This design comes from an exercise in tuning for small area on the open sky130 flow, not from production work. In this exercise RTL edits were held to simulation tests only and were not proved equivalent to the original. Some runs may be left out. An edit can pass the tests and still lose a function that they never use.

Figure 1. The metal 1 layer (run 1).
Drawn at 1 px/um.
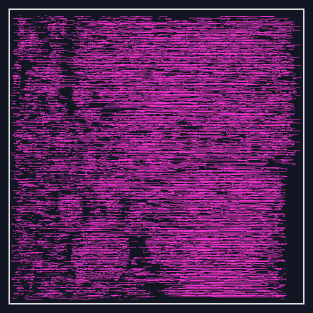
Figure 2. Cell outlines without signal wires (run 1).
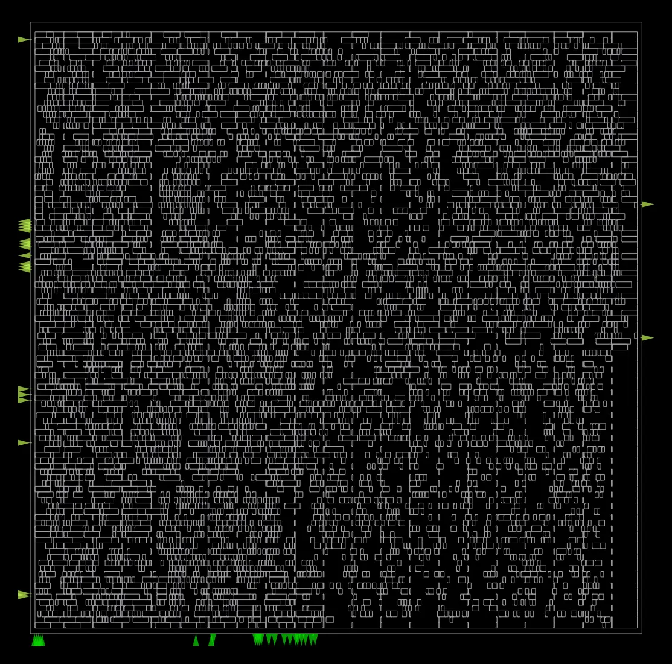
Figure 3. The metal 4 layer (run 1).
Drawn at 1.5 px/um. Cells faint in the background.
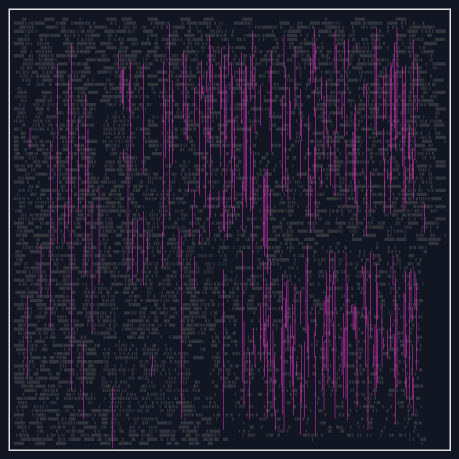
Figure 4. Cell classes on the final placement (run 1).
Drawn at 1 px/um.
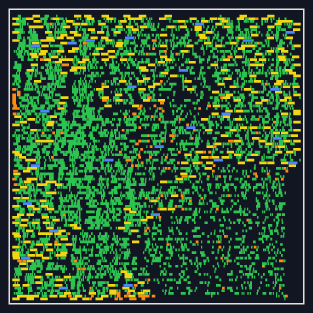
### design/flow/config.mk
export PLATFORM = sky130hd
export DESIGN_NAME = top
export DESIGN_NICKNAME = top
export VERILOG_FILES = /design/flow/design.v
export SDC_FILE = /design/flow/constraint.sdc
export NUM_CORES = 4
export LEC_CHECK = 0
export ABC_AREA = 1
export CAP_MARGIN = 40
export CORE_MARGIN = 2
export CORE_UTILIZATION = 40
export PLACE_DENSITY = 0.55
export SLEW_MARGIN = 30
export SYNTH_MEMORY_MAX_BITS = 8192
### design/flow/constraint.sdc
create_clock -name core_clock -period 20.0 [get_ports {clk}]
set_input_delay 4.0000 -clock core_clock [delete_from_list [all_inputs] [get_ports {clk}]]
set_output_delay 4.0000 -clock core_clock [all_outputs]
set_load 0.01 [all_outputs]
### design/flow/design.v
module MyMC14495(
  input D0, D1, D2, D3,
  input LE,
  input point,
  output reg p,
  output reg a, b, c, d, e, f, g
);
always @(*) begin
    a<=(~D3&~D2&~D1&D0)|(~D3&D2&~D1&~D0)|(D3&~D2&D1&D0)|(D3&D2&~D1&D0)|LE;
    b<=(~D3&D2&~D1&D0)|(D2&D1&~D0)|(D3&D2&~D0)|(D3&D1&D0)|LE;
    c<=(~D3&~D2&D1&~D0)|(D3&D2&~D0)|(D3&D2&D1)|LE;
    d<=(~D3&~D2&~D1&D0)|(~D3&D2&~D1&~D0)|(D2&D1&D0)|(D3&~D2&D1&~D0)|LE;
    e<=(~D3&D0)|(~D3&D2&~D1)|(~D2&~D1&D0)|LE;
    f<=(~D3&~D2&D0)|(~D3&~D2&D1)|(~D3&D1&D0)|(D3&D2&~D1&D0)|LE;
    g<=(~D3&~D2&~D1)|(~D3&D2&D1&D0)|(D3&D2&~D1&~D0)|LE;
    p<=~point|LE;
end
endmodule
module pbdebounce(
    input wire clk,
    input wire reset,
    input wire button,
    output reg pbreg
    );
    reg b;
    reg [2:0] run;
    always@(posedge clk) begin
        if (reset) begin
            b <= 1'b0;
            run <= 3'd7;
            pbreg <= 1'b0;
        end else begin
            if (button != b) begin
                b <= button;
                run <= 3'd0;
            end else if (run != 3'd7)
                run <= run + 1'b1;
            if (run == 3'd7)
                pbreg <= b;
        end
    end
endmodule
module tile_rom(sel, yh, yl, xh, xl, c);
  input [2:0] sel;
  wire [2:0] sel;
  input [1:0] yh;
  wire [1:0] yh;
  input [2:0] yl;
  wire [2:0] yl;
  input [1:0] xh;
  wire [1:0] xh;
  input [2:0] xl;
  wire [2:0] xl;
  output [11:0] c;
  wire [11:0] c;
  wire _0000_;
  wire _0001_;
  wire _0002_;
  wire _0003_;
  wire _0004_;
  wire _0005_;
  wire _0006_;
  wire _0007_;
  wire _0008_;
  wire _0009_;
  wire _0010_;
  wire _0011_;
  wire _0012_;
  wire _0013_;
  wire _0014_;
  wire _0015_;
  wire _0016_;
  wire _0017_;
  wire _0018_;
  wire _0019_;
  wire _0020_;
  wire _0021_;
  wire _0022_;
  wire _0023_;
  wire _0024_;
  wire _0025_;
  wire _0026_;
  wire _0027_;
  wire _0028_;
  wire _0029_;
  wire _0030_;
  wire _0031_;
  wire _0032_;
  wire _0033_;
  wire _0034_;
  wire _0035_;
  wire _0036_;
  wire _0037_;
  wire _0038_;
  wire _0039_;
  wire _0040_;
  wire _0041_;
  wire _0042_;
  wire _0043_;
  wire _0044_;
  wire _0045_;
  wire _0046_;
  wire _0047_;
  wire _0048_;
  wire _0049_;
  wire _0050_;
  wire _0051_;
  wire _0052_;
  wire _0053_;
  wire _0054_;
  wire _0055_;
  wire _0056_;
  wire _0057_;
  wire _0058_;
  wire _0059_;
  wire _0060_;
  wire _0061_;
  wire _0062_;
  wire _0063_;
  wire _0064_;
  wire _0065_;
  wire _0066_;
  wire _0067_;
  wire _0068_;
  wire _0069_;
  wire _0070_;
  wire _0071_;
  wire _0072_;
  wire _0073_;
  wire _0074_;
  wire _0075_;
  wire _0076_;
  wire _0077_;
  wire _0078_;
  wire _0079_;
  wire _0080_;
  wire _0081_;
  wire _0082_;
  wire _0083_;
  wire _0084_;
  wire _0085_;
  wire _0086_;
  wire _0087_;
  wire _0088_;
  wire _0089_;
  wire _0090_;
  wire _0091_;
  wire _0092_;
  wire _0093_;
  wire _0094_;
  wire _0095_;
  wire _0096_;
  wire _0097_;
  wire _0098_;
  wire _0099_;
  wire _0100_;
  wire _0101_;
  wire _0102_;
  wire _0103_;
  wire _0104_;
  wire _0105_;
  wire _0106_;
  wire _0107_;
  wire _0108_;
  wire _0109_;
  wire _0110_;
  wire _0111_;
  wire _0112_;
  wire _0113_;
  wire _0114_;
  wire _0115_;
  wire _0116_;
  wire _0117_;
  wire _0118_;
  wire _0119_;
  wire _0120_;
  wire _0121_;
  wire _0122_;
  wire _0123_;
  wire _0124_;
  wire _0125_;
  wire _0126_;
  wire _0127_;
  wire _0128_;
  wire _0129_;
  wire _0130_;
  wire _0131_;
  wire _0132_;
  wire _0133_;
  wire _0134_;
  wire _0135_;
  wire _0136_;
  wire _0137_;
  wire _0138_;
  wire _0139_;
  wire _0140_;
  wire _0141_;
  wire _0142_;
  wire _0143_;
  wire _0144_;
  wire _0145_;
  wire _0146_;
  wire _0147_;
  wire _0148_;
  wire _0149_;
  wire _0150_;
  wire _0151_;
  wire _0152_;
  wire _0153_;
  wire _0154_;
  wire _0155_;
  wire _0156_;
  wire _0157_;
  wire _0158_;
  wire _0159_;
  wire _0160_;
  wire _0161_;
  wire _0162_;
  wire _0163_;
  wire _0164_;
  wire _0165_;
  wire _0166_;
  wire _0167_;
  wire _0168_;
  wire _0169_;
  wire _0170_;
  wire _0171_;
  wire _0172_;
  wire _0173_;
  wire _0174_;
  wire _0175_;
  wire _0176_;
  wire _0177_;
  wire _0178_;
  wire _0179_;
  wire _0180_;
  wire _0181_;
  wire _0182_;
  wire _0183_;
  wire _0184_;
  wire _0185_;
  wire _0186_;
  wire _0187_;
  wire _0188_;
  wire _0189_;
  wire _0190_;
  wire _0191_;
  wire _0192_;
  wire _0193_;
  wire _0194_;
  wire _0195_;
  wire _0196_;
  wire _0197_;
  wire _0198_;
  wire _0199_;
  wire _0200_;
  wire _0201_;
  wire _0202_;
  wire _0203_;
  wire _0204_;
  wire _0205_;
  wire _0206_;
  wire _0207_;
  wire _0208_;
  wire _0209_;
  wire _0210_;
  wire _0211_;
  wire _0212_;
  wire _0213_;
  wire _0214_;
  wire _0215_;
  wire _0216_;
  wire _0217_;
  wire _0218_;
  wire _0219_;
  wire _0220_;
  wire _0221_;
  wire _0222_;
  wire _0223_;
  wire _0224_;
  wire _0225_;
  wire _0226_;
  wire _0227_;
  wire _0228_;
  wire _0229_;
  wire _0230_;
  wire _0231_;
  wire _0232_;
  wire _0233_;
  wire _0234_;
  wire _0235_;
  wire _0236_;
  wire _0237_;
  wire _0238_;
  wire _0239_;
  wire _0240_;
  wire _0241_;
  wire _0242_;
  wire _0243_;
  wire _0244_;
  wire _0245_;
  wire _0246_;
  wire _0247_;
  wire _0248_;
  wire _0249_;
  wire _0250_;
  wire _0251_;
  wire _0252_;
  wire _0253_;
  wire _0254_;
  wire _0255_;
  wire _0256_;
  wire _0257_;
  wire _0258_;
  wire _0259_;
  wire _0260_;
  wire _0261_;
  wire _0262_;
  wire _0263_;
  wire _0264_;
  wire _0265_;
  wire _0266_;
  wire _0267_;
  wire _0268_;
  wire _0269_;
  wire _0270_;
  wire _0271_;
  wire _0272_;
  wire _0273_;
  wire _0274_;
  wire _0275_;
  wire _0276_;
  wire _0277_;
  wire _0278_;
  wire _0279_;
  wire _0280_;
  wire _0281_;
  wire _0282_;
  wire _0283_;
  wire _0284_;
  wire _0285_;
  wire _0286_;
  wire _0287_;
  wire _0288_;
  wire _0289_;
  wire _0290_;
  wire _0291_;
  wire _0292_;
  wire _0293_;
  wire _0294_;
  wire _0295_;
  wire _0296_;
  wire _0297_;
  wire _0298_;
  wire _0299_;
  wire _0300_;
  wire _0301_;
  wire _0302_;
  wire _0303_;
  wire _0304_;
  wire _0305_;
  wire _0306_;
  wire _0307_;
  wire _0308_;
  wire _0309_;
  wire _0310_;
  wire _0311_;
  wire _0312_;
  wire _0313_;
  wire _0314_;
  wire _0315_;
  wire _0316_;
  wire _0317_;
  wire _0318_;
  wire _0319_;
  wire _0320_;
  wire _0321_;
  wire _0322_;
  wire _0323_;
  wire _0324_;
  wire _0325_;
  wire _0326_;
  wire _0327_;
  wire _0328_;
  wire _0329_;
  wire _0330_;
  wire _0331_;
  wire _0332_;
  wire _0333_;
  wire _0334_;
  wire _0335_;
  wire _0336_;
  wire _0337_;
  wire _0338_;
  wire _0339_;
  wire _0340_;
  wire _0341_;
  wire _0342_;
  wire _0343_;
  wire _0344_;
  wire _0345_;
  wire _0346_;
  wire _0347_;
  wire _0348_;
  wire _0349_;
  wire _0350_;
  wire _0351_;
  wire _0352_;
  wire _0353_;
  wire _0354_;
  wire _0355_;
  wire _0356_;
  wire _0357_;
  wire _0358_;
  wire _0359_;
  wire _0360_;
  wire _0361_;
  wire _0362_;
  wire _0363_;
  wire _0364_;
  wire _0365_;
  wire _0366_;
  wire _0367_;
  wire _0368_;
  wire _0369_;
  wire _0370_;
  wire _0371_;
  wire _0372_;
  wire _0373_;
  wire _0374_;
  wire _0375_;
  wire _0376_;
  wire _0377_;
  wire _0378_;
  wire _0379_;
  wire _0380_;
  wire _0381_;
  wire _0382_;
  wire _0383_;
  wire _0384_;
  wire _0385_;
  wire _0386_;
  wire _0387_;
  wire _0388_;
  wire _0389_;
  wire _0390_;
  wire _0391_;
  wire _0392_;
  wire _0393_;
  wire _0394_;
  wire _0395_;
  wire _0396_;
  wire _0397_;
  wire _0398_;
  wire _0399_;
  wire _0400_;
  wire _0401_;
  wire _0402_;
  wire _0403_;
  wire _0404_;
  wire _0405_;
  wire _0406_;
  wire _0407_;
  wire _0408_;
  wire _0409_;
  wire _0410_;
  wire _0411_;
  wire _0412_;
  wire _0413_;
  wire _0414_;
  wire _0415_;
  wire _0416_;
  wire _0417_;
  wire _0418_;
  wire _0419_;
  wire _0420_;
  wire _0421_;
  wire _0422_;
  wire _0423_;
  wire _0424_;
  wire _0425_;
  wire _0426_;
  wire _0427_;
  wire _0428_;
  wire _0429_;
  wire _0430_;
  wire _0431_;
  wire _0432_;
  wire _0433_;
  wire _0434_;
  wire _0435_;
  wire _0436_;
  wire _0437_;
  wire _0438_;
  wire _0439_;
  wire _0440_;
  wire _0441_;
  wire _0442_;
  wire _0443_;
  wire _0444_;
  wire _0445_;
  wire _0446_;
  wire _0447_;
  wire _0448_;
  wire _0449_;
  wire _0450_;
  wire _0451_;
  wire _0452_;
  wire _0453_;
  wire _0454_;
  wire _0455_;
  wire _0456_;
  wire _0457_;
  wire _0458_;
  wire _0459_;
  wire _0460_;
  wire _0461_;
  wire _0462_;
  wire _0463_;
  wire _0464_;
  wire _0465_;
  wire _0466_;
  wire _0467_;
  wire _0468_;
  wire _0469_;
  wire _0470_;
  wire _0471_;
  wire _0472_;
  wire _0473_;
  wire _0474_;
  wire _0475_;
  wire _0476_;
  wire _0477_;
  wire _0478_;
  wire _0479_;
  wire _0480_;
  wire _0481_;
  wire _0482_;
  wire _0483_;
  wire _0484_;
  wire _0485_;
  wire _0486_;
  wire _0487_;
  wire _0488_;
  wire _0489_;
  wire _0490_;
  wire _0491_;
  wire _0492_;
  wire _0493_;
  wire _0494_;
  wire _0495_;
  wire _0496_;
  wire _0497_;
  wire _0498_;
  wire _0499_;
  wire _0500_;
  wire _0501_;
  wire _0502_;
  wire _0503_;
  wire _0504_;
  wire _0505_;
  wire _0506_;
  wire _0507_;
  wire _0508_;
  wire _0509_;
  wire _0510_;
  wire _0511_;
  wire _0512_;
  wire _0513_;
  wire _0514_;
  wire _0515_;
  wire _0516_;
  wire _0517_;
  wire _0518_;
  wire _0519_;
  wire _0520_;
  wire _0521_;
  wire _0522_;
  wire _0523_;
  wire _0524_;
  wire _0525_;
  wire _0526_;
  wire _0527_;
  wire _0528_;
  wire _0529_;
  wire _0530_;
  wire _0531_;
  wire _0532_;
  wire _0533_;
  wire _0534_;
  wire _0535_;
  wire _0536_;
  wire _0537_;
  wire _0538_;
  wire _0539_;
  wire _0540_;
  wire _0541_;
  wire _0542_;
  wire _0543_;
  wire _0544_;
  wire _0545_;
  wire _0546_;
  wire _0547_;
  wire _0548_;
  wire _0549_;
  wire _0550_;
  wire _0551_;
  wire _0552_;
  wire _0553_;
  wire _0554_;
  wire _0555_;
  wire _0556_;
  wire _0557_;
  wire _0558_;
  wire _0559_;
  wire _0560_;
  wire _0561_;
  wire _0562_;
  wire _0563_;
  wire _0564_;
  wire _0565_;
  wire _0566_;
  wire _0567_;
  wire _0568_;
  wire _0569_;
  wire _0570_;
  wire _0571_;
  wire _0572_;
  wire _0573_;
  wire _0574_;
  wire _0575_;
  wire _0576_;
  wire _0577_;
  wire _0578_;
  wire _0579_;
  wire _0580_;
  wire _0581_;
  wire _0582_;
  wire _0583_;
  wire _0584_;
  wire _0585_;
  wire _0586_;
  wire _0587_;
  wire _0588_;
  wire _0589_;
  wire _0590_;
  wire _0591_;
  wire _0592_;
  wire _0593_;
  wire _0594_;
  wire _0595_;
  wire _0596_;
  wire _0597_;
  wire _0598_;
  wire _0599_;
  wire _0600_;
  wire _0601_;
  wire _0602_;
  wire _0603_;
  wire _0604_;
  wire _0605_;
  wire _0606_;
  wire _0607_;
  wire _0608_;
  wire _0609_;
  wire _0610_;
  wire _0611_;
  wire _0612_;
  wire _0613_;
  wire _0614_;
  wire _0615_;
  wire _0616_;
  wire _0617_;
  wire _0618_;
  wire _0619_;
  wire _0620_;
  wire _0621_;
  wire _0622_;
  wire _0623_;
  wire _0624_;
  wire _0625_;
  wire _0626_;
  wire _0627_;
  wire _0628_;
  wire _0629_;
  wire _0630_;
  wire _0631_;
  wire _0632_;
  wire _0633_;
  wire _0634_;
  wire _0635_;
  wire _0636_;
  wire _0637_;
  wire _0638_;
  wire _0639_;
  wire _0640_;
  wire _0641_;
  wire _0642_;
  wire _0643_;
  wire _0644_;
  wire _0645_;
  wire _0646_;
  wire _0647_;
  wire _0648_;
  wire _0649_;
  wire _0650_;
  wire _0651_;
  wire _0652_;
  wire _0653_;
  wire _0654_;
  wire _0655_;
  wire _0656_;
  wire _0657_;
  wire _0658_;
  wire _0659_;
  wire _0660_;
  wire _0661_;
  wire _0662_;
  wire _0663_;
  wire _0664_;
  wire _0665_;
  wire _0666_;
  wire _0667_;
  wire _0668_;
  wire _0669_;
  wire _0670_;
  wire _0671_;
  wire _0672_;
  wire _0673_;
  wire _0674_;
  wire _0675_;
  wire _0676_;
  wire _0677_;
  wire _0678_;
  wire _0679_;
  wire _0680_;
  wire _0681_;
  wire _0682_;
  wire _0683_;
  wire _0684_;
  wire _0685_;
  wire _0686_;
  wire _0687_;
  wire _0688_;
  wire _0689_;
  wire _0690_;
  wire _0691_;
  wire _0692_;
  wire _0693_;
  wire _0694_;
  wire _0695_;
  wire _0696_;
  wire _0697_;
  wire _0698_;
  wire _0699_;
  wire _0700_;
  wire _0701_;
  wire _0702_;
  wire _0703_;
  wire _0704_;
  wire _0705_;
  wire _0706_;
  wire _0707_;
  wire _0708_;
  wire _0709_;
  wire _0710_;
  wire _0711_;
  wire _0712_;
  wire _0713_;
  wire _0714_;
  wire _0715_;
  wire _0716_;
  wire _0717_;
  wire _0718_;
  wire _0719_;
  wire _0720_;
  wire _0721_;
  wire _0722_;
  wire _0723_;
  wire _0724_;
  wire _0725_;
  wire _0726_;
  wire _0727_;
  wire _0728_;
  wire _0729_;
  wire _0730_;
  wire _0731_;
  wire _0732_;
  wire _0733_;
  wire _0734_;
  wire _0735_;
  wire _0736_;
  wire _0737_;
  wire _0738_;
  wire _0739_;
  wire _0740_;
  wire _0741_;
  wire _0742_;
  wire _0743_;
  wire _0744_;
  wire _0745_;
  wire _0746_;
  wire _0747_;
  wire _0748_;
  wire _0749_;
  wire _0750_;
  wire _0751_;
  wire _0752_;
  wire _0753_;
  wire _0754_;
  wire _0755_;
  wire _0756_;
  wire _0757_;
  wire _0758_;
  wire _0759_;
  wire _0760_;
  wire _0761_;
  wire _0762_;
  wire _0763_;
  wire _0764_;
  wire _0765_;
  wire _0766_;
  wire _0767_;
  wire _0768_;
  wire _0769_;
  wire _0770_;
  wire _0771_;
  wire _0772_;
  wire _0773_;
  wire _0774_;
  wire _0775_;
  wire _0776_;
  wire _0777_;
  wire _0778_;
  wire _0779_;
  wire _0780_;
  wire _0781_;
  wire _0782_;
  wire _0783_;
  wire _0784_;
  wire _0785_;
  wire _0786_;
  wire _0787_;
  wire _0788_;
  wire _0789_;
  wire _0790_;
  wire _0791_;
  wire _0792_;
  wire _0793_;
  wire _0794_;
  wire _0795_;
  wire _0796_;
  wire _0797_;
  wire _0798_;
  wire _0799_;
  wire _0800_;
  wire _0801_;
  wire _0802_;
  wire _0803_;
  wire _0804_;
  wire _0805_;
  wire _0806_;
  wire _0807_;
  wire _0808_;
  wire _0809_;
  wire _0810_;
  wire _0811_;
  wire _0812_;
  wire _0813_;
  wire _0814_;
  wire _0815_;
  wire _0816_;
  wire _0817_;
  wire _0818_;
  wire _0819_;
  wire _0820_;
  wire _0821_;
  wire _0822_;
  wire _0823_;
  wire _0824_;
  wire _0825_;
  wire _0826_;
  wire _0827_;
  wire _0828_;
  wire _0829_;
  wire _0830_;
  wire _0831_;
  wire _0832_;
  wire _0833_;
  wire _0834_;
  wire _0835_;
  wire _0836_;
  wire _0837_;
  wire _0838_;
  wire _0839_;
  wire _0840_;
  wire _0841_;
  wire _0842_;
  wire _0843_;
  wire _0844_;
  wire _0845_;
  wire _0846_;
  wire _0847_;
  wire _0848_;
  wire _0849_;
  wire _0850_;
  wire _0851_;
  wire _0852_;
  wire _0853_;
  wire _0854_;
  wire _0855_;
  wire _0856_;
  wire _0857_;
  wire _0858_;
  wire _0859_;
  wire _0860_;
  wire _0861_;
  wire _0862_;
  wire _0863_;
  wire _0864_;
  wire _0865_;
  wire _0866_;
  wire _0867_;
  wire _0868_;
  wire _0869_;
  wire _0870_;
  wire _0871_;
  wire _0872_;
  wire _0873_;
  wire _0874_;
  wire _0875_;
  wire _0876_;
  wire _0877_;
  wire _0878_;
  wire _0879_;
  wire _0880_;
  wire _0881_;
  wire _0882_;
  wire _0883_;
  wire _0884_;
  wire _0885_;
  wire _0886_;
  wire _0887_;
  wire _0888_;
  wire _0889_;
  wire _0890_;
  wire _0891_;
  wire _0892_;
  wire _0893_;
  wire _0894_;
  wire _0895_;
  wire _0896_;
  wire _0897_;
  wire _0898_;
  wire _0899_;
  wire _0900_;
  wire _0901_;
  wire _0902_;
  wire _0903_;
  wire _0904_;
  wire _0905_;
  wire _0906_;
  wire _0907_;
  wire _0908_;
  wire _0909_;
  wire _0910_;
  wire _0911_;
  wire _0912_;
  wire _0913_;
  wire _0914_;
  wire _0915_;
  wire _0916_;
  wire _0917_;
  wire _0918_;
  wire _0919_;
  wire _0920_;
  wire _0921_;
  wire _0922_;
  wire _0923_;
  wire _0924_;
  wire _0925_;
  wire _0926_;
  wire _0927_;
  wire _0928_;
  wire _0929_;
  wire _0930_;
  wire _0931_;
  wire _0932_;
  wire _0933_;
  wire _0934_;
  wire _0935_;
  wire _0936_;
  wire _0937_;
  wire _0938_;
  wire _0939_;
  wire _0940_;
  wire _0941_;
  wire _0942_;
  wire _0943_;
  wire _0944_;
  wire _0945_;
  wire _0946_;
  wire _0947_;
  wire _0948_;
  wire _0949_;
  wire _0950_;
  wire _0951_;
  wire _0952_;
  wire _0953_;
  wire _0954_;
  wire _0955_;
  wire _0956_;
  wire _0957_;
  wire _0958_;
  wire _0959_;
  wire _0960_;
  wire _0961_;
  wire _0962_;
  wire _0963_;
  wire _0964_;
  wire _0965_;
  wire _0966_;
  wire _0967_;
  wire _0968_;
  wire _0969_;
  wire _0970_;
  wire _0971_;
  wire _0972_;
  wire _0973_;
  wire _0974_;
  wire _0975_;
  wire _0976_;
  wire _0977_;
  wire _0978_;
  wire _0979_;
  wire _0980_;
  wire _0981_;
  wire _0982_;
  wire _0983_;
  wire _0984_;
  wire _0985_;
  wire _0986_;
  wire _0987_;
  wire _0988_;
  wire _0989_;
  wire _0990_;
  wire _0991_;
  wire _0992_;
  wire _0993_;
  wire _0994_;
  wire _0995_;
  wire _0996_;
  wire _0997_;
  wire _0998_;
  wire _0999_;
  wire _1000_;
  wire _1001_;
  wire _1002_;
  wire _1003_;
  wire _1004_;
  wire _1005_;
  wire _1006_;
  wire _1007_;
  wire _1008_;
  wire _1009_;
  wire _1010_;
  wire _1011_;
  wire _1012_;
  wire _1013_;
  wire _1014_;
  wire _1015_;
  wire _1016_;
  wire _1017_;
  wire _1018_;
  wire _1019_;
  wire _1020_;
  wire _1021_;
  wire _1022_;
  wire _1023_;
  wire _1024_;
  wire _1025_;
  wire _1026_;
  wire _1027_;
  wire _1028_;
  wire _1029_;
  wire _1030_;
  wire _1031_;
  wire _1032_;
  wire _1033_;
  wire _1034_;
  wire _1035_;
  wire _1036_;
  wire _1037_;
  wire _1038_;
  wire _1039_;
  wire _1040_;
  wire _1041_;
  wire _1042_;
  wire _1043_;
  wire _1044_;
  wire _1045_;
  wire _1046_;
  wire _1047_;
  wire _1048_;
  wire _1049_;
  wire _1050_;
  wire _1051_;
  wire _1052_;
  wire _1053_;
  wire _1054_;
  wire _1055_;
  wire _1056_;
  wire _1057_;
  wire _1058_;
  wire _1059_;
  wire _1060_;
  wire _1061_;
  wire _1062_;
  wire _1063_;
  wire _1064_;
  wire _1065_;
  wire _1066_;
  wire _1067_;
  wire _1068_;
  wire _1069_;
  wire _1070_;
  wire _1071_;
  wire _1072_;
  wire _1073_;
  wire _1074_;
  wire _1075_;
  wire _1076_;
  wire _1077_;
  wire _1078_;
  wire _1079_;
  wire _1080_;
  wire _1081_;
  wire _1082_;
  wire _1083_;
  wire _1084_;
  wire _1085_;
  wire _1086_;
  wire _1087_;
  wire _1088_;
  wire _1089_;
  wire _1090_;
  wire _1091_;
  wire _1092_;
  wire _1093_;
  wire _1094_;
  wire _1095_;
  wire _1096_;
  wire _1097_;
  wire _1098_;
  wire _1099_;
  wire _1100_;
  wire _1101_;
  wire _1102_;
  wire _1103_;
  wire _1104_;
  wire _1105_;
  wire _1106_;
  wire _1107_;
  wire _1108_;
  wire _1109_;
  wire _1110_;
  wire _1111_;
  wire _1112_;
  wire _1113_;
  wire _1114_;
  wire _1115_;
  wire _1116_;
  wire _1117_;
  wire _1118_;
  wire _1119_;
  wire _1120_;
  wire _1121_;
  wire _1122_;
  wire _1123_;
  wire _1124_;
  wire _1125_;
  wire _1126_;
  wire _1127_;
  wire _1128_;
  wire _1129_;
  wire _1130_;
  wire _1131_;
  wire _1132_;
  wire _1133_;
  wire _1134_;
  wire _1135_;
  wire _1136_;
  wire _1137_;
  wire _1138_;
  wire _1139_;
  wire _1140_;
  wire _1141_;
  wire _1142_;
  wire _1143_;
  wire _1144_;
  wire _1145_;
  wire _1146_;
  wire _1147_;
  wire _1148_;
  wire _1149_;
  wire _1150_;
  wire _1151_;
  wire _1152_;
  wire _1153_;
  wire _1154_;
  wire _1155_;
  wire _1156_;
  wire _1157_;
  wire _1158_;
  wire _1159_;
  wire _1160_;
  wire _1161_;
  wire _1162_;
  wire _1163_;
  wire _1164_;
  wire _1165_;
  wire _1166_;
  wire _1167_;
  wire _1168_;
  wire _1169_;
  wire _1170_;
  assign _0365_ = 4'h1 >> { xl[0], yl[0] };
  assign _0376_ = 4'h8 >> { xl[0], yl[0] };
  assign _0387_ = 4'h1 >> { _0376_, _0365_ };
  assign _0398_ = 4'h8 >> { xh[1], xl[2] };
  assign _0409_ = 4'h2 >> { xl[1], xl[2] };
  assign _0420_ = 4'h4 >> { _0409_, yl[1] };
  assign _0431_ = 4'h2 >> { _0420_, _0398_ };
  assign _0442_ = 4'h8 >> { _0431_, _0387_ };
  assign _0453_ = 4'h8 >> { yl[0], yl[1] };
  assign _0464_ = 4'h8 >> { _0398_, xl[1] };
  assign _0475_ = 4'h1 >> { xh[0], xh[1] };
  assign _0486_ = 4'h1 >> { xl[1], xl[2] };
  assign _0497_ = 4'h8 >> { _0486_, _0475_ };
  assign _0508_ = 4'h1 >> { _0497_, _0464_ };
  assign _0519_ = 4'h2 >> { _0508_, yl[1] };
  assign _0530_ = 4'h1 >> yh;
  assign _0540_ = 4'h4 >> { _0530_, yl[2] };
  assign _0551_ = 4'h4 >> { _0540_, sel[0] };
  assign _0562_ = 4'h4 >> { _0551_, _0519_ };
  assign _0573_ = 4'h4 >> { _0562_, _0453_ };
  assign _0584_ = 4'h8 >> { _0573_, _0442_ };
  assign _0595_ = 4'h8 >> { _0508_, sel[1] };
  assign _0606_ = 4'h2 >> { yl[0], yl[1] };
  assign _0617_ = 4'h8 >> { _0606_, _0540_ };
  assign _0628_ = 4'h8 >> { _0617_, _0595_ };
  assign _0639_ = 4'h1 >> { _0628_, _0584_ };
  assign _0650_ = 4'h8 >> { _0398_, xl[0] };
  assign _0661_ = 4'h1 >> { _0650_, _0497_ };
  assign _0672_ = 4'h4 >> { _0475_, xl[2] };
  assign _0683_ = 4'h8 >> { _0672_, xl[1] };
  assign _0694_ = 4'h4 >> { _0683_, xl[0] };
  assign _0705_ = 4'h1 >> { xl[0], xl[1] };
  assign _0715_ = 4'h8 >> { _0705_, _0398_ };
  assign _0726_ = 4'h1 >> { _0715_, _0694_ };
  assign _0737_ = 4'h8 >> { _0726_, _0661_ };
  assign _0748_ = 4'h4 >> { sel[2], xl[1] };
  assign _0758_ = 4'h1 >> { _0748_, _0737_ };
  assign _0769_ = 4'h1 >> { _0758_, _0639_ };
  assign _0779_ = 4'h8 >> { yh[1], yl[2] };
  assign _0790_ = 4'h8 >> { _0779_, yl[1] };
  assign _0801_ = 4'h4 >> { _0790_, _0497_ };
  assign _0812_ = 4'h1 >> yl[2:1];
  assign _0823_ = 4'h8 >> { _0812_, _0530_ };
  assign _0834_ = 4'h2 >> { _0823_, _0464_ };
  assign _0845_ = 4'h2 >> { _0834_, sel[0] };
  assign _0856_ = 4'h4 >> { _0845_, _0801_ };
  assign _0867_ = 4'h2 >> { _0856_, sel[1] };
  assign _0878_ = 4'h2 >> { _0867_, sel[2] };
  assign _0889_ = 4'h1 >> { _0878_, _0769_ };
  assign _0899_ = 4'h1 >> { yl[0], yl[1] };
  assign _0910_ = 4'h4 >> { _0899_, yl[2] };
  assign _0921_ = 4'h4 >> { xh[0], xh[1] };
  assign _0932_ = 4'h4 >> { _0921_, _0486_ };
  assign _0943_ = 4'h1 >> { _0932_, yl[1] };
  assign _0954_ = 4'h8 >> { xl[0], xl[1] };
  assign _0965_ = 4'h4 >> { xh[1], xl[2] };
  assign _0976_ = 4'h1 >> { _0965_, _0954_ };
  assign _0987_ = 4'h8 >> { _0976_, _0943_ };
  assign _0998_ = 4'h1 >> { _0987_, _0910_ };
  assign _1009_ = 4'h2 >> { _0899_, yl[2] };
  assign _1020_ = 4'h4 >> { _1009_, _0672_ };
  assign _1031_ = 4'h1 >> { _1020_, _0998_ };
  assign _1042_ = 4'h4 >> { yl[0], yl[1] };
  assign _1053_ = 4'h2 >> { _1042_, _0508_ };
  assign _1063_ = 4'h1 >> { _1053_, _1031_ };
  assign _1074_ = 4'h2 >> { _0694_, yl[1] };
  assign _1084_ = 4'h4 >> { _0672_, xl[0] };
  assign _1095_ = 4'h1 >> { _1084_, _0650_ };
  assign _1106_ = 4'h8 >> { _1095_, _0508_ };
  assign _1116_ = 4'h1 >> { _1106_, _0954_ };
  assign _1127_ = 4'h8 >> { _1116_, _1074_ };
  assign _1138_ = 4'h8 >> yl[2:1];
  assign _1149_ = 4'h2 >> { _1084_, _0508_ };
  assign _1160_ = 4'h2 >> { xl[0], xh[1] };
  assign _0000_ = 4'h2 >> { _1160_, yl[0] };
  assign _0011_ = 4'h4 >> { _0000_, yl[1] };
  assign _0022_ = 4'h4 >> { _0011_, _1149_ };
  assign _0033_ = 4'h4 >> { _0921_, xl[2] };
  assign _0044_ = 4'h8 >> { _0033_, xl[1] };
  assign _0055_ = 4'h1 >> { _0899_, _0453_ };
  assign _0065_ = 4'h2 >> { _0055_, _0661_ };
  assign _0076_ = 4'h4 >> { _0065_, _0044_ };
  assign _0087_ = 4'h2 >> { _0398_, yl[1] };
  assign _0098_ = 4'h4 >> { _0087_, _1084_ };
  assign _0109_ = 4'h1 >> { _0098_, _0076_ };
  assign _0120_ = 4'h4 >> { _0109_, _0022_ };
  assign _0131_ = 4'h8 >> { _0120_, _1138_ };
  assign _0142_ = 4'h1 >> { _0131_, _1127_ };
  assign _0153_ = 4'h4 >> { yl[0], xh[1] };
  assign _0164_ = 4'h1 >> { _0153_, _0508_ };
  assign _0175_ = 4'h2 >> { _0164_, yl[1] };
  assign _0186_ = 4'h2 >> { _0606_, _0508_ };
  assign _0197_ = 4'h2 >> { _0186_, _0175_ };
  assign _0208_ = 4'h2 >> { _0197_, yl[2] };
  assign _0219_ = 4'h8 >> { _0453_, yl[2] };
  assign _0227_ = 4'h1 >> { _0219_, _0208_ };
  assign _0228_ = 4'h8 >> { _0705_, _0672_ };
  assign _0229_ = 4'h1 >> { _0228_, _0227_ };
  assign _0230_ = 4'h2 >> { xl[0], xl[1] };
  assign _0231_ = 4'h2 >> { _0230_, _0965_ };
  assign _0232_ = 4'h4 >> { _1106_, yl[0] };
  assign _0233_ = 4'h4 >> { _0232_, _0398_ };
  assign _0234_ = 4'h2 >> { _1106_, _0398_ };
  assign _0235_ = 4'h1 >> { _0234_, yl[1] };
  assign _0236_ = 4'h4 >> { _0235_, _0233_ };
  assign _0237_ = 4'h4 >> { _0236_, _0231_ };
  assign _0238_ = 4'h2 >> { _0237_, _0229_ };
  assign _0239_ = 4'h4 >> { _0497_, _0387_ };
  assign _0240_ = 4'h8 >> { _0239_, _1009_ };
  assign _0241_ = 4'h4 >> { _0240_, _0238_ };
  assign _0242_ = 4'h8 >> { _0230_, _0055_ };
  assign _0243_ = 4'h1 >> { _0242_, _0240_ };
  assign _0244_ = 4'h8 >> { _0243_, _0238_ };
  assign _0245_ = 4'h1 >> { _0244_, _0241_ };
  assign _0246_ = 4'h8 >> { _0131_, _1127_ };
  assign _0247_ = 4'h4 >> { _0246_, _0245_ };
  assign _0248_ = 4'h1 >> { _0247_, _0142_ };
  assign _0249_ = 4'h1 >> { _0248_, _1063_ };
  assign _0250_ = 4'h8 >> { _0954_, _0398_ };
  assign _0251_ = 4'h1 >> { _0250_, yl[2] };
  assign _0252_ = 4'h2 >> yh;
  assign _0253_ = 4'h1 >> { _0812_, yh[1] };
  assign _0254_ = 4'h1 >> { _0253_, _0252_ };
  assign _0255_ = 4'h4 >> { _0254_, _0251_ };
  assign _0256_ = 4'h4 >> { _0255_, _0249_ };
  assign _0257_ = 4'h2 >> { _0256_, sel[0] };
  assign _0258_ = 4'h2 >> { xl[0], yl[0] };
  assign _0259_ = 4'h4 >> { _0258_, _0508_ };
  assign _0260_ = 4'h4 >> { _0650_, yl[0] };
  assign _0261_ = 4'h4 >> { _0260_, xl[1] };
  assign _0262_ = 4'h1 >> { _0261_, _0259_ };
  assign _0263_ = 4'h1 >> { _0672_, _0398_ };
  assign _0264_ = 4'h1 >> { _0263_, _0705_ };
  assign _0265_ = 4'h2 >> { _0264_, _1042_ };
  assign _0266_ = 4'h2 >> { _0265_, _0262_ };
  assign _0267_ = 4'h4 >> { _0266_, _0398_ };
  assign _0268_ = 4'h1 >> { _0267_, _0442_ };
  assign _0269_ = 4'h4 >> { _0268_, sel[0] };
  assign _0270_ = 4'h4 >> { _0650_, xl[1] };
  assign _0271_ = 4'h2 >> { _0270_, _1074_ };
  assign _0272_ = 4'h1 >> { _0453_, yl[2] };
  assign _0273_ = 4'h4 >> { _0272_, _0271_ };
  assign _0274_ = 4'h8 >> { _0273_, _0530_ };
  assign _0275_ = 4'h4 >> { _0274_, _0269_ };
  assign _0276_ = 4'h1 >> { _0275_, sel[1] };
  assign _0277_ = 4'h4 >> { _0276_, _0257_ };
  assign _0278_ = 4'h1 >> { _0277_, _0889_ };
  assign _0279_ = 4'h1 >> { sel[2], sel[0] };
  assign _0280_ = 4'h4 >> { xl[0], xh[1] };
  assign _0281_ = 4'h2 >> { _0280_, _0000_ };
  assign _0282_ = 4'h1 >> sel[2:1];
  assign _0283_ = 4'h4 >> { _0282_, _0281_ };
  assign _0284_ = 4'h4 >> { _0283_, _1106_ };
  assign _0285_ = 4'h8 >> { _0284_, _0274_ };
  assign _0286_ = 4'h1 >> { _0285_, _0279_ };
  assign _0287_ = 4'h1 >> { _1084_, _0464_ };
  assign _0288_ = 4'h1 >> { _0287_, _0230_ };
  assign _0289_ = 4'h2 >> { _0288_, yl[1] };
  assign _0290_ = 4'h1 >> { _0954_, _0705_ };
  assign _0291_ = 4'h4 >> { _0290_, yl[0] };
  assign _0292_ = 4'h2 >> { _0290_, yl[0] };
  assign _0293_ = 4'h1 >> { _0292_, _0291_ };
  assign _0294_ = 4'h1 >> { _0293_, _0508_ };
  assign _0295_ = 4'h2 >> { _0294_, _0289_ };
  assign _0296_ = 4'h1 >> { _0295_, sel[1] };
  assign _0297_ = 4'h4 >> { _0672_, sel[1] };
  assign _0298_ = 4'h2 >> { _0297_, _0175_ };
  assign _0299_ = 4'h1 >> { _0298_, _0296_ };
  assign _0300_ = 4'h8 >> { _0299_, _0256_ };
  assign _0301_ = 4'h1 >> { _0300_, _0286_ };
  assign c[10] = 4'he >> { _0301_, _0278_ };
  assign _0302_ = 4'h2 >> { yh[1], sel[0] };
  assign _0303_ = 4'h2 >> { _0272_, yh[0] };
  assign _0304_ = 4'h8 >> { _0303_, _0228_ };
  assign _0305_ = 4'h4 >> { _0497_, _0453_ };
  assign _0306_ = 4'h2 >> { _0305_, yl[2] };
  assign _0307_ = 4'h1 >> { _0306_, yh[0] };
  assign _0308_ = 4'h8 >> { _0307_, _0245_ };
  assign _0309_ = 4'h1 >> { _0308_, _0304_ };
  assign _0310_ = 4'h1 >> { _0464_, sel[1] };
  assign _0311_ = 4'h8 >> { _0310_, _0309_ };
  assign _0312_ = 4'h2 >> { _0705_, xl[2] };
  assign _0313_ = 4'h8 >> { _0290_, xh[1] };
  assign _0314_ = 4'h1 >> { _0313_, _0932_ };
  assign _0315_ = 4'h1 >> { _0314_, _0312_ };
  assign _0316_ = 4'h2 >> { _0315_, yl[1] };
  assign _0317_ = 4'h4 >> { _0316_, _0232_ };
  assign _0318_ = 4'h1 >> { _0317_, _0288_ };
  assign _0319_ = 4'h1 >> { yl[2], yh[0] };
  assign _0320_ = 4'h4 >> { _0319_, _0239_ };
  assign _0321_ = 4'h8 >> { _0320_, _0318_ };
  assign _0322_ = 4'h1 >> { _0321_, _0311_ };
  assign _0323_ = 4'h2 >> { _0322_, _0302_ };
  assign _0324_ = 4'h8 >> { yh[1], sel[0] };
  assign _0325_ = 4'h8 >> { xl[1], xh[1] };
  assign _0326_ = 4'h1 >> { xl[1], xh[1] };
  assign _0327_ = 4'h1 >> { _0326_, _0325_ };
  assign _0328_ = 4'h4 >> { _0327_, _0376_ };
  assign _0329_ = 4'h1 >> { _0328_, _0280_ };
  assign _0330_ = 4'h1 >> { _0329_, yl[2] };
  assign _0331_ = 4'h1 >> { _0330_, _0263_ };
  assign _0332_ = 4'h8 >> { _0331_, _1031_ };
  assign _0333_ = 4'h1 >> { _0332_, _0248_ };
  assign _0334_ = 4'h8 >> { _0333_, _0324_ };
  assign _0335_ = 4'h4 >> sel[2:1];
  assign _0336_ = 4'h8 >> { xl[1], xl[2] };
  assign _0337_ = 4'h1 >> { _0336_, _0965_ };
  assign _0338_ = 4'h1 >> { _0280_, _0705_ };
  assign _0339_ = 4'h8 >> { _0338_, _0337_ };
  assign _0340_ = 4'h2 >> { _0339_, _0606_ };
  assign _0341_ = 4'h8 >> { _0263_, yl[0] };
  assign _0342_ = 4'h8 >> { _0409_, xh[1] };
  assign _0343_ = 4'h8 >> { _0464_, _0365_ };
  assign _0344_ = 4'h1 >> { _0343_, _0342_ };
  assign _0345_ = 4'h4 >> { _0344_, _0341_ };
  assign _0346_ = 4'h1 >> { _0345_, _0340_ };
  assign _0347_ = 4'h8 >> { _0346_, _0573_ };
  assign _0348_ = 4'h2 >> { _0347_, _0335_ };
  assign _0349_ = 4'h4 >> { _0348_, _0334_ };
  assign _0350_ = 4'h2 >> { _0336_, _0475_ };
  assign _0351_ = 4'h2 >> { _0312_, yl[0] };
  assign _0352_ = 4'h2 >> { _0351_, _0987_ };
  assign _0353_ = 4'h1 >> { _0352_, _0350_ };
  assign _0354_ = 4'h1 >> { _0353_, yl[2] };
  assign _0355_ = 4'h8 >> { yl[2], yh[0] };
  assign _0356_ = 4'h8 >> { _0355_, yl[1] };
  assign _0357_ = 4'h1 >> { _0356_, _0319_ };
  assign _0358_ = 4'h4 >> { _0357_, _0350_ };
  assign _0359_ = 4'h1 >> { _0497_, yl[1] };
  assign _0360_ = 4'h2 >> { _0359_, _0726_ };
  assign _0361_ = 4'h8 >> { _0350_, _0365_ };
  assign _0362_ = 4'h1 >> { _0361_, _0672_ };
  assign _0363_ = 4'h8 >> { _0362_, _0360_ };
  assign _0364_ = 4'h1 >> { _0363_, _0358_ };
  assign _0366_ = 4'h1 >> { _0932_, xh[1] };
  assign _0367_ = 4'h8 >> { _0351_, _1138_ };
  assign _0368_ = 4'h2 >> { xh[1], xl[2] };
  assign _0369_ = 4'h1 >> { _0368_, _0486_ };
  assign _0370_ = 4'h4 >> { _1009_, _0420_ };
  assign _0371_ = 4'h4 >> { _0370_, _0369_ };
  assign _0372_ = 4'h1 >> { _0371_, _0367_ };
  assign _0373_ = 4'h1 >> { _0372_, _0366_ };
  assign _0374_ = 4'h1 >> { _0650_, yl[2] };
  assign _0375_ = 4'h8 >> { _0398_, yl[0] };
  assign _0377_ = 4'h8 >> { _0375_, _0374_ };
  assign _0378_ = 4'h1 >> { _0250_, yh[0] };
  assign _0379_ = 4'h4 >> { _0378_, _0377_ };
  assign _0380_ = 4'h4 >> { _0379_, _0373_ };
  assign _0381_ = 4'h1 >> { _0380_, _0364_ };
  assign _0382_ = 4'h4 >> { _0381_, _0354_ };
  assign _0383_ = 4'h1 >> { _0382_, yh[1] };
  assign _0384_ = 4'h2 >> { _0812_, _0705_ };
  assign _0385_ = 4'h8 >> { _0384_, _0375_ };
  assign _0386_ = 4'h4 >> { _0326_, xl[0] };
  assign _0388_ = 4'h4 >> { _0386_, xh[0] };
  assign _0389_ = 4'h8 >> { _0388_, _0055_ };
  assign _0390_ = 4'h1 >> { _0672_, yl[2] };
  assign _0391_ = 4'h4 >> { _0390_, _0389_ };
  assign _0392_ = 4'h4 >> { _0391_, _0385_ };
  assign _0393_ = 4'h2 >> { _0392_, yh[1] };
  assign _0394_ = 4'h4 >> { _0393_, _0238_ };
  assign _0395_ = 4'h1 >> { _0394_, _0383_ };
  assign _0396_ = 4'h2 >> { _0395_, sel[0] };
  assign _0397_ = 4'h4 >> { _0319_, yl[0] };
  assign _0399_ = 4'h4 >> { _0397_, _0360_ };
  assign _0400_ = 4'h8 >> { _0319_, _1042_ };
  assign _0401_ = 4'h8 >> { _0400_, _0287_ };
  assign _0402_ = 4'h1 >> { _0401_, _0399_ };
  assign _0403_ = 4'h1 >> { _0402_, yh[1] };
  assign _0404_ = 4'h8 >> sel[2:1];
  assign _0405_ = 4'h4 >> { _0404_, _0403_ };
  assign _0406_ = 4'h4 >> { _0405_, _0396_ };
  assign _0407_ = 4'h1 >> { _0406_, _0349_ };
  assign _0408_ = 4'h1 >> { _0407_, _0323_ };
  assign _0410_ = 4'h4 >> { _1149_, sel[0] };
  assign _0411_ = 4'h8 >> { yh[1], yl[0] };
  assign _0412_ = 4'h4 >> { _0411_, _0812_ };
  assign _0413_ = 4'h4 >> { _0412_, _0374_ };
  assign _0414_ = 4'h2 >> { _0413_, _0410_ };
  assign _0415_ = 4'h1 >> { _0372_, _0249_ };
  assign _0416_ = 4'h1 >> { _0272_, _1009_ };
  assign _0417_ = 4'h8 >> { _0416_, _0336_ };
  assign _0418_ = 4'h2 >> { _0921_, _0486_ };
  assign _0419_ = 4'h1 >> { _0418_, _0417_ };
  assign _0421_ = 4'h1 >> { _0419_, xl[0] };
  assign _0422_ = 4'h2 >> { _0416_, _0932_ };
  assign _0423_ = 4'h1 >> { _0422_, _0421_ };
  assign _0424_ = 4'h8 >> { _0336_, _0280_ };
  assign _0425_ = 4'h1 >> { _0424_, _0921_ };
  assign _0426_ = 4'h1 >> { _0372_, _0258_ };
  assign _0427_ = 4'h1 >> { _0426_, _0425_ };
  assign _0428_ = 4'h2 >> { _0427_, yh[0] };
  assign _0429_ = 4'h8 >> { _0428_, _0423_ };
  assign _0430_ = 4'h4 >> { _0429_, _0415_ };
  assign _0432_ = 4'h8 >> { _0336_, _0120_ };
  assign _0433_ = 4'h4 >> { _0386_, yl[1] };
  assign _0434_ = 4'h8 >> { _0433_, xh[0] };
  assign _0435_ = 4'h1 >> { _0374_, _0812_ };
  assign _0436_ = 4'h4 >> { _0435_, _0434_ };
  assign _0437_ = 4'h8 >> { _0965_, _0705_ };
  assign _0438_ = 4'h8 >> { _0437_, yl[0] };
  assign _0439_ = 4'h1 >> { xh[1], xl[2] };
  assign _0440_ = 4'h1 >> { _0439_, _0369_ };
  assign _0441_ = 4'h2 >> { _0921_, yl[0] };
  assign _0443_ = 4'h4 >> { _0441_, _0440_ };
  assign _0444_ = 4'h4 >> { _0954_, xl[2] };
  assign _0445_ = 4'h2 >> { _0444_, _0153_ };
  assign _0446_ = 4'h4 >> { _0445_, _0443_ };
  assign _0447_ = 4'h1 >> { _0446_, _0438_ };
  assign _0448_ = 4'h4 >> { _0447_, _0436_ };
  assign _0449_ = 4'h4 >> { _0448_, _0432_ };
  assign _0450_ = 4'h4 >> { _0705_, xl[2] };
  assign _0451_ = 4'h2 >> { _0450_, _0425_ };
  assign _0452_ = 4'h2 >> { _0451_, _0453_ };
  assign _0454_ = 4'h1 >> { _0033_, yh[0] };
  assign _0455_ = 4'h4 >> { _0454_, _0305_ };
  assign _0456_ = 4'h4 >> { _0455_, _0452_ };
  assign _0457_ = 4'h4 >> { _0456_, _0449_ };
  assign _0458_ = 4'h1 >> { _0457_, _0430_ };
  assign _0459_ = 4'h4 >> { _0458_, _0414_ };
  assign _0460_ = 4'h1 >> { _0234_, yh[1] };
  assign _0461_ = 4'h2 >> { _0450_, xh[1] };
  assign _0462_ = 4'h1 >> { _0461_, _0444_ };
  assign _0463_ = 4'h2 >> { _0462_, _0319_ };
  assign _0465_ = 4'h2 >> { _0463_, _0460_ };
  assign _0466_ = 4'h4 >> { _0465_, _0459_ };
  assign _0467_ = 4'h1 >> { _0333_, _0175_ };
  assign _0468_ = 4'h1 >> { _0467_, _0251_ };
  assign _0469_ = 4'h4 >> { _0374_, _0431_ };
  assign _0470_ = 4'h4 >> { _0469_, _0497_ };
  assign _0471_ = 4'h1 >> { _0470_, _0468_ };
  assign _0472_ = 4'h2 >> { _0471_, yh[1] };
  assign _0473_ = 4'h8 >> { _0288_, _0387_ };
  assign _0474_ = 4'h2 >> { _0473_, _0573_ };
  assign _0476_ = 4'h4 >> { _0779_, yl[0] };
  assign _0477_ = 4'h4 >> { _0476_, _0326_ };
  assign _0478_ = 4'h4 >> { _0477_, _0313_ };
  assign _0479_ = 4'h2 >> { _0478_, sel[1] };
  assign _0480_ = 4'h4 >> { _0479_, _0474_ };
  assign _0481_ = 4'h4 >> { _0480_, _0472_ };
  assign _0482_ = 4'h4 >> { _0481_, _0466_ };
  assign _0483_ = 4'h1 >> { _0444_, _0705_ };
  assign _0484_ = 4'h1 >> { _0483_, _0486_ };
  assign _0485_ = 4'h2 >> { _0705_, yl[0] };
  assign _0487_ = 4'h4 >> { _0485_, _0336_ };
  assign _0488_ = 4'h1 >> { _0487_, _0899_ };
  assign _0489_ = 4'h4 >> { _0488_, _0484_ };
  assign _0490_ = 4'h2 >> { _0357_, xh[1] };
  assign _0491_ = 4'h4 >> { _0490_, _0489_ };
  assign _0492_ = 4'h2 >> { _0303_, _0694_ };
  assign _0493_ = 4'h1 >> { _0492_, _0254_ };
  assign _0494_ = 4'h1 >> { _0397_, _0270_ };
  assign _0495_ = 4'h8 >> { _0494_, _0493_ };
  assign _0496_ = 4'h4 >> { _0495_, _0491_ };
  assign _0498_ = 4'h1 >> { yh[1], sel[0] };
  assign _0499_ = 4'h4 >> { _0498_, _0353_ };
  assign _0500_ = 4'h4 >> { _0499_, _0496_ };
  assign _0501_ = 4'h2 >> { _0287_, _0365_ };
  assign _0502_ = 4'h4 >> { yh[1], sel[0] };
  assign _0503_ = 4'h8 >> { _0502_, _1138_ };
  assign _0504_ = 4'h8 >> { _0503_, _0508_ };
  assign _0505_ = 4'h4 >> { _0504_, _0501_ };
  assign _0506_ = 4'h4 >> sel[1:0];
  assign _0507_ = 4'h1 >> { _0506_, _0414_ };
  assign _0509_ = 4'h4 >> { _0507_, _0505_ };
  assign _0510_ = 4'h4 >> { _0509_, _0500_ };
  assign _0511_ = 4'h1 >> { _0510_, _0482_ };
  assign _0512_ = 4'h8 >> { _1116_, _0899_ };
  assign _0513_ = 4'h8 >> { _0290_, _0475_ };
  assign _0514_ = 4'h2 >> { _0715_, _0606_ };
  assign _0515_ = 4'h4 >> { _0514_, _0513_ };
  assign _0516_ = 4'h1 >> { _0515_, _0294_ };
  assign _0517_ = 4'h4 >> { _0516_, _0512_ };
  assign _0518_ = 4'h1 >> { _0517_, _0595_ };
  assign _0520_ = 4'h2 >> { _0469_, _0595_ };
  assign _0521_ = 4'h1 >> { _0508_, sel[1] };
  assign _0522_ = 4'h1 >> { _0521_, _0520_ };
  assign _0523_ = 4'h1 >> { _0522_, xl[0] };
  assign _0524_ = 4'h8 >> { _0540_, sel[0] };
  assign _0525_ = 4'h4 >> { _0524_, _0453_ };
  assign _0526_ = 4'h4 >> { _0525_, _0523_ };
  assign _0527_ = 4'h4 >> { _0526_, _0518_ };
  assign _0528_ = 4'h1 >> { _0527_, sel[2] };
  assign _0529_ = 4'h4 >> { _0528_, _0511_ };
  assign c[9] = 4'h1 >> { _0529_, _0408_ };
  assign _0531_ = 4'h8 >> { _1116_, _0398_ };
  assign _0532_ = 4'h1 >> { _0531_, _0458_ };
  assign _0533_ = 4'h2 >> { _0954_, xl[2] };
  assign _0534_ = 4'h4 >> { _0444_, yl[0] };
  assign _0535_ = 4'h1 >> { _0534_, _0533_ };
  assign _0536_ = 4'h1 >> { _0535_, yl[0] };
  assign _0537_ = 4'h4 >> { xl[0], xl[2] };
  assign _0538_ = 4'h4 >> { _0537_, xl[1] };
  assign _0539_ = 4'h8 >> { xl[0], xh[1] };
  assign _0541_ = 4'h1 >> { _0539_, _0350_ };
  assign _0542_ = 4'h1 >> { _0541_, _0538_ };
  assign _0543_ = 4'h4 >> { _0542_, _0536_ };
  assign _0544_ = 4'h2 >> { _0543_, _0319_ };
  assign _0545_ = 4'h4 >> { _0544_, _0449_ };
  assign _0546_ = 4'h2 >> { _0545_, _0498_ };
  assign _0547_ = 4'h4 >> { _0546_, _0532_ };
  assign _0548_ = 4'h2 >> { _0333_, _0250_ };
  assign _0549_ = 4'h1 >> { _0489_, _0423_ };
  assign _0550_ = 4'h2 >> { _0549_, _0470_ };
  assign _0552_ = 4'h2 >> { _0120_, yl[2] };
  assign _0553_ = 4'h2 >> { _0552_, _0502_ };
  assign _0554_ = 4'h4 >> { _0553_, _0550_ };
  assign _0555_ = 4'h4 >> { _0554_, _0548_ };
  assign _0556_ = 4'h1 >> { _0259_, _0232_ };
  assign _0557_ = 4'h4 >> { _0556_, _0650_ };
  assign _0558_ = 4'h8 >> { _0557_, _0274_ };
  assign _0559_ = 4'h2 >> sel[2:1];
  assign _0560_ = 4'h8 >> { _0524_, _0508_ };
  assign _0561_ = 4'h8 >> { _0560_, _0606_ };
  assign _0563_ = 4'h8 >> { _0336_, _0475_ };
  assign _0564_ = 4'h2 >> { _0910_, yh[0] };
  assign _0565_ = 4'h1 >> { _0564_, _0563_ };
  assign _0566_ = 4'h1 >> { _1138_, xl[0] };
  assign _0567_ = 4'h1 >> { _0566_, _0565_ };
  assign _0568_ = 4'h2 >> { _0312_, _0921_ };
  assign _0569_ = 4'h1 >> { _0568_, _0715_ };
  assign _0570_ = 4'h4 >> { _0569_, _0567_ };
  assign _0571_ = 4'h8 >> { _0570_, _0561_ };
  assign _0572_ = 4'h2 >> { _0571_, _0559_ };
  assign _0574_ = 4'h4 >> { _0572_, _0558_ };
  assign _0575_ = 4'h4 >> { _0574_, _0555_ };
  assign _0576_ = 4'h4 >> { _0575_, _0547_ };
  assign _0577_ = 4'h4 >> { _0309_, _0737_ };
  assign _0578_ = 4'h2 >> { _0076_, _0464_ };
  assign _0579_ = 4'h1 >> { _0288_, yl[1] };
  assign _0580_ = 4'h1 >> { _0579_, _0317_ };
  assign _0581_ = 4'h1 >> { _0580_, _0578_ };
  assign _0582_ = 4'h2 >> { _0581_, _0319_ };
  assign _0583_ = 4'h2 >> { _0475_, yl[1] };
  assign _0585_ = 4'h8 >> { _0583_, _1106_ };
  assign _0586_ = 4'h1 >> { _0585_, _0567_ };
  assign _0587_ = 4'h4 >> { _0409_, xh[0] };
  assign _0588_ = 4'h8 >> { _0587_, _0566_ };
  assign _0589_ = 4'h8 >> { _0965_, _0954_ };
  assign _0590_ = 4'h1 >> { _0589_, _0683_ };
  assign _0591_ = 4'h4 >> { _0590_, _0588_ };
  assign _0592_ = 4'h4 >> { yl[2], yh[0] };
  assign _0593_ = 4'h4 >> { _0592_, _0591_ };
  assign _0594_ = 4'h8 >> { _0593_, _0586_ };
  assign _0596_ = 4'h1 >> { _0594_, yh[1] };
  assign _0597_ = 4'h4 >> { _0596_, _0582_ };
  assign _0598_ = 4'h4 >> { _0597_, _0577_ };
  assign _0599_ = 4'h8 >> { _0264_, _0236_ };
  assign _0600_ = 4'h2 >> { _0484_, _0341_ };
  assign _0601_ = 4'h2 >> { _0600_, _0591_ };
  assign _0602_ = 4'h2 >> { _0601_, yl[1] };
  assign _0603_ = 4'h4 >> { _0260_, yl[1] };
  assign _0604_ = 4'h4 >> { yh[1], yl[2] };
  assign _0605_ = 4'h4 >> { _0604_, _0715_ };
  assign _0607_ = 4'h4 >> { _0605_, _0603_ };
  assign _0608_ = 4'h4 >> { _0607_, _0602_ };
  assign _0609_ = 4'h4 >> { _0608_, _0599_ };
  assign _0610_ = 4'h8 >> { xl[1], yl[0] };
  assign _0611_ = 4'h1 >> { _0610_, _0340_ };
  assign _0612_ = 4'h2 >> { _0611_, _0425_ };
  assign _0613_ = 4'h4 >> { _0268_, xl[1] };
  assign _0614_ = 4'h1 >> { _0613_, _0612_ };
  assign _0615_ = 4'h8 >> { _0705_, xh[1] };
  assign _0616_ = 4'h2 >> { _0672_, _0453_ };
  assign _0618_ = 4'h1 >> { _0616_, _0615_ };
  assign _0619_ = 4'h4 >> { _0618_, _0614_ };
  assign _0620_ = 4'h8 >> { _0293_, _0650_ };
  assign _0621_ = 4'h1 >> { _0620_, _0236_ };
  assign _0622_ = 4'h4 >> { _0621_, _0619_ };
  assign _0623_ = 4'h2 >> { _0022_, _0779_ };
  assign _0624_ = 4'h4 >> { _0623_, _0622_ };
  assign _0625_ = 4'h1 >> { _0624_, _0609_ };
  assign _0626_ = 4'h4 >> { _0625_, _0598_ };
  assign _0627_ = 4'h2 >> { _0626_, sel[0] };
  assign _0629_ = 4'h8 >> { _0439_, _0954_ };
  assign _0630_ = 4'h1 >> { _0629_, _0440_ };
  assign _0631_ = 4'h2 >> { _0630_, _0921_ };
  assign _0632_ = 4'h2 >> { _0631_, _0363_ };
  assign _0633_ = 4'h1 >> { _0239_, yl[1] };
  assign _0634_ = 4'h8 >> { _0633_, _0345_ };
  assign _0635_ = 4'h2 >> { _0634_, _0573_ };
  assign _0636_ = 4'h4 >> { _0635_, _0632_ };
  assign _0637_ = 4'h2 >> { _0636_, _0335_ };
  assign _0638_ = 4'h4 >> { _0637_, _0627_ };
  assign _0640_ = 4'h2 >> { yl[0], xh[1] };
  assign _0641_ = 4'h4 >> { xh[0], yl[0] };
  assign _0642_ = 4'h8 >> { _0641_, _0336_ };
  assign _0643_ = 4'h1 >> { _0642_, _0640_ };
  assign _0644_ = 4'h4 >> { _0643_, yl[0] };
  assign _0645_ = 4'h1 >> { _0587_, yl[1] };
  assign _0646_ = 4'h8 >> { _0645_, _0644_ };
  assign _0647_ = 4'h2 >> { _0646_, _0414_ };
  assign _0648_ = 4'h2 >> { _0647_, _0604_ };
  assign _0649_ = 4'h8 >> { _0539_, _0606_ };
  assign _0651_ = 4'h8 >> { _0649_, xl[2] };
  assign _0652_ = 4'h4 >> { _0325_, xl[2] };
  assign _0653_ = 4'h1 >> { _0342_, _0606_ };
  assign _0654_ = 4'h4 >> { _0653_, _0652_ };
  assign _0655_ = 4'h1 >> { _0654_, _0651_ };
  assign _0656_ = 4'h2 >> { _0464_, yl[0] };
  assign _0657_ = 4'h8 >> { _0656_, _0359_ };
  assign _0658_ = 4'h8 >> { _0258_, _0672_ };
  assign _0659_ = 4'h1 >> { _0658_, _0657_ };
  assign _0660_ = 4'h4 >> { _0640_, xl[2] };
  assign _0662_ = 4'h2 >> { _0660_, _0779_ };
  assign _0663_ = 4'h8 >> { _0662_, _0659_ };
  assign _0664_ = 4'h4 >> { _0663_, _0655_ };
  assign _0665_ = 4'h1 >> { _0664_, _0496_ };
  assign _0666_ = 4'h4 >> { _0665_, _0648_ };
  assign _0667_ = 4'h1 >> { _0666_, sel[0] };
  assign _0668_ = 4'h2 >> { _0325_, _0317_ };
  assign _0669_ = 4'h1 >> { _0291_, _0508_ };
  assign _0670_ = 4'h2 >> { _0669_, _0823_ };
  assign _0671_ = 4'h1 >> { _0397_, _0250_ };
  assign _0673_ = 4'h4 >> { _0671_, _0670_ };
  assign _0674_ = 4'h2 >> { _0673_, _0498_ };
  assign _0675_ = 4'h4 >> { _0674_, _0228_ };
  assign _0676_ = 4'h4 >> { _0675_, _0668_ };
  assign _0677_ = 4'h1 >> { _1095_, _1042_ };
  assign _0678_ = 4'h1 >> { _0677_, _0606_ };
  assign _0679_ = 4'h8 >> { _0678_, _0266_ };
  assign _0680_ = 4'h1 >> { _0679_, _0515_ };
  assign _0681_ = 4'h2 >> { _0680_, _0560_ };
  assign _0682_ = 4'h2 >> { _0681_, _0282_ };
  assign _0684_ = 4'h4 >> { _0682_, _0676_ };
  assign _0685_ = 4'h4 >> { _0684_, _0667_ };
  assign _0686_ = 4'h2 >> { _0318_, yl[0] };
  assign _0687_ = 4'h2 >> { _0954_, yl[0] };
  assign _0688_ = 4'h2 >> { _0687_, _0921_ };
  assign _0689_ = 4'h8 >> { _0688_, _0230_ };
  assign _0690_ = 4'h8 >> { _0153_, _0486_ };
  assign _0691_ = 4'h2 >> { _0690_, _0319_ };
  assign _0692_ = 4'h4 >> { _0691_, _0689_ };
  assign _0693_ = 4'h4 >> { _0692_, _0686_ };
  assign _0695_ = 4'h1 >> { _0693_, _0497_ };
  assign _0696_ = 4'h2 >> { _0695_, _0586_ };
  assign _0697_ = 4'h4 >> { _0696_, _0250_ };
  assign _0698_ = 4'h2 >> { _0697_, _0383_ };
  assign _0699_ = 4'h8 >> { _0393_, _0245_ };
  assign _0700_ = 4'h2 >> { _0699_, sel[0] };
  assign _0701_ = 4'h4 >> { _0700_, _0698_ };
  assign _0702_ = 4'h8 >> { _0543_, _0087_ };
  assign _0703_ = 4'h1 >> { _0543_, _0087_ };
  assign _0704_ = 4'h2 >> { _0294_, _0573_ };
  assign _0706_ = 4'h4 >> { _0704_, _0703_ };
  assign _0707_ = 4'h4 >> { _0706_, _0702_ };
  assign _0708_ = 4'h2 >> { _0707_, _0404_ };
  assign _0709_ = 4'h4 >> { _0708_, _0701_ };
  assign _0710_ = 4'h1 >> { _0709_, _0685_ };
  assign _0711_ = 4'h4 >> { _0710_, _0638_ };
  assign c[8] = 4'h4 >> { _0711_, _0576_ };
  assign _0712_ = 4'h1 >> { _0294_, _0899_ };
  assign _0713_ = 4'h8 >> { _0712_, _0274_ };
  assign _0714_ = 4'h2 >> sel[1:0];
  assign _0716_ = 4'h4 >> { _0714_, _0713_ };
  assign _0717_ = 4'h2 >> { _0716_, sel[2] };
  assign _0718_ = 4'h4 >> { _0497_, yl[1] };
  assign _0719_ = 4'h8 >> { _1009_, yh[1] };
  assign _0720_ = 4'h1 >> { _0719_, _0250_ };
  assign _0721_ = 4'h1 >> { _0720_, _0718_ };
  assign _0722_ = 4'h8 >> { _0721_, _0296_ };
  assign _0723_ = 4'h4 >> { _0722_, _0403_ };
  assign _0724_ = 4'h2 >> { _0723_, _0717_ };
  assign _0725_ = 4'h1 >> { _0508_, _0453_ };
  assign _0727_ = 4'h4 >> { _0725_, _0289_ };
  assign _0728_ = 4'h4 >> { _0719_, sel[0] };
  assign _0729_ = 4'h4 >> { _0728_, _0727_ };
  assign _0730_ = 4'h8 >> { _0729_, _0724_ };
  assign _0731_ = 4'h8 >> { _0232_, _0540_ };
  assign _0732_ = 4'h1 >> { _0731_, _0670_ };
  assign _0733_ = 4'h1 >> { _0732_, _0363_ };
  assign _0734_ = 4'h1 >> { _0453_, _0398_ };
  assign _0735_ = 4'h4 >> { _0734_, _0258_ };
  assign _0736_ = 4'h8 >> { _0735_, _0562_ };
  assign _0738_ = 4'h2 >> { _0736_, sel[1] };
  assign _0739_ = 4'h1 >> { _0738_, _0505_ };
  assign _0740_ = 4'h1 >> { _0739_, _0733_ };
  assign _0741_ = 4'h4 >> { _0740_, _0724_ };
  assign _0742_ = 4'h8 >> { _0175_, _0779_ };
  assign _0743_ = 4'h8 >> { _0742_, _0262_ };
  assign _0744_ = 4'h1 >> { _0743_, sel[2] };
  assign _0745_ = 4'h2 >> { _0744_, _0732_ };
  assign _0746_ = 4'h8 >> { _0745_, sel[0] };
  assign _0747_ = 4'h4 >> { _0746_, _0740_ };
  assign _0749_ = 4'h1 >> { _0747_, _0741_ };
  assign c[7] = 4'h4 >> { _0749_, _0730_ };
  assign _0750_ = 4'h8 >> { _0339_, _0606_ };
  assign _0751_ = 4'h1 >> { _0750_, _0732_ };
  assign _0752_ = 4'h2 >> { _0729_, _0867_ };
  assign _0753_ = 4'h4 >> { _0752_, _0751_ };
  assign _0754_ = 4'h2 >> { _0753_, _0724_ };
  assign _0755_ = 4'h1 >> { _0921_, yl[1] };
  assign _0756_ = 4'h4 >> { _0755_, _0437_ };
  assign _0757_ = 4'h2 >> { _0756_, sel[0] };
  assign _0759_ = 4'h4 >> { _0757_, _0266_ };
  assign _0760_ = 4'h2 >> { _0336_, _0921_ };
  assign _0761_ = 4'h1 >> { _0760_, _1138_ };
  assign _0762_ = 4'h1 >> { _0761_, sel[0] };
  assign _0763_ = 4'h1 >> { _0230_, _0153_ };
  assign _0764_ = 4'h1 >> { _0763_, _0640_ };
  assign _0765_ = 4'h8 >> { _0764_, _0762_ };
  assign _0766_ = 4'h4 >> { _0765_, _0249_ };
  assign _0767_ = 4'h1 >> { _0766_, _0759_ };
  assign _0768_ = 4'h2 >> { _0767_, _0779_ };
  assign _0770_ = 4'h1 >> { _0768_, sel[1] };
  assign _0771_ = 4'h1 >> { _0683_, _0398_ };
  assign _0772_ = 4'h4 >> { _0771_, _0388_ };
  assign _0773_ = 4'h8 >> { _0772_, _0561_ };
  assign _0774_ = 4'h1 >> { _0773_, _0584_ };
  assign _0775_ = 4'h4 >> { _0774_, _0770_ };
  assign _0776_ = 4'h1 >> { _0775_, sel[2] };
  assign c[6] = 4'he >> { _0776_, _0754_ };
  assign _0777_ = 4'h2 >> { _0391_, _0324_ };
  assign _0778_ = 4'h1 >> { _0649_, _0236_ };
  assign _0780_ = 4'h8 >> { _0778_, _0229_ };
  assign _0781_ = 4'h2 >> { _0780_, _0777_ };
  assign _0782_ = 4'h1 >> { _0353_, _0442_ };
  assign _0783_ = 4'h1 >> { _0782_, _0261_ };
  assign _0784_ = 4'h1 >> { _0783_, yl[2] };
  assign _0785_ = 4'h2 >> { _0784_, _0381_ };
  assign _0786_ = 4'h2 >> { _0785_, _0302_ };
  assign _0787_ = 4'h4 >> { _0750_, _0475_ };
  assign _0788_ = 4'h2 >> { _0388_, _0232_ };
  assign _0789_ = 4'h4 >> { _0359_, _0022_ };
  assign _0791_ = 4'h4 >> { _0789_, _0788_ };
  assign _0792_ = 4'h1 >> { _0791_, _0787_ };
  assign _0793_ = 4'h2 >> { _0792_, _0540_ };
  assign _0794_ = 4'h8 >> { _0294_, yl[1] };
  assign _0795_ = 4'h1 >> { _0794_, _0657_ };
  assign _0796_ = 4'h2 >> { _0795_, _0779_ };
  assign _0797_ = 4'h8 >> { _0672_, _0387_ };
  assign _0798_ = 4'h1 >> { _0797_, _0650_ };
  assign _0799_ = 4'h1 >> { _0798_, sel[0] };
  assign _0800_ = 4'h8 >> { _0799_, _0796_ };
  assign _0802_ = 4'h1 >> { _0319_, _0715_ };
  assign _0803_ = 4'h1 >> { _0802_, _0355_ };
  assign _0804_ = 4'h4 >> { _0498_, _0319_ };
  assign _0805_ = 4'h8 >> { _0804_, _0803_ };
  assign _0806_ = 4'h1 >> { yh[1], yl[1] };
  assign _0807_ = 4'h4 >> { _0806_, _0258_ };
  assign _0808_ = 4'h8 >> { _0592_, _0475_ };
  assign _0809_ = 4'h8 >> { _0808_, _0807_ };
  assign _0810_ = 4'h4 >> { _0809_, _0535_ };
  assign _0811_ = 4'h2 >> { _0810_, _0404_ };
  assign _0813_ = 4'h4 >> { _0811_, _0805_ };
  assign _0814_ = 4'h4 >> { _0813_, _0800_ };
  assign _0815_ = 4'h4 >> { _0814_, _0793_ };
  assign _0816_ = 4'h4 >> { _0815_, _0786_ };
  assign _0817_ = 4'h4 >> { _0816_, _0781_ };
  assign _0818_ = 4'h8 >> { _0410_, _0899_ };
  assign _0819_ = 4'h1 >> { _0290_, sel[0] };
  assign _0820_ = 4'h1 >> { _0819_, _0292_ };
  assign _0821_ = 4'h8 >> { _0820_, _0273_ };
  assign _0822_ = 4'h1 >> { _0821_, _0818_ };
  assign _0824_ = 4'h1 >> { _0822_, yh[0] };
  assign _0825_ = 4'h1 >> { _1106_, yh[1] };
  assign _0826_ = 4'h4 >> { _0825_, _0824_ };
  assign _0827_ = 4'h2 >> { _0764_, _0672_ };
  assign _0828_ = 4'h2 >> { _0827_, _0524_ };
  assign _0829_ = 4'h8 >> { _0828_, _0273_ };
  assign _0830_ = 4'h1 >> { _0829_, _0773_ };
  assign _0831_ = 4'h1 >> { _0830_, _0826_ };
  assign _0832_ = 4'h8 >> { _0450_, xh[0] };
  assign _0833_ = 4'h2 >> { _0832_, _0337_ };
  assign _0835_ = 4'h4 >> { _0833_, _0694_ };
  assign _0836_ = 4'h2 >> { _0835_, yl[1] };
  assign _0837_ = 4'h2 >> { _0250_, _0551_ };
  assign _0838_ = 4'h1 >> { _0239_, _0453_ };
  assign _0839_ = 4'h8 >> { _0838_, _0837_ };
  assign _0840_ = 4'h4 >> { _0839_, _0836_ };
  assign _0841_ = 4'h1 >> { _0840_, sel[2] };
  assign _0842_ = 4'h4 >> { _0841_, _0831_ };
  assign _0843_ = 4'h1 >> { _0655_, _0584_ };
  assign _0844_ = 4'h1 >> { _0843_, _1149_ };
  assign _0846_ = 4'h8 >> { _0571_, _0672_ };
  assign _0847_ = 4'h1 >> { _0846_, _0674_ };
  assign _0848_ = 4'h1 >> { _0847_, _0844_ };
  assign _0849_ = 4'h1 >> { _0250_, yl[0] };
  assign _0850_ = 4'h4 >> { _0849_, _0668_ };
  assign _0851_ = 4'h8 >> { _0771_, _0645_ };
  assign _0852_ = 4'h8 >> { _0219_, xl[1] };
  assign _0853_ = 4'h4 >> { _0852_, _1095_ };
  assign _0854_ = 4'h4 >> { _0502_, _0251_ };
  assign _0855_ = 4'h4 >> { _0854_, _0853_ };
  assign _0857_ = 4'h4 >> { _0855_, _0851_ };
  assign _0858_ = 4'h4 >> { _0857_, _0850_ };
  assign _0859_ = 4'h4 >> { xl[1], yl[1] };
  assign _0860_ = 4'h4 >> { _0398_, xl[0] };
  assign _0861_ = 4'h8 >> { _0860_, _0859_ };
  assign _0862_ = 4'h1 >> { _0861_, _0899_ };
  assign _0863_ = 4'h4 >> { _0862_, _0261_ };
  assign _0864_ = 4'h2 >> { _0863_, _0524_ };
  assign _0865_ = 4'h1 >> { _0864_, sel[1] };
  assign _0866_ = 4'h4 >> { _0865_, _0858_ };
  assign _0868_ = 4'h4 >> { _0866_, _0848_ };
  assign _0869_ = 4'h1 >> { _0868_, _0842_ };
  assign _0870_ = 4'h4 >> { _0869_, _0817_ };
  assign _0871_ = 4'h1 >> { _0656_, _0694_ };
  assign _0872_ = 4'h2 >> { _0871_, yl[2] };
  assign _0873_ = 4'h1 >> { _0872_, _0589_ };
  assign _0874_ = 4'h2 >> { _0873_, _0757_ };
  assign _0875_ = 4'h4 >> { _1106_, _1009_ };
  assign _0876_ = 4'h2 >> { _0875_, yh[1] };
  assign _0877_ = 4'h8 >> { _0475_, _0409_ };
  assign _0879_ = 4'h1 >> { _0652_, _0153_ };
  assign _0880_ = 4'h4 >> { _0879_, _0877_ };
  assign _0881_ = 4'h1 >> { _0797_, _0351_ };
  assign _0882_ = 4'h8 >> { _0881_, _0880_ };
  assign _0883_ = 4'h4 >> { _0882_, _0261_ };
  assign _0884_ = 4'h8 >> { _0537_, _0475_ };
  assign _0885_ = 4'h4 >> { _0884_, xl[1] };
  assign _0886_ = 4'h2 >> { _0885_, _0762_ };
  assign _0887_ = 4'h4 >> { _0886_, _0883_ };
  assign _0888_ = 4'h2 >> { _0887_, _0876_ };
  assign _0890_ = 4'h4 >> { _0888_, _0874_ };
  assign _0891_ = 4'h2 >> { _0890_, _0282_ };
  assign _0892_ = 4'h4 >> { _0891_, _0826_ };
  assign c[5] = 4'he >> { _0892_, _0870_ };
  assign _0893_ = 4'h2 >> { _0589_, _0263_ };
  assign _0894_ = 4'h1 >> { _0893_, _0486_ };
  assign _0895_ = 4'h8 >> { _0587_, yl[1] };
  assign _0896_ = 4'h1 >> { _0895_, _0894_ };
  assign _0897_ = 4'h8 >> { _0896_, _0468_ };
  assign _0898_ = 4'h4 >> { _0633_, _0442_ };
  assign _0900_ = 4'h2 >> { _0898_, _0273_ };
  assign _0901_ = 4'h4 >> { _0416_, _0264_ };
  assign _0902_ = 4'h2 >> { _0901_, _0530_ };
  assign _0903_ = 4'h4 >> { _0902_, _0900_ };
  assign _0904_ = 4'h4 >> { _0903_, _0897_ };
  assign _0905_ = 4'h1 >> { _0461_, _0475_ };
  assign _0906_ = 4'h4 >> { _0164_, _0442_ };
  assign _0907_ = 4'h2 >> { _0906_, _0659_ };
  assign _0908_ = 4'h2 >> { _0535_, xh[1] };
  assign _0909_ = 4'h8 >> { _0908_, _0363_ };
  assign _0911_ = 4'h2 >> { _0909_, _0907_ };
  assign _0912_ = 4'h1 >> { _0911_, _0905_ };
  assign _0913_ = 4'h2 >> { _0912_, _0779_ };
  assign _0914_ = 4'h2 >> { _0893_, _0604_ };
  assign _0915_ = 4'h2 >> { _0483_, yl[1] };
  assign _0916_ = 4'h4 >> { _0538_, yl[1] };
  assign _0917_ = 4'h1 >> { _0916_, _0389_ };
  assign _0918_ = 4'h4 >> { _0917_, _0915_ };
  assign _0919_ = 4'h8 >> { _0918_, _0914_ };
  assign _0920_ = 4'h4 >> { _0591_, _0398_ };
  assign _0922_ = 4'h2 >> { _0920_, _0252_ };
  assign _0923_ = 4'h2 >> { _0922_, sel[0] };
  assign _0924_ = 4'h4 >> { _0923_, _0919_ };
  assign _0925_ = 4'h4 >> { _0924_, _0913_ };
  assign _0926_ = 4'h4 >> { _0925_, _0904_ };
  assign _0927_ = 4'h4 >> { _0900_, _0705_ };
  assign _0928_ = 4'h2 >> { _0272_, _1149_ };
  assign _0929_ = 4'h8 >> { _0219_, _0705_ };
  assign _0930_ = 4'h2 >> { _0929_, _0530_ };
  assign _0931_ = 4'h4 >> { _0930_, _0928_ };
  assign _0933_ = 4'h4 >> { _0931_, _0927_ };
  assign _0934_ = 4'h1 >> { _0583_, _0336_ };
  assign _0935_ = 4'h2 >> { _0934_, _0650_ };
  assign _0936_ = 4'h4 >> { _0934_, _0650_ };
  assign _0937_ = 4'h1 >> { _0936_, _0935_ };
  assign _0938_ = 4'h4 >> { _0937_, _0476_ };
  assign _0939_ = 4'h1 >> { _0604_, yl[0] };
  assign _0940_ = 4'h4 >> { _0939_, _0937_ };
  assign _0941_ = 4'h2 >> { _0755_, _0779_ };
  assign _0942_ = 4'h1 >> { _0941_, _0650_ };
  assign _0944_ = 4'h1 >> { _0885_, _0325_ };
  assign _0945_ = 4'h4 >> { _0944_, _0694_ };
  assign _0946_ = 4'h4 >> { _0945_, _0942_ };
  assign _0947_ = 4'h4 >> { _0946_, _0940_ };
  assign _0948_ = 4'h4 >> { _0947_, _0938_ };
  assign _0949_ = 4'h1 >> { _0234_, _0694_ };
  assign _0950_ = 4'h4 >> { _1009_, _0398_ };
  assign _0951_ = 4'h1 >> { _1009_, yh[0] };
  assign _0952_ = 4'h1 >> { _0951_, yh[1] };
  assign _0953_ = 4'h4 >> { _0952_, _0950_ };
  assign _0955_ = 4'h8 >> { _0812_, xh[1] };
  assign _0956_ = 4'h4 >> { _0955_, _0258_ };
  assign _0957_ = 4'h1 >> { _0956_, _0953_ };
  assign _0958_ = 4'h1 >> { _0957_, _0949_ };
  assign _0959_ = 4'h1 >> { _0958_, sel[0] };
  assign _0960_ = 4'h4 >> { _0959_, _0948_ };
  assign _0961_ = 4'h4 >> { _0960_, _0933_ };
  assign _0962_ = 4'h1 >> { _0961_, sel[2] };
  assign _0963_ = 4'h2 >> { _0219_, _1149_ };
  assign _0964_ = 4'h2 >> { _0963_, _0252_ };
  assign _0966_ = 4'h1 >> { _0964_, _0604_ };
  assign _0967_ = 4'h1 >> { _0966_, _1106_ };
  assign _0968_ = 4'h2 >> { _0263_, _0530_ };
  assign _0969_ = 4'h8 >> { _0968_, _0402_ };
  assign _0970_ = 4'h1 >> { _0969_, _0914_ };
  assign _0971_ = 4'h8 >> { _0327_, yl[2] };
  assign _0972_ = 4'h2 >> { _0386_, _0812_ };
  assign _0973_ = 4'h1 >> { _0972_, _0971_ };
  assign _0974_ = 4'h4 >> { _0973_, _0970_ };
  assign _0975_ = 4'h1 >> { _0974_, _0967_ };
  assign _0977_ = 4'h1 >> { _0975_, _0250_ };
  assign _0978_ = 4'h4 >> { _0353_, _0715_ };
  assign _0979_ = 4'h1 >> { _0978_, _0563_ };
  assign _0980_ = 4'h1 >> { _0979_, yl[1] };
  assign _0981_ = 4'h4 >> { _0519_, _0387_ };
  assign _0982_ = 4'h2 >> { _0981_, _0779_ };
  assign _0983_ = 4'h4 >> { _0610_, _1106_ };
  assign _0984_ = 4'h2 >> { _0983_, _0982_ };
  assign _0985_ = 4'h4 >> { _0984_, _0980_ };
  assign _0986_ = 4'h1 >> { _0985_, _0977_ };
  assign _0988_ = 4'h1 >> { _0986_, _0232_ };
  assign _0989_ = 4'h4 >> { _0335_, sel[0] };
  assign _0990_ = 4'h4 >> { _0989_, _0988_ };
  assign _0991_ = 4'h1 >> { _0990_, _0962_ };
  assign _0992_ = 4'h1 >> { _0991_, _0926_ };
  assign _0993_ = 4'h8 >> { _0236_, _0683_ };
  assign _0994_ = 4'h8 >> { _0375_, _0779_ };
  assign _0995_ = 4'h4 >> { _0994_, _0705_ };
  assign _0996_ = 4'h1 >> { _0995_, _0790_ };
  assign _0997_ = 4'h1 >> { _0734_, _0055_ };
  assign _0999_ = 4'h4 >> { _0997_, _0508_ };
  assign _1000_ = 4'h4 >> { _0537_, _0921_ };
  assign _1001_ = 4'h2 >> { _1000_, _0606_ };
  assign _1002_ = 4'h2 >> { _0260_, _0540_ };
  assign _1003_ = 4'h4 >> { _1002_, _1001_ };
  assign _1004_ = 4'h4 >> { _1003_, _0999_ };
  assign _1005_ = 4'h2 >> { _1004_, _0996_ };
  assign _1006_ = 4'h1 >> { _1005_, _0993_ };
  assign _1007_ = 4'h8 >> { _0313_, _0617_ };
  assign _1008_ = 4'h8 >> { _0335_, sel[0] };
  assign _1010_ = 4'h4 >> { _1008_, _1007_ };
  assign _1011_ = 4'h4 >> { _1010_, _1006_ };
  assign _1012_ = 4'h4 >> { _0786_, _0697_ };
  assign _1013_ = 4'h2 >> { _0803_, _1149_ };
  assign _1014_ = 4'h8 >> { _0859_, _0808_ };
  assign _1015_ = 4'h2 >> { _1014_, _0498_ };
  assign _1016_ = 4'h4 >> { _1015_, _1013_ };
  assign _1017_ = 4'h1 >> { _1016_, _0810_ };
  assign _1018_ = 4'h4 >> { _0686_, _1106_ };
  assign _1019_ = 4'h2 >> { _0340_, _0319_ };
  assign _1021_ = 4'h4 >> { _1019_, _0791_ };
  assign _1022_ = 4'h4 >> { _1021_, _1018_ };
  assign _1023_ = 4'h1 >> { _1022_, _1017_ };
  assign _1024_ = 4'h8 >> { _0778_, _0208_ };
  assign _1025_ = 4'h2 >> { _1024_, _0777_ };
  assign _1026_ = 4'h8 >> { _0996_, _1149_ };
  assign _1027_ = 4'h1 >> { _0885_, _0343_ };
  assign _1028_ = 4'h1 >> { _1027_, _0996_ };
  assign _1029_ = 4'h8 >> { _0610_, yl[2] };
  assign _1030_ = 4'h8 >> { _1029_, _0672_ };
  assign _1032_ = 4'h2 >> { _1030_, _0502_ };
  assign _1033_ = 4'h4 >> { _1032_, _1028_ };
  assign _1034_ = 4'h4 >> { _1033_, _1026_ };
  assign _1035_ = 4'h2 >> { _1034_, sel[1] };
  assign _1036_ = 4'h4 >> { _1035_, _1025_ };
  assign _1037_ = 4'h4 >> { _1036_, _1023_ };
  assign _1038_ = 4'h4 >> { _1037_, _1012_ };
  assign _1039_ = 4'h1 >> { _1038_, _1011_ };
  assign _1040_ = 4'h4 >> { _1039_, _0992_ };
  assign _1041_ = 4'h8 >> { _0836_, _0734_ };
  assign _1043_ = 4'h4 >> { _0033_, xl[1] };
  assign _1044_ = 4'h4 >> { _1043_, _0606_ };
  assign _1045_ = 4'h1 >> { _1044_, _1042_ };
  assign _1046_ = 4'h4 >> { _1045_, _1041_ };
  assign _1047_ = 4'h1 >> { _1046_, _0294_ };
  assign _1048_ = 4'h1 >> { _0294_, _0475_ };
  assign _1049_ = 4'h2 >> { _1048_, _0899_ };
  assign _1050_ = 4'h2 >> { _1049_, _0830_ };
  assign _1051_ = 4'h4 >> { _1050_, _1047_ };
  assign _1052_ = 4'h1 >> { _0830_, _0712_ };
  assign _1054_ = 4'h2 >> { _1052_, _0540_ };
  assign _1055_ = 4'h4 >> { _1054_, _1051_ };
  assign _1056_ = 4'h2 >> { _1055_, _0559_ };
  assign c[4] = 4'h1 >> { _1056_, _1040_ };
  assign _1057_ = 4'h8 >> { _0981_, _0779_ };
  assign _1058_ = 4'h4 >> { _0186_, _0022_ };
  assign _1059_ = 4'h1 >> { _1058_, _1106_ };
  assign _1060_ = 4'h4 >> { _1059_, _1057_ };
  assign _1061_ = 4'h1 >> { _1060_, sel[2] };
  assign _1062_ = 4'h2 >> { _1061_, sel[1] };
  assign _1064_ = 4'h2 >> { _1062_, _0745_ };
  assign _1065_ = 4'h2 >> { _0295_, sel[2] };
  assign _1066_ = 4'h2 >> { _0230_, xl[2] };
  assign _1067_ = 4'h1 >> { _0965_, _0921_ };
  assign _1068_ = 4'h4 >> { _1067_, _1066_ };
  assign _1069_ = 4'h1 >> { _1068_, _0629_ };
  assign _1070_ = 4'h2 >> { _0604_, yl[0] };
  assign _1071_ = 4'h8 >> { _1070_, _0254_ };
  assign _1072_ = 4'h8 >> { _1071_, _1069_ };
  assign _1073_ = 4'h1 >> { _0282_, _0790_ };
  assign _1075_ = 4'h4 >> { _1073_, _1072_ };
  assign _1076_ = 4'h1 >> { _0670_, sel[0] };
  assign _1077_ = 4'h4 >> { _1076_, _1075_ };
  assign _1078_ = 4'h4 >> { _1077_, _1065_ };
  assign c[3] = 4'h1 >> { _1078_, _1064_ };
  assign _1079_ = 4'h1 >> { _0398_, sel[1] };
  assign _1080_ = 4'h4 >> { _1079_, _0326_ };
  assign _1081_ = 4'h4 >> { _1080_, _0644_ };
  assign _1082_ = 4'h1 >> { _1081_, sel[0] };
  assign _1083_ = 4'h4 >> { _1082_, _0796_ };
  assign _1085_ = 4'h1 >> { _1083_, _0856_ };
  assign _1086_ = 4'h2 >> { _1085_, _0717_ };
  assign _1087_ = 4'h4 >> { _1086_, _0277_ };
  assign _1088_ = 4'h1 >> { _1069_, yl[1] };
  assign _1089_ = 4'h2 >> { _1088_, _1009_ };
  assign _1090_ = 4'h8 >> { _1089_, yh[1] };
  assign _1091_ = 4'h1 >> { _1090_, _0474_ };
  assign _1092_ = 4'h1 >> { _0493_, sel[1] };
  assign _1093_ = 4'h2 >> { _1092_, _0279_ };
  assign _1094_ = 4'h4 >> { _1093_, _1091_ };
  assign _1096_ = 4'h1 >> { _0266_, _0943_ };
  assign _1097_ = 4'h8 >> { _1149_, _1042_ };
  assign _1098_ = 4'h2 >> { _0387_, yl[1] };
  assign _1099_ = 4'h4 >> { _1098_, _0287_ };
  assign _1100_ = 4'h1 >> { _1099_, _1097_ };
  assign _1101_ = 4'h2 >> { _1100_, sel[1] };
  assign _1102_ = 4'h1 >> { _1101_, _1096_ };
  assign _1103_ = 4'h2 >> { _1102_, _0779_ };
  assign _1104_ = 4'h2 >> { sel[2], sel[0] };
  assign _1105_ = 4'h4 >> { _1104_, _1103_ };
  assign _1107_ = 4'h1 >> { _1105_, _1094_ };
  assign c[2] = 4'hb >> { _1107_, _1087_ };
  assign _1108_ = 4'h8 >> { _0548_, _0453_ };
  assign _1109_ = 4'h1 >> { _0606_, _0376_ };
  assign _1110_ = 4'h4 >> { _0498_, _0705_ };
  assign _1111_ = 4'h8 >> { _1110_, _1109_ };
  assign _1112_ = 4'h1 >> { _0939_, _1042_ };
  assign _1113_ = 4'h2 >> { _1112_, _0694_ };
  assign _1114_ = 4'h1 >> { _1113_, _1111_ };
  assign _1115_ = 4'h4 >> { _1114_, _1108_ };
  assign _1117_ = 4'h1 >> { _1115_, _0496_ };
  assign _1118_ = 4'h4 >> { _1116_, yl[0] };
  assign _1119_ = 4'h2 >> { _1118_, _0382_ };
  assign _1120_ = 4'h8 >> { _0640_, _0355_ };
  assign _1121_ = 4'h2 >> { _1120_, _0302_ };
  assign _1122_ = 4'h4 >> { _1121_, _1119_ };
  assign _1123_ = 4'h2 >> { _0515_, _0503_ };
  assign _1124_ = 4'h1 >> { _1123_, _0414_ };
  assign _1125_ = 4'h4 >> { _1124_, _0781_ };
  assign _1126_ = 4'h4 >> { _1125_, _1122_ };
  assign _1128_ = 4'h4 >> { _1126_, _1117_ };
  assign _1129_ = 4'h2 >> { _1128_, sel[2] };
  assign _1130_ = 4'h4 >> { _0704_, _0248_ };
  assign _1131_ = 4'h4 >> { xl[1], xh[1] };
  assign _1132_ = 4'h4 >> { _1131_, _1009_ };
  assign _1133_ = 4'h4 >> { _1132_, yh[0] };
  assign _1134_ = 4'h2 >> { _1133_, _0826_ };
  assign _1135_ = 4'h4 >> { _0872_, _0943_ };
  assign _1136_ = 4'h2 >> { _1135_, _0876_ };
  assign _1137_ = 4'h2 >> { _1136_, sel[0] };
  assign _1139_ = 4'h4 >> { _1137_, _1134_ };
  assign _1140_ = 4'h1 >> { _1139_, _1130_ };
  assign _1141_ = 4'h1 >> { _1140_, sel[1] };
  assign _1142_ = 4'h2 >> { _0538_, _0921_ };
  assign _1143_ = 4'h2 >> { _1142_, _0630_ };
  assign _1144_ = 4'h4 >> { _1066_, _0293_ };
  assign _1145_ = 4'h1 >> { _1144_, _0687_ };
  assign _1146_ = 4'h1 >> { _1145_, _0641_ };
  assign _1147_ = 4'h1 >> { _1146_, _0537_ };
  assign _1148_ = 4'h8 >> { _0444_, xh[0] };
  assign _1150_ = 4'h2 >> { _1148_, _0175_ };
  assign _1151_ = 4'h4 >> { _1150_, _1147_ };
  assign _1152_ = 4'h1 >> { _1151_, _1143_ };
  assign _1153_ = 4'h4 >> { _1152_, yl[2] };
  assign _1154_ = 4'h1 >> { _0807_, _0460_ };
  assign _1155_ = 4'h4 >> { _1089_, _0175_ };
  assign _1156_ = 4'h2 >> { _1143_, _0541_ };
  assign _1157_ = 4'h8 >> { _1156_, _0899_ };
  assign _1158_ = 4'h1 >> { _1157_, _1155_ };
  assign _1159_ = 4'h8 >> { _1158_, _1154_ };
  assign _1161_ = 4'h4 >> { _1159_, _1153_ };
  assign _1162_ = 4'h4 >> { _0566_, _0910_ };
  assign _1163_ = 4'h2 >> { _1160_, _0910_ };
  assign _1164_ = 4'h1 >> { _0280_, xl[1] };
  assign _1165_ = 4'h4 >> { _1164_, _1163_ };
  assign _1166_ = 4'h1 >> { _1165_, _1162_ };
  assign _1167_ = 4'h2 >> { _1166_, _0263_ };
  assign _1168_ = 4'h8 >> { _0852_, _0280_ };
  assign _1169_ = 4'h2 >> { _0368_, _0252_ };
  assign _1170_ = 4'h4 >> { _1169_, _0932_ };
  assign _0001_ = 4'h4 >> { _1170_, _1168_ };
  assign _0002_ = 4'h4 >> { _0001_, _1167_ };
  assign _0003_ = 4'h8 >> { _0487_, yl[1] };
  assign _0004_ = 4'h1 >> { _0003_, _0660_ };
  assign _0005_ = 4'h1 >> { _0004_, xl[0] };
  assign _0006_ = 4'h4 >> { _0630_, _0433_ };
  assign _0007_ = 4'h4 >> { _0006_, _0005_ };
  assign _0008_ = 4'h2 >> { _0486_, _0475_ };
  assign _0009_ = 4'h2 >> { _0336_, _0290_ };
  assign _0010_ = 4'h2 >> { _0009_, _0008_ };
  assign _0012_ = 4'h2 >> { _0010_, _0453_ };
  assign _0013_ = 4'h2 >> { _0012_, _0483_ };
  assign _0014_ = 4'h2 >> { _0013_, _0475_ };
  assign _0015_ = 4'h1 >> { _0655_, yl[2] };
  assign _0016_ = 4'h4 >> { _0420_, yl[0] };
  assign _0017_ = 4'h1 >> { _0016_, _0015_ };
  assign _0018_ = 4'h4 >> { _0017_, _0014_ };
  assign _0019_ = 4'h4 >> { _0018_, _0007_ };
  assign _0020_ = 4'h1 >> { _0012_, _0239_ };
  assign _0021_ = 4'h2 >> { _1043_, yl[1] };
  assign _0023_ = 4'h2 >> { _0021_, xl[0] };
  assign _0024_ = 4'h1 >> { _0023_, _0020_ };
  assign _0025_ = 4'h1 >> { _0024_, yl[2] };
  assign _0026_ = 4'h2 >> { _0025_, _0530_ };
  assign _0027_ = 4'h4 >> { _0026_, _0019_ };
  assign _0028_ = 4'h1 >> { _0027_, _0002_ };
  assign _0029_ = 4'h4 >> { _0028_, _1161_ };
  assign _0030_ = 4'h1 >> { _0029_, sel[0] };
  assign _0031_ = 4'h4 >> { _0540_, _0497_ };
  assign _0032_ = 4'h4 >> { _0031_, _0361_ };
  assign _0034_ = 4'h4 >> { _0032_, _0501_ };
  assign _0035_ = 4'h4 >> { _0034_, _0273_ };
  assign _0036_ = 4'h1 >> { _0779_, _0540_ };
  assign _0037_ = 4'h4 >> { _0036_, _0949_ };
  assign _0038_ = 4'h1 >> { _0037_, _0035_ };
  assign _0039_ = 4'h2 >> { _0670_, sel[0] };
  assign _0040_ = 4'h8 >> { _0039_, _1060_ };
  assign _0041_ = 4'h8 >> { _0040_, _0038_ };
  assign _0042_ = 4'h2 >> { _0041_, _0559_ };
  assign _0043_ = 4'h4 >> { _0042_, _0030_ };
  assign _0045_ = 4'h1 >> { _0043_, _1141_ };
  assign _0046_ = 4'h4 >> { _0045_, _1129_ };
  assign _0047_ = 4'h1 >> { _0497_, yl[0] };
  assign _0048_ = 4'h1 >> { _0047_, _0443_ };
  assign _0049_ = 4'h2 >> { _0048_, yl[1] };
  assign _0050_ = 4'h4 >> { _0644_, _0228_ };
  assign _0051_ = 4'h2 >> { _0050_, _0837_ };
  assign _0052_ = 4'h4 >> { _0051_, _0049_ };
  assign _0053_ = 4'h1 >> { _0052_, _0864_ };
  assign _0054_ = 4'h8 >> { _0053_, _0348_ };
  assign c[1] = 4'h1 >> { _0054_, _0046_ };
  assign _0056_ = 4'h8 >> { _0513_, _0351_ };
  assign _0057_ = 4'h2 >> { _0056_, _0236_ };
  assign _0058_ = 4'h2 >> { _0057_, _0208_ };
  assign _0059_ = 4'h4 >> { _0058_, _0548_ };
  assign _0060_ = 4'h2 >> { _0059_, _0777_ };
  assign _0061_ = 4'h4 >> { _1122_, _0696_ };
  assign _0062_ = 4'h1 >> { _0325_, _0475_ };
  assign _0063_ = 4'h4 >> { _0062_, _0439_ };
  assign _0064_ = 4'h1 >> { _0063_, _0694_ };
  assign _0066_ = 4'h1 >> { _0539_, yl[0] };
  assign _0067_ = 4'h1 >> { _0066_, _0453_ };
  assign _0068_ = 4'h4 >> { _0067_, _0064_ };
  assign _0069_ = 4'h1 >> { _0965_, yl[1] };
  assign _0070_ = 4'h2 >> { _0069_, _1106_ };
  assign _0071_ = 4'h2 >> { _0070_, _0604_ };
  assign _0072_ = 4'h4 >> { _0071_, _0068_ };
  assign _0073_ = 4'h4 >> { _0493_, xl[0] };
  assign _0074_ = 4'h1 >> { _0073_, sel[0] };
  assign _0075_ = 4'h4 >> { _0074_, _0496_ };
  assign _0077_ = 4'h4 >> { _0075_, _0072_ };
  assign _0078_ = 4'h8 >> { _0366_, _0340_ };
  assign _0079_ = 4'h2 >> { _0078_, _0289_ };
  assign _0080_ = 4'h2 >> { _0280_, _0409_ };
  assign _0081_ = 4'h1 >> { _0080_, yl[0] };
  assign _0082_ = 4'h8 >> { _0081_, _0590_ };
  assign _0083_ = 4'h1 >> { _0884_, _0388_ };
  assign _0084_ = 4'h4 >> { _0083_, _0082_ };
  assign _0085_ = 4'h1 >> { _0084_, yl[1] };
  assign _0086_ = 4'h1 >> { _0085_, _0079_ };
  assign _0088_ = 4'h2 >> { _0086_, _0779_ };
  assign _0089_ = 4'h1 >> { _0258_, _0453_ };
  assign _0090_ = 4'h2 >> { _0089_, _0234_ };
  assign _0091_ = 4'h2 >> { xl[0], yl[1] };
  assign _0092_ = 4'h1 >> { _0994_, _0540_ };
  assign _0093_ = 4'h1 >> { _0092_, _0091_ };
  assign _0094_ = 4'h4 >> { _0093_, _0584_ };
  assign _0095_ = 4'h4 >> { _0094_, _0090_ };
  assign _0096_ = 4'h1 >> { _0095_, _0088_ };
  assign _0097_ = 4'h8 >> { _0096_, _0077_ };
  assign _0099_ = 4'h2 >> { _0097_, _0404_ };
  assign _0100_ = 4'h4 >> { _0099_, _0061_ };
  assign _0101_ = 4'h4 >> { _0100_, _0060_ };
  assign _0102_ = 4'h8 >> { _0548_, _0502_ };
  assign _0103_ = 4'h8 >> { _0253_, _0250_ };
  assign _0104_ = 4'h1 >> { _0103_, _0530_ };
  assign _0105_ = 4'h1 >> { _0340_, _1149_ };
  assign _0106_ = 4'h1 >> { _0105_, _0289_ };
  assign _0107_ = 4'h2 >> { _0106_, _0556_ };
  assign _0108_ = 4'h2 >> { _0366_, _0340_ };
  assign _0110_ = 4'h8 >> { _0350_, _0376_ };
  assign _0111_ = 4'h2 >> { _0110_, _0812_ };
  assign _0112_ = 4'h1 >> { _0111_, _1009_ };
  assign _0113_ = 4'h4 >> { _0112_, _0108_ };
  assign _0114_ = 4'h4 >> { _0113_, _0107_ };
  assign _0115_ = 4'h2 >> { _0091_, _0397_ };
  assign _0116_ = 4'h4 >> { _0115_, _0287_ };
  assign _0117_ = 4'h1 >> { _0116_, _0114_ };
  assign _0118_ = 4'h2 >> { _0117_, sel[0] };
  assign _0119_ = 4'h1 >> { _0388_, _0683_ };
  assign _0121_ = 4'h2 >> { _0119_, yl[0] };
  assign _0122_ = 4'h2 >> { _0121_, _0643_ };
  assign _0123_ = 4'h8 >> { _0122_, yl[2] };
  assign _0124_ = 4'h1 >> { _0049_, _0650_ };
  assign _0125_ = 4'h2 >> { _0122_, _0049_ };
  assign _0126_ = 4'h1 >> { _0125_, _0124_ };
  assign _0127_ = 4'h4 >> { _0126_, _0123_ };
  assign _0128_ = 4'h4 >> { _0319_, _0228_ };
  assign _0129_ = 4'h8 >> { _0128_, _0122_ };
  assign _0130_ = 4'h2 >> { _1145_, _0289_ };
  assign _0132_ = 4'h8 >> { _0563_, _0376_ };
  assign _0133_ = 4'h2 >> { _0132_, _0592_ };
  assign _0134_ = 4'h1 >> { _0133_, _0130_ };
  assign _0135_ = 4'h4 >> { _0134_, _0129_ };
  assign _0136_ = 4'h1 >> { _0135_, _0127_ };
  assign _0137_ = 4'h1 >> { _0136_, sel[0] };
  assign _0138_ = 4'h1 >> { _0137_, _0118_ };
  assign _0139_ = 4'h1 >> { _0138_, _0104_ };
  assign _0140_ = 4'h1 >> { _0139_, _0102_ };
  assign _0141_ = 4'h2 >> { _0140_, _0335_ };
  assign _0143_ = 4'h2 >> { _0365_, yl[2] };
  assign _0144_ = 4'h2 >> { _0143_, _0718_ };
  assign _0145_ = 4'h8 >> { _0144_, _0933_ };
  assign _0146_ = 4'h1 >> { _0384_, _0263_ };
  assign _0147_ = 4'h8 >> { _0606_, yl[2] };
  assign _0148_ = 4'h1 >> { _0147_, _0146_ };
  assign _0149_ = 4'h1 >> { _0016_, _0008_ };
  assign _0150_ = 4'h4 >> { _0149_, _0148_ };
  assign _0151_ = 4'h2 >> { _0150_, _0876_ };
  assign _0152_ = 4'h2 >> { _0151_, _0559_ };
  assign _0154_ = 4'h8 >> { _0152_, _0038_ };
  assign _0155_ = 4'h4 >> { _0154_, _0145_ };
  assign _0156_ = 4'h1 >> { _1132_, _0900_ };
  assign _0157_ = 4'h8 >> { _1132_, _0273_ };
  assign _0158_ = 4'h2 >> { _1106_, _0530_ };
  assign _0159_ = 4'h4 >> { _0158_, _0157_ };
  assign _0160_ = 4'h4 >> { _0159_, _0156_ };
  assign _0161_ = 4'h1 >> { _0470_, _0943_ };
  assign _0162_ = 4'h4 >> { _0412_, _1116_ };
  assign _0163_ = 4'h4 >> { _0162_, _0161_ };
  assign _0165_ = 4'h2 >> { _0163_, _0282_ };
  assign _0166_ = 4'h4 >> { _0165_, _0160_ };
  assign _0167_ = 4'h1 >> { _0166_, _0155_ };
  assign _0168_ = 4'h8 >> { _0982_, _1127_ };
  assign _0169_ = 4'h2 >> { _0168_, sel[0] };
  assign _0170_ = 4'h4 >> { _0169_, _0167_ };
  assign _0171_ = 4'h8 >> { _0785_, _0336_ };
  assign _0172_ = 4'h2 >> { _0171_, _0002_ };
  assign _0173_ = 4'h4 >> { _0604_, _0464_ };
  assign _0174_ = 4'h4 >> { _0173_, _1152_ };
  assign _0176_ = 4'h4 >> { _0027_, _0250_ };
  assign _0177_ = 4'h8 >> { _0742_, _0228_ };
  assign _0178_ = 4'h4 >> { _1095_, yl[1] };
  assign _0179_ = 4'h2 >> { _0497_, yl[0] };
  assign _0180_ = 4'h4 >> { _0179_, _0178_ };
  assign _0181_ = 4'h1 >> { _0444_, _0965_ };
  assign _0182_ = 4'h4 >> { _0181_, _0063_ };
  assign _0183_ = 4'h2 >> { _0182_, _0899_ };
  assign _0184_ = 4'h4 >> { _0551_, sel[1] };
  assign _0185_ = 4'h4 >> { _0184_, _0183_ };
  assign _0187_ = 4'h4 >> { _0185_, _0180_ };
  assign _0188_ = 4'h1 >> { _0187_, _0177_ };
  assign _0189_ = 4'h1 >> { _0188_, _1127_ };
  assign _0190_ = 4'h1 >> { _1145_, _0337_ };
  assign _0191_ = 4'h8 >> { _0291_, _0280_ };
  assign _0192_ = 4'h1 >> { _0688_, _0440_ };
  assign _0193_ = 4'h4 >> { _0192_, _0191_ };
  assign _0194_ = 4'h4 >> { _0193_, _0190_ };
  assign _0195_ = 4'h2 >> { _0194_, yl[1] };
  assign _0196_ = 4'h4 >> { _0336_, _0921_ };
  assign _0198_ = 4'h1 >> { _0196_, _0568_ };
  assign _0199_ = 4'h2 >> { _0198_, _0957_ };
  assign _0200_ = 4'h4 >> { _0439_, _0230_ };
  assign _0201_ = 4'h2 >> { _0200_, _0540_ };
  assign _0202_ = 4'h4 >> { _0201_, _0907_ };
  assign _0203_ = 4'h4 >> { _0202_, _0199_ };
  assign _0204_ = 4'h4 >> { _0476_, _0336_ };
  assign _0205_ = 4'h4 >> { _0204_, _1156_ };
  assign _0206_ = 4'h1 >> { _0205_, _1090_ };
  assign _0207_ = 4'h4 >> { _0206_, _0203_ };
  assign _0209_ = 4'h1 >> { _0207_, _0195_ };
  assign _0210_ = 4'h1 >> { _0209_, _0189_ };
  assign _0211_ = 4'h4 >> { _0210_, _0176_ };
  assign _0212_ = 4'h4 >> { _0211_, _0174_ };
  assign _0213_ = 4'h4 >> { _0212_, _0172_ };
  assign _0214_ = 4'h4 >> { _0188_, _0506_ };
  assign _0215_ = 4'h1 >> { _0214_, sel[2] };
  assign _0216_ = 4'h4 >> { _0215_, _0213_ };
  assign _0217_ = 4'h1 >> { _0216_, _0170_ };
  assign _0218_ = 4'h4 >> { _0217_, _0141_ };
  assign c[0] = 4'hb >> { _0218_, _0101_ };
  assign _0220_ = 4'h2 >> { _0889_, sel[1] };
  assign _0221_ = 4'h1 >> { _0220_, _0732_ };
  assign _0222_ = 4'h8 >> { sel[2], sel[0] };
  assign _0223_ = 4'h1 >> { _0222_, _0279_ };
  assign _0224_ = 4'h4 >> { _0742_, _0404_ };
  assign _0225_ = 4'h8 >> { _0224_, c[9] };
  assign _0226_ = 4'h1 >> { _0225_, _0223_ };
  assign c[11] = 4'he >> { _0226_, _0221_ };
endmodule
module buzzer_driver (
    input reset,
    input clk,
    input [9:0] cd,            
    input begin_button,
    input getscore,
    input lose,
    output reg note
);
reg [3:0] m9;
reg [4:0] m19;
reg [7:0] m203;
reg [8:0] m383;
always @(posedge clk) begin
    if (reset) begin
        m9 <= 0; m19 <= 0; m203 <= 0; m383 <= 0;
    end else begin
        m9 <= (m9 == 8) ? 4'd0 : m9 + 1'b1;
        m19 <= (m19 == 18) ? 5'd0 : m19 + 1'b1;
        m203 <= (m203 == 202) ? 8'd0 : m203 + 1'b1;
        m383 <= (m383 == 382) ? 9'd0 : m383 + 1'b1;
    end
end
wire z9 = (m9 == 0), z19 = (m19 == 0);
wire z3 = (m9 == 0) | (m9 == 3) | (m9 == 6);
wire [6:0] z = {m203 == 0, (cd[1:0] == 0) & z3 & z19, cd[7:0] == 0, (cd[4:0] == 0) & z9,
                (cd[3:0] == 0) & z19, ~cd[0] & z9 & z19, m383 == 0};
reg [7:0] li;
always @(posedge clk) begin
    if (reset) li <= 0;
    else if (cd == 10'h1ff) li <= (li == 156) ? 8'd0 : li + 1'b1;
end
localparam [627:0] lyric_init = 628'h5023040320101030504302023040503010105035043020230405030101005023040320202304050301010040607605053050435020203010100500300400200300007005003004002003050070000;
reg [2:0] lt;
integer i;
always @(*) begin
    lt = 0;
    for (i = 0; i < 157; i = i + 1)
        if (li == i) lt = lyric_init[626 - 4*i -: 3];
end
reg [2:0] p0, p1, p2, p3, p4;
reg pre_getscore, pre_lose;
always @(posedge clk) begin
    if (reset) begin
        p0 <= 1; p1 <= 2; p2 <= 3; p3 <= 4; p4 <= 5;
        pre_getscore <= 0; pre_lose <= 0;
    end else if (getscore & ~pre_getscore) begin
        p0 <= 1; p1 <= 3; p2 <= 5;
        pre_getscore <= 1;
    end else if (~getscore & pre_getscore) begin
        pre_getscore <= 0;
    end else if (lose & ~pre_lose) begin
        p0 <= 5; p1 <= 4; p2 <= 3; p3 <= 2; p4 <= 1;
        pre_lose <= 1;
    end else if (~lose & pre_lose) begin
        pre_lose <= 0;
    end else if (cd == 10'd1) begin
        p0 <= p1; p1 <= p2; p2 <= p3; p3 <= p4; p4 <= 0;
    end
end
wire tp = (p0 != 0) & z[p0 - 1'b1];
wire tl = begin_button & (lt != 0) & z[lt - 1'b1];
always @(posedge clk) begin
    if (reset) note <= 0;
    else if (tp | tl) note <= ~note;
end
endmodule
module top(
    input clk,
    input reset,
    input [7:0] SW,
    input [3:0] btn,
    output btn_x,
    output vga_hs, vga_vs,
    output [3:0] vga_red, vga_green, vga_blue,
    output [3:0] AN,
    output [7:0] SEGMENT,
    output buzzer
);
reg [14:0] cd;
always @(posedge clk) begin
    if (reset) cd <= 0;
    else cd <= cd + 1'b1;
end
wire rst = SW[0];
wire pause = SW[1];
wire speed_up = SW[2];
wire lose;
reg pre_rst;
reg [1:0] state;                  
wire beginning = state[0];
wire pre_lose = ~state[0];
wire start_ev = (rst ^ pre_rst) & pre_lose;
always @(posedge clk) begin
    if (reset) begin
        pre_rst <= SW[0];
        state <= 0;
    end else if (lose & ~pre_lose) begin
        state <= 2;
    end else if (start_ev) begin
        pre_rst <= rst;
        state <= 1;
    end else if (rst ^ pre_rst & ~pre_lose) pre_rst <= rst;
end
wire left, right, turn_left, turn_right;
pbdebounce debounce0(.clk(clk), .reset(reset), .button(btn[0]), .pbreg(turn_right));
pbdebounce debounce1(.clk(clk), .reset(reset), .button(btn[1]), .pbreg(right));
pbdebounce debounce2(.clk(clk), .reset(reset), .button(btn[2]), .pbreg(left));
pbdebounce debounce3(.clk(clk), .reset(reset), .button(btn[3]), .pbreg(turn_left));
assign btn_x = 1'b0;
function [15:0] pat;
    input [2:0] s; input [1:0] o;
    begin
        case ({s, o})
        5'd0: pat = 16'b0110000100100110;
        5'd1: pat = 16'b0101000100100101;
        5'd2: pat = 16'b0101011000010101;
        5'd3: pat = 16'b0101011000100101;
        5'd4: pat = 16'b1001010101100010;
        5'd5: pat = 16'b0101011000000001;
        5'd6: pat = 16'b1001010101100010;
        5'd7: pat = 16'b0101011000000001;
        5'd8: pat = 16'b1010011000010010;
        5'd9: pat = 16'b1001010101100111;
        5'd10: pat = 16'b1010101101100010;
        5'd11: pat = 16'b0101011001110011;
        5'd12: pat = 16'b1001010100010010;
        5'd13: pat = 16'b0100010101100000;
        5'd14: pat = 16'b1000100101010001;
        5'd15: pat = 16'b1010010001010110;
        5'd16: pat = 16'b1010010101100001;
        5'd17: pat = 16'b0100010100010010;
        5'd18: pat = 16'b1010010101100001;
        5'd19: pat = 16'b0100010100010010;
        5'd20: pat = 16'b1010010101100010;
        5'd21: pat = 16'b1010010101100111;
        5'd22: pat = 16'b1010011001110010;
        5'd23: pat = 16'b0101011001110010;
        5'd24: pat = 16'b0101011000010010;
        5'd25: pat = 16'b0101011000010010;
        5'd26: pat = 16'b0101011000010010;
        5'd27: pat = 16'b0101011000010010;
        5'd28: pat = 16'b1101100101010001;
        5'd29: pat = 16'b0000000100100011;
        5'd30: pat = 16'b1101100101010001;
        5'd31: pat = 16'b0000000100100011;
        default: pat = 16'd0;
        endcase
    end
endfunction
reg [2:0] shape;           
reg [1:0] ko;              
reg signed [5:0] R;        
reg [3:0] C;
reg [3:0] Lo, Hv;          
reg pos_zero;              
function [9:0] pcell;       
    input [3:0] p; input [5:0] r0; input [3:0] c0; input [3:0] lo; input [3:0] hv;
    reg [3:0] cs; reg wrap; reg [4:0] row; reg [3:0] col;
    begin
        cs = c0 + 4'd3 + {2'b00, p[1:0]};
        wrap = (cs >= 10);
        col = wrap ? cs - 4'd10 : cs;
        row = {3'b000, p[3:2]} + r0[4:0] + {4'b0000, wrap};
        pcell = {(p >= lo) & (p < hv), row, col};
    end
endfunction
wire rp;
wire [2:0] sstep;
wire [1:0] uo = (rp & ~sstep[2]) ? ko + sstep[1:0] : ko;
wire signed [5:0] nR;
wire [3:0] nC;
function [9:0] shift_off;
    input [1:0] d; input [5:0] r0; input [3:0] c0;
    begin
        shift_off[9:4] = (d == 2'd1) ? r0 + 6'd1 :
                         (d == 2'd2 && c0 == 9) ? r0 + 6'd1 :
                         (d == 2'd3 && c0 == 0) ? r0 - 6'd1 : r0;
        shift_off[3:0] = (d == 2'd2) ? ((c0 == 9) ? 4'd0 : c0 + 4'd1) :
                         (d == 2'd3) ? ((c0 == 0) ? 4'd9 : c0 - 4'd1) : c0;
    end
endfunction
wire [1:0] ssh = (sstep == 3'd4) ? 2'd3 : (sstep == 3'd5) ? 2'd2 : (sstep == 3'd6) ? 2'd1 : 2'd0;
wire [9:0] sRC = shift_off(ssh, R, C);
wire signed [5:0] uR = rp ? sRC[9:4] : R;
wire [3:0] uC = rp ? sRC[3:0] : C;
wire [15:0] pp = pat(shape, uo);
wire [9:0] pc0 = pcell(pp[15:12], uR, uC, Lo, Hv);
wire [9:0] pc1 = pcell(pp[11:8], uR, uC, Lo, Hv);
wire [9:0] pc2 = pcell(pp[7:4], uR, uC, Lo, Hv);
wire [9:0] pc3 = pcell(pp[3:0], uR, uC, Lo, Hv);
wire pv0 = pc0[9] & ~pos_zero, pv1 = pc1[9] & ~pos_zero;
wire pv2 = pc2[9] & ~pos_zero, pv3 = pc3[9] & ~pos_zero;
wire pos_empty = ~(pv0 | pv1 | pv2 | pv3);
wire isl_u = (pc0[9] & pc0[3:0] == 0) | (pc1[9] & pc1[3:0] == 0) | (pc2[9] & pc2[3:0] == 0) | (pc3[9] & pc3[3:0] == 0);
wire isr_u = (pc0[9] & pc0[3:0] == 9) | (pc1[9] & pc1[3:0] == 9) | (pc2[9] & pc2[3:0] == 9) | (pc3[9] & pc3[3:0] == 9);
wire isleftb  = isl_u & ~pos_zero;
wire isrightb = isr_u & ~pos_zero;
wire bottom   = (pv0 & pc0[8:4] == 19) | (pv1 & pc1[8:4] == 19) | (pv2 & pc2[8:4] == 19) | (pv3 & pc3[8:4] == 19);
function [2:0] mod5;
    input [4:0] r;
    mod5 = (r >= 15) ? r - 15 : (r >= 10) ? r - 10 : (r >= 5) ? r - 5 : r;
endfunction
wire [2:0] pu0 = mod5(pc0[8:4]), pu1 = mod5(pc1[8:4]), pu2 = mod5(pc2[8:4]), pu3 = mod5(pc3[8:4]);
reg [9:0] M [0:4];
integer uu, cc;
always @(*) begin
    for (uu = 0; uu < 5; uu = uu + 1)
        for (cc = 0; cc < 10; cc = cc + 1)
            M[uu][cc] = (pv0 & pu0 == uu & pc0[3:0] == cc) | (pv1 & pu1 == uu & pc1[3:0] == cc)
                      | (pv2 & pu2 == uu & pc2[3:0] == cc) | (pv3 & pu3 == uu & pc3[3:0] == cc);
end
wire [19:0] inwin;
genvar gw;
generate for (gw = 0; gw < 20; gw = gw + 1) begin : win
    assign inwin[gw] = (uR <= gw) & (uR >= gw - 4);
end endgenerate
reg [199:0] P;
integer ii;
always @(*) begin
    for (ii = 0; ii < 200; ii = ii + 1)
        P[ii] = inwin[ii / 10] & M[(ii / 10) % 5][ii % 10];
end
reg [199:0] occupy;
wire lose_live = (P & occupy) != 0;
reg lose_q;
always @(posedge clk) if (~rp) lose_q <= lose_live;
assign lose = rp ? lose_q & ~pos_zero : lose_live;
wire [4:0] d_row; wire [3:0] d_col;
wire [4:0] o_row = d_row;
wire [3:0] o_col = d_col;
reg [9:0] orow;
integer jj;
always @(*) begin
    case (o_row)
    5'd0: orow = occupy[9:0];
    5'd1: orow = occupy[19:10];
    5'd2: orow = occupy[29:20];
    5'd3: orow = occupy[39:30];
    5'd4: orow = occupy[49:40];
    5'd5: orow = occupy[59:50];
    5'd6: orow = occupy[69:60];
    5'd7: orow = occupy[79:70];
    5'd8: orow = occupy[89:80];
    5'd9: orow = occupy[99:90];
    5'd10: orow = occupy[109:100];
    5'd11: orow = occupy[119:110];
    5'd12: orow = occupy[129:120];
    5'd13: orow = occupy[139:130];
    5'd14: orow = occupy[149:140];
    5'd15: orow = occupy[159:150];
    5'd16: orow = occupy[169:160];
    5'd17: orow = occupy[179:170];
    5'd18: orow = occupy[189:180];
    5'd19: orow = occupy[199:190];
    default: orow = 10'b0;
    endcase
end
wire occ_bit = orow[o_col];
assign sstep = cd[4:2];
assign rp = (cd[8:7] == 2'b10) & (cd[6:5] == 2'b00) & (cd[4:2] != 3'd7) & (cd[1:0] == 2'b11);
reg img_l, img_r, img_ov, ovL, ovR, ovB;
always @(posedge clk) begin
    if (rp) begin
        if (~sstep[2]) begin
            img_l  <= (sstep[1:0] != 0 & img_l)  | isl_u;
            img_r  <= (sstep[1:0] != 0 & img_r)  | isr_u;
            img_ov <= (sstep[1:0] != 0 & img_ov) | lose_live;
        end
        if (sstep == 3'd4) ovL <= lose_live;
        if (sstep == 3'd5) ovR <= lose_live;
        if (sstep == 3'd6) ovB <= lose_live;
    end
end
wire ovL_e = ovL & ~pos_zero, ovR_e = ovR & ~pos_zero, ovB_e = ovB & ~pos_zero;
wire img_ov_e = img_ov & ~pos_zero;
wire fall_t = (cd[11:0] == 0) & ~pause;
wire clr_t  = (cd[9:0] == 1) & ~pause;
wire rot_t  = (cd[9:0] == 0) & ~pause;
wire mov_t  = (cd[8:0] == 0) & ~pause;
wire land = ovB_e | bottom | pos_empty;
wire rot_ok = (~turn_left | ~turn_right) & ~(img_l & img_r) & ~img_ov_e;
wire left_ok  = ~left & ~isleftb & ~ovL_e;
wire right_ok = ~right & ~isrightb & ~ovR_e;
wire speed_ok = speed_up & ~ovB_e & ~bottom;
reg [1:0] sh;
always @(*) begin
    sh = 2'd0;
    if (fall_t) sh = 2'd1;
    else if (mov_t) begin
        if (left_ok) sh = 2'd3;
        if (right_ok) sh = 2'd2;
        if (speed_ok) sh = 2'd1;
    end
end
wire [9:0] nRC = shift_off(sh, R, C);
assign nR = nRC[9:4];
assign nC = nRC[3:0];
wire [2:0] fl = (nC >= 7) ? 3'd0 : (nC <= 3) ? 3'd4 : 3'd7 - nC[2:0];
wire [2:0] fh = (nC <= 3) ? 3'd0 : (nC >= 7) ? 3'd4 : nC[2:0] - 3'd3;
reg [3:0] lo_c, hv_c;
always @(*) begin
    case (nR)
    -6'sd1: lo_c = {1'b0, fl};
    -6'sd2: lo_c = 4'd4 + fl;
    -6'sd3: lo_c = 4'd8 + fl;
    -6'sd4: lo_c = (nC < 6) ? 4'd14 : 4'd12;
    default: lo_c = nR[5] ? 4'd14 : 4'd0;
    endcase
    case (nR)
    6'sd16: hv_c = (nC >= 6) ? 4'd13 : 4'd14;
    6'sd17: hv_c = 4'd12 - fh;
    6'sd18: hv_c = 4'd8 - fh;
    6'sd19: hv_c = 4'd4 - fh;
    default: hv_c = (~nR[5] & nR > 6'sd19) ? 4'd0 : 4'd14;
    endcase
end
wire dead = (Lo >= Hv);
wire [19:0] full;
genvar g;
generate for (g = 0; g < 20; g = g + 1) begin : fr
    assign full[g] = &occupy[g*10 +: 10];
end endgenerate
wire [19:0] shiftr;
generate for (g = 0; g < 20; g = g + 1) begin : sr
    if (g == 0) assign shiftr[g] = |full;
    else assign shiftr[g] = ~|full[g-1:0] & |full[19:g];
end endgenerate
wire go = ~start_ev & beginning;
wire clr_all = reset | (~start_ev & ~beginning);
wire land_go = go & fall_t & land;
wire shift_go = go & ~fall_t & clr_t & (|full);
wire [19:0] shr = shift_go ? shiftr : 20'd0;
wire [19:0] ldr = land_go ? inwin : 20'd0;
reg [199:0] occ_n;
integer rr_, cc_;
always @(*) begin
    for (rr_ = 0; rr_ < 20; rr_ = rr_ + 1)
        for (cc_ = 0; cc_ < 10; cc_ = cc_ + 1)
            occ_n[rr_*10 + cc_] = ~clr_all & (
                  (shr[rr_] & (rr_ == 0 ? 1'b0 : occupy[(rr_ == 0 ? 0 : rr_ - 1)*10 + cc_]))
                | (~shr[rr_] & occupy[rr_*10 + cc_])
                | (ldr[rr_] & M[rr_ % 5][cc_]));
end
always @(posedge clk) occupy <= occ_n;
reg [3:0] d0, d1, d2;
reg d3;
reg getscore;
always @(posedge clk) begin
    if (reset) begin
        d0 <= 0; d1 <= 0; d2 <= 0; d3 <= 0; getscore <= 0;
        shape <= 0; ko <= 0; R <= 0; C <= 0;
        Lo <= 4'd14; Hv <= 4'd14; pos_zero <= 1'b1;
    end else if (start_ev) begin
        d0 <= 0; d1 <= 0; d2 <= 0; d3 <= 0;
    end else if (~beginning) begin
        pos_zero <= 1'b1;
    end else if (fall_t) begin
        if (land) begin
            shape <= cd[14:12];
            ko <= 0; R <= 0; C <= 0; Lo <= 0; Hv <= 4'd14;
            pos_zero <= 1'b0;
        end else if (~dead) begin
            R <= nR; C <= nC;
            if (lo_c > Lo) Lo <= lo_c;
            if (hv_c < Hv) Hv <= hv_c;
        end
    end else if (clr_t) begin
        if (|full) begin
            getscore <= 1;
            if (d3 & d2 == 0 & d1 == 2 & d0 == 3) begin
                d0 <= 0; d1 <= 0; d2 <= 0; d3 <= 0;
            end else if (d0 != 9) d0 <= d0 + 1;
            else begin
                d0 <= 0;
                if (d1 != 9) d1 <= d1 + 1;
                else begin
                    d1 <= 0;
                    if (d2 != 9) d2 <= d2 + 1;
                    else begin d2 <= 0; d3 <= 1; end
                end
            end
        end else getscore <= 0;
    end else if (rot_t) begin
        if (rot_ok) begin
            pos_zero <= 1'b0;
            if (~turn_left) ko <= ko + 1'b1;
            else ko <= ko - 1'b1;
        end
    end else if (mov_t) begin
        if (sh != 0 && ~dead) begin
            R <= nR; C <= nC;
            if (lo_c > Lo) Lo <= lo_c;
            if (hv_c < Hv) Hv <= hv_c;
        end
    end
end
wire [1:0] scan = cd[4:3];
wire [3:0] hx = (scan == 0) ? d0 : (scan == 1) ? d1 : (scan == 2) ? d2 : {3'b000, d3};
assign AN = ~(4'b0001 << scan);
MyMC14495 m(.D0(hx[0]), .D1(hx[1]), .D2(hx[2]), .D3(hx[3]), .point(1'b0), .LE(1'b0),
    .a(SEGMENT[0]), .b(SEGMENT[1]), .c(SEGMENT[2]), .d(SEGMENT[3]),
    .e(SEGMENT[4]), .f(SEGMENT[5]), .g(SEGMENT[6]), .p(SEGMENT[7]));
reg [5:0] XA; reg [1:0] XB; reg [2:0] XL;
reg [4:0] YA; reg [1:0] YB; reg [2:0] YL;
reg hs, vs;
reg [3:0] rr, gg, bb;
wire ven = (cd[1:0] == 2'b01);
function ge;
    input [5:0] a; input [1:0] b; input [2:0] l;
    input [5:0] A; input [1:0] B; input [2:0] L;
    ge = (a > A) | (a == A & (b > B | (b == B & l >= L)));
endfunction
wire x_end = (XA == 33) & (XB == 0) & (XL == 7);             
wire x_656 = (XA == 27) & (XB == 1) & (XL == 0);             
wire y_end = (YA == 21) & (YB == 2) & (YL == 4);             
wire [2:0] XLn = XL + 1'b1;
wire [1:0] XBn = (XL != 7) ? XB : (XB == 2) ? 2'd0 : XB + 1'b1;
wire [5:0] XAn = (XL == 7 && XB == 2) ? XA + 1'b1 : XA;
wire [2:0] YLi = YL + 1'b1;
wire [1:0] YBi = (YL != 7) ? YB : (YB == 2) ? 2'd0 : YB + 1'b1;
wire [4:0] YAi = (YL == 7 && YB == 2) ? YA + 1'b1 : YA;
wire [4:0] YAn = ~x_656 ? YA : y_end ? 5'd0 : YAi;
wire [1:0] YBn = ~x_656 ? YB : y_end ? 2'd0 : YBi;
wire [2:0] YLn = ~x_656 ? YL : y_end ? 3'd0 : YLi;
wire rd = ~ge(XA, XB, XL, 26, 2, 0) & (YA < 20);            
wire [11:0] color;
always @(posedge clk) begin
    if (reset) begin
        XA <= 6'd27; XB <= 2'd1; XL <= 3'd0;                 
        YA <= 5'd20; YB <= 2'd1; YL <= 3'd1;                 
        hs <= 0; vs <= 0; rr <= 0; gg <= 0; bb <= 0;
    end else if (ven) begin
        if (x_end) begin XA <= 0; XB <= 0; XL <= 0; end
        else begin XA <= XAn; XB <= XBn; XL <= XLn; end
        YA <= YAn; YB <= YBn; YL <= YLn;
        if (x_656) hs <= 1'b0;
        else if (XA == 31 && XB == 1 && XL == 0) hs <= 1'b1;                   
        if (x_656) vs <= ~(YA == 20 && YB == 1 && (YL == 1 || YL == 2));       
        rr <= rd ? color[3:0] : 4'h0;
        gg <= rd ? color[7:4] : 4'h0;
        bb <= rd ? color[11:8] : 4'h0;
    end
end
assign vga_hs = hs; assign vga_vs = vs;
assign vga_red = rr; assign vga_green = gg; assign vga_blue = bb;
wire [3:0] px = XA - 6'd8 - (XB == 0);
wire [1:0] xh = {XB == 0, XB == 2};
wire [4:0] py = YA;
wire [1:0] yh = YB;
assign d_row = py; assign d_col = px;
wire in_board = ge(XA, XB, XL, 8, 1, 0) & ~ge(XA, XB, XL, 18, 1, 0);           
wire is_occupy = in_board & occ_bit;
wire is_position = in_board & (
      (pv0 & pc0[8:4] == py & pc0[3:0] == px) | (pv1 & pc1[8:4] == py & pc1[3:0] == px)
    | (pv2 & pc2[8:4] == py & pc2[3:0] == px) | (pv3 & pc3[8:4] == py & pc3[3:0] == px));
wire in_window = ge(XA, XB, XL, 7, 0, 2) & ~ge(XA, XB, XL, 19, 1, 6)      
               & ge(YA, YB, YL, 5, 2, 4) & ~ge(YA, YB, YL, 14, 0, 4);     
wire is_bound = (XA == 8 && XB == 0 && XL >= 5) || (XA == 18 && XB == 1 && XL <= 2)    
             || (YA == 0 && YB == 0 && YL <= 2) || ge(YA, YB, YL, 19, 2, 5);        
wire [11:0] tile;
tile_rom tr(.sel(is_position ? shape : 3'd7), .yh(yh), .yl(YL), .xh(xh), .xl(XL), .c(tile));
assign color = (state == 1) ? ((is_position | is_occupy) ? tile : is_bound ? 12'h79b : 12'h000) :
               (state == 0) ? (in_window ? 12'h222 : 12'h111) :
               (state == 2) ? (in_window ? 12'hfff : 12'h000) : 12'h000;
buzzer_driver buzzing(.clk(clk), .reset(reset), .cd(cd[9:0]), .begin_button(beginning),
    .getscore(getscore), .lose(lose), .note(buzzer));
endmodule
### design/flow/flow/run.sh
#!/bin/bash
set -euo pipefail
export CTS_ARGS="-sink_clustering_enable -repair_clock_nets -dont_use_dummy_load -sink_clustering_size 20 -sink_clustering_max_diameter 100"
bash standard.sh > standard_flow.log 2>&1
### design/flow/standard.sh
#!/bin/bash
# synth_recipe.tcl (not shown) runs the flow's synth.tcl, then flattens the netlist and writes it again
# the make line also repeats each setting of config.mk as NAME=value (left out here)
make -C /OpenROAD-flow-scripts/flow DESIGN_CONFIG=/design/flow/config.mk WORK_HOME=/design/flow/orfs CLKGATE_MAP_FILE= SYNTH_SCRIPT=/design/flow/synth_recipe.tcl "${@:-finish}"
==> flow_summary_export.csv, run 1 <==
group,metric,value,unit
clock_network,clk_pin_slew,0.08,ns
layout,syn_to_final_growth,8.57,%
sta,finalClockSkew,0.125,ns
critical_path,cp-start-kind,"flip-flop",
placement,dp_hpwl,139000,um
detailed_routing,drt-pass1-iter-count,7,
logic_synthesis,synth_commonest_cells,"1,246 x nand2_1, 772 x inv_1, 681 x nor2_1",
die,dieArea,0.0858,mm2
placement,io_buffers,34,
layout,clock_buffers,25,
min_path,min_to,"buzzing.m19[0]$_SDFF_PP0_",
logic_synthesis,ys_types,88,
sta,slew_violations,0,
clock_network,numCtsBuffers,25,
layout,final_common_cell,"nand2_1",
flow_run,cap_violations,0,
logic_synthesis,synth_async_sr_flop_share,0,%
min_path,hold_depth,1,
die,ios,42,
placement,pre_cts_ws,8.43,ns
critical_path,path_depth,54,
layout,diodes,6,
min_path,hp-start,"buzzing.m19[0]$_SDFF_PP0_",
clock_network,h-tree-depth,1,
detailed_routing,drc,0,
layout,multi_input_gates,4128,
sta,fin_setup_tns,0,ns
layout,nFillCells,9127,
logic_synthesis,syn_inst,5498,
sta,fin_ws,8.15,ns
critical_path,r2r_start,"cd[0]$_SDFF_PP0_",
layout,largestClassByArea,"multi-input combinational cells",
logic_synthesis,synth-simple-area-share,31.1,%
logic_synthesis,yosysMostFrequentCell,"nand2_1",
critical_path,path_buf_inv,11,
detailed_routing,wire_per_inst,26.8,um
clock_network,holdBufCountCts,0,
layout,final_cell_mix,"1,246 x nand2_1, 770 x inv_1, 680 x nor2_1, 422 x a21oi_1, 405 x o21ai_0",
layout,multiInputGateArea,0.0223,mm2
logic_synthesis,synth_xor_area_share,1.90,%
critical_path,crit_end,"buzzing.p1[1]$_SDFFE_PP1P_",
logic_synthesis,yosysSeqAreaShare,22.4,%
layout,multi_input_area_share,61.4,%
logic_synthesis,yosys-top-cells-area,"dfxtp_1 22%, nand2_1 14%, inv_1 8.7%, nor2_1 7.7%, ha_1 6.6%",
outcome,status,"no timing/DRC/antenna violations",
logic_synthesis,synth.avg_cell_area,6.08,um2
grt,grt_pass1_wl,254000,um
clock_network,clock-sinks,369,
layout,num-nonclk-buffers,159,
die,die_h,293,um
clock_network,cts_setup_buffers,0,
detailed_routing,ant_nets,0,
critical_path,crit_type,"reg -> reg",
die,nWellTaps,1070,
critical_path,critical_path_arrival,12.37,ns
sta,max_clock_freq,84.4,MHz
grt,antenna_found_initial,11,
layout,drive_above_1_share,5.93,%
logic_synthesis,synth_warnings,5,
critical_path,cp.required,20.52,ns
grt,grt_use_total,39.8,%
logic_synthesis,synth_compound_area_share,25.5,%
logic_synthesis,synth_top_family_by_area,"simple AND/OR/NAND/NOR gates",
logic_synthesis,synth_seq_cells,369,
die,die_w,293,um
clock_network,cts_buffer_depth,3,
critical_path,path_delay_family,"simple AND/OR/NAND/NOR gates",
layout,inv_count,863,
critical_path,cp-end-kind,"flip-flop",
sta,rsz0062_at_grt,"no",
grt,grt_pass1_vias,37000,
placement,gp_congestion,1.11,
critical_path,r2r_cells,54,
die,start_util,40.6,%
sta,hold_violations,0,
logic_synthesis,synth_edf_count,8,
detailed_routing,initialDrtViolationCount,5417,
sta,tightest_slew,1.02,ns
placement,post_dp_cell_area,0.0355,mm2
Notes on Figure 1 above:
- wire length on this layer: 72.7 mm
- longest straight run: 104 um
- share of all routed wire: 41%
- nets with wire on the layer: 5,458
drt total wl: 178,000 um
DR vias: 40,800
M1 GR Usage: 52.8%

Notes on Figure 2 above:
Core Area: 0.0824 mm2
sequential cells: 369
post-route insts no fill: 6,620
final core utilization: 44.0%

Notes on Figure 3 above:
- share of all routed wire: 5.9%
- nets with wire on the layer: 204

Notes on Figure 4 above:
- orange: other buffers and delay cells (cells 159)
- green: all other logic (cells 4,991)
- blue: cells driving clock nets (cells 25)
- yellow: flip-flops (cells 369)
Rows: 105
design area: 0.0363 mm2
sequential cell area share: 20.6%

## run 1: kinds of logic after synthesis
kind of cell / after synthesis
multiplexers: 14
AO/OA/AOI/OAI: 1389
XOR/XNOR: 70
AND/OR/NAND/NOR: 2466
adder cells (fa/ha/maj): 187
buffers and inverters: 1001
flip-flops: 369
other: 2
## run 1: sequential cells by signal, summed over array words and instances, names as in the netlist, 4 cells and up
| name | cells |
|---|---|
| d2 | 4 |
| d0 | 4 |
| buzzing.m383 | 9 |
| buzzing.m19 | 5 |
| d1 | 4 |
| cd | 15 |
| YA | 5 |
| buzzing.m203 | 8 |
| gg | 4 |
| bb | 4 |
| occupy | 200 |
| rr | 4 |
| buzzing.li | 8 |
| C | 4 |
| Hv | 4 |
| Lo | 4 |
| XA | 6 |
| buzzing.m9 | 4 |
| R | 6 |
## run 1: routing by layer
metal / vias up / GRT usage, % / share of wire, %
li1: 18600 / - / -
met1: 19000 / 52.8 / 41
met2: 2565 / 58.4 / 40
met3: 569 / 12.2 / 13
met4: 8 / 19.2 / 5.9
met5: - / 0.0567 / 0.034
## Run 2: what changed since run 1
--- a/design/flow/design.v
+++ b/design/flow/design.v
@@ -2421,32 +2421,98 @@
 reg [4:0] m19;
 reg [7:0] m203;
 reg [8:0] m383;
-always @(posedge clk) begin
-    if (reset) begin
-        m9 <= 0; m19 <= 0; m203 <= 0; m383 <= 0;
-    end else begin
-        m9 <= (m9 == 8) ? 4'd0 : m9 + 1'b1;
-        m19 <= (m19 == 18) ? 5'd0 : m19 + 1'b1;
-        m203 <= (m203 == 202) ? 8'd0 : m203 + 1'b1;
-        m383 <= (m383 == 382) ? 9'd0 : m383 + 1'b1;
-    end
-end
-wire z9 = (m9 == 0), z19 = (m19 == 0);
-wire z3 = (m9 == 0) | (m9 == 3) | (m9 == 6);
-wire [6:0] z = {m203 == 0, (cd[1:0] == 0) & z3 & z19, cd[7:0] == 0, (cd[4:0] == 0) & z9,
-                (cd[3:0] == 0) & z19, ~cd[0] & z9 & z19, m383 == 0};
 reg [7:0] li;
 always @(posedge clk) begin
-    if (reset) li <= 0;
-    else if (cd == 10'h1ff) li <= (li == 156) ? 8'd0 : li + 1'b1;
-end
-localparam [627:0] lyric_init = 628'h5023040320101030504302023040503010105035043020230405030101005023040320202304050301010040607605053050435020203010100500300400200300007005003004002003050070000;
+    m9   <= (reset | m9 == 4'd5) ? 4'd1 : {m9[2:0], m9[3] ^ m9[2]};
+    m19  <= (reset | m19 == 5'd3) ? 5'd1 : {m19[3:0], m19[4] ^ m19[2]};
+    m203 <= (reset | m203 == 8'd117) ? 8'd1 : {m203[6:0], m203[7] ^ m203[5] ^ m203[4] ^ m203[3]};
+    m383 <= (reset | m383 == 9'd510) ? 9'd1 : {m383[7:0], m383[8] ^ m383[4]};
+    if (reset) li <= 8'd1;
+    else if (cd == 10'h1ff) li <= (li == 8'd238) ? 8'd1 : {li[6:0], li[7] ^ li[5] ^ li[4] ^ li[3]};
+end
+wire z9 = (m9 == 4'd1), z19 = (m19 == 5'd1);
+wire z3 = (m9 == 4'd1) | (m9 == 4'd9) | (m9 == 4'd13);    
+wire [6:0] z = {m203 == 8'd1, (cd[1:0] == 0) & z3 & z19, cd[7:0] == 0, (cd[4:0] == 0) & z9,
+                (cd[3:0] == 0) & z19, ~cd[0] & z9 & z19, m383 == 9'd1};
 reg [2:0] lt;
-integer i;
 always @(*) begin
-    lt = 0;
-    for (i = 0; i < 157; i = i + 1)
-        if (li == i) lt = lyric_init[626 - 4*i -: 3];
+    lt = 3'd0;
+    if (li == 8'd1) lt = 3'd5;
+    if (li == 8'd4) lt = 3'd2;
+    if (li == 8'd8) lt = 3'd3;
+    if (li == 8'd35) lt = 3'd4;
+    if (li == 8'd142) lt = 3'd3;
+    if (li == 8'd28) lt = 3'd2;
+    if (li == 8'd113) lt = 3'd1;
+    if (li == 8'd196) lt = 3'd1;
+    if (li == 8'd18) lt = 3'd3;
+    if (li == 8'd75) lt = 3'd5;
+    if (li == 8'd46) lt = 3'd4;
+    if (li == 8'd92) lt = 3'd3;
+    if (li == 8'd112) lt = 3'd2;
+    if (li == 8'd192) lt = 3'd2;
+    if (li == 8'd129) lt = 3'd3;
+    if (li == 8'd6) lt = 3'd4;
+    if (li == 8'd25) lt = 3'd5;
+    if (li == 8'd100) lt = 3'd3;
+    if (li == 8'd146) lt = 3'd1;
+    if (li == 8'd73) lt = 3'd1;
+    if (li == 8'd38) lt = 3'd5;
+    if (li == 8'd155) lt = 3'd3;
+    if (li == 8'd55) lt = 3'd5;
+    if (li == 8'd220) lt = 3'd4;
+    if (li == 8'd185) lt = 3'd3;
+    if (li == 8'd228) lt = 3'd2;
+    if (li == 8'd144) lt = 3'd2;
+    if (li == 8'd32) lt = 3'd3;
+    if (li == 8'd130) lt = 3'd4;
+    if (li == 8'd10) lt = 3'd5;
+    if (li == 8'd43) lt = 3'd3;
+    if (li == 8'd173) lt = 3'd1;
+    if (li == 8'd182) lt = 3'd1;
+    if (li == 8'd181) lt = 3'd5;
+    if (li == 8'd214) lt = 3'd2;
+    if (li == 8'd172) lt = 3'd3;
+    if (li == 8'd178) lt = 3'd4;
+    if (li == 8'd203) lt = 3'd3;
+    if (li == 8'd150) lt = 3'd2;
+    if (li == 8'd88) lt = 3'd2;
+    if (li == 8'd97) lt = 3'd2;
+    if (li == 8'd195) lt = 3'd3;
+    if (li == 8'd15) lt = 3'd4;
+    if (li == 8'd62) lt = 3'd5;
+    if (li == 8'd251) lt = 3'd3;
+    if (li == 8'd237) lt = 3'd1;
+    if (li == 8'd183) lt = 3'd1;
+    if (li == 8'd189) lt = 3'd4;
+    if (li == 8'd245) lt = 3'd6;
+    if (li == 8'd215) lt = 3'd7;
+    if (li == 8'd174) lt = 3'd6;
+    if (li == 8'd186) lt = 3'd5;
+    if (li == 8'd232) lt = 3'd5;
+    if (li == 8'd209) lt = 3'd3;
+    if (li == 8'd68) lt = 3'd5;
+    if (li == 8'd16) lt = 3'd4;
+    if (li == 8'd33) lt = 3'd3;
+    if (li == 8'd67) lt = 3'd5;
+    if (li == 8'd13) lt = 3'd2;
+    if (li == 8'd54) lt = 3'd2;
+    if (li == 8'd216) lt = 3'd3;
+    if (li == 8'd99) lt = 3'd1;
+    if (li == 8'd143) lt = 3'd1;
+    if (li == 8'd121) lt = 3'd5;
+    if (li == 8'd206) lt = 3'd3;
+    if (li == 8'd115) lt = 3'd4;
+    if (li == 8'd152) lt = 3'd2;
+    if (li == 8'd197) lt = 3'd3;
+    if (li == 8'd180) lt = 3'd7;
+    if (li == 8'd164) lt = 3'd5;
+    if (li == 8'd34) lt = 3'd3;
+    if (li == 8'd20) lt = 3'd4;
+    if (li == 8'd165) lt = 3'd2;
+    if (li == 8'd42) lt = 3'd3;
+    if (li == 8'd169) lt = 3'd5;
+    if (li == 8'd78) lt = 3'd7;
 end
 reg [2:0] p0, p1, p2, p3, p4;
 reg pre_getscore, pre_lose;
@@ -2544,7 +2610,7 @@
         5'd19: pat = 16'b0100010100010010;
         5'd20: pat = 16'b1010010101100010;
         5'd21: pat = 16'b1010010101100111;
-        5'd22: pat = 16'b1010011001110010;
+        5'd22: pat = 16'b1010011101100010;
         5'd23: pat = 16'b0101011001110010;
         5'd24: pat = 16'b0101011000010010;
         5'd25: pat = 16'b0101011000010010;
@@ -2590,10 +2656,8 @@
                          (d == 2'd3) ? ((c0 == 0) ? 4'd9 : c0 - 4'd1) : c0;
     end
 endfunction
-wire [1:0] ssh = (sstep == 3'd4) ? 2'd3 : (sstep == 3'd5) ? 2'd2 : (sstep == 3'd6) ? 2'd1 : 2'd0;
-wire [9:0] sRC = shift_off(ssh, R, C);
-wire signed [5:0] uR = rp ? sRC[9:4] : R;
-wire [3:0] uC = rp ? sRC[3:0] : C;
+wire signed [5:0] uR = rp ? nR : R;
+wire [3:0] uC = rp ? nC : C;
 wire [15:0] pp = pat(shape, uo);
 wire [9:0] pc0 = pcell(pp[15:12], uR, uC, Lo, Hv);
 wire [9:0] pc1 = pcell(pp[11:8], uR, uC, Lo, Hv);
@@ -2601,12 +2665,10 @@
 wire [9:0] pc3 = pcell(pp[3:0], uR, uC, Lo, Hv);
 wire pv0 = pc0[9] & ~pos_zero, pv1 = pc1[9] & ~pos_zero;
 wire pv2 = pc2[9] & ~pos_zero, pv3 = pc3[9] & ~pos_zero;
-wire pos_empty = ~(pv0 | pv1 | pv2 | pv3);
 wire isl_u = (pc0[9] & pc0[3:0] == 0) | (pc1[9] & pc1[3:0] == 0) | (pc2[9] & pc2[3:0] == 0) | (pc3[9] & pc3[3:0] == 0);
 wire isr_u = (pc0[9] & pc0[3:0] == 9) | (pc1[9] & pc1[3:0] == 9) | (pc2[9] & pc2[3:0] == 9) | (pc3[9] & pc3[3:0] == 9);
-wire isleftb  = isl_u & ~pos_zero;
-wire isrightb = isr_u & ~pos_zero;
-wire bottom   = (pv0 & pc0[8:4] == 19) | (pv1 & pc1[8:4] == 19) | (pv2 & pc2[8:4] == 19) | (pv3 & pc3[8:4] == 19);
+wire bot_u = (pc0[9] & pc0[8:4] == 19) | (pc1[9] & pc1[8:4] == 19) | (pc2[9] & pc2[8:4] == 19) | (pc3[9] & pc3[8:4] == 19);
+wire emp_u = ~(pc0[9] | pc1[9] | pc2[9] | pc3[9]);
 function [2:0] mod5;
     input [4:0] r;
     mod5 = (r >= 15) ? r - 15 : (r >= 10) ? r - 10 : (r >= 5) ? r - 5 : r;
@@ -2670,6 +2732,7 @@
 assign sstep = cd[4:2];
 assign rp = (cd[8:7] == 2'b10) & (cd[6:5] == 2'b00) & (cd[4:2] != 3'd7) & (cd[1:0] == 2'b11);
 reg img_l, img_r, img_ov, ovL, ovR, ovB;
+reg pl_b, pr_b, pbot, pemp;         
 always @(posedge clk) begin
     if (rp) begin
         if (~sstep[2]) begin
@@ -2677,6 +2740,9 @@
             img_r  <= (sstep[1:0] != 0 & img_r)  | isr_u;
             img_ov <= (sstep[1:0] != 0 & img_ov) | lose_live;
         end
+        if (sstep == 3'd0) begin
+            pl_b <= isl_u; pr_b <= isr_u; pbot <= bot_u; pemp <= emp_u;
+        end
         if (sstep == 3'd4) ovL <= lose_live;
         if (sstep == 3'd5) ovR <= lose_live;
         if (sstep == 3'd6) ovB <= lose_live;
@@ -2684,6 +2750,10 @@
 end
 wire ovL_e = ovL & ~pos_zero, ovR_e = ovR & ~pos_zero, ovB_e = ovB & ~pos_zero;
 wire img_ov_e = img_ov & ~pos_zero;
+wire isleftb = pl_b & ~pos_zero;
+wire isrightb = pr_b & ~pos_zero;
+wire bottom = pbot & ~pos_zero;
+wire pos_empty = pemp | pos_zero;
 wire fall_t = (cd[11:0] == 0) & ~pause;
 wire clr_t  = (cd[9:0] == 1) & ~pause;
 wire rot_t  = (cd[9:0] == 0) & ~pause;
@@ -2696,7 +2766,8 @@
 reg [1:0] sh;
 always @(*) begin
     sh = 2'd0;
-    if (fall_t) sh = 2'd1;
+    if (rp) sh = (sstep == 3'd4) ? 2'd3 : (sstep == 3'd5) ? 2'd2 : (sstep == 3'd6) ? 2'd1 : 2'd0;
+    else if (fall_t) sh = 2'd1;
     else if (mov_t) begin
         if (left_ok) sh = 2'd3;
         if (right_ok) sh = 2'd2;
@@ -2756,13 +2827,26 @@
 reg [3:0] d0, d1, d2;
 reg d3;
 reg getscore;
+wire clr_go = go & ~fall_t & clr_t;
+wire s_wrap = d3 & (d2 == 0) & (d1 == 2) & (d0 == 3);
+wire s_c0 = (d0 == 9), s_c1 = s_c0 & (d1 == 9), s_c2 = s_c1 & (d2 == 9);
+always @(posedge clk) begin
+    if (reset | start_ev) begin
+        d0 <= 0; d1 <= 0; d2 <= 0; d3 <= 0;
+    end else if (shift_go) begin
+        d0 <= (s_wrap | s_c0) ? 4'd0 : d0 + 1'b1;
+        d1 <= s_wrap ? 4'd0 : ~s_c0 ? d1 : (d1 == 9) ? 4'd0 : d1 + 1'b1;
+        d2 <= s_wrap ? 4'd0 : ~s_c1 ? d2 : (d2 == 9) ? 4'd0 : d2 + 1'b1;
+        d3 <= ~s_wrap & (d3 | s_c2);
+    end
+    if (reset) getscore <= 1'b0;
+    else if (clr_go) getscore <= |full;
+end
 always @(posedge clk) begin
     if (reset) begin
-        d0 <= 0; d1 <= 0; d2 <= 0; d3 <= 0; getscore <= 0;
         shape <= 0; ko <= 0; R <= 0; C <= 0;
         Lo <= 4'd14; Hv <= 4'd14; pos_zero <= 1'b1;
     end else if (start_ev) begin
-        d0 <= 0; d1 <= 0; d2 <= 0; d3 <= 0;
     end else if (~beginning) begin
         pos_zero <= 1'b1;
     end else if (fall_t) begin
@@ -2776,21 +2860,6 @@
             if (hv_c < Hv) Hv <= hv_c;
         end
     end else if (clr_t) begin
-        if (|full) begin
-            getscore <= 1;
-            if (d3 & d2 == 0 & d1 == 2 & d0 == 3) begin
-                d0 <= 0; d1 <= 0; d2 <= 0; d3 <= 0;
-            end else if (d0 != 9) d0 <= d0 + 1;
-            else begin
-                d0 <= 0;
-                if (d1 != 9) d1 <= d1 + 1;
-                else begin
-                    d1 <= 0;
-                    if (d2 != 9) d2 <= d2 + 1;
-                    else begin d2 <= 0; d3 <= 1; end
-                end
-            end
-        end else getscore <= 0;
     end else if (rot_t) begin
         if (rot_ok) begin
             pos_zero <= 1'b0;
--- a/design/flow/config.mk
+++ b/design/flow/config.mk
@@ -8,7 +8,7 @@
 export ABC_AREA = 1
 export CAP_MARGIN = 40
 export CORE_MARGIN = 2
-export CORE_UTILIZATION = 40
-export PLACE_DENSITY = 0.55
+export CORE_UTILIZATION = 30
+export PLACE_DENSITY = 0.45
 export SLEW_MARGIN = 30
 export SYNTH_MEMORY_MAX_BITS = 8192
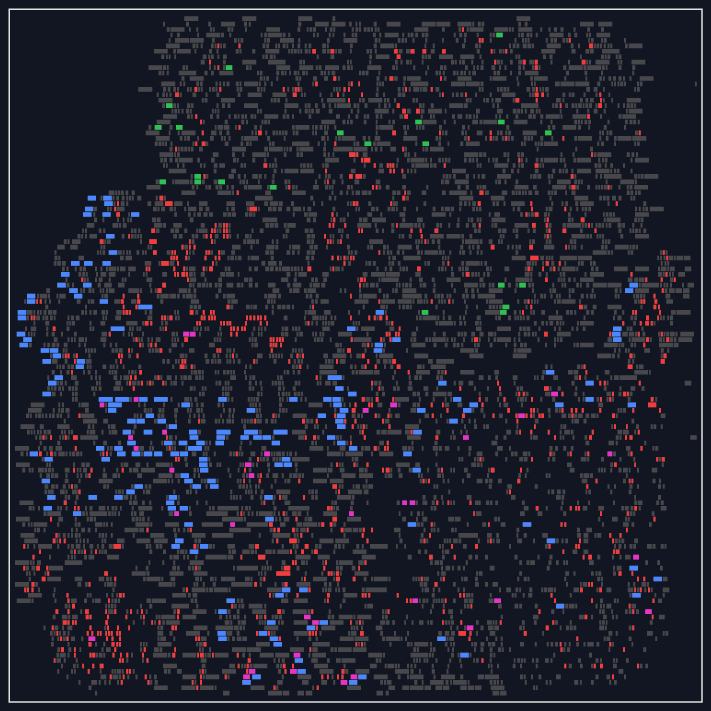
Figure 5: run 2, logic cells by family.
Drawn at 2 px/um.
- red: NOR gates (cells 851; where widely spread)
- green: multiplexers (cells 21)
- blue: adder and majority cells (cells 176)
- magenta: AND-OR and OR-AND gates (cells 36)
commonest non-fill, non-tap cell in the layout: nand2_1
post-route insts no fill: 7,380
multi-input combinational area share: 62.2%

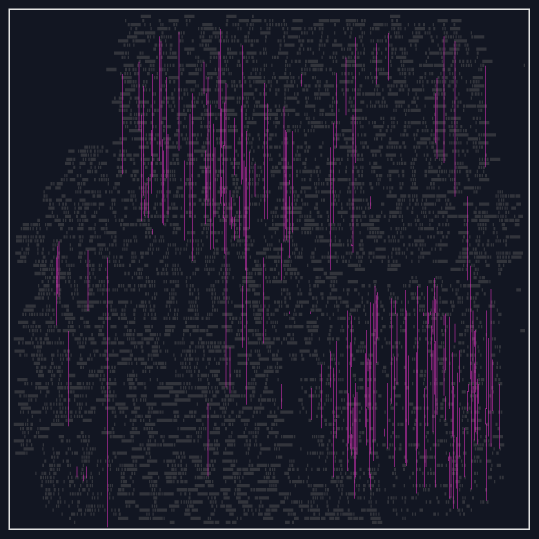
Figure 6: run 2, the metal 4 layer.
Drawn at 1.5 px/um. Cells faint in the background.
- main direction: vertical
- nets with wire on the layer: 144
DR vias: 42,300
drt total wl: 194,000 um

==> run 2 against run 1 <==
Compared with the run above: non-clock buffer count fell by 30; count of clock-buffer cells in the layout rose by 5; core utilization fell by 11 points; final cell count rose by 11%; sequential cell count rose by 4; clock skew rose by 0.042 ns; critical endpoint is now buzzing.p1[2]$_SDFFE_PP0P_; highest routed layer unchanged.
==> flow_summary_export.csv, run 2 <==
group,metric,value,unit
critical_path,rrSetupSlack,8.52,ns
layout,finish.utilization,32.8,%
logic_synthesis,yosys-top-cells-area,"dfxtp_1 21%, nand2_1 16%, inv_1 7.7%, nand3_1 7.4%, nor2_1 7.1%",
die,rows,125,
logic_synthesis,synth_warnings,5,
logic_synthesis,yosysMostFrequentCell,"nand2_1",
layout,nets,6045,
logic_synthesis,synth_xor_area_share,1.10,%
logic_synthesis,synth.avg_cell_area,5.97,um2
critical_path,crit_end,"buzzing.p1[2]$_SDFFE_PP0P_",
logic_synthesis,synth_seq_cells,373,
detailed_routing,wire_per_inst,26.2,um
clock_network,cts_setup_buffers,0,
clock_network,cts.repair.resized,0,
critical_path,path_depth,56,
critical_path,cp-startpoint,"SW[1]",
sta,hold_violations,0,
critical_path,critical_path_arrival,14.42,ns
clock_network,root_buffer,"clkbuf_16",
logic_synthesis,syn_nets,6054,
grt,grt_pass1_wl,278000,um
placement,dp_hpwl,150000,um
sta,finalClockSkew,0.166,ns
logic_synthesis,yosysTopAreaCell,"dfxtp_1",
logic_synthesis,yosysSeqAreaShare,21.7,%
detailed_routing,drt-pass1-iter-count,8,
layout,top_regs,"occupy x200, cd x15, buzzing.m383 x9",
critical_path,reg2reg_to,"buzzing.p1[2]$_SDFFE_PP0P_",
grt,gr-max-usage-layer,"met2",
critical_path,cp.required,20.51,ns
critical_path,r2r_start,"cd[4]$_SDFF_PP0_",
clock_network,clock_latency,0.70,ns
critical_path,crit_path_max_fanout,34,
logic_synthesis,synth_async_sr_flop_share,0,%
outcome,status,"no timing/DRC/antenna violations",
flow_run,cap_violations,0,
layout,largest-register,"occupy",
detailed_routing,ant_nets,0,
logic_synthesis,synth_top_cell_area_share,20.6,%
logic_synthesis,synth_mux_area_share,0.600,%
grt,grt-ovfl-total,0,
clock_network,numCtsBuffers,30,
placement,post_dp_cell_area,0.0372,mm2
die,dieArea,0.119,mm2
logic_synthesis,ys.flop_type,"dfxtp_1",
grt,grt_start_max_net_pins,74,
min_path,min_to,"buzzing.m19[1]$_SDFF_PP0_",
detailed_routing,drc,0,
logic_synthesis,syn_area,0.0350,mm2
detailed_routing,initialDrtViolationCount,5296,
clock_network,cts_buffer_depth,3,
critical_path,path_buf_inv,10,
logic_synthesis,synth_fa_ha_area_share,6.52,%
sta,final-setup-viol-count,0,
sta,tightest_slew,0.997,ns
die,core_area,0.116,mm2
detailed_routing,vias_per_cell,5.73,
min_path,hp-start,"buzzing.m19[0]$_SDFF_PP1_",
placement,placedCellCount,7339,
min_path,hp-class,"reg -> reg",
placement,io_buffers,34,
critical_path,cp-start-kind,"input port",
sta,fin_setup_tns,0,ns
logic_synthesis,ys_types,80,
placement,pre_cts_ws,5.63,ns
logic_synthesis,synth_top_family_by_area,"simple AND/OR/NAND/NOR gates",
clock_network,clock-sinks,373,
clock_network,cts_tree,"built",
grt,use_met3,5.64,%
sta,rsz0062_at_grt,"no",
logic_synthesis,syn_inst,5864,
logic_synthesis,synth-simple-area-share,40.8,%
die,ios,42,
sta,finalCriticalPeriod,13.91,ns
layout,final_cell_mix,"1,461 x nand2_1, 719 x inv_1, 657 x nor2_1, 516 x nand3_1, 415 x a21oi_1",
critical_path,cp-end-kind,"flip-flop",
clock_network,holdBufCountCts,0,
critical_path,slowest_delay,0.74,ns
grt,gr-usage-met2,46.8,%
sta,max_clock_freq,71.9,MHz
grt,grt_pass1_vias,38800,
critical_path,cpMostUsedCell,"nand2_1",
layout,drive_above_1_share,5.95,%
critical_path,crit_slowest_cell,"fa_1",
critical_path,r2r_cells,53,
grt,use_met1,44.1,%
sta,fin_ws,6.09,ns
placement,gp_congestion,1.04,
logic_synthesis,synth_edf_count,12,
min_path,hold_depth,2,
grt,antenna_found_initial,5,
layout,syn_to_final_growth,8.63,%
layout,final_area,0.0380,mm2
sta,whs,0.430,ns
critical_path,crit_type,"in -> reg",
sta,slew_violations,0,
die,die_h,346,um
logic_synthesis,synth_commonest_cells,"1,461 x nand2_1, 720 x inv_1, 658 x nor2_1",
clock_network,h-tree-depth,1,
die,die_w,346,um
sta,slew_headroom,32.9,%
critical_path,path_delay_family,"simple AND/OR/NAND/NOR gates",
die,start_util,30.2,%
clock_network,clk_pin_slew,0.09,ns
sta,finalCritPeriodShare,69.6,%
logic_synthesis,synth_compound_area_share,18.3,%
layout,largest_reg_flops,200,
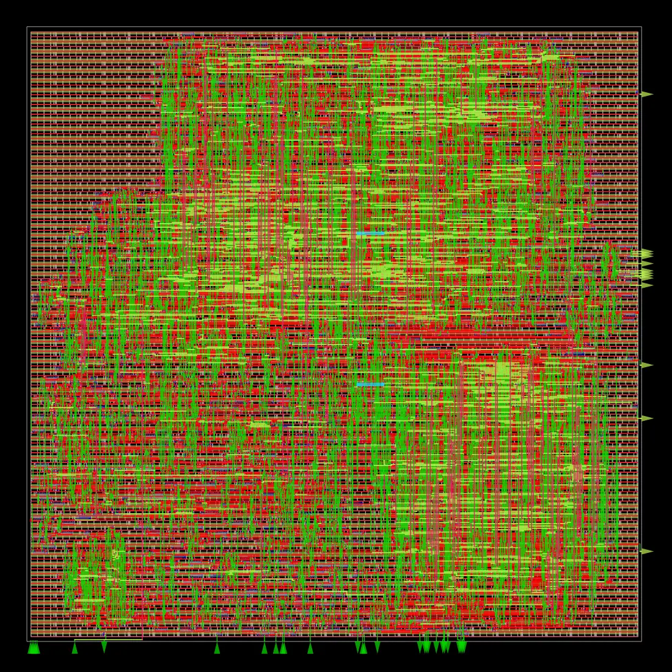
Figure 7: run 2, routing view.
wl on met1: 86,900 um
DR WL met2: 80,400 um
gr usage total: 31.1%
Top Layer Used: met5
met3 WL: 17,600 um

## run 2: layer usage
layer	wire (um)	part of all wire (%)
met1	86900	45
met2	80400	42
met3	17600	9.1
met4	8630	4.5
met5	27	0.014
## run 2: cells by family (layout without fill, tap and decap cells)
kind of cell | after synthesis | in the layout
simple gates | 3170 | 3170
mux | 21 | 21
flops | 373 | 373
fa+ha+maj | 176 | 176
compound gates | 1101 | 1101
other cells | 2 | 5
buf+inv | 977 | 966
xor+xnor | 44 | 44
## run 2: cell type report
type / instances / area (um2)
fillers: 13200 / 78000
multi-input cells: 4514 / 23700
flip-flops and latches: 373 / 7590
inverters: 807 / 3030
well taps: 1524 / 1910
repair buffers: 129 / 1100
clock buffers: 30 / 751
diodes: 3 / 7.51
## run 2: worst register-to-register path: cells and delay by family, from the launching register on
family / cells / cell delay (ns)
DFF: 1 / 0.54
adders and majority gates: 6 / 2.13
xor gates and xnor gates: 1 / 0.30
AOI/OAI and AO/OA: 5 / 0.99
buffers and inverters: 11 / 1.77
and+or+nand+nor: 30 / 5.73
==> run 3: too many edits to list; what changed since run 2 <==
design/flow/design.v: 2947 -> 12451 lines; modules unchanged: 0
  top: edited, 404 -> 12451 lines
  removed: MyMC14495, pbdebounce, tile_rom, buzzer_driver
--- a/design/flow/config.mk
+++ b/design/flow/config.mk
@@ -9,6 +9,6 @@
 export CAP_MARGIN = 40
 export CORE_MARGIN = 2
-export CORE_UTILIZATION = 30
-export PLACE_DENSITY = 0.45
+export CORE_UTILIZATION = 40
+export PLACE_DENSITY = 0.55
 export SLEW_MARGIN = 30
 export SYNTH_MEMORY_MAX_BITS = 8192
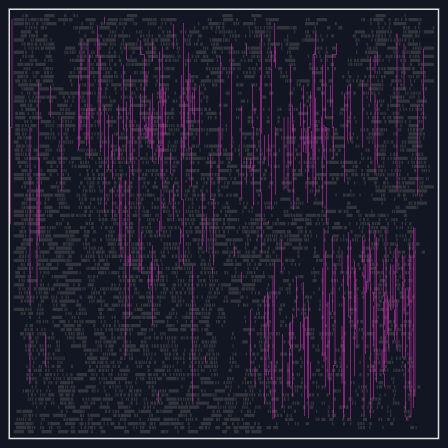
Figure 8: run 3, the metal 4 layer.
Drawn at 1.5 px/um. Cells faint in the background.
- wire length on this layer: 9,490 um
- longest straight run: 120 um
- share of all routed wire: 5.4%
- nets with wire on the layer: 196
drt total wl: 177,000 um
DR vias: 39,400

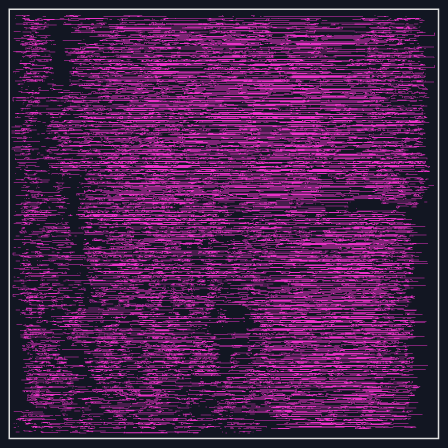
Figure 9: run 3, the metal 1 layer.
Drawn at 1.5 px/um.
- longest straight run: 113 um
- nets with wire on the layer: 5,193
- share of all routed wire: 40%
M1 GR Usage: 55.3%

==> run 3 against run 2 <==
Compared with the run above: still clean; first-iteration DRC count grew 12%; final cell count shrank 13%; sequential cell count is the same; fmax is essentially flat; largest cell class unchanged.
==> flow_summary_export.csv, run 3 <==
group,metric,value,unit
layout,largest-register,"occupy",
clock_network,cts_setup_buffers,0,
sta,finalCritPeriodShare,69.6,%
critical_path,cp-end-kind,"flip-flop",
logic_synthesis,synth_top_family_by_area,"simple AND/OR/NAND/NOR gates",
detailed_routing,wl_met2,70400,um
logic_synthesis,synth_mux_area_share,0.0316,%
sta,tightest_slew,0.978,ns
sta,slew_headroom,34.1,%
flow_run,cap_violations,0,
sta,fin_setup_tns,0,ns
detailed_routing,drc,0,
detailed_routing,wire_per_inst,27.6,um
critical_path,path_delay_family,"simple AND/OR/NAND/NOR gates",
layout,drive_above_1_share,6.31,%
die,die_h,285,um
layout,nFillCells,8790,
clock_network,numCtsBuffers,26,
sta,final-setup-viol-count,0,
layout,syn_to_final_growth,7.44,%
sta,finalCriticalPeriod,13.92,ns
sta,max_clock_freq,71.8,MHz
placement,dp_hpwl,139000,um
layout,final_common_cell,"nand2_1",
logic_synthesis,yosysSeqAreaShare,24.0,%
logic_synthesis,synth_xor_area_share,0.692,%
grt,grt_pass1_vias,35500,
detailed_routing,vias_per_cell,6.16,
layout,multiInputGateArea,0.0205,mm2
die,ios,42,
clock_network,clock_latency,0.66,ns
grt,use_met3,15.4,%
critical_path,crit_type,"in -> reg",
die,dieArea,0.0813,mm2
sta,finalClockSkew,0.116,ns
detailed_routing,drt-pass1-iter-count,9,
placement,pre_cts_ws,5.38,ns
logic_synthesis,synth_warnings,1,
placement,placedCellCount,6348,
layout,final_cells,6393,
layout,largest_reg_flops,200,
detailed_routing,dr.max_layer_used,"met5",
placement,post_dp_cell_area,0.0332,mm2
outcome,status,"no timing/DRC/antenna violations",
clock_network,clock-sinks,373,
grt,antenna_found_initial,10,
die,start_util,40.2,%
logic_synthesis,yosysMostFrequentCell,"nand2_1",
critical_path,cpMostUsedCell,"nand2_1",
critical_path,path_buf_inv,9,
die,rows,103,
critical_path,cp.required,20.51,ns
grt,grt_use_total,41.7,%
logic_synthesis,synth_top_cell_area_share,22.8,%
logic_synthesis,synth_edf_count,12,
critical_path,slowest_delay,0.49,ns
logic_synthesis,synth_compound_area_share,20.8,%
critical_path,cp-start-kind,"input port",
clock_network,cts_tree,"built",
layout,nets,5464,
clock_network,root_buffer,"clkbuf_16",
sta,slew_violations,0,
clock_network,holdBufCountCts,0,
critical_path,crit_slowest_cell,"clkdlybuf4s50_1",
clock_network,cts_buffer_depth,3,
critical_path,critical_path_arrival,14.43,ns
layout,final_cell_mix,"1,453 x nand2_1, 695 x inv_1, 520 x nor2_1, 400 x a21oi_1, 379 x nand3_1",
detailed_routing,ant_nets,0,
grt,gr-usage-met2,60.1,%
clock_network,cts.repair.resized,0,
logic_synthesis,syn_area,0.0316,mm2
logic_synthesis,ys.flop_type,"dfxtp_1",
min_path,hp-class,"reg -> reg",
logic_synthesis,syn_nets,5464,
logic_synthesis,synth_commonest_cells,"1,453 x nand2_1, 696 x inv_1, 521 x nor2_1",
logic_synthesis,synth.avg_cell_area,5.92,um2
layout,top_regs,"occupy x200, cd x15, buzzing.m383 x9",
logic_synthesis,synth-simple-area-share,38.4,%
logic_synthesis,yosys-top-cells-area,"dfxtp_1 23%, nand2_1 17%, inv_1 8.3%, a21oi_1 6.3%, nor2_1 6.2%",
layout,regArea,0.00759,mm2
clock_network,h-tree-depth,1,
logic_synthesis,synth_async_sr_flop_share,0,%
logic_synthesis,ys_types,77,
logic_synthesis,synth_fa_ha_area_share,4.63,%
logic_synthesis,yosysTopAreaCell,"dfxtp_1",
sta,whs,0.422,ns
logic_synthesis,synth_seq_cells,373,
detailed_routing,met3WireLength,25100,um
detailed_routing,initialDrtViolationCount,5926,
grt,grt-ovfl-total,0,
placement,io_buffers,34,
detailed_routing,met1Wirelength,71300,um
grt,gr-max-usage-layer,"met2",
critical_path,crit_path_max_fanout,9,
grt,grt_start_max_net_pins,202,
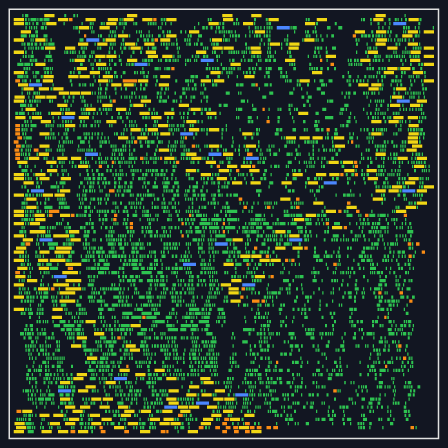
Figure 10: run 3, cell classes on the final placement.
Drawn at 1.5 px/um.
- green: all other logic (cells 4,816)
- orange: other buffers and delay cells (cells 122)
- yellow: flip-flops (cells 373)
- blue: cells driving clock nets (cells 26)
final core utilization: 43.2%
Core Area: 0.0786 mm2
sequential cell area share: 22.3%
design area: 0.0340 mm2

run 3: changes by cell type in the layout (fill, tap and decap cells not counted), moves of 20 or more:
cell,previous run,this run
inv_2,43,63
nand4_1,182,115
ha_1,165,101
clkinv_1,44,23
buf_4,82,60
inv_1,719,695
mux2i_1,21,1
o22ai_1,64,135
nand4_2,32,4
nor4_1,60,33
nor2_1,657,520
nand3_1,516,379
run 3: worst paths after layout:
check                                         startpoint                         end  slack [ns]  cells after the start
worst min-delay path            buzzing.m9[1]$_SDFF_PP0_    buzzing.m9[2]$_SDFF_PP0_        0.42                      2
worst min register to register  buzzing.m9[1]$_SDFF_PP0_    buzzing.m9[2]$_SDFF_PP0_        0.42                      2
worst max register to register          cd[4]$_SDFF_PP0_  buzzing.p2[2]$_SDFFE_PP0P_        9.07                     59
worst max-delay path                               SW[1]  buzzing.p2[2]$_SDFFE_PP0P_        6.08                     59
run 3: layout make-up:
type / instances / area share, %
Clock buffer: 26 / 1.91
Sequential cell: 373 / 22.3
Inverter: 783 / 8.66
Multi-Input combinational cell: 4033 / 60.2
Antenna cell: 6 / 0.0442
Tap cell: 1050 / 3.87
Timing Repair Buffer: 122 / 2.94
--- run 4: outline of the changes from run 3 ---
design/flow/design.v: 12451 -> 12305 lines; modules unchanged: 0
  top: edited, 12451 -> 12305 lines
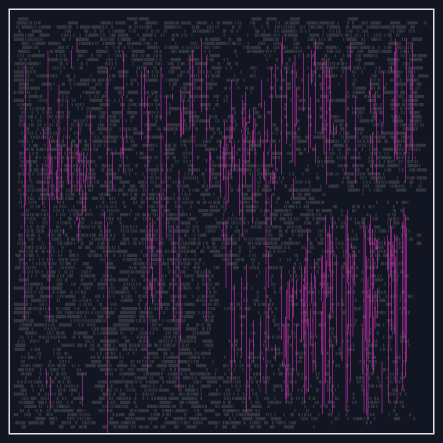
Figure 11: run 4, the metal 4 layer.
Drawn at 1.5 px/um. Cells faint in the background.
- longest straight run: 184 um
- wire length on this layer: 10,000 um
- main direction: vertical
DR vias: 38,700
drt total wl: 178,000 um

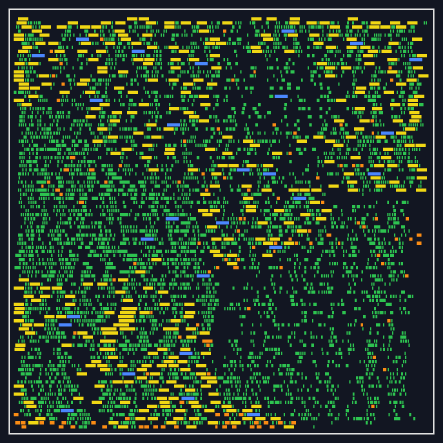
Figure 12: run 4, cell classes on the final placement.
Drawn at 1.5 px/um.
- green: all other logic (cells 4,553)
- orange: other buffers and delay cells (cells 118)
- yellow: flip-flops (cells 373)
- blue: cells driving clock nets (cells 27)
final core utilization: 43.9%
sequential cell area share: 22.7%
Rows: 101

==> run 4 against run 3 <==
Compared with the run above: routed wire length increased by 1.1%; critical path depth rose by 9; clock skew is 0.068 ns lower; register-to-register slack worse by 2.6 ns; sequential share of layout area is 0.33 points higher; final cell count is 4.5% lower; fmax is 16% lower; via count decreased by 1.6%; design area down 1.5%; synthesized cell count fell by 5.9%; non-clock buffer count down 4; still clean.
==> flow_summary_export.csv, run 4 <==
group,metric,value,unit
critical_path,cp-start-kind,"input port",
placement,pre_cts_ws,3.45,ns
grt,grt_start_max_net_pins,72,
grt,grt_pass1_vias,34600,
layout,largest_reg_flops,200,
critical_path,path_delay_family,"simple AND/OR/NAND/NOR gates",
flow_run,cap_violations,0,
logic_synthesis,synth_edf_count,12,
logic_synthesis,synth_async_sr_flop_share,0,%
grt,grt_use_total,43.6,%
detailed_routing,wire_per_inst,29.2,um
clock_network,cts_setup_buffers,0,
clock_network,cts_buffer_depth,3,
clock_network,numCtsBuffers,27,
critical_path,cp-startpoint,"SW[1]",
layout,final_area,0.0335,mm2
die,start_util,40.6,%
clock_network,cts_tree,"built",
placement,gp_congestion,1.14,
logic_synthesis,yosysMostFrequentCell,"nand2_1",
clock_network,clock-sinks,373,
outcome,status,"no timing/DRC/antenna violations",
clock_network,h-tree-depth,1,
detailed_routing,ant_nets,0,
placement,post_dp_cell_area,0.0327,mm2
logic_synthesis,yosysTopAreaCell,"dfxtp_1",
layout,drive_above_1_share,5.72,%
die,die_h,282,um
sta,finalCriticalPeriod,16.51,ns
clock_network,clock_latency,0.63,ns
detailed_routing,vias_per_cell,6.34,
logic_synthesis,synth_top_cell_area_share,23.4,%
critical_path,r2r_start,"cd[0]$_SDFF_PP0_",
layout,nets,5201,
logic_synthesis,syn_area,0.0309,mm2
layout,syn_to_final_growth,8.34,%
logic_synthesis,synth_seq_cells,373,
sta,tightest_slew,1.04,ns
detailed_routing,drt-pass1-iter-count,8,
sta,slew_headroom,30.2,%
logic_synthesis,synth_warnings,1,
die,dieArea,0.0795,mm2
layout,top_regs,"occupy x200, cd x15, buzzing.m383 x9",
logic_synthesis,syn_inst,5023,
critical_path,critical_path_arrival,17.02,ns
critical_path,crit_type,"in -> reg",
die,core_area,0.0762,mm2
logic_synthesis,synth_commonest_cells,"1,318 x nand2_1, 765 x inv_1, 523 x nor2_1",
critical_path,crit_slowest_cell,"a21boi_2",
logic_synthesis,ys_types,79,
critical_path,path_buf_inv,15,
critical_path,cp.required,20.51,ns
detailed_routing,initialDrtViolationCount,6166,
sta,whs,0.427,ns
layout,final_cell_mix,"1,318 x nand2_1, 765 x inv_1, 520 x nor2_1, 361 x dfxtp_1, 286 x o21ai_0",
sta,fin_ws,3.49,ns
detailed_routing,drc,0,
placement,io_buffers,34,
die,die_w,282,um
min_path,hp-class,"reg -> reg",
sta,final-setup-viol-count,0,
logic_synthesis,yosysSeqAreaShare,24.5,%
clock_network,cts.repair.resized,0,
layout,final_common_cell,"nand2_1",
clock_network,clk_pin_slew,0.08,ns
clock_network,holdBufCountCts,0,
grt,grt_pass1_wl,251000,um
layout,largest-register,"occupy",
placement,placedCellCount,6064,
sta,finalClockSkew,0.0472,ns
sta,fin_setup_tns,0,ns
logic_synthesis,ys.flop_type,"dfxtp_1",
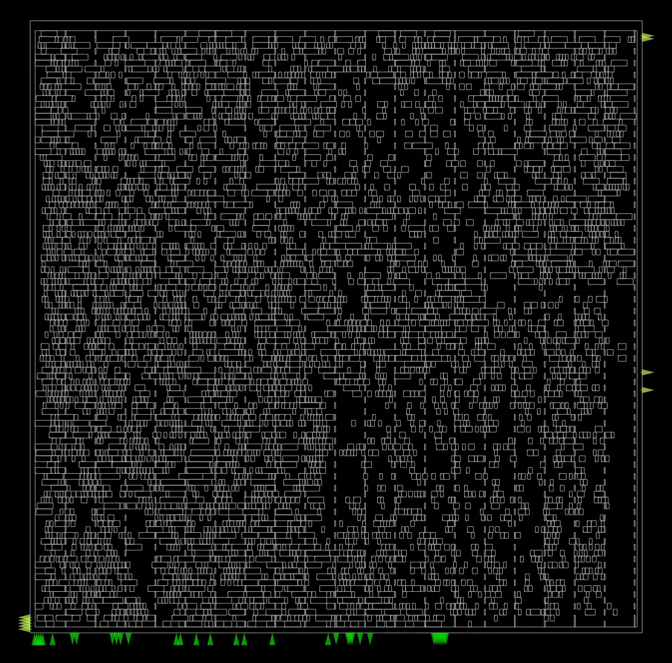
Figure 13: run 4, cell outlines without signal wires.
post-route insts no fill: 6,106
Tap Count: 1,030

-- run 4: logic make-up (layout without fill, tap and decap cells) --
family,after synthesis,after routing,share of synthesized area (%)
simple gates,2496,2496,35.1
compound gates,1095,1095,23.2
buf+inv,903,951,11.2
flops,373,373,24.5
fa+ha+maj,115,115,4.74
xor+xnor,39,39,1.13
other cells,2,7,0.0243
-- run 4: cell type report --
class	instances	area (um2)	area share, %
antenna	5	12.5	0.0374
clock buffer	27	676	2.02
inverter	806	3030	9.04
multi-input combinational	3747	19900	59.5
sequential	373	7590	22.7
tap	1030	1290	3.85
timing repair buffer	118	981	2.93
-- run 4: per-layer routing --
metal | vias up | track usage (%) | part of all wire (%)
met2 | 2842 | 59.1 | 38
met5 | - | 0.794 | 0.090
met4 | 12 | 20.2 | 5.6
li1 | 17000 | - | -
met1 | 18300 | 59.5 | 41
met3 | 555 | 17.4 | 15
-- run 4: worst paths after layout --
path	cells after the start	slack, ns	end
max	68	3.49	buzzing.p1[1]$_SDFFE_PP1P_
min	2	0.43	buzzing.m203[2]$_SDFF_PP0_
max reg2reg	69	6.50	buzzing.p1[1]$_SDFFE_PP1P_
min reg2reg	2	0.43	buzzing.m203[2]$_SDFF_PP0_

==> layout pictures side by side <==
Routing view.
shot_01.png
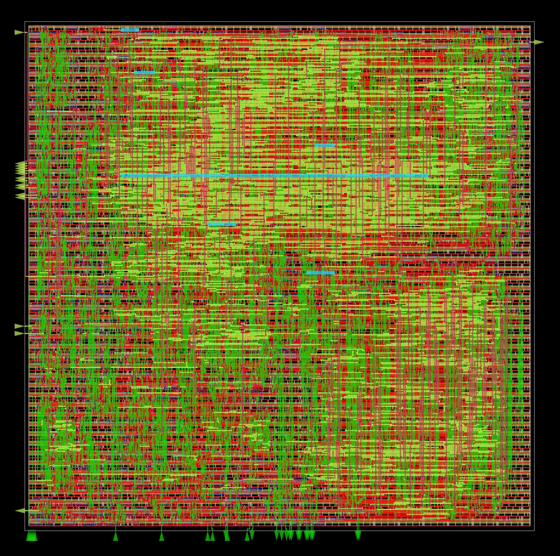
shot_02.png
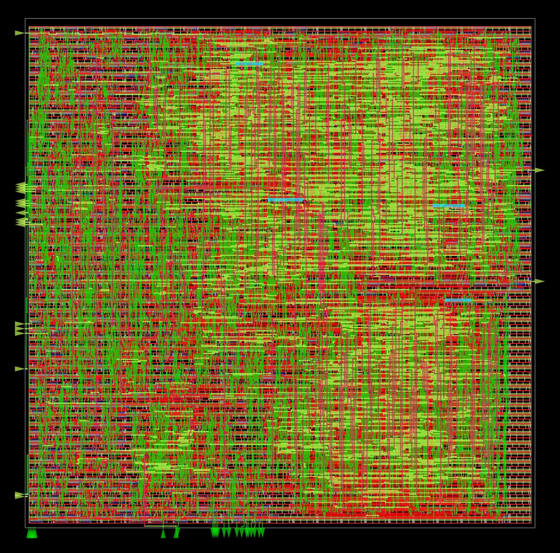
| picture | from |
|---|---|
| shot_01.png | run 3 |
| shot_02.png | run 1 |

==> re-timing with driven ports <==
Ports are ideal in the flow. The routed layouts listed here were re-timed in OpenROAD. Step 1 (the two cells are an assumption about what drives the block):
set clk [get_ports {clk}]
set_driving_cell -lib_cell sky130_fd_sc_hd__clkbuf_16 $clk
set_driving_cell -lib_cell sky130_fd_sc_hd__buf_2 [delete_from_list [all_inputs] $clk]
Step 2 also shifts input and output timing later by t, the mid clock arrival at the registers, as if the neighbouring blocks saw the same clock. Three values: no drivers, after step 1, after step 2; two values: the first two.
run | shift t [ns] | setup WS [ns] | worst hold slack (ns) | worst register clock-pin slew, ns | worst data-port slew with drivers (ns)
run 1 | 0.650 | 8.149 / 8.149 / 8.149 | 0.464 / 0.464 / 0.464 | 0.10 / 0.10 | 0.14
run 2 | 0.697 | 6.088 / 6.130 / 5.433 | 0.430 / 0.430 / 0.430 | 0.10 / 0.10 | 0.04
run 3 | 0.666 | 6.080 / 6.118 / 5.452 | 0.422 / 0.422 / 0.422 | 0.10 / 0.10 | 0.05
run 4 | 0.673 | 3.488 / 3.533 / 2.860 | 0.427 / 0.427 / 0.427 | 0.10 / 0.10 | 0.04
After both steps setup and hold are still met in every run listed. For run 2, which loses most, drivers alone change the setup slack by +0.042 ns; drivers and shift together by -0.655 ns.
